What follows belongs to an exercise in optimizing a design on an open flow for small area; a production flow would make more cautious choices.
RTL that was checked went through simulation tests only; none was proved equivalent to the original.
Some runs may be left out. An edit can pass the tests and still lose a function that they never use.
The RTL of run 3 was laid out without a check of its function.

Run 1, sizing map:
Drawn at 1.5 px/um.
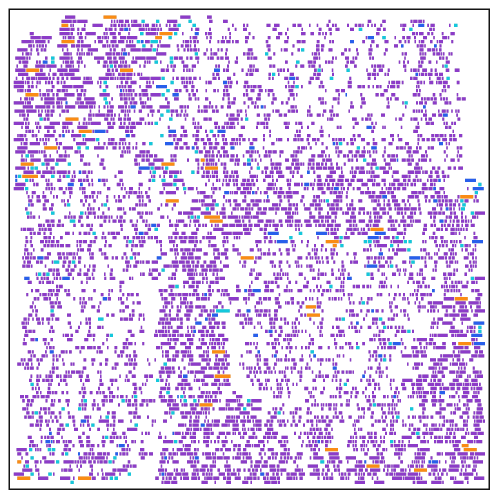
Run 1, logic cells by family:
Drawn at 2 px/um.
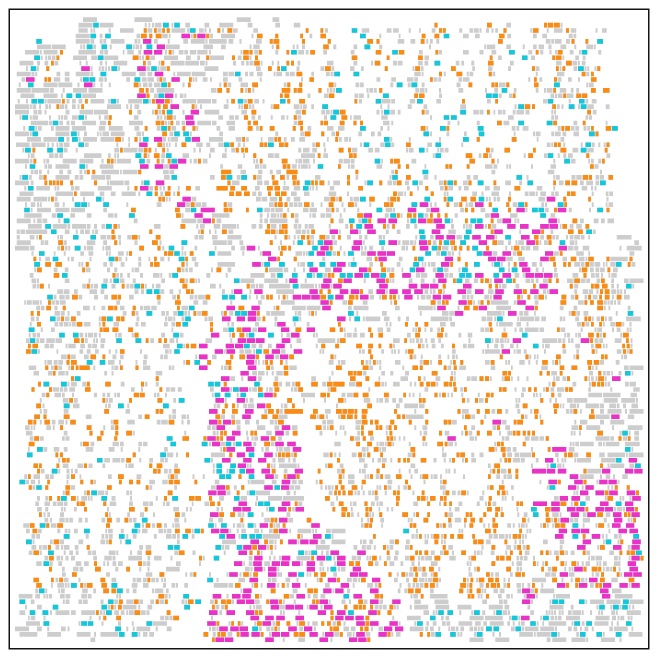
Run 1, M3 wires:
Drawn at 1.5 px/um.
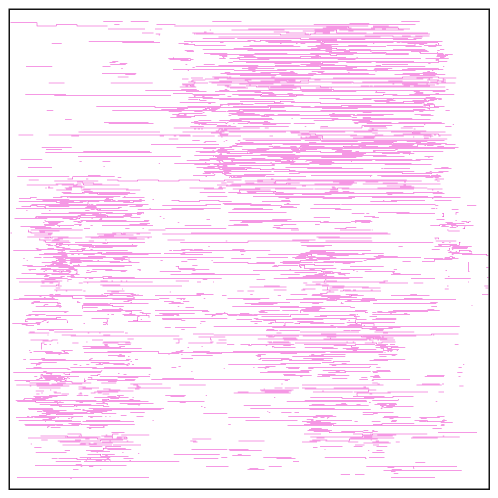
Run 1, supply network:
Drawn at 1.5 px/um. Pins as bars on the die edge. Tap cells in gray.
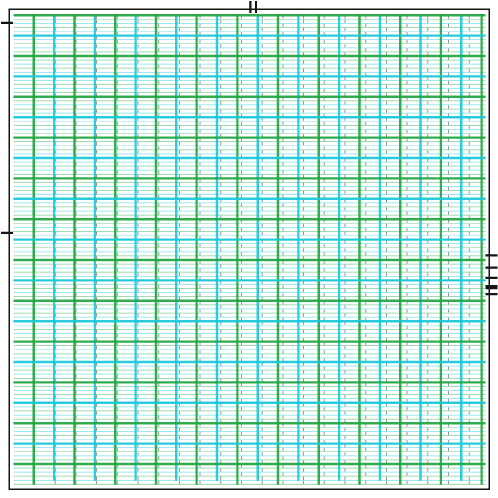
File: design/flow/config.mk
export PLATFORM = sky130hd
export DESIGN_NAME = Main
export DESIGN_NICKNAME = Main
export VERILOG_FILES = /design/flow/design.v
export SDC_FILE = /design/flow/constraint.sdc
export NUM_CORES = 4
export LEC_CHECK = 0
export CAP_MARGIN = 20
export CORE_MARGIN = 2
export CORE_UTILIZATION = 40
export PLACE_DENSITY = 0.6
export SLEW_MARGIN = 20
File: design/flow/constraint.sdc
create_clock -name core_clock -period 10.0 [get_ports {clk}]
set_input_delay 2.0000 -clock core_clock [delete_from_list [all_inputs] [get_ports {clk}]]
set_output_delay 2.0000 -clock core_clock [all_outputs]
set_load 0.01 [all_outputs]
File: design/flow/design.v
`timescale 1ns / 1ps
module hvsync_generator(clk, reset, vga_h_sync, vga_v_sync, inDisplayArea, CounterX, CounterY);
input clk, reset;
output vga_h_sync, vga_v_sync;
output inDisplayArea;
output [9:0] CounterX;
output [8:0] CounterY;
reg [9:0] CounterX;
reg [8:0] CounterY;
wire CounterXmaxed = (CounterX==10'h2FF);
always @(posedge clk)
if(!reset)
	CounterX <= 0;
else if(CounterXmaxed)
	CounterX <= 0;
else
	CounterX <= CounterX + 1;
always @(posedge clk)
if(!reset)
	CounterY <= 0;
else if(CounterXmaxed) CounterY <= CounterY + 1;
reg	vga_HS, vga_VS;
always @(posedge clk)
if(!reset)
begin
	vga_HS <= 0;
	vga_VS <= 0;
end
else
begin
	vga_HS <= (CounterX[9:4]==6'h2D);  
	vga_VS <= (CounterY==500);  
end
reg inDisplayArea;
always @(posedge clk)
if(!reset)
	inDisplayArea <= 0;
else if(inDisplayArea==0)
	inDisplayArea <= (CounterXmaxed) && (CounterY<480);
else
	inDisplayArea <= !(CounterX==639);
assign vga_h_sync = ~vga_HS;
assign vga_v_sync = ~vga_VS;
endmodule
`timescale 1ns / 1ps
module Freq25(tick,clk,reset);
input clk,reset;
output tick;
reg [7:0] count;
assign tick = (count == 8'd127);
always @ (posedge clk)
	if(!reset)
		count <= 8'd0;
	else
		count <= count + 8'd1;
endmodule
`timescale 1ns / 1ps
module slowclock(out,step,clk,reset);
input clk,reset;
output reg out;
output step;   
reg[11:0] count;
assign step = (count == 12'd2441) && !out;
always @ (posedge clk)
	if(!reset)
		begin
		count <= 12'd0;
		out <= 1'b0;
		end
	else if(count == 12'd2441)
		begin
		count <= 12'd0;
		out <= ~out ;
		end
	else
		count <= count + 12'd1;
endmodule
`timescale 1ns / 1ps
module Random(clk,step,reset,data);
  input  clk,step,reset;
  output reg [3:0] data;
wire feedback = data[3] ^ data[0] ;
always @(posedge clk)
    if(!reset)
        data <= 4'b1111;
    else if(step)
        data <= {data[2:0], feedback} ;
endmodule
`timescale 1ns / 1ps
module status(clk,reset,start,dead,status);
input clk,reset,dead,start;
output reg status;
reg start_d,dead_d;
always@(posedge clk)
begin
if (!reset) begin
	status <= 1;
	start_d <= 1;
	dead_d <= 1;
	end
else begin
	start_d <= start;
	dead_d <= dead;
	if ((start_d && !start) || (dead_d && !dead)) begin
		if (!start)
			status <= 1;
		else if (!dead)
			status <= 0;  
		end
	end
end
endmodule
`timescale 1ns / 1ps
module Scene(
	output reg vga_R,vga_G,vga_B,
	input [9:0] CounterX,
	input [8:0] CounterY
	);
	wire G =  (CounterX>=171) && (CounterX<=220) && (CounterY>=120) && (CounterY<=130)
|| (CounterX>=161) &&(CounterX<=180) && (CounterY>=131) && (CounterY<=180)
|| (CounterX>=211) &&(CounterX<=230) && (CounterY>=131) && (CounterY<=140)
|| (CounterX>=201) &&(CounterX<=230) && (CounterY>=151) && (CounterY<=160)
|| (CounterX>=211) &&(CounterX<=230) && (CounterY>=161) && (CounterY<=180)
|| (CounterX>=171) &&(CounterX<=220) && (CounterY>=181) && (CounterY<=190);
wire A =  (CounterX>=261) && (CounterX<=290) && (CounterY>=120) && (CounterY<=130)
|| (CounterX>=251) &&(CounterX<=270) && (CounterY>=131) && (CounterY<=140)
|| (CounterX>=281) &&(CounterX<=300) && (CounterY>=131) && (CounterY<=140)
|| (CounterX>=241) &&(CounterX<=260) && (CounterY>=141) && (CounterY<=150)
|| (CounterX>=291) &&(CounterX<=310) && (CounterY>=141) && (CounterY<=150)
|| (CounterX>=241) &&(CounterX<=260) && (CounterY>=151) && (CounterY<=160)
|| (CounterX>=291) &&(CounterX<=310) && (CounterY>=151) && (CounterY<=160)
|| (CounterX>=241) &&(CounterX<=310) && (CounterY>=161) && (CounterY<=170)
|| (CounterX>=241) &&(CounterX<=260) && (CounterY>=171) && (CounterY<=180)
|| (CounterX>=291) &&(CounterX<=310) && (CounterY>=171) && (CounterY<=180)
|| (CounterX>=241) &&(CounterX<=260) && (CounterY>=181) && (CounterY<=190)
|| (CounterX>=291) &&(CounterX<=310) && (CounterY>=181) && (CounterY<=190);
wire M =  (CounterX>=321) && (CounterX<=330) && (CounterY>=120) && (CounterY<=130)
|| (CounterX>=381) &&(CounterX<=390) && (CounterY>=120) && (CounterY<=130)
|| (CounterX>=321) &&(CounterX<=340) && (CounterY>=131) && (CounterY<=140)
|| (CounterX>=371) &&(CounterX<=390) && (CounterY>=131) && (CounterY<=140)
|| (CounterX>=321) &&(CounterX<=350) && (CounterY>=141) && (CounterY<=150)
|| (CounterX>=361) &&(CounterX<=390) && (CounterY>=141) && (CounterY<=150)
|| (CounterX>=321) &&(CounterX<=390) && (CounterY>=151) && (CounterY<=160)
|| (CounterX>=321) &&(CounterX<=340) && (CounterY>=161) && (CounterY<=170)
|| (CounterX>=351) &&(CounterX<=360) && (CounterY>=161) && (CounterY<=170)
|| (CounterX>=371) &&(CounterX<=390) && (CounterY>=161) && (CounterY<=170)
|| (CounterX>=321) &&(CounterX<=340) && (CounterY>=171) && (CounterY<=180)
|| (CounterX>=371) &&(CounterX<=390) && (CounterY>=171) && (CounterY<=180)
|| (CounterX>=321) &&(CounterX<=340) && (CounterY>=181) && (CounterY<=190)
|| (CounterX>=371) &&(CounterX<=390) && (CounterY>=181) && (CounterY<=190);
wire E =  (CounterX>=401) && (CounterX<=470) && (CounterY>=120) && (CounterY<=130)
|| (CounterX>=401) &&(CounterX<=420) && (CounterY>=131) && (CounterY<=140)
|| (CounterX>=401) &&(CounterX<=420) && (CounterY>=141) && (CounterY<=150)
|| (CounterX>=401) &&(CounterX<=460) && (CounterY>=151) && (CounterY<=160)
|| (CounterX>=401) &&(CounterX<=420) && (CounterY>=161) && (CounterY<=170)
|| (CounterX>=401) &&(CounterX<=420) && (CounterY>=171) && (CounterY<=180)
|| (CounterX>=401) &&(CounterX<=470) && (CounterY>=181) && (CounterY<=190);
wire O =  (CounterX>=171) && (CounterX<=220) && (CounterY>=200) && (CounterY<=210)
|| (CounterX>=161) &&(CounterX<=180) && (CounterY>=211) && (CounterY<=220)
|| (CounterX>=211) &&(CounterX<=230) && (CounterY>=211) && (CounterY<=220)
|| (CounterX>=161) &&(CounterX<=180) && (CounterY>=221) && (CounterY<=230)
|| (CounterX>=211) &&(CounterX<=230) && (CounterY>=221) && (CounterY<=230)
|| (CounterX>=161) &&(CounterX<=180) && (CounterY>=231) && (CounterY<=240)
|| (CounterX>=211) &&(CounterX<=230) && (CounterY>=231) && (CounterY<=240)
|| (CounterX>=161) &&(CounterX<=180) && (CounterY>=241) && (CounterY<=250)
|| (CounterX>=211) &&(CounterX<=230) && (CounterY>=241) && (CounterY<=250)
|| (CounterX>=161) &&(CounterX<=180) && (CounterY>=251) && (CounterY<=260)
|| (CounterX>=211) &&(CounterX<=230) && (CounterY>=251) && (CounterY<=260)
|| (CounterX>=171) &&(CounterX<=220) && (CounterY>=261) && (CounterY<=270);
wire V =  (CounterX>=241) && (CounterX<=260) && (CounterY>=200) && (CounterY<=210)
|| (CounterX>=291) && (CounterX<=310) && (CounterY>=200) && (CounterY<=210)
|| (CounterX>=241) &&(CounterX<=260) && (CounterY>=211) && (CounterY<=220)
|| (CounterX>=291) &&(CounterX<=310) && (CounterY>=211) && (CounterY<=220)
|| (CounterX>=241) &&(CounterX<=260) && (CounterY>=221) && (CounterY<=230)
|| (CounterX>=291) &&(CounterX<=310) && (CounterY>=221) && (CounterY<=230)
|| (CounterX>=241) &&(CounterX<=260) && (CounterY>=231) && (CounterY<=240)
|| (CounterX>=291) &&(CounterX<=310) && (CounterY>=231) && (CounterY<=240)
|| (CounterX>=241) &&(CounterX<=260) && (CounterY>=241) && (CounterY<=250)
|| (CounterX>=291) &&(CounterX<=310) && (CounterY>=241) && (CounterY<=250)
|| (CounterX>=251) &&(CounterX<=270) && (CounterY>=251) && (CounterY<=260)
|| (CounterX>=281) &&(CounterX<=300) && (CounterY>=251) && (CounterY<=260)
|| (CounterX>=261) &&(CounterX<=290) && (CounterY>=261) && (CounterY<=270);
wire EE =  (CounterX>=321) && (CounterX<=390) && (CounterY>=200) && (CounterY<=210)
|| (CounterX>=321) &&(CounterX<=340) && (CounterY>=211) && (CounterY<=220)
|| (CounterX>=321) &&(CounterX<=340) && (CounterY>=221) && (CounterY<=230)
|| (CounterX>=321) &&(CounterX<=380) && (CounterY>=231) && (CounterY<=240)
|| (CounterX>=321) &&(CounterX<=340) && (CounterY>=241) && (CounterY<=250)
|| (CounterX>=321) &&(CounterX<=340) && (CounterY>=251) && (CounterY<=260)
|| (CounterX>=321) &&(CounterX<=390) && (CounterY>=261) && (CounterY<=270);
wire R =  (CounterX>=401) && (CounterX<=460) && (CounterY>=200) && (CounterY<=210)
|| (CounterX>=401) &&(CounterX<=420) && (CounterY>=211) && (CounterY<=220)
|| (CounterX>=451) &&(CounterX<=470) && (CounterY>=211) && (CounterY<=220)
|| (CounterX>=401) &&(CounterX<=420) && (CounterY>=221) && (CounterY<=230)
|| (CounterX>=451) &&(CounterX<=470) && (CounterY>=221) && (CounterY<=230)
|| (CounterX>=401) &&(CounterX<=460) && (CounterY>=231) && (CounterY<=240)
|| (CounterX>=401) &&(CounterX<=420) && (CounterY>=241) && (CounterY<=250)
|| (CounterX>=431) &&(CounterX<=450) && (CounterY>=241) && (CounterY<=250)
|| (CounterX>=401) &&(CounterX<=420) && (CounterY>=251) && (CounterY<=260)
|| (CounterX>=441) &&(CounterX<=460) && (CounterY>=251) && (CounterY<=260)
|| (CounterX>=401) &&(CounterX<=420) && (CounterY>=261) && (CounterY<=270)
|| (CounterX>=451) &&(CounterX<=470) && (CounterY>=261) && (CounterY<=270);
	always @*
	begin
		vga_R = G|A|M|EE|O|V|E|R;
		vga_G = G|A|M|EE|O|V|E|R;
		vga_B = G|A|M|EE|O|V|E|R;
	end
endmodule
module Object(CounterX,CounterY,obj_R,obj_G,obj_B,clk,tick,right,left,check,check1,check2,check3,check4,Oncollision,dead,reset);
input [9:0] CounterX;
input [8:0] CounterY;
input clk,tick,Oncollision,check1,check2,check3,check4;
output reg obj_R,obj_G,obj_B,dead;
output integer check;
input left,reset;
input right;
integer positionx;
localparam integer var0 = 55;
localparam integer Y = 0;
always @( posedge clk )
	if(!reset)
	begin
	dead<=1;
	positionx<=0;
	end
	else if(tick)
	begin
	if(!reset)
	begin  dead<=1;
	end
	else if(Oncollision == 1 && check1==1)begin  
	if(positionx >= -242 && positionx <= -154)
			    dead<=0;
	end
	else if(Oncollision == 1 && check2==1)begin  
	if(positionx >= -130 && positionx <= -29)	 
			    dead<=0;
	end
	else if(Oncollision == 1 && check3==1 )begin   
	if(positionx >= -10 && positionx <= 78)	 
			    dead<=0;
	end
	else if(Oncollision == 1 && check4==1)begin   
	if(positionx >= 80 && positionx <= 135)	 
			   dead<=0;
	end
	 if(right == 0 && positionx <= 135 )  
			positionx <= positionx+2;
	 else if(left == 0 && positionx  >=-255  )
			positionx <= positionx-2;
	end
wire border = (CounterX[9:3]==0) || (CounterX[9:3]==79) || (CounterY[8:3]==0) || (CounterY[8:3]==59);
wire rectangular =  ((CounterX>=285+positionx ) && (CounterX<=365+positionx )&& (CounterY>=350  ) && (CounterY<=460)); 
wire carBorder = (CounterX>=285+positionx+var0)&& (CounterX<=290+positionx+var0) && (CounterY>=375+Y) && (CounterY<=450+Y)
					  || (CounterX>=290+positionx+var0)&& (CounterX<=295+positionx+var0) && (CounterY>=370+Y) && (CounterY<=380+Y)
					  || (CounterX>=295+positionx+var0)&& (CounterX<=300+positionx+var0) && (CounterY>=360+Y) && (CounterY<=375+Y)
					  || (CounterX>=300+positionx+var0)&& (CounterX<=310+positionx+var0) && (CounterY>=355+Y) && (CounterY<=360+Y)
					  || (CounterX>=310+positionx+var0)&& (CounterX<=325+positionx+var0) && (CounterY>=350+Y) && (CounterY<=355+Y)
					  || (CounterX>=325+positionx+var0)&& (CounterX<=340+positionx+var0) && (CounterY>=350+Y) && (CounterY<=355+Y)
					  || (CounterX>=340+positionx+var0)&& (CounterX<=350+positionx+var0) && (CounterY>=355+Y) && (CounterY<=360+Y)
					  || (CounterX>=350+positionx+var0)&& (CounterX<=355+positionx+var0) && (CounterY>=360+Y) && (CounterY<=375+Y)
					  || (CounterX>=355+positionx+var0)&& (CounterX<=360+positionx+var0) && (CounterY>=370+Y) && (CounterY<=380+Y)
					  || (CounterX>=360+positionx+var0)&& (CounterX<=365+positionx+var0) && (CounterY>=375+Y) && (CounterY<=450+Y)
					  || (CounterX>=290+positionx+var0)&& (CounterX<=360+positionx+var0) && (CounterY>=450+Y) && (CounterY<=455+Y)
					  || (CounterX>=310+positionx+var0)&& (CounterX<=325+positionx+var0) && (CounterY>=375+Y) && (CounterY<=380+Y)
					  || (CounterX>=325+positionx+var0)&& (CounterX<=340+positionx+var0) && (CounterY>=375+Y) && (CounterY<=380+Y)
					  || (CounterX>=300+positionx+var0)&& (CounterX<=310+positionx+var0) && (CounterY>=380+Y) && (CounterY<=385+Y)
					  || (CounterX>=340+positionx+var0)&& (CounterX<=350+positionx+var0) && (CounterY>=380+Y) && (CounterY<=385+Y)
				     || (CounterX>=295+positionx+var0)&& (CounterX<=300+positionx+var0) && (CounterY>=385+Y) && (CounterY<=390+Y)
					  || (CounterX>=350+positionx+var0)&& (CounterX<=355+positionx+var0) && (CounterY>=385+Y) && (CounterY<=390+Y)
					  || (CounterX>=290+positionx+var0)&& (CounterX<=295+positionx+var0) && (CounterY>=390+Y) && (CounterY<=395+Y)
					  || (CounterX>=355+positionx+var0)&& (CounterX<=360+positionx+var0) && (CounterY>=390+Y) && (CounterY<=395+Y)
					  || (CounterX>=300+positionx+var0)&& (CounterX<=350+positionx+var0) && (CounterY>=405+Y) && (CounterY<=410+Y)
					  || (CounterX>=295+positionx+var0)&& (CounterX<=300+positionx+var0) && (CounterY>=410+Y) && (CounterY<=415+Y)
					  || (CounterX>=350+positionx+var0)&& (CounterX<=355+positionx+var0) && (CounterY>=410+Y) && (CounterY<=415+Y)
					  || (CounterX>=355+positionx+var0)&& (CounterX<=360+positionx+var0) && (CounterY>=415+Y) && (CounterY<=420+Y)
					  || (CounterX>=290+positionx+var0)&& (CounterX<=295+positionx+var0) && (CounterY>=415+Y) && (CounterY<=420+Y)
					  || (CounterX>=345+positionx+var0)&& (CounterX<=355+positionx+var0) && (CounterY>=450+Y) && (CounterY<=460+Y)
					  || (CounterX>=295+positionx+var0)&& (CounterX<=305+positionx+var0) && (CounterY>=450+Y) && (CounterY<=460+Y);
wire insideCar = ((CounterX>=290+positionx+var0)&& (CounterX<=360+positionx+var0) && (CounterY>=420+Y) && (CounterY<=450+Y)  
            ||(CounterX>=320+positionx+var0) && (CounterX<=330+positionx+var0) && (CounterY>=355+Y) && (CounterY<=360+Y) 
					  || (CounterX>=295+positionx+var0)&& (CounterX<=355+positionx+var0) && (CounterY>=410+Y) && (CounterY<=420+Y) 
					  || (CounterX>=290+positionx+var0)&& (CounterX<=295+positionx+var0) && (CounterY>=385+Y) && (CounterY<=390+Y) 
					  || (CounterX>=355+positionx+var0)&& (CounterX<=360+positionx+var0) && (CounterY>=385+Y) && (CounterY<=390+Y) 
					  || (CounterX>=290+positionx+var0)&& (CounterX<=300+positionx+var0) && (CounterY>=380+Y) && (CounterY<=385+Y) 
					  || (CounterX>=350+positionx+var0)&& (CounterX<=360+positionx+var0) && (CounterY>=380+Y) && (CounterY<=385+Y) 
					  || (CounterX>=290+positionx+var0)&& (CounterX<=360+positionx+var0) && (CounterY>=375+Y) && (CounterY<=380+Y) 
					  || (CounterX>=300+positionx+var0)&& (CounterX<=350+positionx+var0) && (CounterY>=360+Y) && (CounterY<=375)+Y); 
wire mirror = 	((CounterX>=290+positionx+var0)&& (CounterX<=300+positionx+var0) && (CounterY>=405+Y) && (CounterY<=415+Y) 
			        || (CounterX>=355+positionx+var0)&& (CounterX<=360+positionx+var0) && (CounterY>=410+Y) && (CounterY<=420+Y) 
					  || (CounterX>=350+positionx+var0)&& (CounterX<=360+positionx+var0) && (CounterY>=400+Y) && (CounterY<=410+Y) 
					  || (CounterX>=290+positionx+var0)&& (CounterX<=360+positionx+var0) && (CounterY>=390+Y) && (CounterY<=400+Y) 
					  || (CounterX>=290+positionx+var0)&& (CounterX<=360+positionx+var0) && (CounterY>=400+Y) && (CounterY<=405+Y) 
					  || (CounterX>=300+positionx+var0)&& (CounterX<=350+positionx+var0) && (CounterY>=380+Y) && (CounterY<=390+Y));
wire light =   ((CounterX>=310+positionx+var0)&& (CounterX<=320+positionx+var0) && (CounterY>=355+Y) && (CounterY<=360+Y)
					  ||(CounterX>=330+positionx+var0)&& (CounterX<=340+positionx+var0) && (CounterY>=355+Y) && (CounterY<=360+Y) );
always @*
begin
obj_R = 0;
obj_G = 0;
obj_B = 0;
if(carBorder==1)
	begin
			obj_R = 0;
		obj_G = 0;
		obj_B = 0;
		check =1;
	end
else if(insideCar)
	begin
		obj_R = 0;
		obj_G = 1;
		obj_B = 0;
		check=1;
	end
else if(mirror)
	begin
		obj_R = 0;
		obj_G = 0;
		obj_B = 1;
		check=1;
	end
else if(light)
	begin
		obj_R = 1;
		obj_G = 1;
		obj_B = 0;
		check=1;
	end
else
check=0;
end
endmodule
`timescale 1ns / 1ps
module Map(clk,tick,reset,CounterX,CounterY,Map_R,Map_G,Map_B);
input clk,tick,reset;
input [9:0] CounterX;
input [8:0] CounterY;
output reg Map_R,Map_G,Map_B;
reg Ground,Road,Border,block,g1;
reg [5:0] Positiony;
always @ (posedge clk) 
if (!reset) Positiony <= 0;
else if (!tick) Positiony <= Positiony;
else if (Positiony == 480) Positiony <= 0;
else  Positiony <= Positiony + 2; 
always @*
begin
Ground = ((CounterX>=0 && CounterX<=80 && CounterY>=0 && CounterY<=480) ||
			 (CounterX>=560 && CounterX<=640 && CounterY>=0 && CounterY<=480) );
Border = ((CounterX>=80 && CounterX<=81 && CounterY>=0 && CounterY<=480 )
			||  (CounterX>=319 && CounterX<=320 && CounterY>=0 && CounterY<=480)
			||  (CounterX>=320 && CounterX<=321 && CounterY>=0 && CounterY<=480)
			||  (CounterX>=559 && CounterX<=560 && CounterY>=0 && CounterY<=480));
Road   =(  (CounterX>=81 && CounterX <= 196 && CounterY>=0 && CounterY<=480)
			|| (CounterX>=204 && CounterX <= 319 && CounterY>=0 && CounterY<=480)
			|| (CounterX>=321 && CounterX <= 436 && CounterY>=0 && CounterY<=480)
			|| (CounterX>=444 && CounterX <= 559 && CounterY>=0 && CounterY<=480) ) ;
block  = (( (CounterX>=196 && CounterX <= 204 )|| (CounterX>=436 && CounterX <= 444 ) )
			&&(( CounterY>=0+Positiony && CounterY<=20+Positiony)     ||(CounterY>=40+Positiony && CounterY<=60+Positiony)    ||( CounterY>=80+Positiony && CounterY<=100+Positiony)  
			||( CounterY>=120+Positiony &&CounterY<=140+Positiony)   ||( CounterY>=160+Positiony && CounterY<=180+Positiony)  ||( CounterY>=200+Positiony && CounterY<=220+Positiony) 
			||( CounterY>=240+Positiony && CounterY<=260+Positiony)  ||(CounterY>=280+Positiony && CounterY<=300+Positiony)   ||( CounterY>=320+Positiony && CounterY<=340+Positiony)  
			||( CounterY>=360+Positiony && CounterY<=380+Positiony)  ||( CounterY>=400+Positiony &&CounterY<=420+Positiony)   ||( CounterY>=440+Positiony && CounterY<=460+Positiony) ) ) ;
if((CounterX>=0) && (CounterX<=80))
			g1  = ((((CounterX + (CounterY-Positiony/2))% 16 <= 5) ) && (CounterY >=0 ) && (CounterY<=480));
else if((CounterX>=559) && (CounterX<=640))
			g1  = ((((CounterX + (CounterY-Positiony/2))% 16 <= 5) ) && (CounterY>=0) && (CounterY<=480));
else 
			g1=0;
if(block==1)
	begin
	Map_R = 1;
	Map_G = 1;
	Map_B = 1;
	end
else
	begin
	Map_R = ( Road   )& ~Border;
	Map_G = ( Road |g1 )& ~Border ;
	Map_B = ( Road | block  ) & ~Border ;
	end
end
endmodule
`timescale 1ns / 1ps
module Block(CounterX,CounterY,obj_R,obj_G,obj_B,clk,tick,check,var1,check1,check2,check3,check4,Oncollision,CheckPositionY,reset);
input [9:0] CounterX;
input [8:0] CounterY;
input clk,tick;
input check1,check2,check3,check4,reset;
input [8:0]var1;
output reg obj_R,obj_G,obj_B,check,Oncollision,CheckPositionY;
integer Position;
always @ (posedge clk)
begin
 if(!reset)
	begin
   Position<=0;
	CheckPositionY <= 0;
	Oncollision <= 0;
	end
else if (!tick) begin
	end
else if (Position == 480) begin
		Position <= 0;
		CheckPositionY <= 1;
		end
else if(Position>=300 && Position < 470)begin
		Oncollision <= 1;	 
		Position <= Position + 3;
	end	
else  begin
		Oncollision <= 0; 
		Position <= Position + 3;
		CheckPositionY <= 0;
end		
end
		wire Obs = check1 && (((CounterX>=113+0) && (CounterX <= 161+0) && (CounterY >= 302+Position-250) && (CounterY <= 318+Position-250) 
		              || (CounterX>=109+0) && (CounterX <= 113+0) && (CounterY >= 290+Position-250) && (CounterY <= 318+Position-250) 
		              || (CounterX>=161+0) && (CounterX <= 165+0) && (CounterY >= 290+Position-250) && (CounterY <= 318+Position-250) 
		              || (CounterX>=113+0) && (CounterX <= 161+0) && (CounterY >= 282+Position-250) && (CounterY <= 290+Position-250) 
		              || (CounterX>=93+0)  && (CounterX <= 109+0) && (CounterY >= 298+Position-250) && (CounterY <= 306+Position-250) 
		              || (CounterX>=97+0)  && (CounterX <= 109+0) && (CounterY >= 306+Position-250) && (CounterY <= 310+Position-250) 
		              || (CounterX>=101+0) && (CounterX <= 109+0) && (CounterY >= 310+Position-250) && (CounterY <= 314+Position-250) 
		              || (CounterX>=105+0) && (CounterX <= 109+0) && (CounterY >= 314+Position-250) && (CounterY <= 318+Position-250) 
		              || (CounterX>=165+0) && (CounterX <= 181+0) && (CounterY >= 298+Position-250) && (CounterY <= 306+Position-250) 
		              || (CounterX>=165+0) && (CounterX <= 177+0) && (CounterY >= 306+Position-250) && (CounterY <= 310+Position-250) 
		              || (CounterX>=165+0) && (CounterX <= 173+0) && (CounterY >= 310+Position-250) && (CounterY <= 314+Position-250) 
		              || (CounterX>=165+0) && (CounterX <= 169+0) && (CounterY >= 314+Position-250) && (CounterY <= 318+Position-250) 
		              || (CounterX>=105+0) && (CounterX <= 109+0) && (CounterY >= 294+Position-250) && (CounterY <= 298+Position-250) 
		              || (CounterX>=165+0) && (CounterX <= 169+0) && (CounterY >= 314+Position-250) && (CounterY <= 318+Position-250)
		              || (CounterX>=113+0) && (CounterX <= 117+0) && (CounterY >= 298+Position-250) && (CounterY <= 302+Position-250)  
		              || (CounterX>=157+0) && (CounterX <= 161+0) && (CounterY >= 298+Position-250) && (CounterY <= 302+Position-250) 
		              || (CounterX>=117+0) && (CounterX <= 157+0) && (CounterY >= 290+Position-250) && (CounterY <= 294+Position-250) 
		              || (CounterX>=117+0) && (CounterX <= 121+0) && (CounterY >= 274+Position-250) && (CounterY <= 282+Position-250) 
		              || (CounterX>=153+0) && (CounterX <= 157+0) && (CounterY >= 274+Position-250) && (CounterY <= 282+Position-250)
		              || (CounterX>=121+0) && (CounterX <= 125+0) && (CounterY >= 266+Position-250) && (CounterY <= 274+Position-250)
		              || (CounterX>=149+0) && (CounterX <= 153+0) && (CounterY >= 266+Position-250) && (CounterY <= 274+Position-250)
		              || (CounterX>=125+0) && (CounterX <= 149+0) && (CounterY >= 262+Position-250) && (CounterY <= 270+Position-250)
		              || (CounterX>=129+0) && (CounterX <= 145+0) && (CounterY >= 254+Position-250) && (CounterY <= 262+Position-250)
		            || (CounterX>=133+0) && (CounterX <= 141+0) && (CounterY >= 250+Position-250) && (CounterY <= 254+Position-250)));
		wire Obs1 = check2 && (((CounterX>=113+125) && (CounterX <= 161+125) && (CounterY >= 302+Position-250) && (CounterY <= 318+Position-250) 
		              || (CounterX>=109+125) && (CounterX <= 113+125) && (CounterY >= 290+Position-250) && (CounterY <= 318+Position-250) 
		              || (CounterX>=161+125) && (CounterX <= 165+125) && (CounterY >= 290+Position-250) && (CounterY <= 318+Position-250) 
		              || (CounterX>=113+125) && (CounterX <= 161+125) && (CounterY >= 282+Position-250) && (CounterY <= 290+Position-250) 
		              || (CounterX>=93+125)  && (CounterX <= 109+125) && (CounterY >= 298+Position-250) && (CounterY <= 306+Position-250) 
		              || (CounterX>=97+125)  && (CounterX <= 109+125) && (CounterY >= 306+Position-250) && (CounterY <= 310+Position-250) 
		              || (CounterX>=101+125) && (CounterX <= 109+125) && (CounterY >= 310+Position-250) && (CounterY <= 314+Position-250) 
		              || (CounterX>=105+125) && (CounterX <= 109+125) && (CounterY >= 314+Position-250) && (CounterY <= 318+Position-250) 
		              || (CounterX>=165+125) && (CounterX <= 181+125) && (CounterY >= 298+Position-250) && (CounterY <= 306+Position-250) 
		              || (CounterX>=165+125) && (CounterX <= 177+125) && (CounterY >= 306+Position-250) && (CounterY <= 310+Position-250) 
		              || (CounterX>=165+125) && (CounterX <= 173+125) && (CounterY >= 310+Position-250) && (CounterY <= 314+Position-250) 
		              || (CounterX>=165+125) && (CounterX <= 169+125) && (CounterY >= 314+Position-250) && (CounterY <= 318+Position-250) 
		              || (CounterX>=105+125) && (CounterX <= 109+125) && (CounterY >= 294+Position-250) && (CounterY <= 298+Position-250) 
		              || (CounterX>=165+125) && (CounterX <= 169+125) && (CounterY >= 314+Position-250) && (CounterY <= 318+Position-250)
		              || (CounterX>=113+125) && (CounterX <= 117+125) && (CounterY >= 298+Position-250) && (CounterY <= 302+Position-250)  
		              || (CounterX>=157+125) && (CounterX <= 161+125) && (CounterY >= 298+Position-250) && (CounterY <= 302+Position-250) 
		              || (CounterX>=117+125) && (CounterX <= 157+125) && (CounterY >= 290+Position-250) && (CounterY <= 294+Position-250) 
		              || (CounterX>=117+125) && (CounterX <= 121+125) && (CounterY >= 274+Position-250) && (CounterY <= 282+Position-250) 
		              || (CounterX>=153+125) && (CounterX <= 157+125) && (CounterY >= 274+Position-250) && (CounterY <= 282+Position-250)
		              || (CounterX>=121+125) && (CounterX <= 125+125) && (CounterY >= 266+Position-250) && (CounterY <= 274+Position-250)
		              || (CounterX>=149+125) && (CounterX <= 153+125) && (CounterY >= 266+Position-250) && (CounterY <= 274+Position-250)
		              || (CounterX>=125+125) && (CounterX <= 149+125) && (CounterY >= 262+Position-250) && (CounterY <= 270+Position-250)
		              || (CounterX>=129+125) && (CounterX <= 145+125) && (CounterY >= 254+Position-250) && (CounterY <= 262+Position-250)
		            || (CounterX>=133+125) && (CounterX <= 141+125) && (CounterY >= 250+Position-250) && (CounterY <= 254+Position-250)));
		wire Obs2 = check3 && (((CounterX>=113+240) && (CounterX <= 161+240) && (CounterY >= 302+Position-250) && (CounterY <= 318+Position-250) 
		              || (CounterX>=109+240) && (CounterX <= 113+240) && (CounterY >= 290+Position-250) && (CounterY <= 318+Position-250) 
		              || (CounterX>=161+240) && (CounterX <= 165+240) && (CounterY >= 290+Position-250) && (CounterY <= 318+Position-250) 
		              || (CounterX>=113+240) && (CounterX <= 161+240) && (CounterY >= 282+Position-250) && (CounterY <= 290+Position-250) 
		              || (CounterX>=93+240)  && (CounterX <= 109+240) && (CounterY >= 298+Position-250) && (CounterY <= 306+Position-250) 
		              || (CounterX>=97+240)  && (CounterX <= 109+240) && (CounterY >= 306+Position-250) && (CounterY <= 310+Position-250) 
		              || (CounterX>=101+240) && (CounterX <= 109+240) && (CounterY >= 310+Position-250) && (CounterY <= 314+Position-250) 
		              || (CounterX>=105+240) && (CounterX <= 109+240) && (CounterY >= 314+Position-250) && (CounterY <= 318+Position-250) 
		              || (CounterX>=165+240) && (CounterX <= 181+240) && (CounterY >= 298+Position-250) && (CounterY <= 306+Position-250) 
		              || (CounterX>=165+240) && (CounterX <= 177+240) && (CounterY >= 306+Position-250) && (CounterY <= 310+Position-250) 
		              || (CounterX>=165+240) && (CounterX <= 173+240) && (CounterY >= 310+Position-250) && (CounterY <= 314+Position-250) 
		              || (CounterX>=165+240) && (CounterX <= 169+240) && (CounterY >= 314+Position-250) && (CounterY <= 318+Position-250) 
		              || (CounterX>=105+240) && (CounterX <= 109+240) && (CounterY >= 294+Position-250) && (CounterY <= 298+Position-250) 
		              || (CounterX>=165+240) && (CounterX <= 169+240) && (CounterY >= 314+Position-250) && (CounterY <= 318+Position-250)
		              || (CounterX>=113+240) && (CounterX <= 117+240) && (CounterY >= 298+Position-250) && (CounterY <= 302+Position-250)  
		              || (CounterX>=157+240) && (CounterX <= 161+240) && (CounterY >= 298+Position-250) && (CounterY <= 302+Position-250) 
		              || (CounterX>=117+240) && (CounterX <= 157+240) && (CounterY >= 290+Position-250) && (CounterY <= 294+Position-250) 
		              || (CounterX>=117+240) && (CounterX <= 121+240) && (CounterY >= 274+Position-250) && (CounterY <= 282+Position-250) 
		              || (CounterX>=153+240) && (CounterX <= 157+240) && (CounterY >= 274+Position-250) && (CounterY <= 282+Position-250)
		              || (CounterX>=121+240) && (CounterX <= 125+240) && (CounterY >= 266+Position-250) && (CounterY <= 274+Position-250)
		              || (CounterX>=149+240) && (CounterX <= 153+240) && (CounterY >= 266+Position-250) && (CounterY <= 274+Position-250)
		              || (CounterX>=125+240) && (CounterX <= 149+240) && (CounterY >= 262+Position-250) && (CounterY <= 270+Position-250)
		              || (CounterX>=129+240) && (CounterX <= 145+240) && (CounterY >= 254+Position-250) && (CounterY <= 262+Position-250)
		            || (CounterX>=133+240) && (CounterX <= 141+240) && (CounterY >= 250+Position-250) && (CounterY <= 254+Position-250)));				
		wire Obs3 = check4 && (((CounterX>=113+365) && (CounterX <= 161+365) && (CounterY >= 302+Position-250) && (CounterY <= 318+Position-250) 
		              || (CounterX>=109+365) && (CounterX <= 113+365) && (CounterY >= 290+Position-250) && (CounterY <= 318+Position-250) 
		              || (CounterX>=161+365) && (CounterX <= 165+365) && (CounterY >= 290+Position-250) && (CounterY <= 318+Position-250) 
		              || (CounterX>=113+365) && (CounterX <= 161+365) && (CounterY >= 282+Position-250) && (CounterY <= 290+Position-250) 
		              || (CounterX>=93+365)  && (CounterX <= 109+365) && (CounterY >= 298+Position-250) && (CounterY <= 306+Position-250) 
		              || (CounterX>=97+365)  && (CounterX <= 109+365) && (CounterY >= 306+Position-250) && (CounterY <= 310+Position-250) 
		              || (CounterX>=101+365) && (CounterX <= 109+365) && (CounterY >= 310+Position-250) && (CounterY <= 314+Position-250) 
		              || (CounterX>=105+365) && (CounterX <= 109+365) && (CounterY >= 314+Position-250) && (CounterY <= 318+Position-250) 
		              || (CounterX>=165+365) && (CounterX <= 181+365) && (CounterY >= 298+Position-250) && (CounterY <= 306+Position-250) 
		              || (CounterX>=165+365) && (CounterX <= 177+365) && (CounterY >= 306+Position-250) && (CounterY <= 310+Position-250) 
		              || (CounterX>=165+365) && (CounterX <= 173+365) && (CounterY >= 310+Position-250) && (CounterY <= 314+Position-250) 
		              || (CounterX>=165+365) && (CounterX <= 169+365) && (CounterY >= 314+Position-250) && (CounterY <= 318+Position-250) 
		              || (CounterX>=105+365) && (CounterX <= 109+365) && (CounterY >= 294+Position-250) && (CounterY <= 298+Position-250) 
		              || (CounterX>=165+365) && (CounterX <= 169+365) && (CounterY >= 314+Position-250) && (CounterY <= 318+Position-250)
		              || (CounterX>=113+365) && (CounterX <= 117+365) && (CounterY >= 298+Position-250) && (CounterY <= 302+Position-250)  
		              || (CounterX>=157+365) && (CounterX <= 161+365) && (CounterY >= 298+Position-250) && (CounterY <= 302+Position-250) 
		              || (CounterX>=117+365) && (CounterX <= 157+365) && (CounterY >= 290+Position-250) && (CounterY <= 294+Position-250) 
		              || (CounterX>=117+365) && (CounterX <= 121+365) && (CounterY >= 274+Position-250) && (CounterY <= 282+Position-250) 
		              || (CounterX>=153+365) && (CounterX <= 157+365) && (CounterY >= 274+Position-250) && (CounterY <= 282+Position-250)
		              || (CounterX>=121+365) && (CounterX <= 125+365) && (CounterY >= 266+Position-250) && (CounterY <= 274+Position-250)
		              || (CounterX>=149+365) && (CounterX <= 153+365) && (CounterY >= 266+Position-250) && (CounterY <= 274+Position-250)
		              || (CounterX>=125+365) && (CounterX <= 149+365) && (CounterY >= 262+Position-250) && (CounterY <= 270+Position-250)
		              || (CounterX>=129+365) && (CounterX <= 145+365) && (CounterY >= 254+Position-250) && (CounterY <= 262+Position-250)
		              || (CounterX>=133+365) && (CounterX <= 141+365) && (CounterY >= 250+Position-250) && (CounterY <= 254+Position-250)));				
always @*
begin 
		obj_R = Obs2 | Obs | Obs1 | Obs3;
		obj_G = 0;
		obj_B = 0 ;
		check= obj_R|obj_G|obj_B;
end
endmodule
`timescale 1ns / 1ps
module Generate_block(clk,reset,Random,position,check1,check2,check3,check4,ck);
input clk,reset;
input  [1:0] Random;
input ck;
output reg check1,check2,check3,check4;
output reg [8:0]position;
reg ck_d;
always@(posedge clk)
	if(!reset)
	  begin
		check1<=1;check2<=1;check3<=0;check4<=1;
		position<=0;
		ck_d<=0;
	  end
	else
	  begin
	  ck_d<=ck;
	  if(ck && !ck_d)
	  begin
		check1<=1;
		check2<=1;
		check3<=1;
		check4<=1;
		case(Random)
		2'b00:
		begin
			position <= 0;
			check1<=0;
		end
		2'b01:
		begin
			position <= 125;
			check2<=0;
		end
		2'b10:
		begin
			position <= 250;
			check3<=0;
		end
		2'b11:
		begin
			position <= 375;
			check4<=0;
		end
		endcase
	  end
	  end
endmodule
`timescale 1ns / 1ps
module DrawScore(clk,tick,CheckPositionY,CounterX,CounterY,R_Score_on,G_Score_on,B_Score_on,R_Score_off,G_Score_off,B_Score_off,check,reset,dead);
reg [15:0] ScorePositionX;
reg [15:0] ScorePositionY;
input [9:0] CounterX;
input [8:0] CounterY;
input CheckPositionY,reset,dead;
input clk,tick;
output reg R_Score_on,G_Score_on,B_Score_on,R_Score_off,G_Score_off,B_Score_off,check;
integer Ten;
integer Unit;
reg p_y;
reg ZeroBlack,ZeroWhite,OneBlack,OneWhite,TwoBlack,TwoWhite,ThreeBlack,ThreeWhite,FourBlack,FourWhite,FiveBlack,FiveWhite,SixBlack,SixWhite,SevenBlack,SevenWhite,EightBlack,EightWhite,NineBlack,NineWhite;
reg ScoreWhiteUnit,ScoreBlackUnit,ScoreWhiteTen,ScoreBlackTen;
always @ (posedge clk)
if (!reset)
	begin
		ScorePositionX <= 320;
		ScorePositionY <= 50;
		Ten <= 0;
		Unit <= 0;
		p_y <= 1;
	end
else if (tick)
begin
ScorePositionX <= 320;
ScorePositionY <= 20;
if (CheckPositionY == 1 && p_y)
			begin
			if (Unit == 9)
				begin
					Ten <= Ten + 1;
					Unit <= 0;
				end
			else if (Ten == 10)
				begin  Ten <= 0; Unit <= Unit + 1; end
			else
				begin		Unit <= Unit + 1;end
			end
else if(!dead)
	begin
		ScorePositionY <= 380;
		p_y <= 0 ;
end
end
always @*
begin
ScoreBlackTen = 0;
ScoreBlackUnit = 0;
ScoreWhiteUnit = 0;
ScoreWhiteTen = 0;
case (Unit)
0 : begin
ScoreBlackUnit = (CounterX>=ScorePositionX+3+0*3) && (CounterX<=ScorePositionX+3+9*3) && (CounterY>=ScorePositionY+0*3) && (CounterY<=ScorePositionY+1*3)
||          (CounterX>=ScorePositionX+3+0*3) && (CounterX<=ScorePositionX+3+1*3) && (CounterY>=ScorePositionY+1*3) && (CounterY<=ScorePositionY+4*3)
||          (CounterX>=ScorePositionX+3+8*3) && (CounterX<=ScorePositionX+3+9*3) && (CounterY>=ScorePositionY+1*3) && (CounterY<=ScorePositionY+4*3)
||          (CounterX>=ScorePositionX+3+0*3) && (CounterX<=ScorePositionX+3+1*3) && (CounterY>=ScorePositionY+4*3) && (CounterY<=ScorePositionY+10*3)
||          (CounterX>=ScorePositionX+3+4*3) && (CounterX<=ScorePositionX+3+5*3) && (CounterY>=ScorePositionY+4*3) && (CounterY<=ScorePositionY+10*3)
||          (CounterX>=ScorePositionX+3+8*3) && (CounterX<=ScorePositionX+3+9*3) && (CounterY>=ScorePositionY+4*3) && (CounterY<=ScorePositionY+10*3)
||          (CounterX>=ScorePositionX+3+0*3) && (CounterX<=ScorePositionX+3+1*3) && (CounterY>=ScorePositionY+10*3) && (CounterY<=ScorePositionY+13*3)
||          (CounterX>=ScorePositionX+3+8*3) && (CounterX<=ScorePositionX+3+9*3) && (CounterY>=ScorePositionY+10*3) && (CounterY<=ScorePositionY+13*3)
||	    (CounterX>=ScorePositionX+3+0*3) && (CounterX<=ScorePositionX+3+9*3) && (CounterY>=ScorePositionY+13*3) && (CounterY<=ScorePositionY+14*3);
ScoreWhiteUnit =  (CounterX>=ScorePositionX+3+1*3) && (CounterX<=ScorePositionX+3+8*3) && (CounterY>=ScorePositionY+1*3) && (CounterY<=ScorePositionY+4*3)
||	    (CounterX>=ScorePositionX+3+1*3) && (CounterX<=ScorePositionX+3+4*3) && (CounterY>=ScorePositionY+4*3) && (CounterY<=ScorePositionY+10*3)
||	    (CounterX>=ScorePositionX+3+5*3) && (CounterX<=ScorePositionX+3+8*3) && (CounterY>=ScorePositionY+4*3) && (CounterY<=ScorePositionY+10*3)
||	    (CounterX>=ScorePositionX+3+1*3) && (CounterX<=ScorePositionX+3+8*3) && (CounterY>=ScorePositionY+10*3) && (CounterY<=ScorePositionY+13*3);
end
1 : begin
ScoreBlackUnit = (CounterX>=ScorePositionX+3+2*3) && (CounterX<=ScorePositionX+3+8*3) && (CounterY>=ScorePositionY+0*3) && (CounterY<=ScorePositionY+1*3)
||          (CounterX>=ScorePositionX+3+2*3) && (CounterX<=ScorePositionX+3+3*3) && (CounterY>=ScorePositionY+1*3) && (CounterY<=ScorePositionY+4*3)
||          (CounterX>=ScorePositionX+3+7*3) && (CounterX<=ScorePositionX+3+8*3) && (CounterY>=ScorePositionY+1*3) && (CounterY<=ScorePositionY+4*3)
||          (CounterX>=ScorePositionX+3+2*3) && (CounterX<=ScorePositionX+3+4*3) && (CounterY>=ScorePositionY+4*3) && (CounterY<=ScorePositionY+5*3)
||          (CounterX>=ScorePositionX+3+7*3) && (CounterX<=ScorePositionX+3+8*3) && (CounterY>=ScorePositionY+4*3) && (CounterY<=ScorePositionY+5*3)
||          (CounterX>=ScorePositionX+3+3*3) && (CounterX<=ScorePositionX+3+4*3) && (CounterY>=ScorePositionY+5*3) && (CounterY<=ScorePositionY+13*3)
||          (CounterX>=ScorePositionX+3+7*3) && (CounterX<=ScorePositionX+3+8*3) && (CounterY>=ScorePositionY+5*3) && (CounterY<=ScorePositionY+13*3)
||	    (CounterX>=ScorePositionX+3+3*3) && (CounterX<=ScorePositionX+3+8*3) && (CounterY>=ScorePositionY+13*3) && (CounterY<=ScorePositionY+14*3);
ScoreWhiteUnit =  (CounterX>=ScorePositionX+3+3*3) && (CounterX<=ScorePositionX+3+7*3) && (CounterY>=ScorePositionY+1*3) && (CounterY<=ScorePositionY+4*3)
||	    (CounterX>=ScorePositionX+3+4*3) && (CounterX<=ScorePositionX+3+7*3) && (CounterY>=ScorePositionY+4*3) && (CounterY<=ScorePositionY+13*3);
end
2 : begin
ScoreBlackUnit = (CounterX>=ScorePositionX+3+0*3) && (CounterX<=ScorePositionX+3+9*3) && (CounterY>=ScorePositionY+0*3) && (CounterY<=ScorePositionY+1*3)
||          (CounterX>=ScorePositionX+3+0*3) && (CounterX<=ScorePositionX+3+1*3) && (CounterY>=ScorePositionY+1*3) && (CounterY<=ScorePositionY+4*3)
||          (CounterX>=ScorePositionX+3+8*3) && (CounterX<=ScorePositionX+3+9*3) && (CounterY>=ScorePositionY+1*3) && (CounterY<=ScorePositionY+4*3)
||          (CounterX>=ScorePositionX+3+0*3) && (CounterX<=ScorePositionX+3+5*3) && (CounterY>=ScorePositionY+4*3) && (CounterY<=ScorePositionY+5*3)
||          (CounterX>=ScorePositionX+3+8*3) && (CounterX<=ScorePositionX+3+9*3) && (CounterY>=ScorePositionY+4*3) && (CounterY<=ScorePositionY+5*3)
||          (CounterX>=ScorePositionX+3+0*3) && (CounterX<=ScorePositionX+3+1*3) && (CounterY>=ScorePositionY+5*3) && (CounterY<=ScorePositionY+9*3)
||          (CounterX>=ScorePositionX+3+8*3) && (CounterX<=ScorePositionX+3+9*3) && (CounterY>=ScorePositionY+5*3) && (CounterY<=ScorePositionY+9*3)
||          (CounterX>=ScorePositionX+3+0*3) && (CounterX<=ScorePositionX+3+1*3) && (CounterY>=ScorePositionY+9*3) && (CounterY<=ScorePositionY+10*3)
||          (CounterX>=ScorePositionX+3+4*3) && (CounterX<=ScorePositionX+3+9*3) && (CounterY>=ScorePositionY+9*3) && (CounterY<=ScorePositionY+10*3)
||          (CounterX>=ScorePositionX+3+0*3) && (CounterX<=ScorePositionX+3+1*3) && (CounterY>=ScorePositionY+10*3) && (CounterY<=ScorePositionY+13*3)
||          (CounterX>=ScorePositionX+3+8*3) && (CounterX<=ScorePositionX+3+9*3) && (CounterY>=ScorePositionY+10*3) && (CounterY<=ScorePositionY+13*3)
||	    (CounterX>=ScorePositionX+3+0*3) && (CounterX<=ScorePositionX+3+9*3) && (CounterY>=ScorePositionY+13*3) && (CounterY<=ScorePositionY+14*3);
ScoreWhiteUnit = (CounterX>=ScorePositionX+3+1*3) && (CounterX<=ScorePositionX+3+8*3) && (CounterY>=ScorePositionY+1*3) && (CounterY<=ScorePositionY+4*3)
||          (CounterX>=ScorePositionX+3+5*3) && (CounterX<=ScorePositionX+3+8*3) && (CounterY>=ScorePositionY+4*3) && (CounterY<=ScorePositionY+5*3)
||          (CounterX>=ScorePositionX+3+1*3) && (CounterX<=ScorePositionX+3+8*3) && (CounterY>=ScorePositionY+5*3) && (CounterY<=ScorePositionY+9*3)
||          (CounterX>=ScorePositionX+3+1*3) && (CounterX<=ScorePositionX+3+4*3) && (CounterY>=ScorePositionY+9*3) && (CounterY<=ScorePositionY+10*3)
||          (CounterX>=ScorePositionX+3+1*3) && (CounterX<=ScorePositionX+3+8*3) && (CounterY>=ScorePositionY+10*3) && (CounterY<=ScorePositionY+13*3);
end
3 : begin
ScoreBlackUnit = (CounterX>=ScorePositionX+3+0*3) && (CounterX<=ScorePositionX+3+9*3) && (CounterY>=ScorePositionY+0*3) && (CounterY<=ScorePositionY+1*3)
||          (CounterX>=ScorePositionX+3+0*3) && (CounterX<=ScorePositionX+3+1*3) && (CounterY>=ScorePositionY+1*3) && (CounterY<=ScorePositionY+4*3)
||          (CounterX>=ScorePositionX+3+8*3) && (CounterX<=ScorePositionX+3+9*3) && (CounterY>=ScorePositionY+1*3) && (CounterY<=ScorePositionY+4*3)
||          (CounterX>=ScorePositionX+3+0*3) && (CounterX<=ScorePositionX+3+5*3) && (CounterY>=ScorePositionY+4*3) && (CounterY<=ScorePositionY+5*3)
||          (CounterX>=ScorePositionX+3+8*3) && (CounterX<=ScorePositionX+3+9*3) && (CounterY>=ScorePositionY+4*3) && (CounterY<=ScorePositionY+5*3)
||          (CounterX>=ScorePositionX+3+0*3) && (CounterX<=ScorePositionX+3+1*3) && (CounterY>=ScorePositionY+5*3) && (CounterY<=ScorePositionY+9*3)
||          (CounterX>=ScorePositionX+3+8*3) && (CounterX<=ScorePositionX+3+9*3) && (CounterY>=ScorePositionY+5*3) && (CounterY<=ScorePositionY+9*3)
||          (CounterX>=ScorePositionX+3+0*3) && (CounterX<=ScorePositionX+3+5*3) && (CounterY>=ScorePositionY+9*3) && (CounterY<=ScorePositionY+10*3)
||          (CounterX>=ScorePositionX+3+8*3) && (CounterX<=ScorePositionX+3+9*3) && (CounterY>=ScorePositionY+9*3) && (CounterY<=ScorePositionY+10*3)
||          (CounterX>=ScorePositionX+3+0*3) && (CounterX<=ScorePositionX+3+1*3) && (CounterY>=ScorePositionY+10*3) && (CounterY<=ScorePositionY+13*3)
||          (CounterX>=ScorePositionX+3+8*3) && (CounterX<=ScorePositionX+3+9*3) && (CounterY>=ScorePositionY+10*3) && (CounterY<=ScorePositionY+13*3)
||	    (CounterX>=ScorePositionX+3+0*3) && (CounterX<=ScorePositionX+3+9*3) && (CounterY>=ScorePositionY+13*3) && (CounterY<=ScorePositionY+14*3);
ScoreWhiteUnit = (CounterX>=ScorePositionX+3+1*3) && (CounterX<=ScorePositionX+3+8*3) && (CounterY>=ScorePositionY+1*3) && (CounterY<=ScorePositionY+4*3)
||          (CounterX>=ScorePositionX+3+5*3) && (CounterX<=ScorePositionX+3+8*3) && (CounterY>=ScorePositionY+4*3) && (CounterY<=ScorePositionY+5*3)
||          (CounterX>=ScorePositionX+3+1*3) && (CounterX<=ScorePositionX+3+8*3) && (CounterY>=ScorePositionY+5*3) && (CounterY<=ScorePositionY+9*3)
||          (CounterX>=ScorePositionX+3+5*3) && (CounterX<=ScorePositionX+3+8*3) && (CounterY>=ScorePositionY+9*3) && (CounterY<=ScorePositionY+10*3)
||          (CounterX>=ScorePositionX+3+1*3) && (CounterX<=ScorePositionX+3+8*3) && (CounterY>=ScorePositionY+10*3) && (CounterY<=ScorePositionY+13*3);
end
4 : begin
ScoreBlackUnit = (CounterX>=ScorePositionX+3+0*3) && (CounterX<=ScorePositionX+3+9*3) && (CounterY>=ScorePositionY+0*3) && (CounterY<=ScorePositionY+1*3)
||          (CounterX>=ScorePositionX+3+0*3) && (CounterX<=ScorePositionX+3+1*3) && (CounterY>=ScorePositionY+1*3) && (CounterY<=ScorePositionY+9*3)
||          (CounterX>=ScorePositionX+3+4*3) && (CounterX<=ScorePositionX+3+5*3) && (CounterY>=ScorePositionY+1*3) && (CounterY<=ScorePositionY+6*3)
||          (CounterX>=ScorePositionX+3+8*3) && (CounterX<=ScorePositionX+3+9*3) && (CounterY>=ScorePositionY+1*3) && (CounterY<=ScorePositionY+13*3)
||          (CounterX>=ScorePositionX+3+0*3) && (CounterX<=ScorePositionX+3+5*3) && (CounterY>=ScorePositionY+9*3) && (CounterY<=ScorePositionY+10*3)
||          (CounterX>=ScorePositionX+3+4*3) && (CounterX<=ScorePositionX+3+5*3) && (CounterY>=ScorePositionY+10*3) && (CounterY<=ScorePositionY+13*3)
||	    (CounterX>=ScorePositionX+3+4*3) && (CounterX<=ScorePositionX+3+9*3) && (CounterY>=ScorePositionY+13*3) && (CounterY<=ScorePositionY+14*3);
ScoreWhiteUnit = (CounterX>=ScorePositionX+3+1*3) && (CounterX<=ScorePositionX+3+4*3) && (CounterY>=ScorePositionY+1*3) && (CounterY<=ScorePositionY+9*3)
||          (CounterX>=ScorePositionX+3+4*3) && (CounterX<=ScorePositionX+3+5*3) && (CounterY>=ScorePositionY+6*3) && (CounterY<=ScorePositionY+9*3)
||          (CounterX>=ScorePositionX+3+5*3) && (CounterX<=ScorePositionX+3+8*3) && (CounterY>=ScorePositionY+1*3) && (CounterY<=ScorePositionY+13*3);
end
5 : begin
ScoreBlackUnit = (CounterX>=ScorePositionX+3+0*3) && (CounterX<=ScorePositionX+3+9*3) && (CounterY>=ScorePositionY+0*3) && (CounterY<=ScorePositionY+1*3)
||          (CounterX>=ScorePositionX+3+0*3) && (CounterX<=ScorePositionX+3+1*3) && (CounterY>=ScorePositionY+1*3) && (CounterY<=ScorePositionY+13*3)
||          (CounterX>=ScorePositionX+3+8*3) && (CounterX<=ScorePositionX+3+9*3) && (CounterY>=ScorePositionY+1*3) && (CounterY<=ScorePositionY+13*3)
||          (CounterX>=ScorePositionX+3+4*3) && (CounterX<=ScorePositionX+3+8*3) && (CounterY>=ScorePositionY+4*3) && (CounterY<=ScorePositionY+5*3)
||          (CounterX>=ScorePositionX+3+1*3) && (CounterX<=ScorePositionX+3+5*3) && (CounterY>=ScorePositionY+9*3) && (CounterY<=ScorePositionY+10*3)
||	    (CounterX>=ScorePositionX+3+0*3) && (CounterX<=ScorePositionX+3+9*3) && (CounterY>=ScorePositionY+13*3) && (CounterY<=ScorePositionY+14*3);
ScoreWhiteUnit = (CounterX>=ScorePositionX+3+1*3) && (CounterX<=ScorePositionX+3+8*3) && (CounterY>=ScorePositionY+1*3) && (CounterY<=ScorePositionY+4*3)
||          (CounterX>=ScorePositionX+3+1*3) && (CounterX<=ScorePositionX+3+4*3) && (CounterY>=ScorePositionY+4*3) && (CounterY<=ScorePositionY+5*3)
||          (CounterX>=ScorePositionX+3+1*3) && (CounterX<=ScorePositionX+3+8*3) && (CounterY>=ScorePositionY+5*3) && (CounterY<=ScorePositionY+9*3)
||          (CounterX>=ScorePositionX+3+5*3) && (CounterX<=ScorePositionX+3+8*3) && (CounterY>=ScorePositionY+9*3) && (CounterY<=ScorePositionY+10*3)
||          (CounterX>=ScorePositionX+3+1*3) && (CounterX<=ScorePositionX+3+8*3) && (CounterY>=ScorePositionY+10*3) && (CounterY<=ScorePositionY+13*3);
end
6 : begin
ScoreBlackUnit = (CounterX>=ScorePositionX+3+0*3) && (CounterX<=ScorePositionX+3+9*3) && (CounterY>=ScorePositionY+0*3) && (CounterY<=ScorePositionY+1*3)
||          (CounterX>=ScorePositionX+3+0*3) && (CounterX<=ScorePositionX+3+1*3) && (CounterY>=ScorePositionY+1*3) && (CounterY<=ScorePositionY+13*3)
||          (CounterX>=ScorePositionX+3+8*3) && (CounterX<=ScorePositionX+3+9*3) && (CounterY>=ScorePositionY+1*3) && (CounterY<=ScorePositionY+13*3)
||          (CounterX>=ScorePositionX+3+4*3) && (CounterX<=ScorePositionX+3+8*3) && (CounterY>=ScorePositionY+4*3) && (CounterY<=ScorePositionY+5*3)
||          (CounterX>=ScorePositionX+3+4*3) && (CounterX<=ScorePositionX+3+5*3) && (CounterY>=ScorePositionY+9*3) && (CounterY<=ScorePositionY+10*3)
||	    (CounterX>=ScorePositionX+3+0*3) && (CounterX<=ScorePositionX+3+9*3) && (CounterY>=ScorePositionY+13*3) && (CounterY<=ScorePositionY+14*3);
ScoreWhiteUnit = (CounterX>=ScorePositionX+3+1*3) && (CounterX<=ScorePositionX+3+8*3) && (CounterY>=ScorePositionY+1*3) && (CounterY<=ScorePositionY+4*3)
||          (CounterX>=ScorePositionX+3+1*3) && (CounterX<=ScorePositionX+3+4*3) && (CounterY>=ScorePositionY+4*3) && (CounterY<=ScorePositionY+5*3)
||          (CounterX>=ScorePositionX+3+1*3) && (CounterX<=ScorePositionX+3+8*3) && (CounterY>=ScorePositionY+5*3) && (CounterY<=ScorePositionY+9*3)
||          (CounterX>=ScorePositionX+3+1*3) && (CounterX<=ScorePositionX+3+4*3) && (CounterY>=ScorePositionY+9*3) && (CounterY<=ScorePositionY+10*3)
||          (CounterX>=ScorePositionX+3+5*3) && (CounterX<=ScorePositionX+3+8*3) && (CounterY>=ScorePositionY+9*3) && (CounterY<=ScorePositionY+10*3)
||          (CounterX>=ScorePositionX+3+1*3) && (CounterX<=ScorePositionX+3+8*3) && (CounterY>=ScorePositionY+10*3) && (CounterY<=ScorePositionY+13*3);
end
7 : begin
ScoreBlackUnit = (CounterX>=ScorePositionX+3+0*3) && (CounterX<=ScorePositionX+3+9*3) && (CounterY>=ScorePositionY+0*3) && (CounterY<=ScorePositionY+1*3)
||          (CounterX>=ScorePositionX+3+0*3) && (CounterX<=ScorePositionX+3+1*3) && (CounterY>=ScorePositionY+1*3) && (CounterY<=ScorePositionY+4*3)
||          (CounterX>=ScorePositionX+3+0*3) && (CounterX<=ScorePositionX+3+5*3) && (CounterY>=ScorePositionY+4*3) && (CounterY<=ScorePositionY+5*3)
||          (CounterX>=ScorePositionX+3+4*3) && (CounterX<=ScorePositionX+3+5*3) && (CounterY>=ScorePositionY+5*3) && (CounterY<=ScorePositionY+13*3)
||          (CounterX>=ScorePositionX+3+8*3) && (CounterX<=ScorePositionX+3+9*3) && (CounterY>=ScorePositionY+1*3) && (CounterY<=ScorePositionY+13*3)
||	    (CounterX>=ScorePositionX+3+4*3) && (CounterX<=ScorePositionX+3+9*3) && (CounterY>=ScorePositionY+13*3) && (CounterY<=ScorePositionY+14*3);
ScoreWhiteUnit = (CounterX>=ScorePositionX+3+1*3) && (CounterX<=ScorePositionX+3+8*3) && (CounterY>=ScorePositionY+1*3) && (CounterY<=ScorePositionY+4*3)
||          (CounterX>=ScorePositionX+3+5*3) && (CounterX<=ScorePositionX+3+8*3) && (CounterY>=ScorePositionY+4*3) && (CounterY<=ScorePositionY+13*3);
end
8 : begin
ScoreBlackUnit = (CounterX>=ScorePositionX+3+0*3) && (CounterX<=ScorePositionX+3+9*3) && (CounterY>=ScorePositionY+0*3) && (CounterY<=ScorePositionY+1*3)
||          (CounterX>=ScorePositionX+3+0*3) && (CounterX<=ScorePositionX+3+1*3) && (CounterY>=ScorePositionY+1*3) && (CounterY<=ScorePositionY+13*3)
||          (CounterX>=ScorePositionX+3+8*3) && (CounterX<=ScorePositionX+3+9*3) && (CounterY>=ScorePositionY+1*3) && (CounterY<=ScorePositionY+13*3)
||          (CounterX>=ScorePositionX+3+4*3) && (CounterX<=ScorePositionX+3+5*3) && (CounterY>=ScorePositionY+4*3) && (CounterY<=ScorePositionY+5*3)
||          (CounterX>=ScorePositionX+3+4*3) && (CounterX<=ScorePositionX+3+5*3) && (CounterY>=ScorePositionY+9*3) && (CounterY<=ScorePositionY+10*3)
||	    (CounterX>=ScorePositionX+3+0*3) && (CounterX<=ScorePositionX+3+9*3) && (CounterY>=ScorePositionY+13*3) && (CounterY<=ScorePositionY+14*3);
ScoreWhiteUnit = (CounterX>=ScorePositionX+3+1*3) && (CounterX<=ScorePositionX+3+4*3) && (CounterY>=ScorePositionY+1*3) && (CounterY<=ScorePositionY+13*3)
||          (CounterX>=ScorePositionX+3+5*3) && (CounterX<=ScorePositionX+3+8*3) && (CounterY>=ScorePositionY+1*3) && (CounterY<=ScorePositionY+13*3)
||          (CounterX>=ScorePositionX+3+4*3) && (CounterX<=ScorePositionX+3+5*3) && (CounterY>=ScorePositionY+1*3) && (CounterY<=ScorePositionY+4*3)
||          (CounterX>=ScorePositionX+3+4*3) && (CounterX<=ScorePositionX+3+5*3) && (CounterY>=ScorePositionY+5*3) && (CounterY<=ScorePositionY+9*3)
||          (CounterX>=ScorePositionX+3+4*3) && (CounterX<=ScorePositionX+3+5*3) && (CounterY>=ScorePositionY+10*3) && (CounterY<=ScorePositionY+13*3);
end
9 : begin
ScoreBlackUnit = (CounterX>=ScorePositionX+3+0*3) && (CounterX<=ScorePositionX+3+9*3) && (CounterY>=ScorePositionY+0*3) && (CounterY<=ScorePositionY+1*3)
||          (CounterX>=ScorePositionX+3+0*3) && (CounterX<=ScorePositionX+3+1*3) && (CounterY>=ScorePositionY+1*3) && (CounterY<=ScorePositionY+13*3)
||          (CounterX>=ScorePositionX+3+8*3) && (CounterX<=ScorePositionX+3+9*3) && (CounterY>=ScorePositionY+1*3) && (CounterY<=ScorePositionY+13*3)
||          (CounterX>=ScorePositionX+3+4*3) && (CounterX<=ScorePositionX+3+5*3) && (CounterY>=ScorePositionY+4*3) && (CounterY<=ScorePositionY+5*3)
||          (CounterX>=ScorePositionX+3+1*3) && (CounterX<=ScorePositionX+3+5*3) && (CounterY>=ScorePositionY+9*3) && (CounterY<=ScorePositionY+10*3)
||	    (CounterX>=ScorePositionX+3+0*3) && (CounterX<=ScorePositionX+3+9*3) && (CounterY>=ScorePositionY+13*3) && (CounterY<=ScorePositionY+14*3);
ScoreWhiteUnit = (CounterX>=ScorePositionX+3+1*3) && (CounterX<=ScorePositionX+3+4*3) && (CounterY>=ScorePositionY+1*3) && (CounterY<=ScorePositionY+9*3)
||          (CounterX>=ScorePositionX+3+5*3) && (CounterX<=ScorePositionX+3+8*3) && (CounterY>=ScorePositionY+1*3) && (CounterY<=ScorePositionY+13*3)
||          (CounterX>=ScorePositionX+3+1*3) && (CounterX<=ScorePositionX+3+5*3) && (CounterY>=ScorePositionY+10*3) && (CounterY<=ScorePositionY+13*3)
||          (CounterX>=ScorePositionX+3+4*3) && (CounterX<=ScorePositionX+3+5*3) && (CounterY>=ScorePositionY+1*3) && (CounterY<=ScorePositionY+4*3)
||          (CounterX>=ScorePositionX+3+4*3) && (CounterX<=ScorePositionX+3+5*3) && (CounterY>=ScorePositionY+5*3) && (CounterY<=ScorePositionY+9*3);
end
endcase
if (Ten > 0)
case (Ten)
0 : begin
ScoreBlackTen = (CounterX>=ScorePositionX-30+0*3) && (CounterX<=ScorePositionX-30+9*3) && (CounterY>=ScorePositionY+0*3) && (CounterY<=ScorePositionY+1*3)
||          (CounterX>=ScorePositionX-30+0*3) && (CounterX<=ScorePositionX-30+1*3) && (CounterY>=ScorePositionY+1*3) && (CounterY<=ScorePositionY+4*3)
||          (CounterX>=ScorePositionX-30+8*3) && (CounterX<=ScorePositionX-30+9*3) && (CounterY>=ScorePositionY+1*3) && (CounterY<=ScorePositionY+4*3)
||          (CounterX>=ScorePositionX-30+0*3) && (CounterX<=ScorePositionX-30+1*3) && (CounterY>=ScorePositionY+4*3) && (CounterY<=ScorePositionY+10*3)
||          (CounterX>=ScorePositionX-30+4*3) && (CounterX<=ScorePositionX-30+5*3) && (CounterY>=ScorePositionY+4*3) && (CounterY<=ScorePositionY+10*3)
||          (CounterX>=ScorePositionX-30+8*3) && (CounterX<=ScorePositionX-30+9*3) && (CounterY>=ScorePositionY+4*3) && (CounterY<=ScorePositionY+10*3)
||          (CounterX>=ScorePositionX-30+0*3) && (CounterX<=ScorePositionX-30+1*3) && (CounterY>=ScorePositionY+10*3) && (CounterY<=ScorePositionY+13*3)
||          (CounterX>=ScorePositionX-30+8*3) && (CounterX<=ScorePositionX-30+9*3) && (CounterY>=ScorePositionY+10*3) && (CounterY<=ScorePositionY+13*3)
||	    (CounterX>=ScorePositionX-30+0*3) && (CounterX<=ScorePositionX-30+9*3) && (CounterY>=ScorePositionY+13*3) && (CounterY<=ScorePositionY+14*3);
ScoreWhiteTen =  (CounterX>=ScorePositionX-30+1*3) && (CounterX<=ScorePositionX-30+8*3) && (CounterY>=ScorePositionY+1*3) && (CounterY<=ScorePositionY+4*3)
||	    (CounterX>=ScorePositionX-30+1*3) && (CounterX<=ScorePositionX-30+4*3) && (CounterY>=ScorePositionY+4*3) && (CounterY<=ScorePositionY+10*3)
||	    (CounterX>=ScorePositionX-30+5*3) && (CounterX<=ScorePositionX-30+8*3) && (CounterY>=ScorePositionY+4*3) && (CounterY<=ScorePositionY+10*3)
||	    (CounterX>=ScorePositionX-30+1*3) && (CounterX<=ScorePositionX-30+8*3) && (CounterY>=ScorePositionY+10*3) && (CounterY<=ScorePositionY+13*3);
end
1 : begin
ScoreBlackTen = (CounterX>=ScorePositionX-30+2*3) && (CounterX<=ScorePositionX-30+8*3) && (CounterY>=ScorePositionY+0*3) && (CounterY<=ScorePositionY+1*3)
||          (CounterX>=ScorePositionX-30+2*3) && (CounterX<=ScorePositionX-30+3*3) && (CounterY>=ScorePositionY+1*3) && (CounterY<=ScorePositionY+4*3)
||          (CounterX>=ScorePositionX-30+7*3) && (CounterX<=ScorePositionX-30+8*3) && (CounterY>=ScorePositionY+1*3) && (CounterY<=ScorePositionY+4*3)
||          (CounterX>=ScorePositionX-30+2*3) && (CounterX<=ScorePositionX-30+4*3) && (CounterY>=ScorePositionY+4*3) && (CounterY<=ScorePositionY+5*3)
||          (CounterX>=ScorePositionX-30+7*3) && (CounterX<=ScorePositionX-30+8*3) && (CounterY>=ScorePositionY+4*3) && (CounterY<=ScorePositionY+5*3)
||          (CounterX>=ScorePositionX-30+3*3) && (CounterX<=ScorePositionX-30+4*3) && (CounterY>=ScorePositionY+5*3) && (CounterY<=ScorePositionY+13*3)
||          (CounterX>=ScorePositionX-30+7*3) && (CounterX<=ScorePositionX-30+8*3) && (CounterY>=ScorePositionY+5*3) && (CounterY<=ScorePositionY+13*3)
||	    (CounterX>=ScorePositionX-30+3*3) && (CounterX<=ScorePositionX-30+8*3) && (CounterY>=ScorePositionY+13*3) && (CounterY<=ScorePositionY+14*3);
ScoreWhiteTen =  (CounterX>=ScorePositionX-30+3*3) && (CounterX<=ScorePositionX-30+7*3) && (CounterY>=ScorePositionY+1*3) && (CounterY<=ScorePositionY+4*3)
||	    (CounterX>=ScorePositionX-30+4*3) && (CounterX<=ScorePositionX-30+7*3) && (CounterY>=ScorePositionY+4*3) && (CounterY<=ScorePositionY+13*3);
end
2 : begin
ScoreBlackTen = (CounterX>=ScorePositionX-30+0*3) && (CounterX<=ScorePositionX-30+9*3) && (CounterY>=ScorePositionY+0*3) && (CounterY<=ScorePositionY+1*3)
||          (CounterX>=ScorePositionX-30+0*3) && (CounterX<=ScorePositionX-30+1*3) && (CounterY>=ScorePositionY+1*3) && (CounterY<=ScorePositionY+4*3)
||          (CounterX>=ScorePositionX-30+8*3) && (CounterX<=ScorePositionX-30+9*3) && (CounterY>=ScorePositionY+1*3) && (CounterY<=ScorePositionY+4*3)
||          (CounterX>=ScorePositionX-30+0*3) && (CounterX<=ScorePositionX-30+5*3) && (CounterY>=ScorePositionY+4*3) && (CounterY<=ScorePositionY+5*3)
||          (CounterX>=ScorePositionX-30+8*3) && (CounterX<=ScorePositionX-30+9*3) && (CounterY>=ScorePositionY+4*3) && (CounterY<=ScorePositionY+5*3)
||          (CounterX>=ScorePositionX-30+0*3) && (CounterX<=ScorePositionX-30+1*3) && (CounterY>=ScorePositionY+5*3) && (CounterY<=ScorePositionY+9*3)
||          (CounterX>=ScorePositionX-30+8*3) && (CounterX<=ScorePositionX-30+9*3) && (CounterY>=ScorePositionY+5*3) && (CounterY<=ScorePositionY+9*3)
||          (CounterX>=ScorePositionX-30+0*3) && (CounterX<=ScorePositionX-30+1*3) && (CounterY>=ScorePositionY+9*3) && (CounterY<=ScorePositionY+10*3)
||          (CounterX>=ScorePositionX-30+4*3) && (CounterX<=ScorePositionX-30+9*3) && (CounterY>=ScorePositionY+9*3) && (CounterY<=ScorePositionY+10*3)
||          (CounterX>=ScorePositionX-30+0*3) && (CounterX<=ScorePositionX-30+1*3) && (CounterY>=ScorePositionY+10*3) && (CounterY<=ScorePositionY+13*3)
||          (CounterX>=ScorePositionX-30+8*3) && (CounterX<=ScorePositionX-30+9*3) && (CounterY>=ScorePositionY+10*3) && (CounterY<=ScorePositionY+13*3)
||	    (CounterX>=ScorePositionX-30+0*3) && (CounterX<=ScorePositionX-30+9*3) && (CounterY>=ScorePositionY+13*3) && (CounterY<=ScorePositionY+14*3);
ScoreWhiteTen = (CounterX>=ScorePositionX-30+1*3) && (CounterX<=ScorePositionX-30+8*3) && (CounterY>=ScorePositionY+1*3) && (CounterY<=ScorePositionY+4*3)
||          (CounterX>=ScorePositionX-30+5*3) && (CounterX<=ScorePositionX-30+8*3) && (CounterY>=ScorePositionY+4*3) && (CounterY<=ScorePositionY+5*3)
||          (CounterX>=ScorePositionX-30+1*3) && (CounterX<=ScorePositionX-30+8*3) && (CounterY>=ScorePositionY+5*3) && (CounterY<=ScorePositionY+9*3)
||          (CounterX>=ScorePositionX-30+1*3) && (CounterX<=ScorePositionX-30+4*3) && (CounterY>=ScorePositionY+9*3) && (CounterY<=ScorePositionY+10*3)
||          (CounterX>=ScorePositionX-30+1*3) && (CounterX<=ScorePositionX-30+8*3) && (CounterY>=ScorePositionY+10*3) && (CounterY<=ScorePositionY+13*3);
end
3 : begin
ScoreBlackTen = (CounterX>=ScorePositionX-30+0*3) && (CounterX<=ScorePositionX-30+9*3) && (CounterY>=ScorePositionY+0*3) && (CounterY<=ScorePositionY+1*3)
||          (CounterX>=ScorePositionX-30+0*3) && (CounterX<=ScorePositionX-30+1*3) && (CounterY>=ScorePositionY+1*3) && (CounterY<=ScorePositionY+4*3)
||          (CounterX>=ScorePositionX-30+8*3) && (CounterX<=ScorePositionX-30+9*3) && (CounterY>=ScorePositionY+1*3) && (CounterY<=ScorePositionY+4*3)
||          (CounterX>=ScorePositionX-30+0*3) && (CounterX<=ScorePositionX-30+5*3) && (CounterY>=ScorePositionY+4*3) && (CounterY<=ScorePositionY+5*3)
||          (CounterX>=ScorePositionX-30+8*3) && (CounterX<=ScorePositionX-30+9*3) && (CounterY>=ScorePositionY+4*3) && (CounterY<=ScorePositionY+5*3)
||          (CounterX>=ScorePositionX-30+0*3) && (CounterX<=ScorePositionX-30+1*3) && (CounterY>=ScorePositionY+5*3) && (CounterY<=ScorePositionY+9*3)
||          (CounterX>=ScorePositionX-30+8*3) && (CounterX<=ScorePositionX-30+9*3) && (CounterY>=ScorePositionY+5*3) && (CounterY<=ScorePositionY+9*3)
||          (CounterX>=ScorePositionX-30+0*3) && (CounterX<=ScorePositionX-30+5*3) && (CounterY>=ScorePositionY+9*3) && (CounterY<=ScorePositionY+10*3)
||          (CounterX>=ScorePositionX-30+8*3) && (CounterX<=ScorePositionX-30+9*3) && (CounterY>=ScorePositionY+9*3) && (CounterY<=ScorePositionY+10*3)
||          (CounterX>=ScorePositionX-30+0*3) && (CounterX<=ScorePositionX-30+1*3) && (CounterY>=ScorePositionY+10*3) && (CounterY<=ScorePositionY+13*3)
||          (CounterX>=ScorePositionX-30+8*3) && (CounterX<=ScorePositionX-30+9*3) && (CounterY>=ScorePositionY+10*3) && (CounterY<=ScorePositionY+13*3)
||	    (CounterX>=ScorePositionX-30+0*3) && (CounterX<=ScorePositionX-30+9*3) && (CounterY>=ScorePositionY+13*3) && (CounterY<=ScorePositionY+14*3);
ScoreWhiteTen = (CounterX>=ScorePositionX-30+1*3) && (CounterX<=ScorePositionX-30+8*3) && (CounterY>=ScorePositionY+1*3) && (CounterY<=ScorePositionY+4*3)
||          (CounterX>=ScorePositionX-30+5*3) && (CounterX<=ScorePositionX-30+8*3) && (CounterY>=ScorePositionY+4*3) && (CounterY<=ScorePositionY+5*3)
||          (CounterX>=ScorePositionX-30+1*3) && (CounterX<=ScorePositionX-30+8*3) && (CounterY>=ScorePositionY+5*3) && (CounterY<=ScorePositionY+9*3)
||          (CounterX>=ScorePositionX-30+5*3) && (CounterX<=ScorePositionX-30+8*3) && (CounterY>=ScorePositionY+9*3) && (CounterY<=ScorePositionY+10*3)
||          (CounterX>=ScorePositionX-30+1*3) && (CounterX<=ScorePositionX-30+8*3) && (CounterY>=ScorePositionY+10*3) && (CounterY<=ScorePositionY+13*3);
end
4 : begin
ScoreBlackTen = (CounterX>=ScorePositionX-30+0*3) && (CounterX<=ScorePositionX-30+9*3) && (CounterY>=ScorePositionY+0*3) && (CounterY<=ScorePositionY+1*3)
||          (CounterX>=ScorePositionX-30+0*3) && (CounterX<=ScorePositionX-30+1*3) && (CounterY>=ScorePositionY+1*3) && (CounterY<=ScorePositionY+9*3)
||          (CounterX>=ScorePositionX-30+4*3) && (CounterX<=ScorePositionX-30+5*3) && (CounterY>=ScorePositionY+1*3) && (CounterY<=ScorePositionY+6*3)
||          (CounterX>=ScorePositionX-30+8*3) && (CounterX<=ScorePositionX-30+9*3) && (CounterY>=ScorePositionY+1*3) && (CounterY<=ScorePositionY+13*3)
||          (CounterX>=ScorePositionX-30+0*3) && (CounterX<=ScorePositionX-30+5*3) && (CounterY>=ScorePositionY+9*3) && (CounterY<=ScorePositionY+10*3)
||          (CounterX>=ScorePositionX-30+4*3) && (CounterX<=ScorePositionX-30+5*3) && (CounterY>=ScorePositionY+10*3) && (CounterY<=ScorePositionY+13*3)
||	    (CounterX>=ScorePositionX-30+4*3) && (CounterX<=ScorePositionX-30+9*3) && (CounterY>=ScorePositionY+13*3) && (CounterY<=ScorePositionY+14*3);
ScoreWhiteTen = (CounterX>=ScorePositionX-30+1*3) && (CounterX<=ScorePositionX-30+4*3) && (CounterY>=ScorePositionY+1*3) && (CounterY<=ScorePositionY+9*3)
||          (CounterX>=ScorePositionX-30+4*3) && (CounterX<=ScorePositionX-30+5*3) && (CounterY>=ScorePositionY+6*3) && (CounterY<=ScorePositionY+9*3)
||          (CounterX>=ScorePositionX-30+5*3) && (CounterX<=ScorePositionX-30+8*3) && (CounterY>=ScorePositionY+1*3) && (CounterY<=ScorePositionY+13*3);
end
5 : begin
ScoreBlackTen = (CounterX>=ScorePositionX-30+0*3) && (CounterX<=ScorePositionX-30+9*3) && (CounterY>=ScorePositionY+0*3) && (CounterY<=ScorePositionY+1*3)
||          (CounterX>=ScorePositionX-30+0*3) && (CounterX<=ScorePositionX-30+1*3) && (CounterY>=ScorePositionY+1*3) && (CounterY<=ScorePositionY+13*3)
||          (CounterX>=ScorePositionX-30+8*3) && (CounterX<=ScorePositionX-30+9*3) && (CounterY>=ScorePositionY+1*3) && (CounterY<=ScorePositionY+13*3)
||          (CounterX>=ScorePositionX-30+4*3) && (CounterX<=ScorePositionX-30+8*3) && (CounterY>=ScorePositionY+4*3) && (CounterY<=ScorePositionY+5*3)
||          (CounterX>=ScorePositionX-30+1*3) && (CounterX<=ScorePositionX-30+5*3) && (CounterY>=ScorePositionY+9*3) && (CounterY<=ScorePositionY+10*3)
||	    (CounterX>=ScorePositionX-30+0*3) && (CounterX<=ScorePositionX-30+9*3) && (CounterY>=ScorePositionY+13*3) && (CounterY<=ScorePositionY+14*3);
ScoreWhiteTen = (CounterX>=ScorePositionX-30+1*3) && (CounterX<=ScorePositionX-30+8*3) && (CounterY>=ScorePositionY+1*3) && (CounterY<=ScorePositionY+4*3)
||          (CounterX>=ScorePositionX-30+1*3) && (CounterX<=ScorePositionX-30+4*3) && (CounterY>=ScorePositionY+4*3) && (CounterY<=ScorePositionY+5*3)
||          (CounterX>=ScorePositionX-30+1*3) && (CounterX<=ScorePositionX-30+8*3) && (CounterY>=ScorePositionY+5*3) && (CounterY<=ScorePositionY+9*3)
||          (CounterX>=ScorePositionX-30+5*3) && (CounterX<=ScorePositionX-30+8*3) && (CounterY>=ScorePositionY+9*3) && (CounterY<=ScorePositionY+10*3)
||          (CounterX>=ScorePositionX-30+1*3) && (CounterX<=ScorePositionX-30+8*3) && (CounterY>=ScorePositionY+10*3) && (CounterY<=ScorePositionY+13*3);
end
6 : begin
ScoreBlackTen = (CounterX>=ScorePositionX-30+0*3) && (CounterX<=ScorePositionX-30+9*3) && (CounterY>=ScorePositionY+0*3) && (CounterY<=ScorePositionY+1*3)
||          (CounterX>=ScorePositionX-30+0*3) && (CounterX<=ScorePositionX-30+1*3) && (CounterY>=ScorePositionY+1*3) && (CounterY<=ScorePositionY+13*3)
||          (CounterX>=ScorePositionX-30+8*3) && (CounterX<=ScorePositionX-30+9*3) && (CounterY>=ScorePositionY+1*3) && (CounterY<=ScorePositionY+13*3)
||          (CounterX>=ScorePositionX-30+4*3) && (CounterX<=ScorePositionX-30+8*3) && (CounterY>=ScorePositionY+4*3) && (CounterY<=ScorePositionY+5*3)
||          (CounterX>=ScorePositionX-30+4*3) && (CounterX<=ScorePositionX-30+5*3) && (CounterY>=ScorePositionY+9*3) && (CounterY<=ScorePositionY+10*3)
||	    (CounterX>=ScorePositionX-30+0*3) && (CounterX<=ScorePositionX-30+9*3) && (CounterY>=ScorePositionY+13*3) && (CounterY<=ScorePositionY+14*3);
ScoreWhiteTen = (CounterX>=ScorePositionX-30+1*3) && (CounterX<=ScorePositionX-30+8*3) && (CounterY>=ScorePositionY+1*3) && (CounterY<=ScorePositionY+4*3)
||          (CounterX>=ScorePositionX-30+1*3) && (CounterX<=ScorePositionX-30+4*3) && (CounterY>=ScorePositionY+4*3) && (CounterY<=ScorePositionY+5*3)
||          (CounterX>=ScorePositionX-30+1*3) && (CounterX<=ScorePositionX-30+8*3) && (CounterY>=ScorePositionY+5*3) && (CounterY<=ScorePositionY+9*3)
||          (CounterX>=ScorePositionX-30+1*3) && (CounterX<=ScorePositionX-30+4*3) && (CounterY>=ScorePositionY+9*3) && (CounterY<=ScorePositionY+10*3)
||          (CounterX>=ScorePositionX-30+5*3) && (CounterX<=ScorePositionX-30+8*3) && (CounterY>=ScorePositionY+9*3) && (CounterY<=ScorePositionY+10*3)
||          (CounterX>=ScorePositionX-30+1*3) && (CounterX<=ScorePositionX-30+8*3) && (CounterY>=ScorePositionY+10*3) && (CounterY<=ScorePositionY+13*3);
end
7 : begin
ScoreBlackTen = (CounterX>=ScorePositionX-30+0*3) && (CounterX<=ScorePositionX-30+9*3) && (CounterY>=ScorePositionY+0*3) && (CounterY<=ScorePositionY+1*3)
||          (CounterX>=ScorePositionX-30+0*3) && (CounterX<=ScorePositionX-30+1*3) && (CounterY>=ScorePositionY+1*3) && (CounterY<=ScorePositionY+4*3)
||          (CounterX>=ScorePositionX-30+0*3) && (CounterX<=ScorePositionX-30+5*3) && (CounterY>=ScorePositionY+4*3) && (CounterY<=ScorePositionY+5*3)
||          (CounterX>=ScorePositionX-30+4*3) && (CounterX<=ScorePositionX-30+5*3) && (CounterY>=ScorePositionY+5*3) && (CounterY<=ScorePositionY+13*3)
||          (CounterX>=ScorePositionX-30+8*3) && (CounterX<=ScorePositionX-30+9*3) && (CounterY>=ScorePositionY+1*3) && (CounterY<=ScorePositionY+13*3)
||	    (CounterX>=ScorePositionX-30+4*3) && (CounterX<=ScorePositionX-30+9*3) && (CounterY>=ScorePositionY+13*3) && (CounterY<=ScorePositionY+14*3);
ScoreWhiteTen = (CounterX>=ScorePositionX-30+1*3) && (CounterX<=ScorePositionX-30+8*3) && (CounterY>=ScorePositionY+1*3) && (CounterY<=ScorePositionY+4*3)
||          (CounterX>=ScorePositionX-30+5*3) && (CounterX<=ScorePositionX-30+8*3) && (CounterY>=ScorePositionY+4*3) && (CounterY<=ScorePositionY+13*3);
end
8 : begin
ScoreBlackTen = (CounterX>=ScorePositionX-30+0*3) && (CounterX<=ScorePositionX-30+9*3) && (CounterY>=ScorePositionY+0*3) && (CounterY<=ScorePositionY+1*3)
||          (CounterX>=ScorePositionX-30+0*3) && (CounterX<=ScorePositionX-30+1*3) && (CounterY>=ScorePositionY+1*3) && (CounterY<=ScorePositionY+13*3)
||          (CounterX>=ScorePositionX-30+8*3) && (CounterX<=ScorePositionX-30+9*3) && (CounterY>=ScorePositionY+1*3) && (CounterY<=ScorePositionY+13*3)
||          (CounterX>=ScorePositionX-30+4*3) && (CounterX<=ScorePositionX-30+5*3) && (CounterY>=ScorePositionY+4*3) && (CounterY<=ScorePositionY+5*3)
||          (CounterX>=ScorePositionX-30+4*3) && (CounterX<=ScorePositionX-30+5*3) && (CounterY>=ScorePositionY+9*3) && (CounterY<=ScorePositionY+10*3)
||	    (CounterX>=ScorePositionX-30+0*3) && (CounterX<=ScorePositionX-30+9*3) && (CounterY>=ScorePositionY+13*3) && (CounterY<=ScorePositionY+14*3);
ScoreWhiteTen = (CounterX>=ScorePositionX-30+1*3) && (CounterX<=ScorePositionX-30+4*3) && (CounterY>=ScorePositionY+1*3) && (CounterY<=ScorePositionY+13*3)
||          (CounterX>=ScorePositionX-30+5*3) && (CounterX<=ScorePositionX-30+8*3) && (CounterY>=ScorePositionY+1*3) && (CounterY<=ScorePositionY+13*3)
||          (CounterX>=ScorePositionX-30+4*3) && (CounterX<=ScorePositionX-30+5*3) && (CounterY>=ScorePositionY+1*3) && (CounterY<=ScorePositionY+4*3)
||          (CounterX>=ScorePositionX-30+4*3) && (CounterX<=ScorePositionX-30+5*3) && (CounterY>=ScorePositionY+5*3) && (CounterY<=ScorePositionY+9*3)
||          (CounterX>=ScorePositionX-30+4*3) && (CounterX<=ScorePositionX-30+5*3) && (CounterY>=ScorePositionY+10*3) && (CounterY<=ScorePositionY+13*3);
end
9 : begin
ScoreBlackTen = (CounterX>=ScorePositionX-30+0*3) && (CounterX<=ScorePositionX-30+9*3) && (CounterY>=ScorePositionY+0*3) && (CounterY<=ScorePositionY+1*3)
||          (CounterX>=ScorePositionX-30+0*3) && (CounterX<=ScorePositionX-30+1*3) && (CounterY>=ScorePositionY+1*3) && (CounterY<=ScorePositionY+13*3)
||          (CounterX>=ScorePositionX-30+8*3) && (CounterX<=ScorePositionX-30+9*3) && (CounterY>=ScorePositionY+1*3) && (CounterY<=ScorePositionY+13*3)
||          (CounterX>=ScorePositionX-30+4*3) && (CounterX<=ScorePositionX-30+5*3) && (CounterY>=ScorePositionY+4*3) && (CounterY<=ScorePositionY+5*3)
||          (CounterX>=ScorePositionX-30+1*3) && (CounterX<=ScorePositionX-30+5*3) && (CounterY>=ScorePositionY+9*3) && (CounterY<=ScorePositionY+10*3)
||	    (CounterX>=ScorePositionX-30+0*3) && (CounterX<=ScorePositionX-30+9*3) && (CounterY>=ScorePositionY+13*3) && (CounterY<=ScorePositionY+14*3);
ScoreWhiteTen = (CounterX>=ScorePositionX-30+1*3) && (CounterX<=ScorePositionX-30+4*3) && (CounterY>=ScorePositionY+1*3) && (CounterY<=ScorePositionY+9*3)
||          (CounterX>=ScorePositionX-30+5*3) && (CounterX<=ScorePositionX-30+8*3) && (CounterY>=ScorePositionY+1*3) && (CounterY<=ScorePositionY+13*3)
||          (CounterX>=ScorePositionX-30+1*3) && (CounterX<=ScorePositionX-30+5*3) && (CounterY>=ScorePositionY+10*3) && (CounterY<=ScorePositionY+13*3)
||          (CounterX>=ScorePositionX-30+4*3) && (CounterX<=ScorePositionX-30+5*3) && (CounterY>=ScorePositionY+1*3) && (CounterY<=ScorePositionY+4*3)
||          (CounterX>=ScorePositionX-30+4*3) && (CounterX<=ScorePositionX-30+5*3) && (CounterY>=ScorePositionY+5*3) && (CounterY<=ScorePositionY+9*3);
end
endcase
R_Score_on =    ScoreWhiteUnit | ScoreWhiteTen;
G_Score_on =	 0;
B_Score_on =	 ScoreWhiteUnit | ScoreWhiteTen;
R_Score_off =  ScoreBlackUnit | ScoreBlackTen;
G_Score_off =  ScoreBlackUnit | ScoreBlackTen;
B_Score_off =  ScoreBlackUnit | ScoreBlackTen;
check = R_Score_on |G_Score_on|B_Score_on|R_Score_off|G_Score_off|B_Score_off;
end
endmodule
`timescale 1ns / 1ps
module Main(clk, vga_h_sync, vga_v_sync, vga_R, vga_G, vga_B,right,left,reset,start);
	input clk,right,left,reset,start;
	output vga_h_sync, vga_v_sync, vga_R, vga_G, vga_B ;
	wire inDisplayArea;
	wire [9:0] CounterX;
	wire [8:0] CounterY;
	wire Map_R, Map_G, Map_B,objr,objb,objg,block_r,block_g,block_b;
	wire scene_r,scene_g,scene_b;
	wire tick;
	wire slow,step;
	wire Block1,dead,score;
	wire [31:0] check;
	wire [3:0]data;
	wire [8:0]position;
	wire check1,check2,check3,check4,status;
	wire Oncollision,CheckPositionY;
	wire R_Score_on,G_Score_on,B_Score_on,R_Score_off,G_Score_off,B_Score_off;
	hvsync_generator syncgen(clk,reset,vga_h_sync, vga_v_sync,inDisplayArea, CounterX, CounterY);
   Freq25 divider25(tick,clk,reset);
	slowclock divider(slow,step,clk,reset);
	Random rand_gen(clk,step,reset,data);
	status menu(clk,reset,start,dead,status);
	Scene show(scene_r,scene_b,scene_g,CounterX,CounterY);
	Object character(CounterX,CounterY,objr,objg,objb,clk,tick,right,left,check,check1,check2,check3,check4,Oncollision,dead,reset);
	Map map1(clk,tick,reset,CounterX,CounterY,Map_R,Map_G,Map_B);
	Block object_block1(CounterX,CounterY,block_r,block_g,block_b,clk,tick,Block1,position,check1,check2,check3,check4,Oncollision,CheckPositionY,reset);
	Generate_block block(clk,reset,data[1:0],position,check1,check2,check3,check4,CheckPositionY);
	DrawScore Draw(clk,tick,CheckPositionY,CounterX,CounterY,R_Score_on,G_Score_on,B_Score_on,R_Score_off,G_Score_off,B_Score_off,score,reset,dead);
	   reg R;
		reg G;
		reg B;
		always @(posedge clk)
			if(!reset)
			begin
				R <= 0;
				G <= 0;
				B <= 0;
			end
			else if(status)
			begin
				if(check==1)
					begin 
					R <= objr ;
					G <= objg ;	
					B <= objb ;			
					end
				else if(Block1)
					begin
					R <= block_r;
					G <= block_g;	
					B <= block_b;		
					end
				else if(score)
					begin
					R <= R_Score_on|R_Score_off;
					G <= G_Score_on|G_Score_off;	
					B <= B_Score_on|B_Score_off;		
					end	
				else
					begin
					R <= Map_R;
					G <= Map_G;
					B <= Map_B;
					end
				end 
			else 
					begin
						if(score)
						begin
							R <= R_Score_on|R_Score_off;
							G <= G_Score_on|G_Score_off;	
							B <= B_Score_on|B_Score_off;		
						end	
						else
						begin
							R <= scene_r;
							G <= scene_g;
							B <= scene_b;
						end
					end
	reg vga_R, vga_G, vga_B;
		always @(posedge clk)
		if(!reset)
		begin
			 vga_R <= 0;
			 vga_G <= 0;
			 vga_B <= 0;
		end
		else
		begin
			 vga_R <= R & inDisplayArea ;
			 vga_G <= G & inDisplayArea ;
			 vga_B <= B & inDisplayArea ;
		end
endmodule
File: design/flow/run.sh
#!/bin/bash
# synth_recipe.tcl (not shown) runs the flow's synth.tcl, then flattens the netlist and writes it again
# the make line also repeats each setting of config.mk as NAME=value (left out here)
make -C /OpenROAD-flow-scripts/flow DESIGN_CONFIG=/design/flow/config.mk WORK_HOME=/design/flow/orfs CLKGATE_MAP_FILE= SYNTH_SCRIPT=/design/flow/synth_recipe.tcl finish
==> summary.txt, run 1 <==
Clocking
  – CTS root buf: clkbuf_16
  – Total CTS buffers: 29
  – Post-cts resize count: 0
  – H-tree depth: 1
  – Worst-skew pair later-pin latency: 0.65 ns
  – CTS tree: yes
  – Setup bufs post-CTS: 0
  – CTS clk-pin slew, worst paths: 0.06 ns
  – # hold bufs at CTS: 0

Timing
  – Fin crit period: 7.175 ns
  – Final setup fails: 0
  – Final Hold Vio Count: 0
  – Max Slew Vio Count: 0
  – Setup Skew: 0.02158 ns
  – Fmax: 139.4 MHz
  – Slew @ Worst Pin: 1.392 ns
  – Relative slew slack: 0.06331
  – Hold_ws: 0.4449 ns
  – RSZ-0062 raised after global routing: false

Final layout
  – Final Non-Filler Cells: 6,980
  – Nets@finish: 6,099
  – # diodes: 0
  – Layout cell share with drive strength beyond 1: 0.06113
  – Commonest non-fill, non-tap cell in the layout: nor2_1

Place
  – # port buffers: 9
  – Gp weighted congestion: 1.109
  – Placed cell count: 6,928
  – HPWL after DPL: 174,200 um

Global routing
  – Grt total ovfl: 0
  – Initial antenna violation count: 8
  – Gr usage total: 0.4297
  – First-pass GRT wire length: 327,400 um
  – Vias in the first global route: 45,627
  – Largest net degree at the start of global routing: 64

Setup path
  – CP dominant cell by count: nor2_1
  – Startpoint Class: flop
  – WP data arrival: 7.67 ns
  – WP buf/inv: 3
  – Crit path cell chain: buf_4, nor2_1, nand2_1, or4_1, nor3_1, nand3_1, a21oi_1, inv_1, buf_4, ha_1, a21o_1, a2111oi_0, o31ai_1, a211oi_1, or3_1, o21ai_0, o21a_1, a41o_1, o41ai_1, nor2_1, a2111oi_0, xnor2_1, mux2i_1, nor2_1
  – Crit path required time: 10.50 ns
  – Crit-path leading delay family: compound AO/OA/AOI/OAI gates
  – Critical Path Fanout Max: 31
  – Crit-path slowest cell: a2111oi_0
  – WP depth: 24

Worst hold path
  – Cell depth of the worst hold path: 1
  – Worst Hold Class: flop to flop

Synth
  – Distinct cells, synth: 98
  – FF+latch count, synth: 201
  – Synth Net Count: 6,303
  – Syn Area/Cell: 6.754 um2
  – Area contributors post-synth: ha_1 (13%), dfxtp_1 (10%), xnor2_1 (7.0%)
  – Asr flop ratio synth: 0
  – Count of warnings emitted by yosys: 12
  – Compound-Gate Fraction of Synth Area: 0.2863
  – Post-synth EDFFs: 0
  – Synthesized cell area: 39,680 um2
  – Top-area cell type share of the netlist area: 0.1318
  – Xor and xnor area share after synthesis: 0.09534
  – Ys flop type: dfxtp_1

Floorplan
  – Die Wd: 319.0 um
  – Ports: 10
  – Core area: 98,420 um2
  – Num rows: 115
  – Starting Density: 0.4032
  – Die height: 319.0 um

Status
  – Outcome: timing/DRC/antenna clean

Routing
  – First-iteration detailed-routing DRC count: 8,319
  – First-pass DRT Iterations: 9
  – DRC violations left: 0
  – Routed vias/inst: 7.123
  – Met3 WL: 31,180 um
  – Top sig layer: met5
  – Via count: 49,719
  – Routed len/inst: 32.92 um

Flow run
  – Maximum capacitance violations: 0
-- 'sizing map' (at the start) --
size	color	cells	share
x3 and x4	cyan	186	3.3%
x6 and larger	orange	39	0.69%
x1 and smaller	purple	5,345	94%
x2	blue	123	2.2%

-- 'logic cells by family' (at the start) --
family	color	cells	most used
xor and xnor cells	cyan	432	xnor2_1
fa/ha/maj cells	magenta	422	ha_1
aoi and oai cells	orange	1,441	a21oi_1

-- 'M3 wires' (at the start) --
share of all routed wire	14%
nets with wire on the layer	1,077
wire length on this layer	31.2 mm
main direction	horizontal
longest straight run	164 um

-- 'supply network' (at the start) --
net	color
VDD	cyan
VSS	green
signal pins	10
rows	115

run 1: final timing paths:
path	endpoint	slack [ns]	start
worst max-delay path	character.positionx[30]	2.83	character.positionx[29]
worst max register to register	character.positionx[30]	2.83	character.positionx[29]
worst min-delay path	divider25.count[0]	0.44	divider25.count[0]
worst min register to register	divider25.count[0]	0.44	divider25.count[0]
run 1: through the flow:
stage	instance area (um2)	utilization	worst slack, ns
2_1_floorplan	39680	-	3.607
3_3_place_gp	41130	0.4179	2.674
3_5_place_dp	41130	0.4179	2.724
4_1_cts	42110	0.4279	3.055
5_1_grt	42140	0.4282	2.275
6_report	42140	0.4282	2.825
run 1: logic make-up (layout without fill, tap and decap cells):
logic type | Yosys count | count (layout)
simple gates | 2439 | 2439
compound gates | 1728 | 1728
buf+inv | 606 | 423
xor+xnor | 432 | 432
fa+ha+maj | 422 | 422
flops | 201 | 201
mux | 48 | 48
run 1: registers in the layout, summed over array words and instances, names as in the netlist, 4 cells and up:
register / count
Draw.ScorePositionY: 4
Draw.Ten: 32
Draw.Unit: 32
character.positionx: 31
divider.count: 12
divider25.count: 8
map1.Positiony: 5
object_block1.Position: 32
rand_gen.data: 4
syncgen.CounterX: 10
syncgen.CounterY: 9
run 1: final cells by class:
cell class / count / area (um2)
Fill cell: 10617 / 56280
Multi-Input combinational cell: 5069 / 33400
Sequential cell: 201 / 4044
Tap cell: 1287 / 1610
Timing Repair Buffer: 185 / 1406
Clock buffer: 36 / 782.0
Inverter: 186 / 699.4
Clock inverter: 16 / 198.9
run 1: worst register-to-register path, cell delays in order (launching register included):
cell and delay [ns]:
dfxtp_1 0.30, buf_4 0.23, nor2_1 0.56, nand2_1 0.09, or4_1 0.43, nor3_1 0.25, nand3_1 0.21, a21oi_1 0.42
inv_1 0.08, buf_4 0.26, ha_1 0.41, a21o_1 0.21, a2111oi_0 0.90, o31ai_1 0.13, a211oi_1 0.31, or3_1 0.16
o21ai_0 0.13, o21a_1 0.24, a41o_1 0.28, o41ai_1 0.36, nor2_1 0.09, a2111oi_0 0.61, xnor2_1 0.15, mux2i_1 0.16
nor2_1 0.05
run 1: layer usage:
layer / global-route usage / vias to the layer above
li1: - / 21526
met1: 0.5640 / 23648
met2: 0.6222 / 3716
met3: 0.1318 / 821
met4: 0.2366 / 8
met5: 0 / -
## Run 2: files that changed since run 1, shown whole
==> design/flow/design.v <==
module Main(clk, vga_h_sync, vga_v_sync, vga_R, vga_G, vga_B, right, left, reset, start);
input clk, right, left, reset, start;
output vga_h_sync, vga_v_sync, vga_R, vga_G, vga_B;
reg vga_R, vga_G, vga_B;
reg [9:0] X;
reg [8:0] Y;
wire xmax = X[9] & (&X[7:0]);           
always @(posedge clk)
  if (!reset) X <= 10'd0;
  else if (xmax) X <= 10'd0;
  else X <= X + 10'd1;
always @(posedge clk)
  if (!reset) Y <= 9'd0;
  else if (xmax) Y <= Y + 9'd1;
reg HS, VS, inD;
always @(posedge clk)
  if (!reset) begin HS <= 1'b0; VS <= 1'b0; inD <= 1'b0; end
  else begin
    HS <= (X[9:4] == 6'h2D);
    VS <= (Y == 9'd500);
    inD <= inD ? !(X == 10'd639) : (xmax && (Y < 9'd480));
  end
assign vga_h_sync = ~HS;
assign vga_v_sync = ~VS;
wire tick  = (X[7:0] == 8'd127);
wire tick1 = (X[7:0] == 8'd128);
reg [10:0] sc;
always @(posedge clk)
  if (!reset) sc <= 11'd0;
  else if (X[1:0] == 2'd3) sc <= (sc == 11'd1220) ? 11'd0 : sc + 11'd1;
wire step = (sc == 11'd610) && (X[1:0] == 2'd1);
reg [3:0] data;
always @(posedge clk)
  if (!reset) data <= 4'b1111;
  else if (step) data <= {data[2:0], data[3] ^ data[0]};
reg [8:0] P;
reg cpy;                  
always @(posedge clk)
  if (!reset) begin P <= 9'd0; cpy <= 1'b0; end
  else if (tick) begin
    cpy <= (P == 9'd480);
    P <= (P == 9'd480) ? 9'd0 : P + 9'd3;
  end
wire onc = (P >= 9'd303) && (P <= 9'd471);
reg [1:0] lane;
always @(posedge clk)
  if (!reset) lane <= 2'd2;
  else if (cpy && tick1) lane <= data[1:0];
reg [7:0] q;
reg dead;                 
always @(posedge clk)
  if (!reset) begin q <= 8'd128; dead <= 1'b1; end
  else if (tick) begin
    if (onc && ((lane != 2'd0) ? (q >= 8'd7 && q <= 8'd51) : (q >= 8'd63 && q <= 8'd113)))
      dead <= 1'b0;
    if (!right && q <= 8'd195) q <= q + 8'd1;
    else if (!left && q >= 8'd1) q <= q - 8'd1;
  end
reg [3:0] Unit, Ten;
reg p_y;
always @(posedge clk)
  if (!reset) begin Unit <= 4'd0; Ten <= 4'd0; p_y <= 1'b1; end
  else if (tick) begin
    if (cpy && p_y) begin
      if (Unit == 4'd9) begin Ten <= Ten + 4'd1; Unit <= 4'd0; end
      else if (Ten == 4'd10) begin Ten <= 4'd0; Unit <= Unit + 4'd1; end
      else Unit <= Unit + 4'd1;
    end else if (!dead) p_y <= 1'b0;
  end
reg status, start_d;
wire dead_fall = !dead && p_y && tick1;
always @(posedge clk)
  if (!reset) begin status <= 1'b1; start_d <= 1'b1; end
  else begin
    start_d <= start;
    if (dead_fall) status <= !start;
    else if (start_d && !start) status <= 1'b1;
  end
wire [10:0] u = {1'b0, X} - {2'b0, q, 1'b0} - 11'd84;
wire ucar = !u[10] && (u <= 11'd80) && (Y >= 9'd350) && (Y <= 9'd460);
wire [6:0] uc = u[6:0];
wire c_carBorder = ucar && (((uc <= 5) && (Y >= 375) && (Y <= 450))
      | ((uc >= 5) && (uc <= 10) && (Y >= 370) && (Y <= 380))
      | ((uc >= 10) && (uc <= 15) && (Y >= 360) && (Y <= 375))
      | ((uc >= 15) && (uc <= 25) && (Y >= 355) && (Y <= 360))
      | ((uc >= 25) && (uc <= 40) && (Y >= 350) && (Y <= 355))
      | ((uc >= 40) && (uc <= 55) && (Y >= 350) && (Y <= 355))
      | ((uc >= 55) && (uc <= 65) && (Y >= 355) && (Y <= 360))
      | ((uc >= 65) && (uc <= 70) && (Y >= 360) && (Y <= 375))
      | ((uc >= 70) && (uc <= 75) && (Y >= 370) && (Y <= 380))
      | ((uc >= 75) && (Y >= 375) && (Y <= 450))
      | ((uc >= 5) && (uc <= 75) && (Y >= 450) && (Y <= 455))
      | ((uc >= 25) && (uc <= 40) && (Y >= 375) && (Y <= 380))
      | ((uc >= 40) && (uc <= 55) && (Y >= 375) && (Y <= 380))
      | ((uc >= 15) && (uc <= 25) && (Y >= 380) && (Y <= 385))
      | ((uc >= 55) && (uc <= 65) && (Y >= 380) && (Y <= 385))
      | ((uc >= 10) && (uc <= 15) && (Y >= 385) && (Y <= 390))
      | ((uc >= 65) && (uc <= 70) && (Y >= 385) && (Y <= 390))
      | ((uc >= 5) && (uc <= 10) && (Y >= 390) && (Y <= 395))
      | ((uc >= 70) && (uc <= 75) && (Y >= 390) && (Y <= 395))
      | ((uc >= 15) && (uc <= 65) && (Y >= 405) && (Y <= 410))
      | ((uc >= 10) && (uc <= 15) && (Y >= 410) && (Y <= 415))
      | ((uc >= 65) && (uc <= 70) && (Y >= 410) && (Y <= 415))
      | ((uc >= 70) && (uc <= 75) && (Y >= 415) && (Y <= 420))
      | ((uc >= 5) && (uc <= 10) && (Y >= 415) && (Y <= 420))
      | ((uc >= 60) && (uc <= 70) && (Y >= 450) && (Y <= 460))
      | ((uc >= 10) && (uc <= 20) && (Y >= 450) && (Y <= 460)));
wire c_insideCar = ucar && (((uc >= 5) && (uc <= 75) && (Y >= 420) && (Y <= 450))
      | ((uc >= 35) && (uc <= 45) && (Y >= 355) && (Y <= 360))
      | ((uc >= 10) && (uc <= 70) && (Y >= 410) && (Y <= 420))
      | ((uc >= 5) && (uc <= 10) && (Y >= 385) && (Y <= 390))
      | ((uc >= 70) && (uc <= 75) && (Y >= 385) && (Y <= 390))
      | ((uc >= 5) && (uc <= 15) && (Y >= 380) && (Y <= 385))
      | ((uc >= 65) && (uc <= 75) && (Y >= 380) && (Y <= 385))
      | ((uc >= 5) && (uc <= 75) && (Y >= 375) && (Y <= 380))
      | ((uc >= 15) && (uc <= 65) && (Y >= 360) && (Y <= 375)));
wire c_mirror = ucar && (((uc >= 5) && (uc <= 15) && (Y >= 405) && (Y <= 415))
      | ((uc >= 70) && (uc <= 75) && (Y >= 410) && (Y <= 420))
      | ((uc >= 65) && (uc <= 75) && (Y >= 400) && (Y <= 410))
      | ((uc >= 5) && (uc <= 75) && (Y >= 390) && (Y <= 400))
      | ((uc >= 5) && (uc <= 75) && (Y >= 400) && (Y <= 405))
      | ((uc >= 15) && (uc <= 65) && (Y >= 380) && (Y <= 390)));
wire c_light = ucar && (((uc >= 25) && (uc <= 35) && (Y >= 355) && (Y <= 360))
      | ((uc >= 45) && (uc <= 55) && (Y >= 355) && (Y <= 360)));
wire car = c_carBorder | c_insideCar | c_mirror | c_light;
wire [2:0] carc = c_carBorder ? 3'b000 : c_insideCar ? 3'b010 : c_mirror ? 3'b001 : 3'b110;
wire [9:0] vv = {1'b0, Y} - {1'b0, P};
wire vok = !vv[9] && (vv[8:0] <= 9'd68);
wire [6:0] v = vv[6:0];
wire in1 = (X >= 10'd93) && (X <= 10'd181);
wire in2 = (X >= 10'd218) && (X <= 10'd306);
wire in3 = (X >= 10'd333) && (X <= 10'd421);
wire in4 = (X >= 10'd458) && (X <= 10'd546);
wire inl = (in1 && lane != 2'd0) || (in2 && lane != 2'd1) || (in3 && lane != 2'd2) || (in4 && lane != 2'd3);
wire [9:0] wb = in1 ? 10'd93 : in2 ? 10'd218 : in3 ? 10'd333 : 10'd458;
wire [9:0] ww = X - wb;
wire [6:0] wo = ww[6:0];
wire obs = inl && vok && (((wo >= 20) && (wo <= 68) && (v >= 52))
      | ((wo >= 16) && (wo <= 20) && (v >= 40))
      | ((wo >= 68) && (wo <= 72) && (v >= 40))
      | ((wo >= 20) && (wo <= 68) && (v >= 32) && (v <= 40))
      | ((wo <= 16) && (v >= 48) && (v <= 56))
      | ((wo >= 4) && (wo <= 16) && (v >= 56) && (v <= 60))
      | ((wo >= 8) && (wo <= 16) && (v >= 60) && (v <= 64))
      | ((wo >= 12) && (wo <= 16) && (v >= 64))
      | ((wo >= 72) && (v >= 48) && (v <= 56))
      | ((wo >= 72) && (wo <= 84) && (v >= 56) && (v <= 60))
      | ((wo >= 72) && (wo <= 80) && (v >= 60) && (v <= 64))
      | ((wo >= 72) && (wo <= 76) && (v >= 64))
      | ((wo >= 12) && (wo <= 16) && (v >= 44) && (v <= 48))
      | ((wo >= 72) && (wo <= 76) && (v >= 64))
      | ((wo >= 20) && (wo <= 24) && (v >= 48) && (v <= 52))
      | ((wo >= 64) && (wo <= 68) && (v >= 48) && (v <= 52))
      | ((wo >= 24) && (wo <= 64) && (v >= 40) && (v <= 44))
      | ((wo >= 24) && (wo <= 28) && (v >= 24) && (v <= 32))
      | ((wo >= 60) && (wo <= 64) && (v >= 24) && (v <= 32))
      | ((wo >= 28) && (wo <= 32) && (v >= 16) && (v <= 24))
      | ((wo >= 56) && (wo <= 60) && (v >= 16) && (v <= 24))
      | ((wo >= 32) && (wo <= 56) && (v >= 12) && (v <= 20))
      | ((wo >= 36) && (wo <= 52) && (v >= 4) && (v <= 12))
      | ((wo >= 40) && (wo <= 48) && (v <= 4)));
wire [9:0] sy = {1'b0, Y} - (p_y ? 10'd20 : 10'd380);
wire syok = !sy[9] && (sy[8:0] <= 9'd42);
wire [5:0] s = sy[5:0];
wire inU = (X >= 10'd323) && (X <= 10'd350);
wire inT = (X >= 10'd290) && (X <= 10'd317) && (Ten != 4'd0) && (Ten != 4'd10);
wire [9:0] xr10 = X - (inU ? 10'd323 : 10'd290);
wire [4:0] xr = xr10[4:0];
wire [3:0] dg = inU ? Unit : Ten;
reg gw, gb;
always @* begin
  gw = 1'b0; gb = 1'b0;
  case (dg)
  4'd0: begin
    gw = ((xr >= 3) && (xr <= 24) && (s >= 3) && (s <= 12))
      | ((xr >= 3) && (xr <= 12) && (s >= 12) && (s <= 30))
      | ((xr >= 15) && (xr <= 24) && (s >= 12) && (s <= 30))
      | ((xr >= 3) && (xr <= 24) && (s >= 30) && (s <= 39));
    gb = (1'b1 && (s <= 3))
      | ((xr <= 3) && (s >= 3) && (s <= 12))
      | ((xr >= 24) && (s >= 3) && (s <= 12))
      | ((xr <= 3) && (s >= 12) && (s <= 30))
      | ((xr >= 12) && (xr <= 15) && (s >= 12) && (s <= 30))
      | ((xr >= 24) && (s >= 12) && (s <= 30))
      | ((xr <= 3) && (s >= 30) && (s <= 39))
      | ((xr >= 24) && (s >= 30) && (s <= 39))
      | (1'b1 && (s >= 39));
  end
  4'd1: begin
    gw = ((xr >= 9) && (xr <= 21) && (s >= 3) && (s <= 12))
      | ((xr >= 12) && (xr <= 21) && (s >= 12) && (s <= 39));
    gb = ((xr >= 6) && (xr <= 24) && (s <= 3))
      | ((xr >= 6) && (xr <= 9) && (s >= 3) && (s <= 12))
      | ((xr >= 21) && (xr <= 24) && (s >= 3) && (s <= 12))
      | ((xr >= 6) && (xr <= 12) && (s >= 12) && (s <= 15))
      | ((xr >= 21) && (xr <= 24) && (s >= 12) && (s <= 15))
      | ((xr >= 9) && (xr <= 12) && (s >= 15) && (s <= 39))
      | ((xr >= 21) && (xr <= 24) && (s >= 15) && (s <= 39))
      | ((xr >= 9) && (xr <= 24) && (s >= 39));
  end
  4'd2: begin
    gw = ((xr >= 3) && (xr <= 24) && (s >= 3) && (s <= 12))
      | ((xr >= 15) && (xr <= 24) && (s >= 12) && (s <= 15))
      | ((xr >= 3) && (xr <= 24) && (s >= 15) && (s <= 27))
      | ((xr >= 3) && (xr <= 12) && (s >= 27) && (s <= 30))
      | ((xr >= 3) && (xr <= 24) && (s >= 30) && (s <= 39));
    gb = (1'b1 && (s <= 3))
      | ((xr <= 3) && (s >= 3) && (s <= 12))
      | ((xr >= 24) && (s >= 3) && (s <= 12))
      | ((xr <= 15) && (s >= 12) && (s <= 15))
      | ((xr >= 24) && (s >= 12) && (s <= 15))
      | ((xr <= 3) && (s >= 15) && (s <= 27))
      | ((xr >= 24) && (s >= 15) && (s <= 27))
      | ((xr <= 3) && (s >= 27) && (s <= 30))
      | ((xr >= 12) && (s >= 27) && (s <= 30))
      | ((xr <= 3) && (s >= 30) && (s <= 39))
      | ((xr >= 24) && (s >= 30) && (s <= 39))
      | (1'b1 && (s >= 39));
  end
  4'd3: begin
    gw = ((xr >= 3) && (xr <= 24) && (s >= 3) && (s <= 12))
      | ((xr >= 15) && (xr <= 24) && (s >= 12) && (s <= 15))
      | ((xr >= 3) && (xr <= 24) && (s >= 15) && (s <= 27))
      | ((xr >= 15) && (xr <= 24) && (s >= 27) && (s <= 30))
      | ((xr >= 3) && (xr <= 24) && (s >= 30) && (s <= 39));
    gb = (1'b1 && (s <= 3))
      | ((xr <= 3) && (s >= 3) && (s <= 12))
      | ((xr >= 24) && (s >= 3) && (s <= 12))
      | ((xr <= 15) && (s >= 12) && (s <= 15))
      | ((xr >= 24) && (s >= 12) && (s <= 15))
      | ((xr <= 3) && (s >= 15) && (s <= 27))
      | ((xr >= 24) && (s >= 15) && (s <= 27))
      | ((xr <= 15) && (s >= 27) && (s <= 30))
      | ((xr >= 24) && (s >= 27) && (s <= 30))
      | ((xr <= 3) && (s >= 30) && (s <= 39))
      | ((xr >= 24) && (s >= 30) && (s <= 39))
      | (1'b1 && (s >= 39));
  end
  4'd4: begin
    gw = ((xr >= 3) && (xr <= 12) && (s >= 3) && (s <= 27))
      | ((xr >= 12) && (xr <= 15) && (s >= 18) && (s <= 27))
      | ((xr >= 15) && (xr <= 24) && (s >= 3) && (s <= 39));
    gb = (1'b1 && (s <= 3))
      | ((xr <= 3) && (s >= 3) && (s <= 27))
      | ((xr >= 12) && (xr <= 15) && (s >= 3) && (s <= 18))
      | ((xr >= 24) && (s >= 3) && (s <= 39))
      | ((xr <= 15) && (s >= 27) && (s <= 30))
      | ((xr >= 12) && (xr <= 15) && (s >= 30) && (s <= 39))
      | ((xr >= 12) && (s >= 39));
  end
  4'd5: begin
    gw = ((xr >= 3) && (xr <= 24) && (s >= 3) && (s <= 12))
      | ((xr >= 3) && (xr <= 12) && (s >= 12) && (s <= 15))
      | ((xr >= 3) && (xr <= 24) && (s >= 15) && (s <= 27))
      | ((xr >= 15) && (xr <= 24) && (s >= 27) && (s <= 30))
      | ((xr >= 3) && (xr <= 24) && (s >= 30) && (s <= 39));
    gb = (1'b1 && (s <= 3))
      | ((xr <= 3) && (s >= 3) && (s <= 39))
      | ((xr >= 24) && (s >= 3) && (s <= 39))
      | ((xr >= 12) && (xr <= 24) && (s >= 12) && (s <= 15))
      | ((xr >= 3) && (xr <= 15) && (s >= 27) && (s <= 30))
      | (1'b1 && (s >= 39));
  end
  4'd6: begin
    gw = ((xr >= 3) && (xr <= 24) && (s >= 3) && (s <= 12))
      | ((xr >= 3) && (xr <= 12) && (s >= 12) && (s <= 15))
      | ((xr >= 3) && (xr <= 24) && (s >= 15) && (s <= 27))
      | ((xr >= 3) && (xr <= 12) && (s >= 27) && (s <= 30))
      | ((xr >= 15) && (xr <= 24) && (s >= 27) && (s <= 30))
      | ((xr >= 3) && (xr <= 24) && (s >= 30) && (s <= 39));
    gb = (1'b1 && (s <= 3))
      | ((xr <= 3) && (s >= 3) && (s <= 39))
      | ((xr >= 24) && (s >= 3) && (s <= 39))
      | ((xr >= 12) && (xr <= 24) && (s >= 12) && (s <= 15))
      | ((xr >= 12) && (xr <= 15) && (s >= 27) && (s <= 30))
      | (1'b1 && (s >= 39));
  end
  4'd7: begin
    gw = ((xr >= 3) && (xr <= 24) && (s >= 3) && (s <= 12))
      | ((xr >= 15) && (xr <= 24) && (s >= 12) && (s <= 39));
    gb = (1'b1 && (s <= 3))
      | ((xr <= 3) && (s >= 3) && (s <= 12))
      | ((xr <= 15) && (s >= 12) && (s <= 15))
      | ((xr >= 12) && (xr <= 15) && (s >= 15) && (s <= 39))
      | ((xr >= 24) && (s >= 3) && (s <= 39))
      | ((xr >= 12) && (s >= 39));
  end
  4'd8: begin
    gw = ((xr >= 3) && (xr <= 12) && (s >= 3) && (s <= 39))
      | ((xr >= 15) && (xr <= 24) && (s >= 3) && (s <= 39))
      | ((xr >= 12) && (xr <= 15) && (s >= 3) && (s <= 12))
      | ((xr >= 12) && (xr <= 15) && (s >= 15) && (s <= 27))
      | ((xr >= 12) && (xr <= 15) && (s >= 30) && (s <= 39));
    gb = (1'b1 && (s <= 3))
      | ((xr <= 3) && (s >= 3) && (s <= 39))
      | ((xr >= 24) && (s >= 3) && (s <= 39))
      | ((xr >= 12) && (xr <= 15) && (s >= 12) && (s <= 15))
      | ((xr >= 12) && (xr <= 15) && (s >= 27) && (s <= 30))
      | (1'b1 && (s >= 39));
  end
  4'd9: begin
    gw = ((xr >= 3) && (xr <= 12) && (s >= 3) && (s <= 27))
      | ((xr >= 15) && (xr <= 24) && (s >= 3) && (s <= 39))
      | ((xr >= 3) && (xr <= 15) && (s >= 30) && (s <= 39))
      | ((xr >= 12) && (xr <= 15) && (s >= 3) && (s <= 12))
      | ((xr >= 12) && (xr <= 15) && (s >= 15) && (s <= 27));
    gb = (1'b1 && (s <= 3))
      | ((xr <= 3) && (s >= 3) && (s <= 39))
      | ((xr >= 24) && (s >= 3) && (s <= 39))
      | ((xr >= 12) && (xr <= 15) && (s >= 12) && (s <= 15))
      | ((xr >= 3) && (xr <= 15) && (s >= 27) && (s <= 30))
      | (1'b1 && (s >= 39));
  end
  default: ;
  endcase
end
wire sc_on = (inU | inT) && syok;
wire score = sc_on && (gw | gb);
wire soff = sc_on && gb;
wire border = (X == 10'd80) || (X == 10'd81) || (X == 10'd319) || (X == 10'd320) || (X == 10'd321) || (X == 10'd559) || (X == 10'd560);
wire road = ((X >= 10'd81) && (X <= 10'd196)) || ((X >= 10'd204) && (X <= 10'd319)) || ((X >= 10'd321) && (X <= 10'd436)) || ((X >= 10'd444) && (X <= 10'd559));
wire mk1 = (X >= 10'd196) && (X <= 10'd204);
wire mk2 = (X >= 10'd436) && (X <= 10'd444);
wire [4:0] m = Y[4:0] + {Y[3:0], 1'b0} + (mk2 ? 5'd2 : 5'd1);
wire [9:0] ry = {1'b0, Y} - {4'b0, m, 1'b0};
wire block = (mk1 || mk2) && !ry[9] && (((ry >= 10'd0) && (ry <= 10'd20)) || ((ry >= 10'd40) && (ry <= 10'd60)) || ((ry >= 10'd80) && (ry <= 10'd100)) || ((ry >= 10'd120) && (ry <= 10'd140)) || ((ry >= 10'd160) && (ry <= 10'd180)) || ((ry >= 10'd200) && (ry <= 10'd220)) || ((ry >= 10'd240) && (ry <= 10'd260)) || ((ry >= 10'd280) && (ry <= 10'd300)) || ((ry >= 10'd320) && (ry <= 10'd340)) || ((ry >= 10'd360) && (ry <= 10'd380)) || ((ry >= 10'd400) && (ry <= 10'd420)) || ((ry >= 10'd440) && (ry <= 10'd460)));
wire gz = (X <= 10'd80) || ((X >= 10'd559) && (X <= 10'd640));
wire [3:0] gm = X[3:0] - {Y[2:0], 1'b0} - ((X >= 10'd384) ? 4'd2 : 4'd0);
wire g1 = gz && (gm <= 4'd5);
wire [2:0] mapc = block ? 3'b111 : {road & !border, (road | g1) & !border, road & !border};
wire letters = ((X >= 171) && (X <= 220) && (Y >= 120) && (Y <= 130))
      | ((X >= 161) && (X <= 180) && (Y >= 131) && (Y <= 180))
      | ((X >= 211) && (X <= 230) && (Y >= 131) && (Y <= 140))
      | ((X >= 201) && (X <= 230) && (Y >= 151) && (Y <= 160))
      | ((X >= 211) && (X <= 230) && (Y >= 161) && (Y <= 180))
      | ((X >= 171) && (X <= 220) && (Y >= 181) && (Y <= 190))
      | ((X >= 261) && (X <= 290) && (Y >= 120) && (Y <= 130))
      | ((X >= 251) && (X <= 270) && (Y >= 131) && (Y <= 140))
      | ((X >= 281) && (X <= 300) && (Y >= 131) && (Y <= 140))
      | ((X >= 241) && (X <= 260) && (Y >= 141) && (Y <= 150))
      | ((X >= 291) && (X <= 310) && (Y >= 141) && (Y <= 150))
      | ((X >= 241) && (X <= 260) && (Y >= 151) && (Y <= 160))
      | ((X >= 291) && (X <= 310) && (Y >= 151) && (Y <= 160))
      | ((X >= 241) && (X <= 310) && (Y >= 161) && (Y <= 170))
      | ((X >= 241) && (X <= 260) && (Y >= 171) && (Y <= 180))
      | ((X >= 291) && (X <= 310) && (Y >= 171) && (Y <= 180))
      | ((X >= 241) && (X <= 260) && (Y >= 181) && (Y <= 190))
      | ((X >= 291) && (X <= 310) && (Y >= 181) && (Y <= 190))
      | ((X >= 321) && (X <= 330) && (Y >= 120) && (Y <= 130))
      | ((X >= 381) && (X <= 390) && (Y >= 120) && (Y <= 130))
      | ((X >= 321) && (X <= 340) && (Y >= 131) && (Y <= 140))
      | ((X >= 371) && (X <= 390) && (Y >= 131) && (Y <= 140))
      | ((X >= 321) && (X <= 350) && (Y >= 141) && (Y <= 150))
      | ((X >= 361) && (X <= 390) && (Y >= 141) && (Y <= 150))
      | ((X >= 321) && (X <= 390) && (Y >= 151) && (Y <= 160))
      | ((X >= 321) && (X <= 340) && (Y >= 161) && (Y <= 170))
      | ((X >= 351) && (X <= 360) && (Y >= 161) && (Y <= 170))
      | ((X >= 371) && (X <= 390) && (Y >= 161) && (Y <= 170))
      | ((X >= 321) && (X <= 340) && (Y >= 171) && (Y <= 180))
      | ((X >= 371) && (X <= 390) && (Y >= 171) && (Y <= 180))
      | ((X >= 321) && (X <= 340) && (Y >= 181) && (Y <= 190))
      | ((X >= 371) && (X <= 390) && (Y >= 181) && (Y <= 190))
      | ((X >= 401) && (X <= 470) && (Y >= 120) && (Y <= 130))
      | ((X >= 401) && (X <= 420) && (Y >= 131) && (Y <= 140))
      | ((X >= 401) && (X <= 420) && (Y >= 141) && (Y <= 150))
      | ((X >= 401) && (X <= 460) && (Y >= 151) && (Y <= 160))
      | ((X >= 401) && (X <= 420) && (Y >= 161) && (Y <= 170))
      | ((X >= 401) && (X <= 420) && (Y >= 171) && (Y <= 180))
      | ((X >= 401) && (X <= 470) && (Y >= 181) && (Y <= 190))
      | ((X >= 171) && (X <= 220) && (Y >= 200) && (Y <= 210))
      | ((X >= 161) && (X <= 180) && (Y >= 211) && (Y <= 220))
      | ((X >= 211) && (X <= 230) && (Y >= 211) && (Y <= 220))
      | ((X >= 161) && (X <= 180) && (Y >= 221) && (Y <= 230))
      | ((X >= 211) && (X <= 230) && (Y >= 221) && (Y <= 230))
      | ((X >= 161) && (X <= 180) && (Y >= 231) && (Y <= 240))
      | ((X >= 211) && (X <= 230) && (Y >= 231) && (Y <= 240))
      | ((X >= 161) && (X <= 180) && (Y >= 241) && (Y <= 250))
      | ((X >= 211) && (X <= 230) && (Y >= 241) && (Y <= 250))
      | ((X >= 161) && (X <= 180) && (Y >= 251) && (Y <= 260))
      | ((X >= 211) && (X <= 230) && (Y >= 251) && (Y <= 260))
      | ((X >= 171) && (X <= 220) && (Y >= 261) && (Y <= 270))
      | ((X >= 241) && (X <= 260) && (Y >= 200) && (Y <= 210))
      | ((X >= 291) && (X <= 310) && (Y >= 200) && (Y <= 210))
      | ((X >= 241) && (X <= 260) && (Y >= 211) && (Y <= 220))
      | ((X >= 291) && (X <= 310) && (Y >= 211) && (Y <= 220))
      | ((X >= 241) && (X <= 260) && (Y >= 221) && (Y <= 230))
      | ((X >= 291) && (X <= 310) && (Y >= 221) && (Y <= 230))
      | ((X >= 241) && (X <= 260) && (Y >= 231) && (Y <= 240))
      | ((X >= 291) && (X <= 310) && (Y >= 231) && (Y <= 240))
      | ((X >= 241) && (X <= 260) && (Y >= 241) && (Y <= 250))
      | ((X >= 291) && (X <= 310) && (Y >= 241) && (Y <= 250))
      | ((X >= 251) && (X <= 270) && (Y >= 251) && (Y <= 260))
      | ((X >= 281) && (X <= 300) && (Y >= 251) && (Y <= 260))
      | ((X >= 261) && (X <= 290) && (Y >= 261) && (Y <= 270))
      | ((X >= 321) && (X <= 390) && (Y >= 200) && (Y <= 210))
      | ((X >= 321) && (X <= 340) && (Y >= 211) && (Y <= 220))
      | ((X >= 321) && (X <= 340) && (Y >= 221) && (Y <= 230))
      | ((X >= 321) && (X <= 380) && (Y >= 231) && (Y <= 240))
      | ((X >= 321) && (X <= 340) && (Y >= 241) && (Y <= 250))
      | ((X >= 321) && (X <= 340) && (Y >= 251) && (Y <= 260))
      | ((X >= 321) && (X <= 390) && (Y >= 261) && (Y <= 270))
      | ((X >= 401) && (X <= 460) && (Y >= 200) && (Y <= 210))
      | ((X >= 401) && (X <= 420) && (Y >= 211) && (Y <= 220))
      | ((X >= 451) && (X <= 470) && (Y >= 211) && (Y <= 220))
      | ((X >= 401) && (X <= 420) && (Y >= 221) && (Y <= 230))
      | ((X >= 451) && (X <= 470) && (Y >= 221) && (Y <= 230))
      | ((X >= 401) && (X <= 460) && (Y >= 231) && (Y <= 240))
      | ((X >= 401) && (X <= 420) && (Y >= 241) && (Y <= 250))
      | ((X >= 431) && (X <= 450) && (Y >= 241) && (Y <= 250))
      | ((X >= 401) && (X <= 420) && (Y >= 251) && (Y <= 260))
      | ((X >= 441) && (X <= 460) && (Y >= 251) && (Y <= 260))
      | ((X >= 401) && (X <= 420) && (Y >= 261) && (Y <= 270))
      | ((X >= 451) && (X <= 470) && (Y >= 261) && (Y <= 270));
reg R, G, B;
always @(posedge clk)
  if (!reset) {R, G, B} <= 3'b000;
  else if (status) begin
    if (car) {R, G, B} <= carc;
    else if (obs) {R, G, B} <= 3'b100;
    else if (score) {R, G, B} <= {1'b1, soff, 1'b1};
    else {R, G, B} <= mapc;
  end else begin
    if (score) {R, G, B} <= {1'b1, soff, 1'b1};
    else {R, G, B} <= {3{letters}};
  end
always @(posedge clk)
  if (!reset) {vga_R, vga_G, vga_B} <= 3'b000;
  else {vga_R, vga_G, vga_B} <= {R & inD, G & inD, B & inD};
endmodule
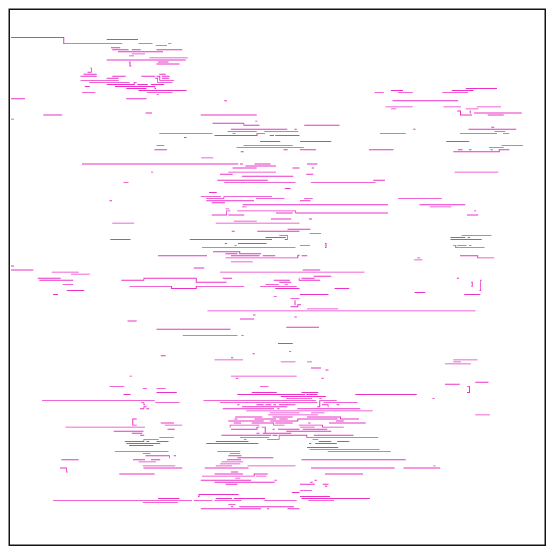
Run 2: M3 wires
Drawn at 3 px/um.
longest straight run	89.0 um
wire length on this layer	3,340 um
nets with wire on the layer	243

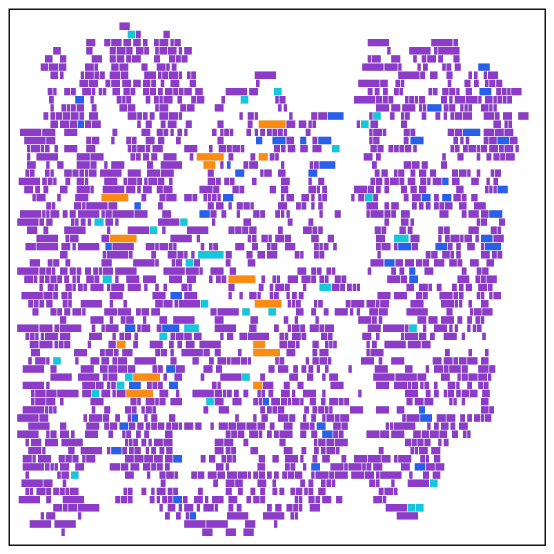
Run 2: sizing map
Drawn at 3 px/um.
size	color	cells	share
x6 and larger	orange	14	0.82%
x1 and smaller	purple	1,615	94%
x3 and x4	cyan	31	1.8%
x2	blue	52	3.0%

==> run 2 against run 1 <==
Compared with the run above:
- final area decreased by 70%
- global-route usage decreased by 15 points
- synthesized cell count decreased by 70%
- critical path depth decreased by 2
- final cell count decreased by 70%
- core utilization increased by 0.13 points
- worst setup slack improved by 0.49 ns
- via count decreased by 72%
- clock skew decreased by 0.0028 ns
- largest cell class unchanged
==> summary.txt, run 2 <==
Timing
  – Final Hold Vio Count: 0
  – Period Utilization, post-route: 0.6688
  – Setup TNS: 0 ns
  – RSZ-0062 raised after global routing: false
  – Fmax: 149.5 MHz
  – Setup Skew: 0.01883 ns
  – Relative slew slack: 0.2614
  – Final setup fails: 0
  – Slew @ Worst Pin: 1.108 ns
  – Max Slew Vio Count: 0
  – Fin crit period: 6.688 ns

Floorplan
  – Ports: 10
  – Starting Density: 0.4082
  – Core area: 29,720 um2
  – Die area: 31,740 um2
  – Die height: 178.2 um
  – Die Wd: 178.2 um
  – Num rows: 63

Global routing
  – Largest net degree at the start of global routing: 46
  – First-pass GRT wire length: 70,400 um
  – Initial antenna violation count: 0
  – Vias in the first global route: 12,610
  – Grt total ovfl: 0
  – Gr usage total: 0.2790

Final layout
  – # diodes: 0
  – Nets@finish: 1,812
  – Max FFs per register: 11
  – Finished Cell Area: 12,760 um2
  – Area growth, synth to finish: 5.198%
  – Fill cells: 3,077
  – Highest-count cells in the layout ignoring fill and taps: nor2_1 (183), nand2_1 (152), a21oi_1 (141)
  – Layout cell share with drive strength beyond 1: 0.05666
  – Commonest non-fill, non-tap cell in the layout: nor2_1
  – Regs by FF count: sc (11), X (10)
  – Post-layout util: 0.4295
  – Most flops, register: sc

Synth
  – Top-count cell post-synth: nor2_1
  – Asr flop ratio synth: 0
  – Xor and xnor area share after synthesis: 0.05848
  – Post-Synth Simple-Gate Area: 0.2980
  – Syn Area/Cell: 6.881 um2
  – FF+latch count, synth: 75
  – Distinct cells, synth: 104
  – Post-Syn Instances: 1,763
  – Sequential share of the synthesized area: 0.1238
  – Compound-Gate Fraction of Synth Area: 0.3307
  – Synth Net Count: 1,868
  – Post-synth EDFFs: 0
  – Count of warnings emitted by yosys: 1
  – Mux cell area share after synthesis: 0.02321
  – Main combinational cell family by area after synthesis: compound AO/OA/AOI/OAI gates
  – Area contributors post-synth: dfxtp_1 (12%), ha_1 (9.6%), a21oi_1 (5.8%)
  – Ys flop type: dfxtp_1
  – Leading area contributor after synthesis: dfxtp_1
  – Adder-cell share of the synthesized area: 0.1075
  – Synthesized cell area: 12,130 um2
  – Top-area cell type share of the netlist area: 0.1238

Setup path
  – Startpoint Class: flop
  – Crit Path Class: flop to flop
  – Flop2flop setup slack: 3.31 ns
  – WP data arrival: 6.92 ns
  – Critical Path Fanout Max: 19
  – Worst Setup End Kind: flop
  – Crit path required time: 10.23 ns

Routing
  – Routed len/inst: 21.34 um
  – DR WL met2: 20,430 um
  – First-iteration detailed-routing DRC count: 2,038
  – Met3 WL: 3339 um
  – Via count: 13,978
  – WL final: 44,860 um
  – Antenna Violating Nets Remaining: 0
  – Met1 WL: 19,410 um
  – Routed vias/inst: 6.650
  – First-pass DRT Iterations: 8
  – DRC violations left: 0
  – Top sig layer: met4

Clocking
  – H-tree depth: 3
  – CTS clk-pin slew, worst paths: 0.07 ns
  – Total CTS buffers: 9
  – CTS root buf: clkbuf_16
  – Post-cts resize count: 0
  – Worst-skew pair later-pin latency: 0.37 ns
  – # hold bufs at CTS: 0
  – Num Clock Sinks: 75
  – CTS tree: yes
  – Setup bufs post-CTS: 0
  – CTS Buffer Depth: 2

Status
  – Outcome: timing/DRC/antenna clean

Worst hold path
  – Worst Hold Class: flop to flop

Place
  – Placed cell areas: 12,470 um2
  – # port buffers: 9
  – Gp weighted congestion: 0.9660
  – HPWL after DPL: 32,950 um

Flow run
  – Maximum capacitance violations: 0
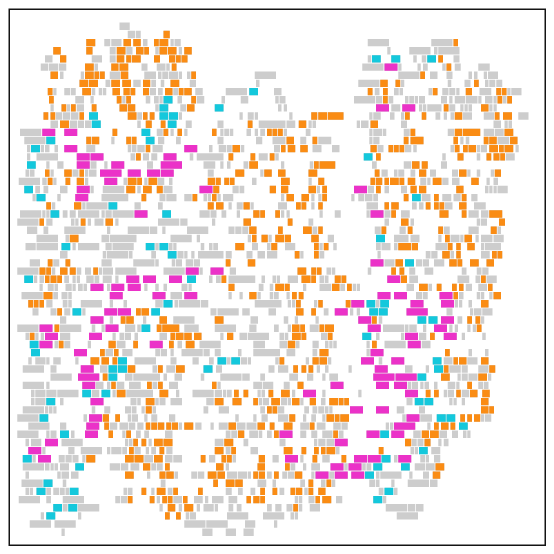
Run 2: logic cells by family
Drawn at 3 px/um.
family	color	cells	most used
fa/ha/maj cells	magenta	100	ha_1
aoi and oai cells	orange	508	a21oi_1
xor and xnor cells	cyan	81	xnor2_1

-- run 2: changes by cell type in the layout (fill, tap and decap cells not counted), sizes merged, moves of 107 or more --
cell   before  now
buf       177   25
inv       179   72
nand3     246   78
xnor2     318   54
nor3      222   55
nand4     164   27
ha        418   93
o21ai     406  121
a21oi     418  142
dfxtp     201   75
nand2     521  152
nor2      589  184
-- run 2: cell type report --
class | instances | area [um2] | area share
Sequential cell | 75 | 1501 | 0.1176
Tap cell | 390 | 488.0 | 0.03824
Inverter | 74 | 277.8 | 0.02176
Clock inverter | 7 | 66.31 | 0.005196
Multi-Input combinational cell | 1513 | 9926 | 0.7777
Timing Repair Buffer | 34 | 277.8 | 0.02176
Clock buffer | 9 | 225.2 | 0.01765
-- run 2: worst max-delay path, cell delays in order, from the launching register on --
cell	delay, ns
dfxtp_1	0.74
inv_1	0.41
ha_1	0.51
nand2_1	0.16
o21ai_0	0.09
nand2_1	0.09
a21oi_1	0.14
fa_1	0.53
ha_1	0.17
inv_1	0.05
fa_1	0.37
xor2_1	0.15
ha_1	0.36
o2bb2ai_1	0.39
xor2_1	0.65
o21ai_0	0.19
a31oi_1	0.22
nor3_1	0.07
a32o_1	0.28
o41a_1	0.40
a21o_1	0.23
o311ai_2	0.25
a21oi_1	0.09
-- run 2: worst paths after layout --
path | start | endpoint | depth (start not counted)
hold reg to reg | dead | dead | 2
hold / removal | dead | dead | 2
setup reg to reg | X[0] | R | 22
setup / recovery | X[0] | R | 22
-- run 2: cell families (layout without fill, tap and decap cells) --
family,count (synthesis),after routing
flip-flops,75,75
XOR/XNOR,81,81
adder cells (fa/ha/maj),100,100
buffers and inverters,175,124
AO/OA/AOI/OAI,596,596
AND/OR/NAND/NOR,709,709
multiplexers,27,27
-- run 2: metrics by stage --
step | hold WS, ns | cells | setup WS [ns]
floorplan | 0.4367 | 1763 | 4.334
global placement | 0.4544 | 2086 | 3.463
detailed placement | 0.4637 | 2086 | 3.369
CTS | 0.4791 | 2102 | 3.364
global route | 0.5034 | 2102 | 2.751
finish | 0.4794 | 2102 | 3.312
-- run 2: metal layers --
metal | global-route usage | vias up
li1 | - | 6514
met1 | 0.3706 | 6599
met2 | 0.4608 | 721
met3 | 0.03431 | 144
met4 | 0.1048 | 0
met5 | 0 | -
## Run 3: large edit since run 2, in outline
design/flow/design.v: 429 -> 2777 lines; modules unchanged: 0
  Main: edited, 429 -> 2777 lines
==> design/flow/flow/run.sh (new file) <==
#!/bin/bash
# Layout flow: the standard flow (standard.sh) with these changes:
#  - synthesis: the logic is mapped with ABC's area-oriented mapper
#    (flow/abc_map.script) in place of ORFS's abc_area.script, and Yosys's
#    extract_fa (full/half adder extraction) is skipped; registers are made
#    exactly as in the standard synthesis;
#  - the port buffers are the smallest buffer;
#  - the clock tree is built from small clock buffers without dummy loads.
set -euo pipefail
HERE=$(pwd)
{
  cat <<EOT
proc abc {args} {
  set i [lsearch -exact \$args -script]
  if {\$i >= 0} { lset args [expr {\$i + 1}] $HERE/flow/abc_map.script }
  yosys abc {*}\$args
}
proc extract_fa {args} { puts "extract_fa skipped" }
EOT
  cat synth_recipe.tcl
} > my_synth.tcl
bash standard.sh SYNTH_SCRIPT=$HERE/my_synth.tcl synth > synth.log 2>&1
bash standard.sh "BUFFER_PORTS_ARGS=-buffer_cell sky130_fd_sc_hd__buf_1" \
  "CTS_ARGS=-sink_clustering_enable -repair_clock_nets -buf_list sky130_fd_sc_hd__clkbuf_8 -root_buf sky130_fd_sc_hd__clkbuf_8 -dont_use_dummy_load" \
  finish > layout.log 2>&1
==> design/flow/flow/abc_map.script (new file) <==
strash
dch
amap
topo
==> design/flow/standard.sh (new file) <==
#!/bin/bash
# synth_recipe.tcl (not shown) runs the flow's synth.tcl, then flattens the netlist and writes it again
# the make line also repeats each setting of config.mk as NAME=value (left out here)
make -C /OpenROAD-flow-scripts/flow DESIGN_CONFIG=/design/flow/config.mk WORK_HOME=/design/flow/orfs CLKGATE_MAP_FILE= SYNTH_SCRIPT=/design/flow/synth_recipe.tcl "${@:-finish}"
--- a/design/flow/config.mk
+++ b/design/flow/config.mk
@@ -6,4 +6,5 @@
 export NUM_CORES = 4
 export LEC_CHECK = 0
+export ABC_AREA = 1
 export CAP_MARGIN = 20
 export CORE_MARGIN = 2
removed: design/flow/run.sh
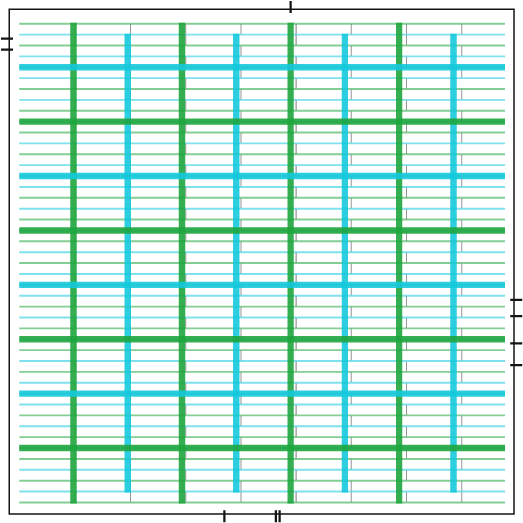
Run 3: supply network
Drawn at 4 px/um. Pins as bars on the die edge. Tap cells in gray.
net	color
VSS	green
VDD	cyan
tap cells	184
rows	44
met5 straps	8

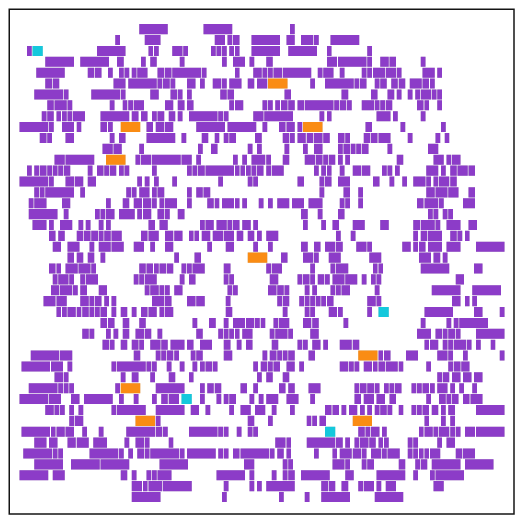
Run 3: sizing map
Drawn at 4 px/um.
size	color	cells	share
x1 and smaller	purple	973	99%
x3 and x4	cyan	4	0.41%
x6 and larger	orange	9	0.91%

==> run 3 against run 2 <==
Compared with the run above:
- still clean
- worst setup slack got worse by 0.13 ns
- area after synthesis decreased by 51%
- core utilization increased by 0.78 points
- register-to-register slack got worse by 0.13 ns
- hold slack got worse by 0.030 ns
- first-iteration DRC count decreased by 66%
- critical path type unchanged
- highest routed layer unchanged
==> summary.txt, run 3 <==
Timing
  – Final Hold Vio Count: 0
  – Final setup fails: 0
  – Slew @ Worst Pin: 0.9127 ns
  – Fmax: 146.8 MHz
  – Period Utilization, post-route: 0.6814
  – Fin crit period: 6.814 ns
  – Relative slew slack: 0.3916
  – Setup TNS: 0 ns
  – Setup Skew: 0.02778 ns
  – RSZ-0062 raised after global routing: false

Clocking
  – # hold bufs at CTS: 0
  – Post-cts resize count: 0
  – CTS clk-pin slew, worst paths: 0.07 ns
  – CTS root buf: clkbuf_8
  – CTS Buffer Depth: 2
  – Total CTS buffers: 9
  – Setup bufs post-CTS: 0
  – Worst-skew pair later-pin latency: 0.38 ns
  – Num Clock Sinks: 74
  – H-tree depth: 3
  – CTS tree: yes

Routing
  – WL final: 22,970 um
  – First-pass DRT Iterations: 5
  – DRC violations left: 0
  – Via count: 7,256
  – Routed len/inst: 19.63 um
  – Routed vias/inst: 6.202
  – First-iteration detailed-routing DRC count: 691
  – Antenna Violating Nets Remaining: 0

Synth
  – Count of warnings emitted by yosys: 1
  – Asr flop ratio synth: 0
  – Top-area cell type share of the netlist area: 0.2495
  – Synth Net Count: 969
  – Top-count cell post-synth: nor2_1
  – Leading area contributor after synthesis: dfxtp_1
  – Area contributors post-synth: dfxtp_1 (25%), nor2_1 (15%), clkinv_1 (8.5%)
  – Synthesized cell area: 5937 um2
  – Post-Syn Instances: 964
  – Sequential share of the synthesized area: 0.2495
  – FF+latch count, synth: 74
  – Post-synth EDFFs: 0
  – Distinct cells, synth: 49
  – Syn Area/Cell: 6.159 um2
  – Ys flop type: dfxtp_1

Place
  – HPWL after DPL: 17,950 um
  – Gp weighted congestion: 1.037
  – # port buffers: 9

Floorplan
  – Die area: 15,830 um2
  – Core area: 14,530 um2
  – Die Wd: 125.8 um
  – Die height: 125.8 um
  – Starting Density: 0.4085
  – Num rows: 44

Status
  – Outcome: timing/DRC/antenna clean

Final layout
  – Nets@finish: 993
  – Regs by FF count: sc (11), X (10)
  – Most flops, register: sc
  – Area growth, synth to finish: 7.039%
  – Max FFs per register: 11
  – Commonest non-fill, non-tap cell in the layout: nor2_1
  – # diodes: 0
  – Layout cell share with drive strength beyond 1: 0.01318
  – Highest-count cells in the layout ignoring fill and taps: nor2_1 (231), clkinv_1 (135), nand2_1 (91)
  – Fill cells: 1,614

Global routing
  – Largest net degree at the start of global routing: 39
  – Grt total ovfl: 0
  – Gr usage total: 0.2859
  – Vias in the first global route: 6,544
  – First-pass GRT wire length: 36,040 um
  – Initial antenna violation count: 0

Setup path
  – Crit Path Class: flop to flop
  – WP data arrival: 7.07 ns
  – Critical Path Fanout Max: 21
  – Worst Setup End Kind: flop
  – Startpoint Class: flop
  – Crit path required time: 10.25 ns

Flow run
  – Maximum capacitance violations: 0

Worst hold path
  – Worst Hold Class: flop to flop
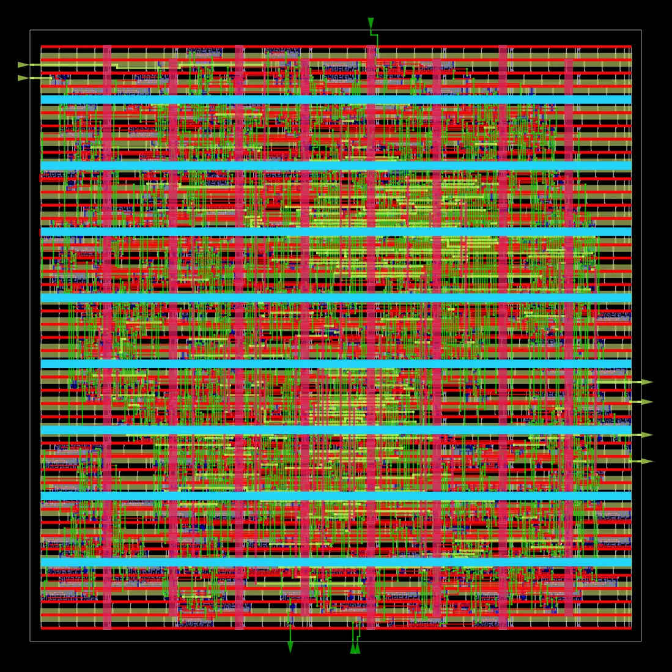
Run 3: full-chip view from the flow's report step
Finished Cell Area: 6355 um2
Ports: 10
post-layout util: 0.4372

run 3: cell count changes after synthesis, sizes merged, moves of 61 or more:
cell,change
a21oi,-80
nand2,-61
clkbuf,-68
nand3,-63
clkinv,+128
ha,-93
inv,-67
run 3: final timing paths:
check	startpoint	end	slack, ns	cells after the start
max	X[4]	G	3.19	25
min reg2reg	R	vga_R	0.45	1
max reg2reg	X[4]	G	3.19	25
min	R	vga_R	0.45	1
run 3: worst max-delay path, cell delays in order, from the launching register on:
cell and delay [ns]:
dfxtp_1 0.81, clkinv_1 0.61, nor2_1 0.35, clkinv_1 0.19, nor2_1 0.36, clkinv_1 0.21, a21oi_1 0.17, a21oi_1 0.06
nor4b_1 0.17, a21oi_1 0.13, o21ai_0 0.21, or2_0 0.30, o21ai_0 0.14, nand2_1 0.14, o21ai_0 0.52, clkinv_1 0.26
nor2_1 0.23, nor3_1 0.07, o21ai_0 0.17, o21ai_0 0.10, a21oi_1 0.12, nor2_1 0.05, o21a_1 0.19, o31ai_1 0.65
a31oi_1 0.18, o41ai_1 0.31
run 3: metrics by stage:
| stage | std cells | area (um2) | util | hold WS [ns] | worst slack, ns |
|---|---|---|---|---|---|
| floorplan | 964 | 5937 | - | 0.4138 | 5.005 |
| global placement | 1161 | 6231 | 0.4287 | 0.4405 | 3.451 |
| detailed placement | 1161 | 6231 | 0.4287 | 0.4454 | 3.533 |
| CTS | 1170 | 6355 | 0.4372 | 0.4577 | 3.474 |
| global route | 1170 | 6355 | 0.4372 | 0.4670 | 2.608 |
| finish | 1170 | 6355 | 0.4372 | 0.4495 | 3.186 |
run 3: area by class of cell:
type	instances	area (um2)	share of cell area
Clock buffer	9	123.9	0.01949
Inverter	135	506.7	0.07974
Sequential cell	74	1481	0.2331
Multi-Input combinational cell	755	3949	0.6214
Timing Repair Buffer	13	63.81	0.01004
Tap cell	184	230.2	0.03623
run 3: cell families (layout without fill, tap and decap cells):
group / count (synthesis) / after routing / synth area share
flops: 74 / 74 / 0.2495
simple gates: 435 / 435 / 0.3085
buf+inv: 135 / 157 / 0.08535
compound gates: 320 / 320 / 0.3566
run 3: per-layer routing:
layer	GRT usage	share of wire
met4	0.1312	0.043
met2	0.4293	0.43
met5	0	0
met3	0.04843	0.075
met1	0.4008	0.45
## Run 4: large edit since run 3, in outline
design/flow/design.v: 2777 -> 2743 lines; modules unchanged: 0
  Main: edited, 2777 -> 2743 lines
==> design/flow/flow/run.sh (replaced) <==
#!/bin/bash
# Layout flow: the standard flow (standard.sh), except that the synthesis
# maps the logic with ABC's area-oriented mapper (flow/abc_map.script) in place
# of ORFS's abc_area.script; everything else, registers included, is as in the
# standard synthesis.
set -euo pipefail
HERE=$(pwd)
{
  cat <<EOT
proc abc {args} {
  set i [lsearch -exact \$args -script]
  if {\$i >= 0} { lset args [expr {\$i + 1}] $HERE/flow/abc_map.script }
  yosys abc {*}\$args
}
EOT
  cat synth_recipe.tcl
} > my_synth.tcl
bash standard.sh SYNTH_SCRIPT=$HERE/my_synth.tcl synth > synth.log 2>&1
bash standard.sh > layout.log 2>&1
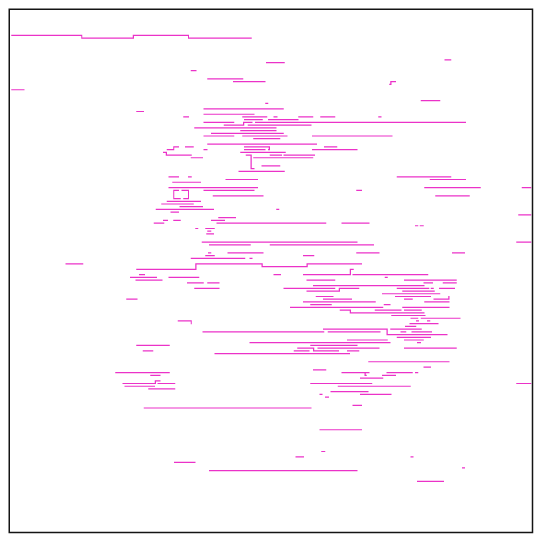
Run 4: M3 wires
Drawn at 4 px/um.
nets with wire on the layer	130
main direction	horizontal
longest straight run	52.4 um
share of all routed wire	7.5%

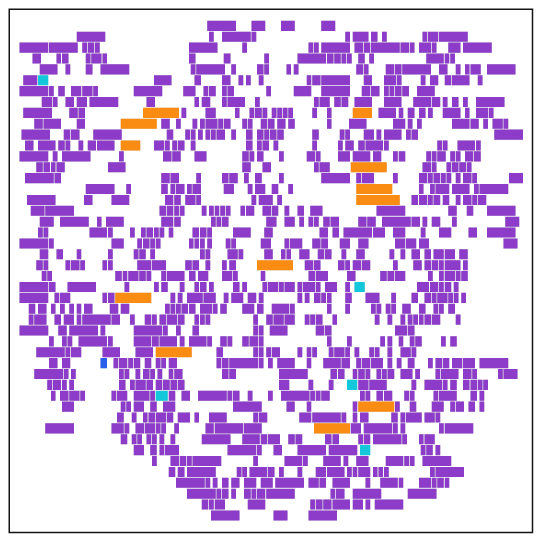
Run 4: sizing map
Drawn at 4 px/um.
size	color	cells	share
x1 and smaller	purple	973	98%
x3 and x4	cyan	5	0.50%
x6 and larger	orange	12	1.2%
x2	blue	1	0.10%

==> run 4 against run 3 <==
Compared with the run above:
- still clean
- clock-buffer cell count grew 2
- sequential cell count is the same
- critical path depth shrank 3
- critical endpoint is now R
- highest routed layer unchanged
==> summary.txt, run 4 <==
Synth
  – Post-synth EDFFs: 0
  – Ys flop type: dfxtp_1
  – Synth Net Count: 1,027
  – Synth cell count leaders: nor2_1 (215), clkinv_1 (136), dfxtp_1 (74), nand2_1 (74), nor3_1 (56)
  – Post-Syn Instances: 964
  – FF+latch count, synth: 74
  – Count of warnings emitted by yosys: 1
  – Top-count cell post-synth: nor2_1
  – Asr flop ratio synth: 0
  – Leading area contributor after synthesis: dfxtp_1
  – Syn Area/Cell: 6.634 um2
  – Top-area cell type share of the netlist area: 0.2317
  – Synthesized cell area: 6395 um2
  – Area contributors post-synth: dfxtp_1 (23%), nor2_1 (13%), ha_1 (10%)
  – Sequential share of the synthesized area: 0.2317
  – Distinct cells, synth: 50

Final layout
  – Max FFs per register: 11
  – Final Non-Filler Cells: 1,207
  – Nets@finish: 1,050
  – Most flops, register: sc
  – Area growth, synth to finish: 10.74%
  – Commonest non-fill, non-tap cell in the layout: nor2_1
  – Fill cells: 1,695
  – # diodes: 0
  – Finished Cell Area: 7082 um2
  – Post-layout util: 0.4491
  – Highest-count cells in the layout ignoring fill and taps: nor2_1 (215), clkinv_1 (136), dfxtp_1 (74), nand2_1 (74), nor3_1 (56)
  – Layout cell share with drive strength beyond 1: 0.01816
  – Regs by FF count: sc (11), X (10)

Place
  – HPWL after DPL: 17,450 um
  – Placed cell count: 1,192
  – Gp weighted congestion: 1.023
  – # port buffers: 9
  – Placed cell areas: 6778 um2

Routing
  – DR WL met2: 9527 um
  – First-pass DRT Iterations: 8
  – Via count: 7,172
  – WL final: 22,500 um
  – Met1 WL: 10,220 um
  – DRC violations left: 0
  – Routed len/inst: 18.64 um
  – Top sig layer: met4
  – Met3 WL: 1685 um
  – First-iteration detailed-routing DRC count: 742
  – Antenna Violating Nets Remaining: 0
  – Routed vias/inst: 5.942

Clocking
  – Total CTS buffers: 9
  – CTS clk-pin slew, worst paths: 0.06 ns
  – Post-cts resize count: 0
  – CTS tree: yes
  – CTS root buf: clkbuf_16
  – Worst-skew pair later-pin latency: 0.35 ns
  – H-tree depth: 3
  – CTS Buffer Depth: 2
  – Num Clock Sinks: 74
  – # hold bufs at CTS: 0
  – Setup bufs post-CTS: 0

Setup path
  – Crit path required time: 10.24 ns
  – Crit Path Class: flop to flop
  – Critical Path Fanout Max: 16
  – Worst Setup End Kind: flop
  – WP data arrival: 6.01 ns
  – Startpoint Class: flop

Timing
  – Max Slew Vio Count: 0
  – Final setup fails: 0
  – Slew @ Worst Pin: 0.8361 ns
  – Fmax: 173.4 MHz
  – Period Utilization, post-route: 0.5767
  – Final Hold Vio Count: 0
  – RSZ-0062 raised after global routing: false
  – Relative slew slack: 0.4353
  – Fin crit period: 5.767 ns
  – Setup TNS: 0 ns
  – Setup Skew: 0.008597 ns

Global routing
  – Initial antenna violation count: 0
  – Vias in the first global route: 6,557
  – Grt total ovfl: 0
  – Largest net degree at the start of global routing: 41
  – Gr usage total: 0.2735
  – First-pass GRT wire length: 35,830 um

Floorplan
  – Die area: 17,010 um2
  – Die Wd: 130.4 um
  – Ports: 10
  – Die height: 130.4 um
  – Starting Density: 0.4055
  – Core area: 15,770 um2
  – Num rows: 46

Worst hold path
  – Worst Hold Class: flop to flop

Flow run
  – Maximum capacitance violations: 0

Status
  – Outcome: timing/DRC/antenna clean
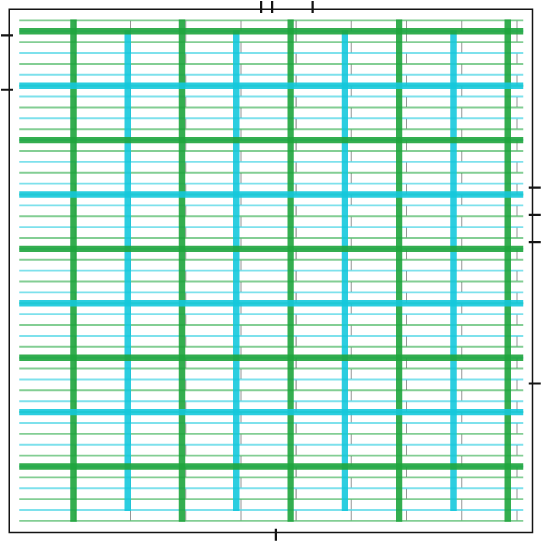
Run 4: supply network
Drawn at 4 px/um. Pins as bars on the die edge. Tap cells in gray.
net	color
VDD	cyan
VSS	green
met5 straps	9
signal pins	10
met1 rails	47
met4 straps	9
rows	46

==> run 4: logic make-up after synthesis <==
| family | Yosys count | share of synthesized area |
|---|---|---|
| simple gates | 435 | 0.2990 |
| compound gates | 261 | 0.2702 |
| buf+inv | 136 | 0.07983 |
| flops | 74 | 0.2317 |
| fa+ha+maj | 58 | 0.1194 |
==> run 4: per-stage QoR <==
step	hold WS, ns	setup slack (ns)
6_report	0.4662	4.233
5_1_grt	0.4669	3.629
4_1_cts	0.4658	4.162
3_5_place_dp	0.4572	4.206
3_3_place_gp	0.4514	4.133
2_1_floorplan	0.4138	5.624
==> run 4: metal layers <==
layer,global-route usage,vias to the layer above
li1,-,3495
met1,0.3779,3265
met2,0.4108,334
met3,0.04967,78
met4,0.1358,0
met5,0,-
==> run 4: worst max-delay path: stages (launching register included) <==
cell	delay, ns
dfxtp_1	0.77
clkinv_1	0.57
ha_1	0.45
clkinv_1	0.05
ha_1	0.12
nor2_1	0.04
nor2_1	0.16
a31oi_1	0.07
ha_1	0.22
nor3_1	0.20
a21oi_1	0.10
o21ai_0	0.44
clkinv_1	0.23
o22ai_1	0.36
nand3_1	0.16
nand2_1	0.11
a31oi_1	0.04
a21oi_1	0.27
a211oi_1	0.12
o311ai_0	0.38
o2111ai_1	0.26
or2_0	0.29
o41ai_1	0.23
==> run 4: cell type report <==
type | instances | area, um2 | area share
Timing Repair Buffer | 12 | 112.6 | 0.01590
Clock inverter | 4 | 51.30 | 0.007244
Sequential cell | 74 | 1481 | 0.2092
Inverter | 136 | 510.5 | 0.07208
Tap cell | 216 | 270.3 | 0.03816
Multi-Input combinational cell | 754 | 4403 | 0.6217
Clock buffer | 11 | 252.7 | 0.03569
==> run 4: worst paths after layout <==
check        start    end  slack (ns)  cells after the start
max           X[3]      R        4.23                     22
max reg2reg   X[3]      R        4.23                     22
min reg2reg      R  vga_R        0.47                      1
min              R  vga_R        0.47                      1
==> run 5, diff against run 4 <==
==> design/flow/run.sh (new file) <==
#!/bin/bash
# synth_recipe.tcl (not shown) runs the flow's synth.tcl, then flattens the netlist and writes it again
# the make line also repeats each setting of config.mk as NAME=value (left out here)
make -C /OpenROAD-flow-scripts/flow DESIGN_CONFIG=/design/flow/config.mk WORK_HOME=/design/flow/orfs CLKGATE_MAP_FILE= SYNTH_SCRIPT=/design/flow/synth_recipe.tcl finish
removed: design/flow/flow/run.sh
removed: design/flow/flow/abc_map.script
removed: design/flow/standard.sh
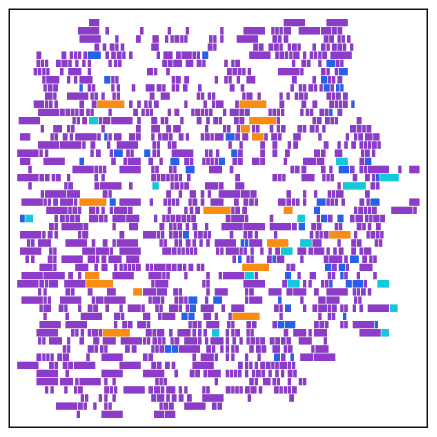
Run 5: sizing map
Drawn at 3 px/um.
size	color	cells	share
x6 and larger	orange	16	1.3%
x3 and x4	cyan	15	1.2%
x2	blue	60	4.9%
x1 and smaller	purple	1,125	93%

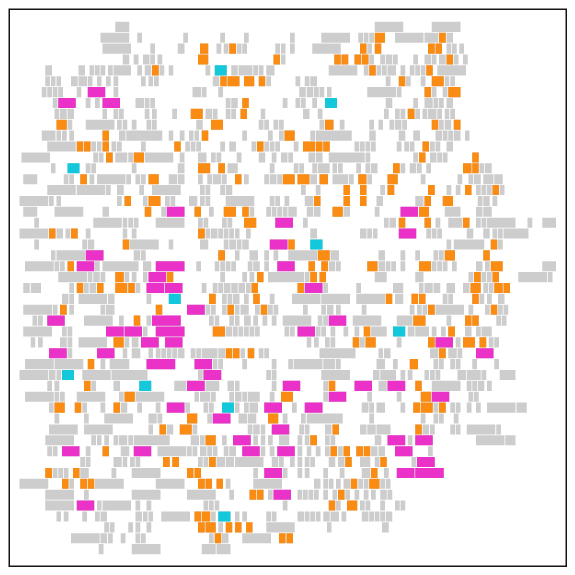
Run 5: logic cells by family
Drawn at 4 px/um.
family	color	cells	most used
xor and xnor cells	cyan	10	xor2_1
aoi and oai cells	orange	208	o21ai_0
fa/ha/maj cells	magenta	58	ha_1

==> run 5 against run 4 <==
Compared with the run above:
- critical path depth grew 1
- clock skew grew 0.0023 ns
- final area grew 11%
- via count grew 11%
- critical endpoint is now B
- hold slack lost 0.0098 ns
- still clean on timing, DRC and antenna
- critical path type unchanged
- synthesized cell count grew 26%
- sequential cell count is the same
- wire length grew 12%
- highest routed layer unchanged
==> summary.txt, run 5 <==
Status
  – Outcome: timing/DRC/antenna clean

Synth
  – Post-synth EDFFs: 0
  – Leading area contributor after synthesis: dfxtp_1
  – FF+latch count, synth: 74
  – Ys flop type: dfxtp_1
  – Top-area cell type share of the netlist area: 0.2036
  – Sequential share of the synthesized area: 0.2036
  – Area contributors post-synth: dfxtp_1 (20%), nand2_1 (15%), inv_1 (9.2%)
  – Asr flop ratio synth: 0
  – Top-count cell post-synth: nand2_1
  – Synth Net Count: 1,273
  – Distinct cells, synth: 61
  – Synthesized cell area: 7274 um2
  – Count of warnings emitted by yosys: 1
  – Synth cell count leaders: nand2_1 (294), inv_1 (179), nor2_1 (146)
  – Post-Syn Instances: 1,210
  – Syn Area/Cell: 6.012 um2

Final layout
  – Layout cell share with drive strength beyond 1: 0.07484
  – Regs by FF count: sc (11), X (10)
  – Most flops, register: sc
  – Finished Cell Area: 7831 um2
  – Commonest non-fill, non-tap cell in the layout: nand2_1
  – Highest-count cells in the layout ignoring fill and taps: nand2_1 (294), inv_1 (179), nor2_1 (146)
  – Area growth, synth to finish: 7.654%
  – # diodes: 0
  – Final Non-Filler Cells: 1,445
  – Max FFs per register: 11

Worst hold path
  – Worst Hold Class: flop to flop
  – Min-delay src: R
  – Min-Delay Endpoint: vga_R
  – Cell depth of the worst hold path: 2

Setup path
  – Max incr delay on CP: 0.59 ns
  – Worst reg2reg endpoint: B
  – Startpoint Class: flop
  – Critical Path Fanout Max: 9
  – Crit path cell chain: ha_1, inv_1, ha_1, inv_1, nor2_1, nor2_1, inv_1, a21oi_1, nand2_1, inv_1, fa_1, inv_1, ha_1, inv_1, ha_1, nand2_1, nand2_1, nor2_1, o21ai_0, o2111a_1, nand2_1, nand3_1, o21ai_1
  – CP dominant cell by count: inv_1
  – Crit path required time: 10.23 ns
  – Reg2Reg Depth: 23
  – Flop2flop setup slack: 5.74 ns
  – Crit-path slowest cell: dfxtp_1
  – FF-to-FF Start: X[1]
  – WP data arrival: 4.48 ns
  – Worst Setup End Kind: flop

Floorplan
  – Ports: 10
  – Num rows: 49
  – Die height: 138.9 um
  – Starting Density: 0.4063
  – Die Wd: 138.9 um
  – Die area: 19,280 um2
  – Core area: 17,900 um2

Routing
  – Antenna Violating Nets Remaining: 0
  – First-pass DRT Iterations: 6
  – WL final: 25,290 um
  – Routed vias/inst: 5.532
  – Routed len/inst: 17.50 um
  – DRC violations left: 0
  – First-iteration detailed-routing DRC count: 777
  – Via count: 7,994

Timing
  – Setup TNS: 0 ns
  – Final setup fails: 0
  – RSZ-0062 raised after global routing: false
  – Relative slew slack: 0.4580
  – Max Slew Vio Count: 0
  – Setup Skew: 0.01087 ns
  – Slew @ Worst Pin: 0.8100 ns
  – Fin crit period: 4.258 ns
  – Period Utilization, post-route: 0.4258
  – Final Hold Vio Count: 0
  – Fmax: 234.9 MHz

Clocking
  – CTS root buf: clkbuf_16
  – H-tree depth: 3
  – CTS clk-pin slew, worst paths: 0.06 ns
  – Total CTS buffers: 9
  – Worst-skew pair later-pin latency: 0.35 ns
  – # hold bufs at CTS: 0
  – Num Clock Sinks: 74
  – CTS Buffer Depth: 2
  – Post-cts resize count: 0
  – Setup bufs post-CTS: 0
  – CTS tree: yes

Global routing
  – Gr usage total: 0.2644
  – Largest net degree at the start of global routing: 48
  – Vias in the first global route: 7,491
  – First-pass GRT wire length: 40,540 um
  – Grt total ovfl: 0
  – Initial antenna violation count: 0

Place
  – Placed cell areas: 7542 um2
  – Gp weighted congestion: 0.9964
  – HPWL after DPL: 19,830 um
  – Placed cell count: 1,429
  – # port buffers: 9

Flow run
  – Maximum capacitance violations: 0
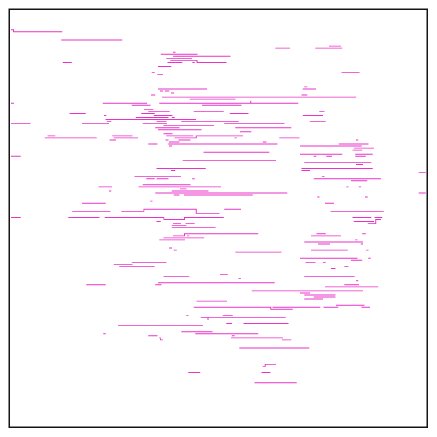
Run 5: M3 wires
Drawn at 3 px/um.
longest straight run	64.4 um
share of all routed wire	7.1%
main direction	horizontal
nets with wire on the layer	144

[run 5: changes by cell type in the layout (fill, tap and decap cells not counted), moves of 16 or more]
cell	previous run	this run
nand2_1	74	294
clkinv_1	136	3
inv_2	0	17
nor3_1	56	31
a211oi_1	26	4
nand3_1	21	94
nor2_1	215	146
inv_1	0	179
a31oi_1	25	5
o22ai_1	22	4
nor2b_1	19	0
o21ai_1	0	16
o21ai_0	53	78
[run 5: cell type report]
cell class	count	area (um2)
Fill cell	1961	10070
Multi-Input combinational cell	911	4888
Sequential cell	74	1481
Inverter	202	770.7
Tap cell	229	286.5
Clock buffer	10	239.0
Timing Repair Buffer	13	115.1
Clock inverter	6	50.05
[run 5: worst max path at each step]
stage	start	to	slack (ns)	cells after the start
after CTS	X[1]	B	5.92	25
after global placement	X[1]	G	5.95	24
final	X[1]	B	5.74	23
after global routing	X[1]	P[8]	5.47	19
after detailed placement	right	q[5]	5.92	13
after floorplan	right	q[5]	6.64	12
[run 5: metal layers]
layer	part of all wire	GRT usage	vias to the layer above
met5	0	0	-
met4	0.037	0.1074	0
met3	0.071	0.02659	74
met2	0.43	0.4099	356
met1	0.46	0.3770	3623
li1	-	-	3941
[run 5: per-stage QoR]
stage | hold WS [ns] | util | setup slack [ns]
after global routing | 0.4805 | 0.4374 | 5.466
after CTS | 0.4591 | 0.4374 | 5.923
after global placement | 0.4459 | 0.4213 | 5.952
after floorplan | 0.3905 | - | 6.637
final | 0.4564 | 0.4374 | 5.742
after detailed placement | 0.4371 | 0.4213 | 5.924
[run 5: cell families after synthesis]
family | after synthesis | share of synthesized area
and+or+nand+nor | 628 | 0.3812
buffers and inverters | 225 | 0.1244
AOI/OAI and AO/OA | 214 | 0.1725
DFF | 74 | 0.2036
adders and majority gates | 58 | 0.1049
xor gates and xnor gates | 10 | 0.01204
muxes | 1 | 0.001376
[run 5: critical path, delay by kind of cell, from the launching register on]
kind,cells,cell delay [ns]
adders and majority gates,5,1.22
AOI/OAI and AO/OA,4,1.01
and+or+nand+nor,8,0.76
DFF,1,0.59
buffers and inverters,6,0.57

==> notes/layouts.md <==
Pictures saved along the way, in no particular order.

Full-chip view from the flow's report step.
panel A
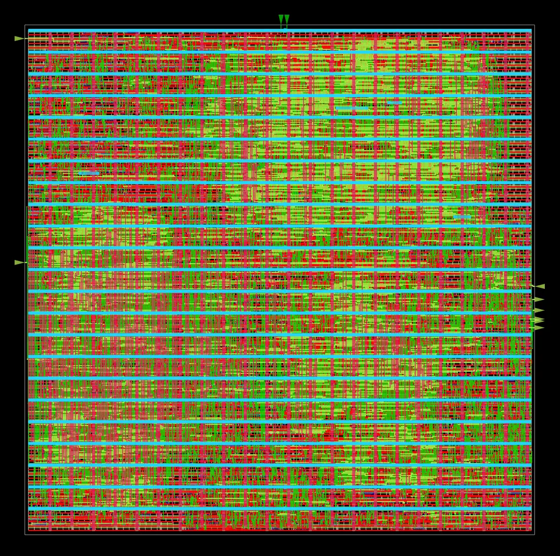
panel B
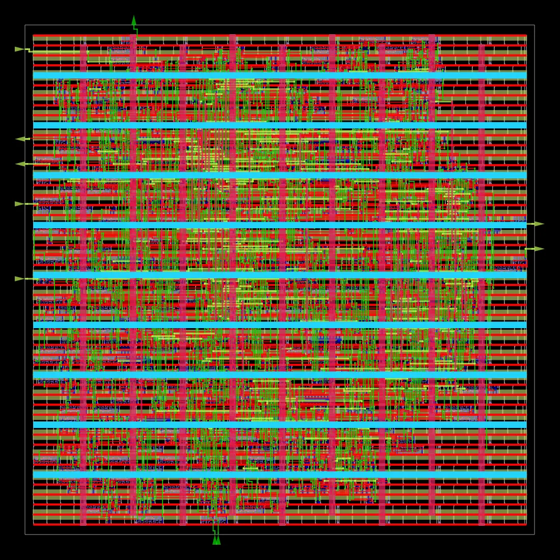
panel C
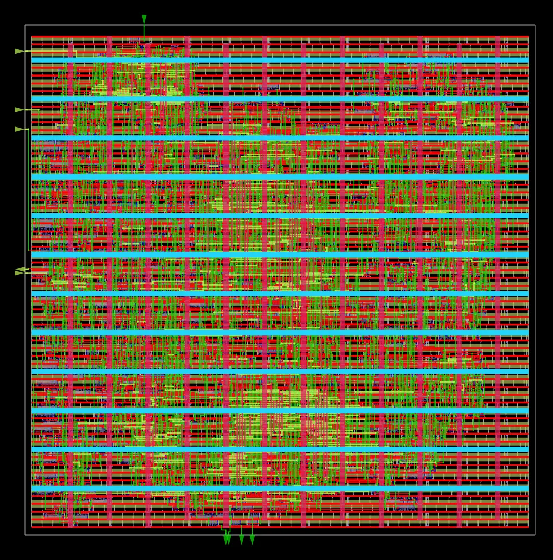
panel D
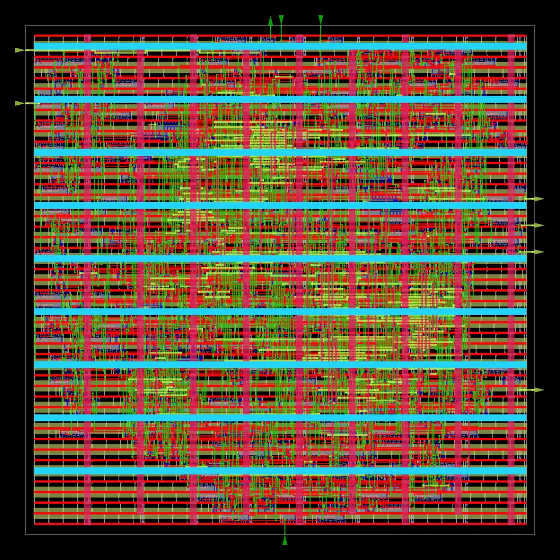
| from | picture |
|---|---|
| run 1 | panel A |
| run 5 | panel B |
| run 4 | panel D |
| run 2 | panel C |
The one with the most cells is panel A.
The one with the largest die is panel A.

[afterwards: timing with drivers on the ports]
The flow's constraints put no driver on any port. The routed layouts listed below were extracted and timed again, unchanged, in two steps.
Step 1, drivers: a clkbuf_16 drives clk and a buf_2 each remaining input, both assumed.
Step 2 adds t to the input delays and takes it off the output delays; t is the mean of the earliest and latest rising clock arrival at the registers after step 1. Input paths then give back, and output paths get back, about the clock's delay inside the block.
Three values: no drivers, after step 1, after step 2; two values: the first two.
run | t (ns) | slack for setup (ns) | clock arrival spread, ns | worst data-port slew with drivers (ns)
run 1 | 0.716 | 2.825 / 2.825 / 2.528 | 0.028 / 0.029 | 0.04
run 2 | 0.410 | 3.312 / 3.312 / 3.312 | 0.022 / 0.022 | 0.05
run 3 | 0.399 | 3.186 / 3.186 / 3.186 | 0.028 / 0.028 | 0.03
run 4 | 0.388 | 4.233 / 4.233 / 4.233 | 0.009 / 0.009 | 0.03
run 5 | 0.395 | 5.742 / 5.742 / 5.742 | 0.011 / 0.011 | 0.03
After both steps setup and hold are still met in every run listed. The setup slack of run 1, which loses most, moves by 0.000 ns with the drivers and by -0.297 ns with both steps.
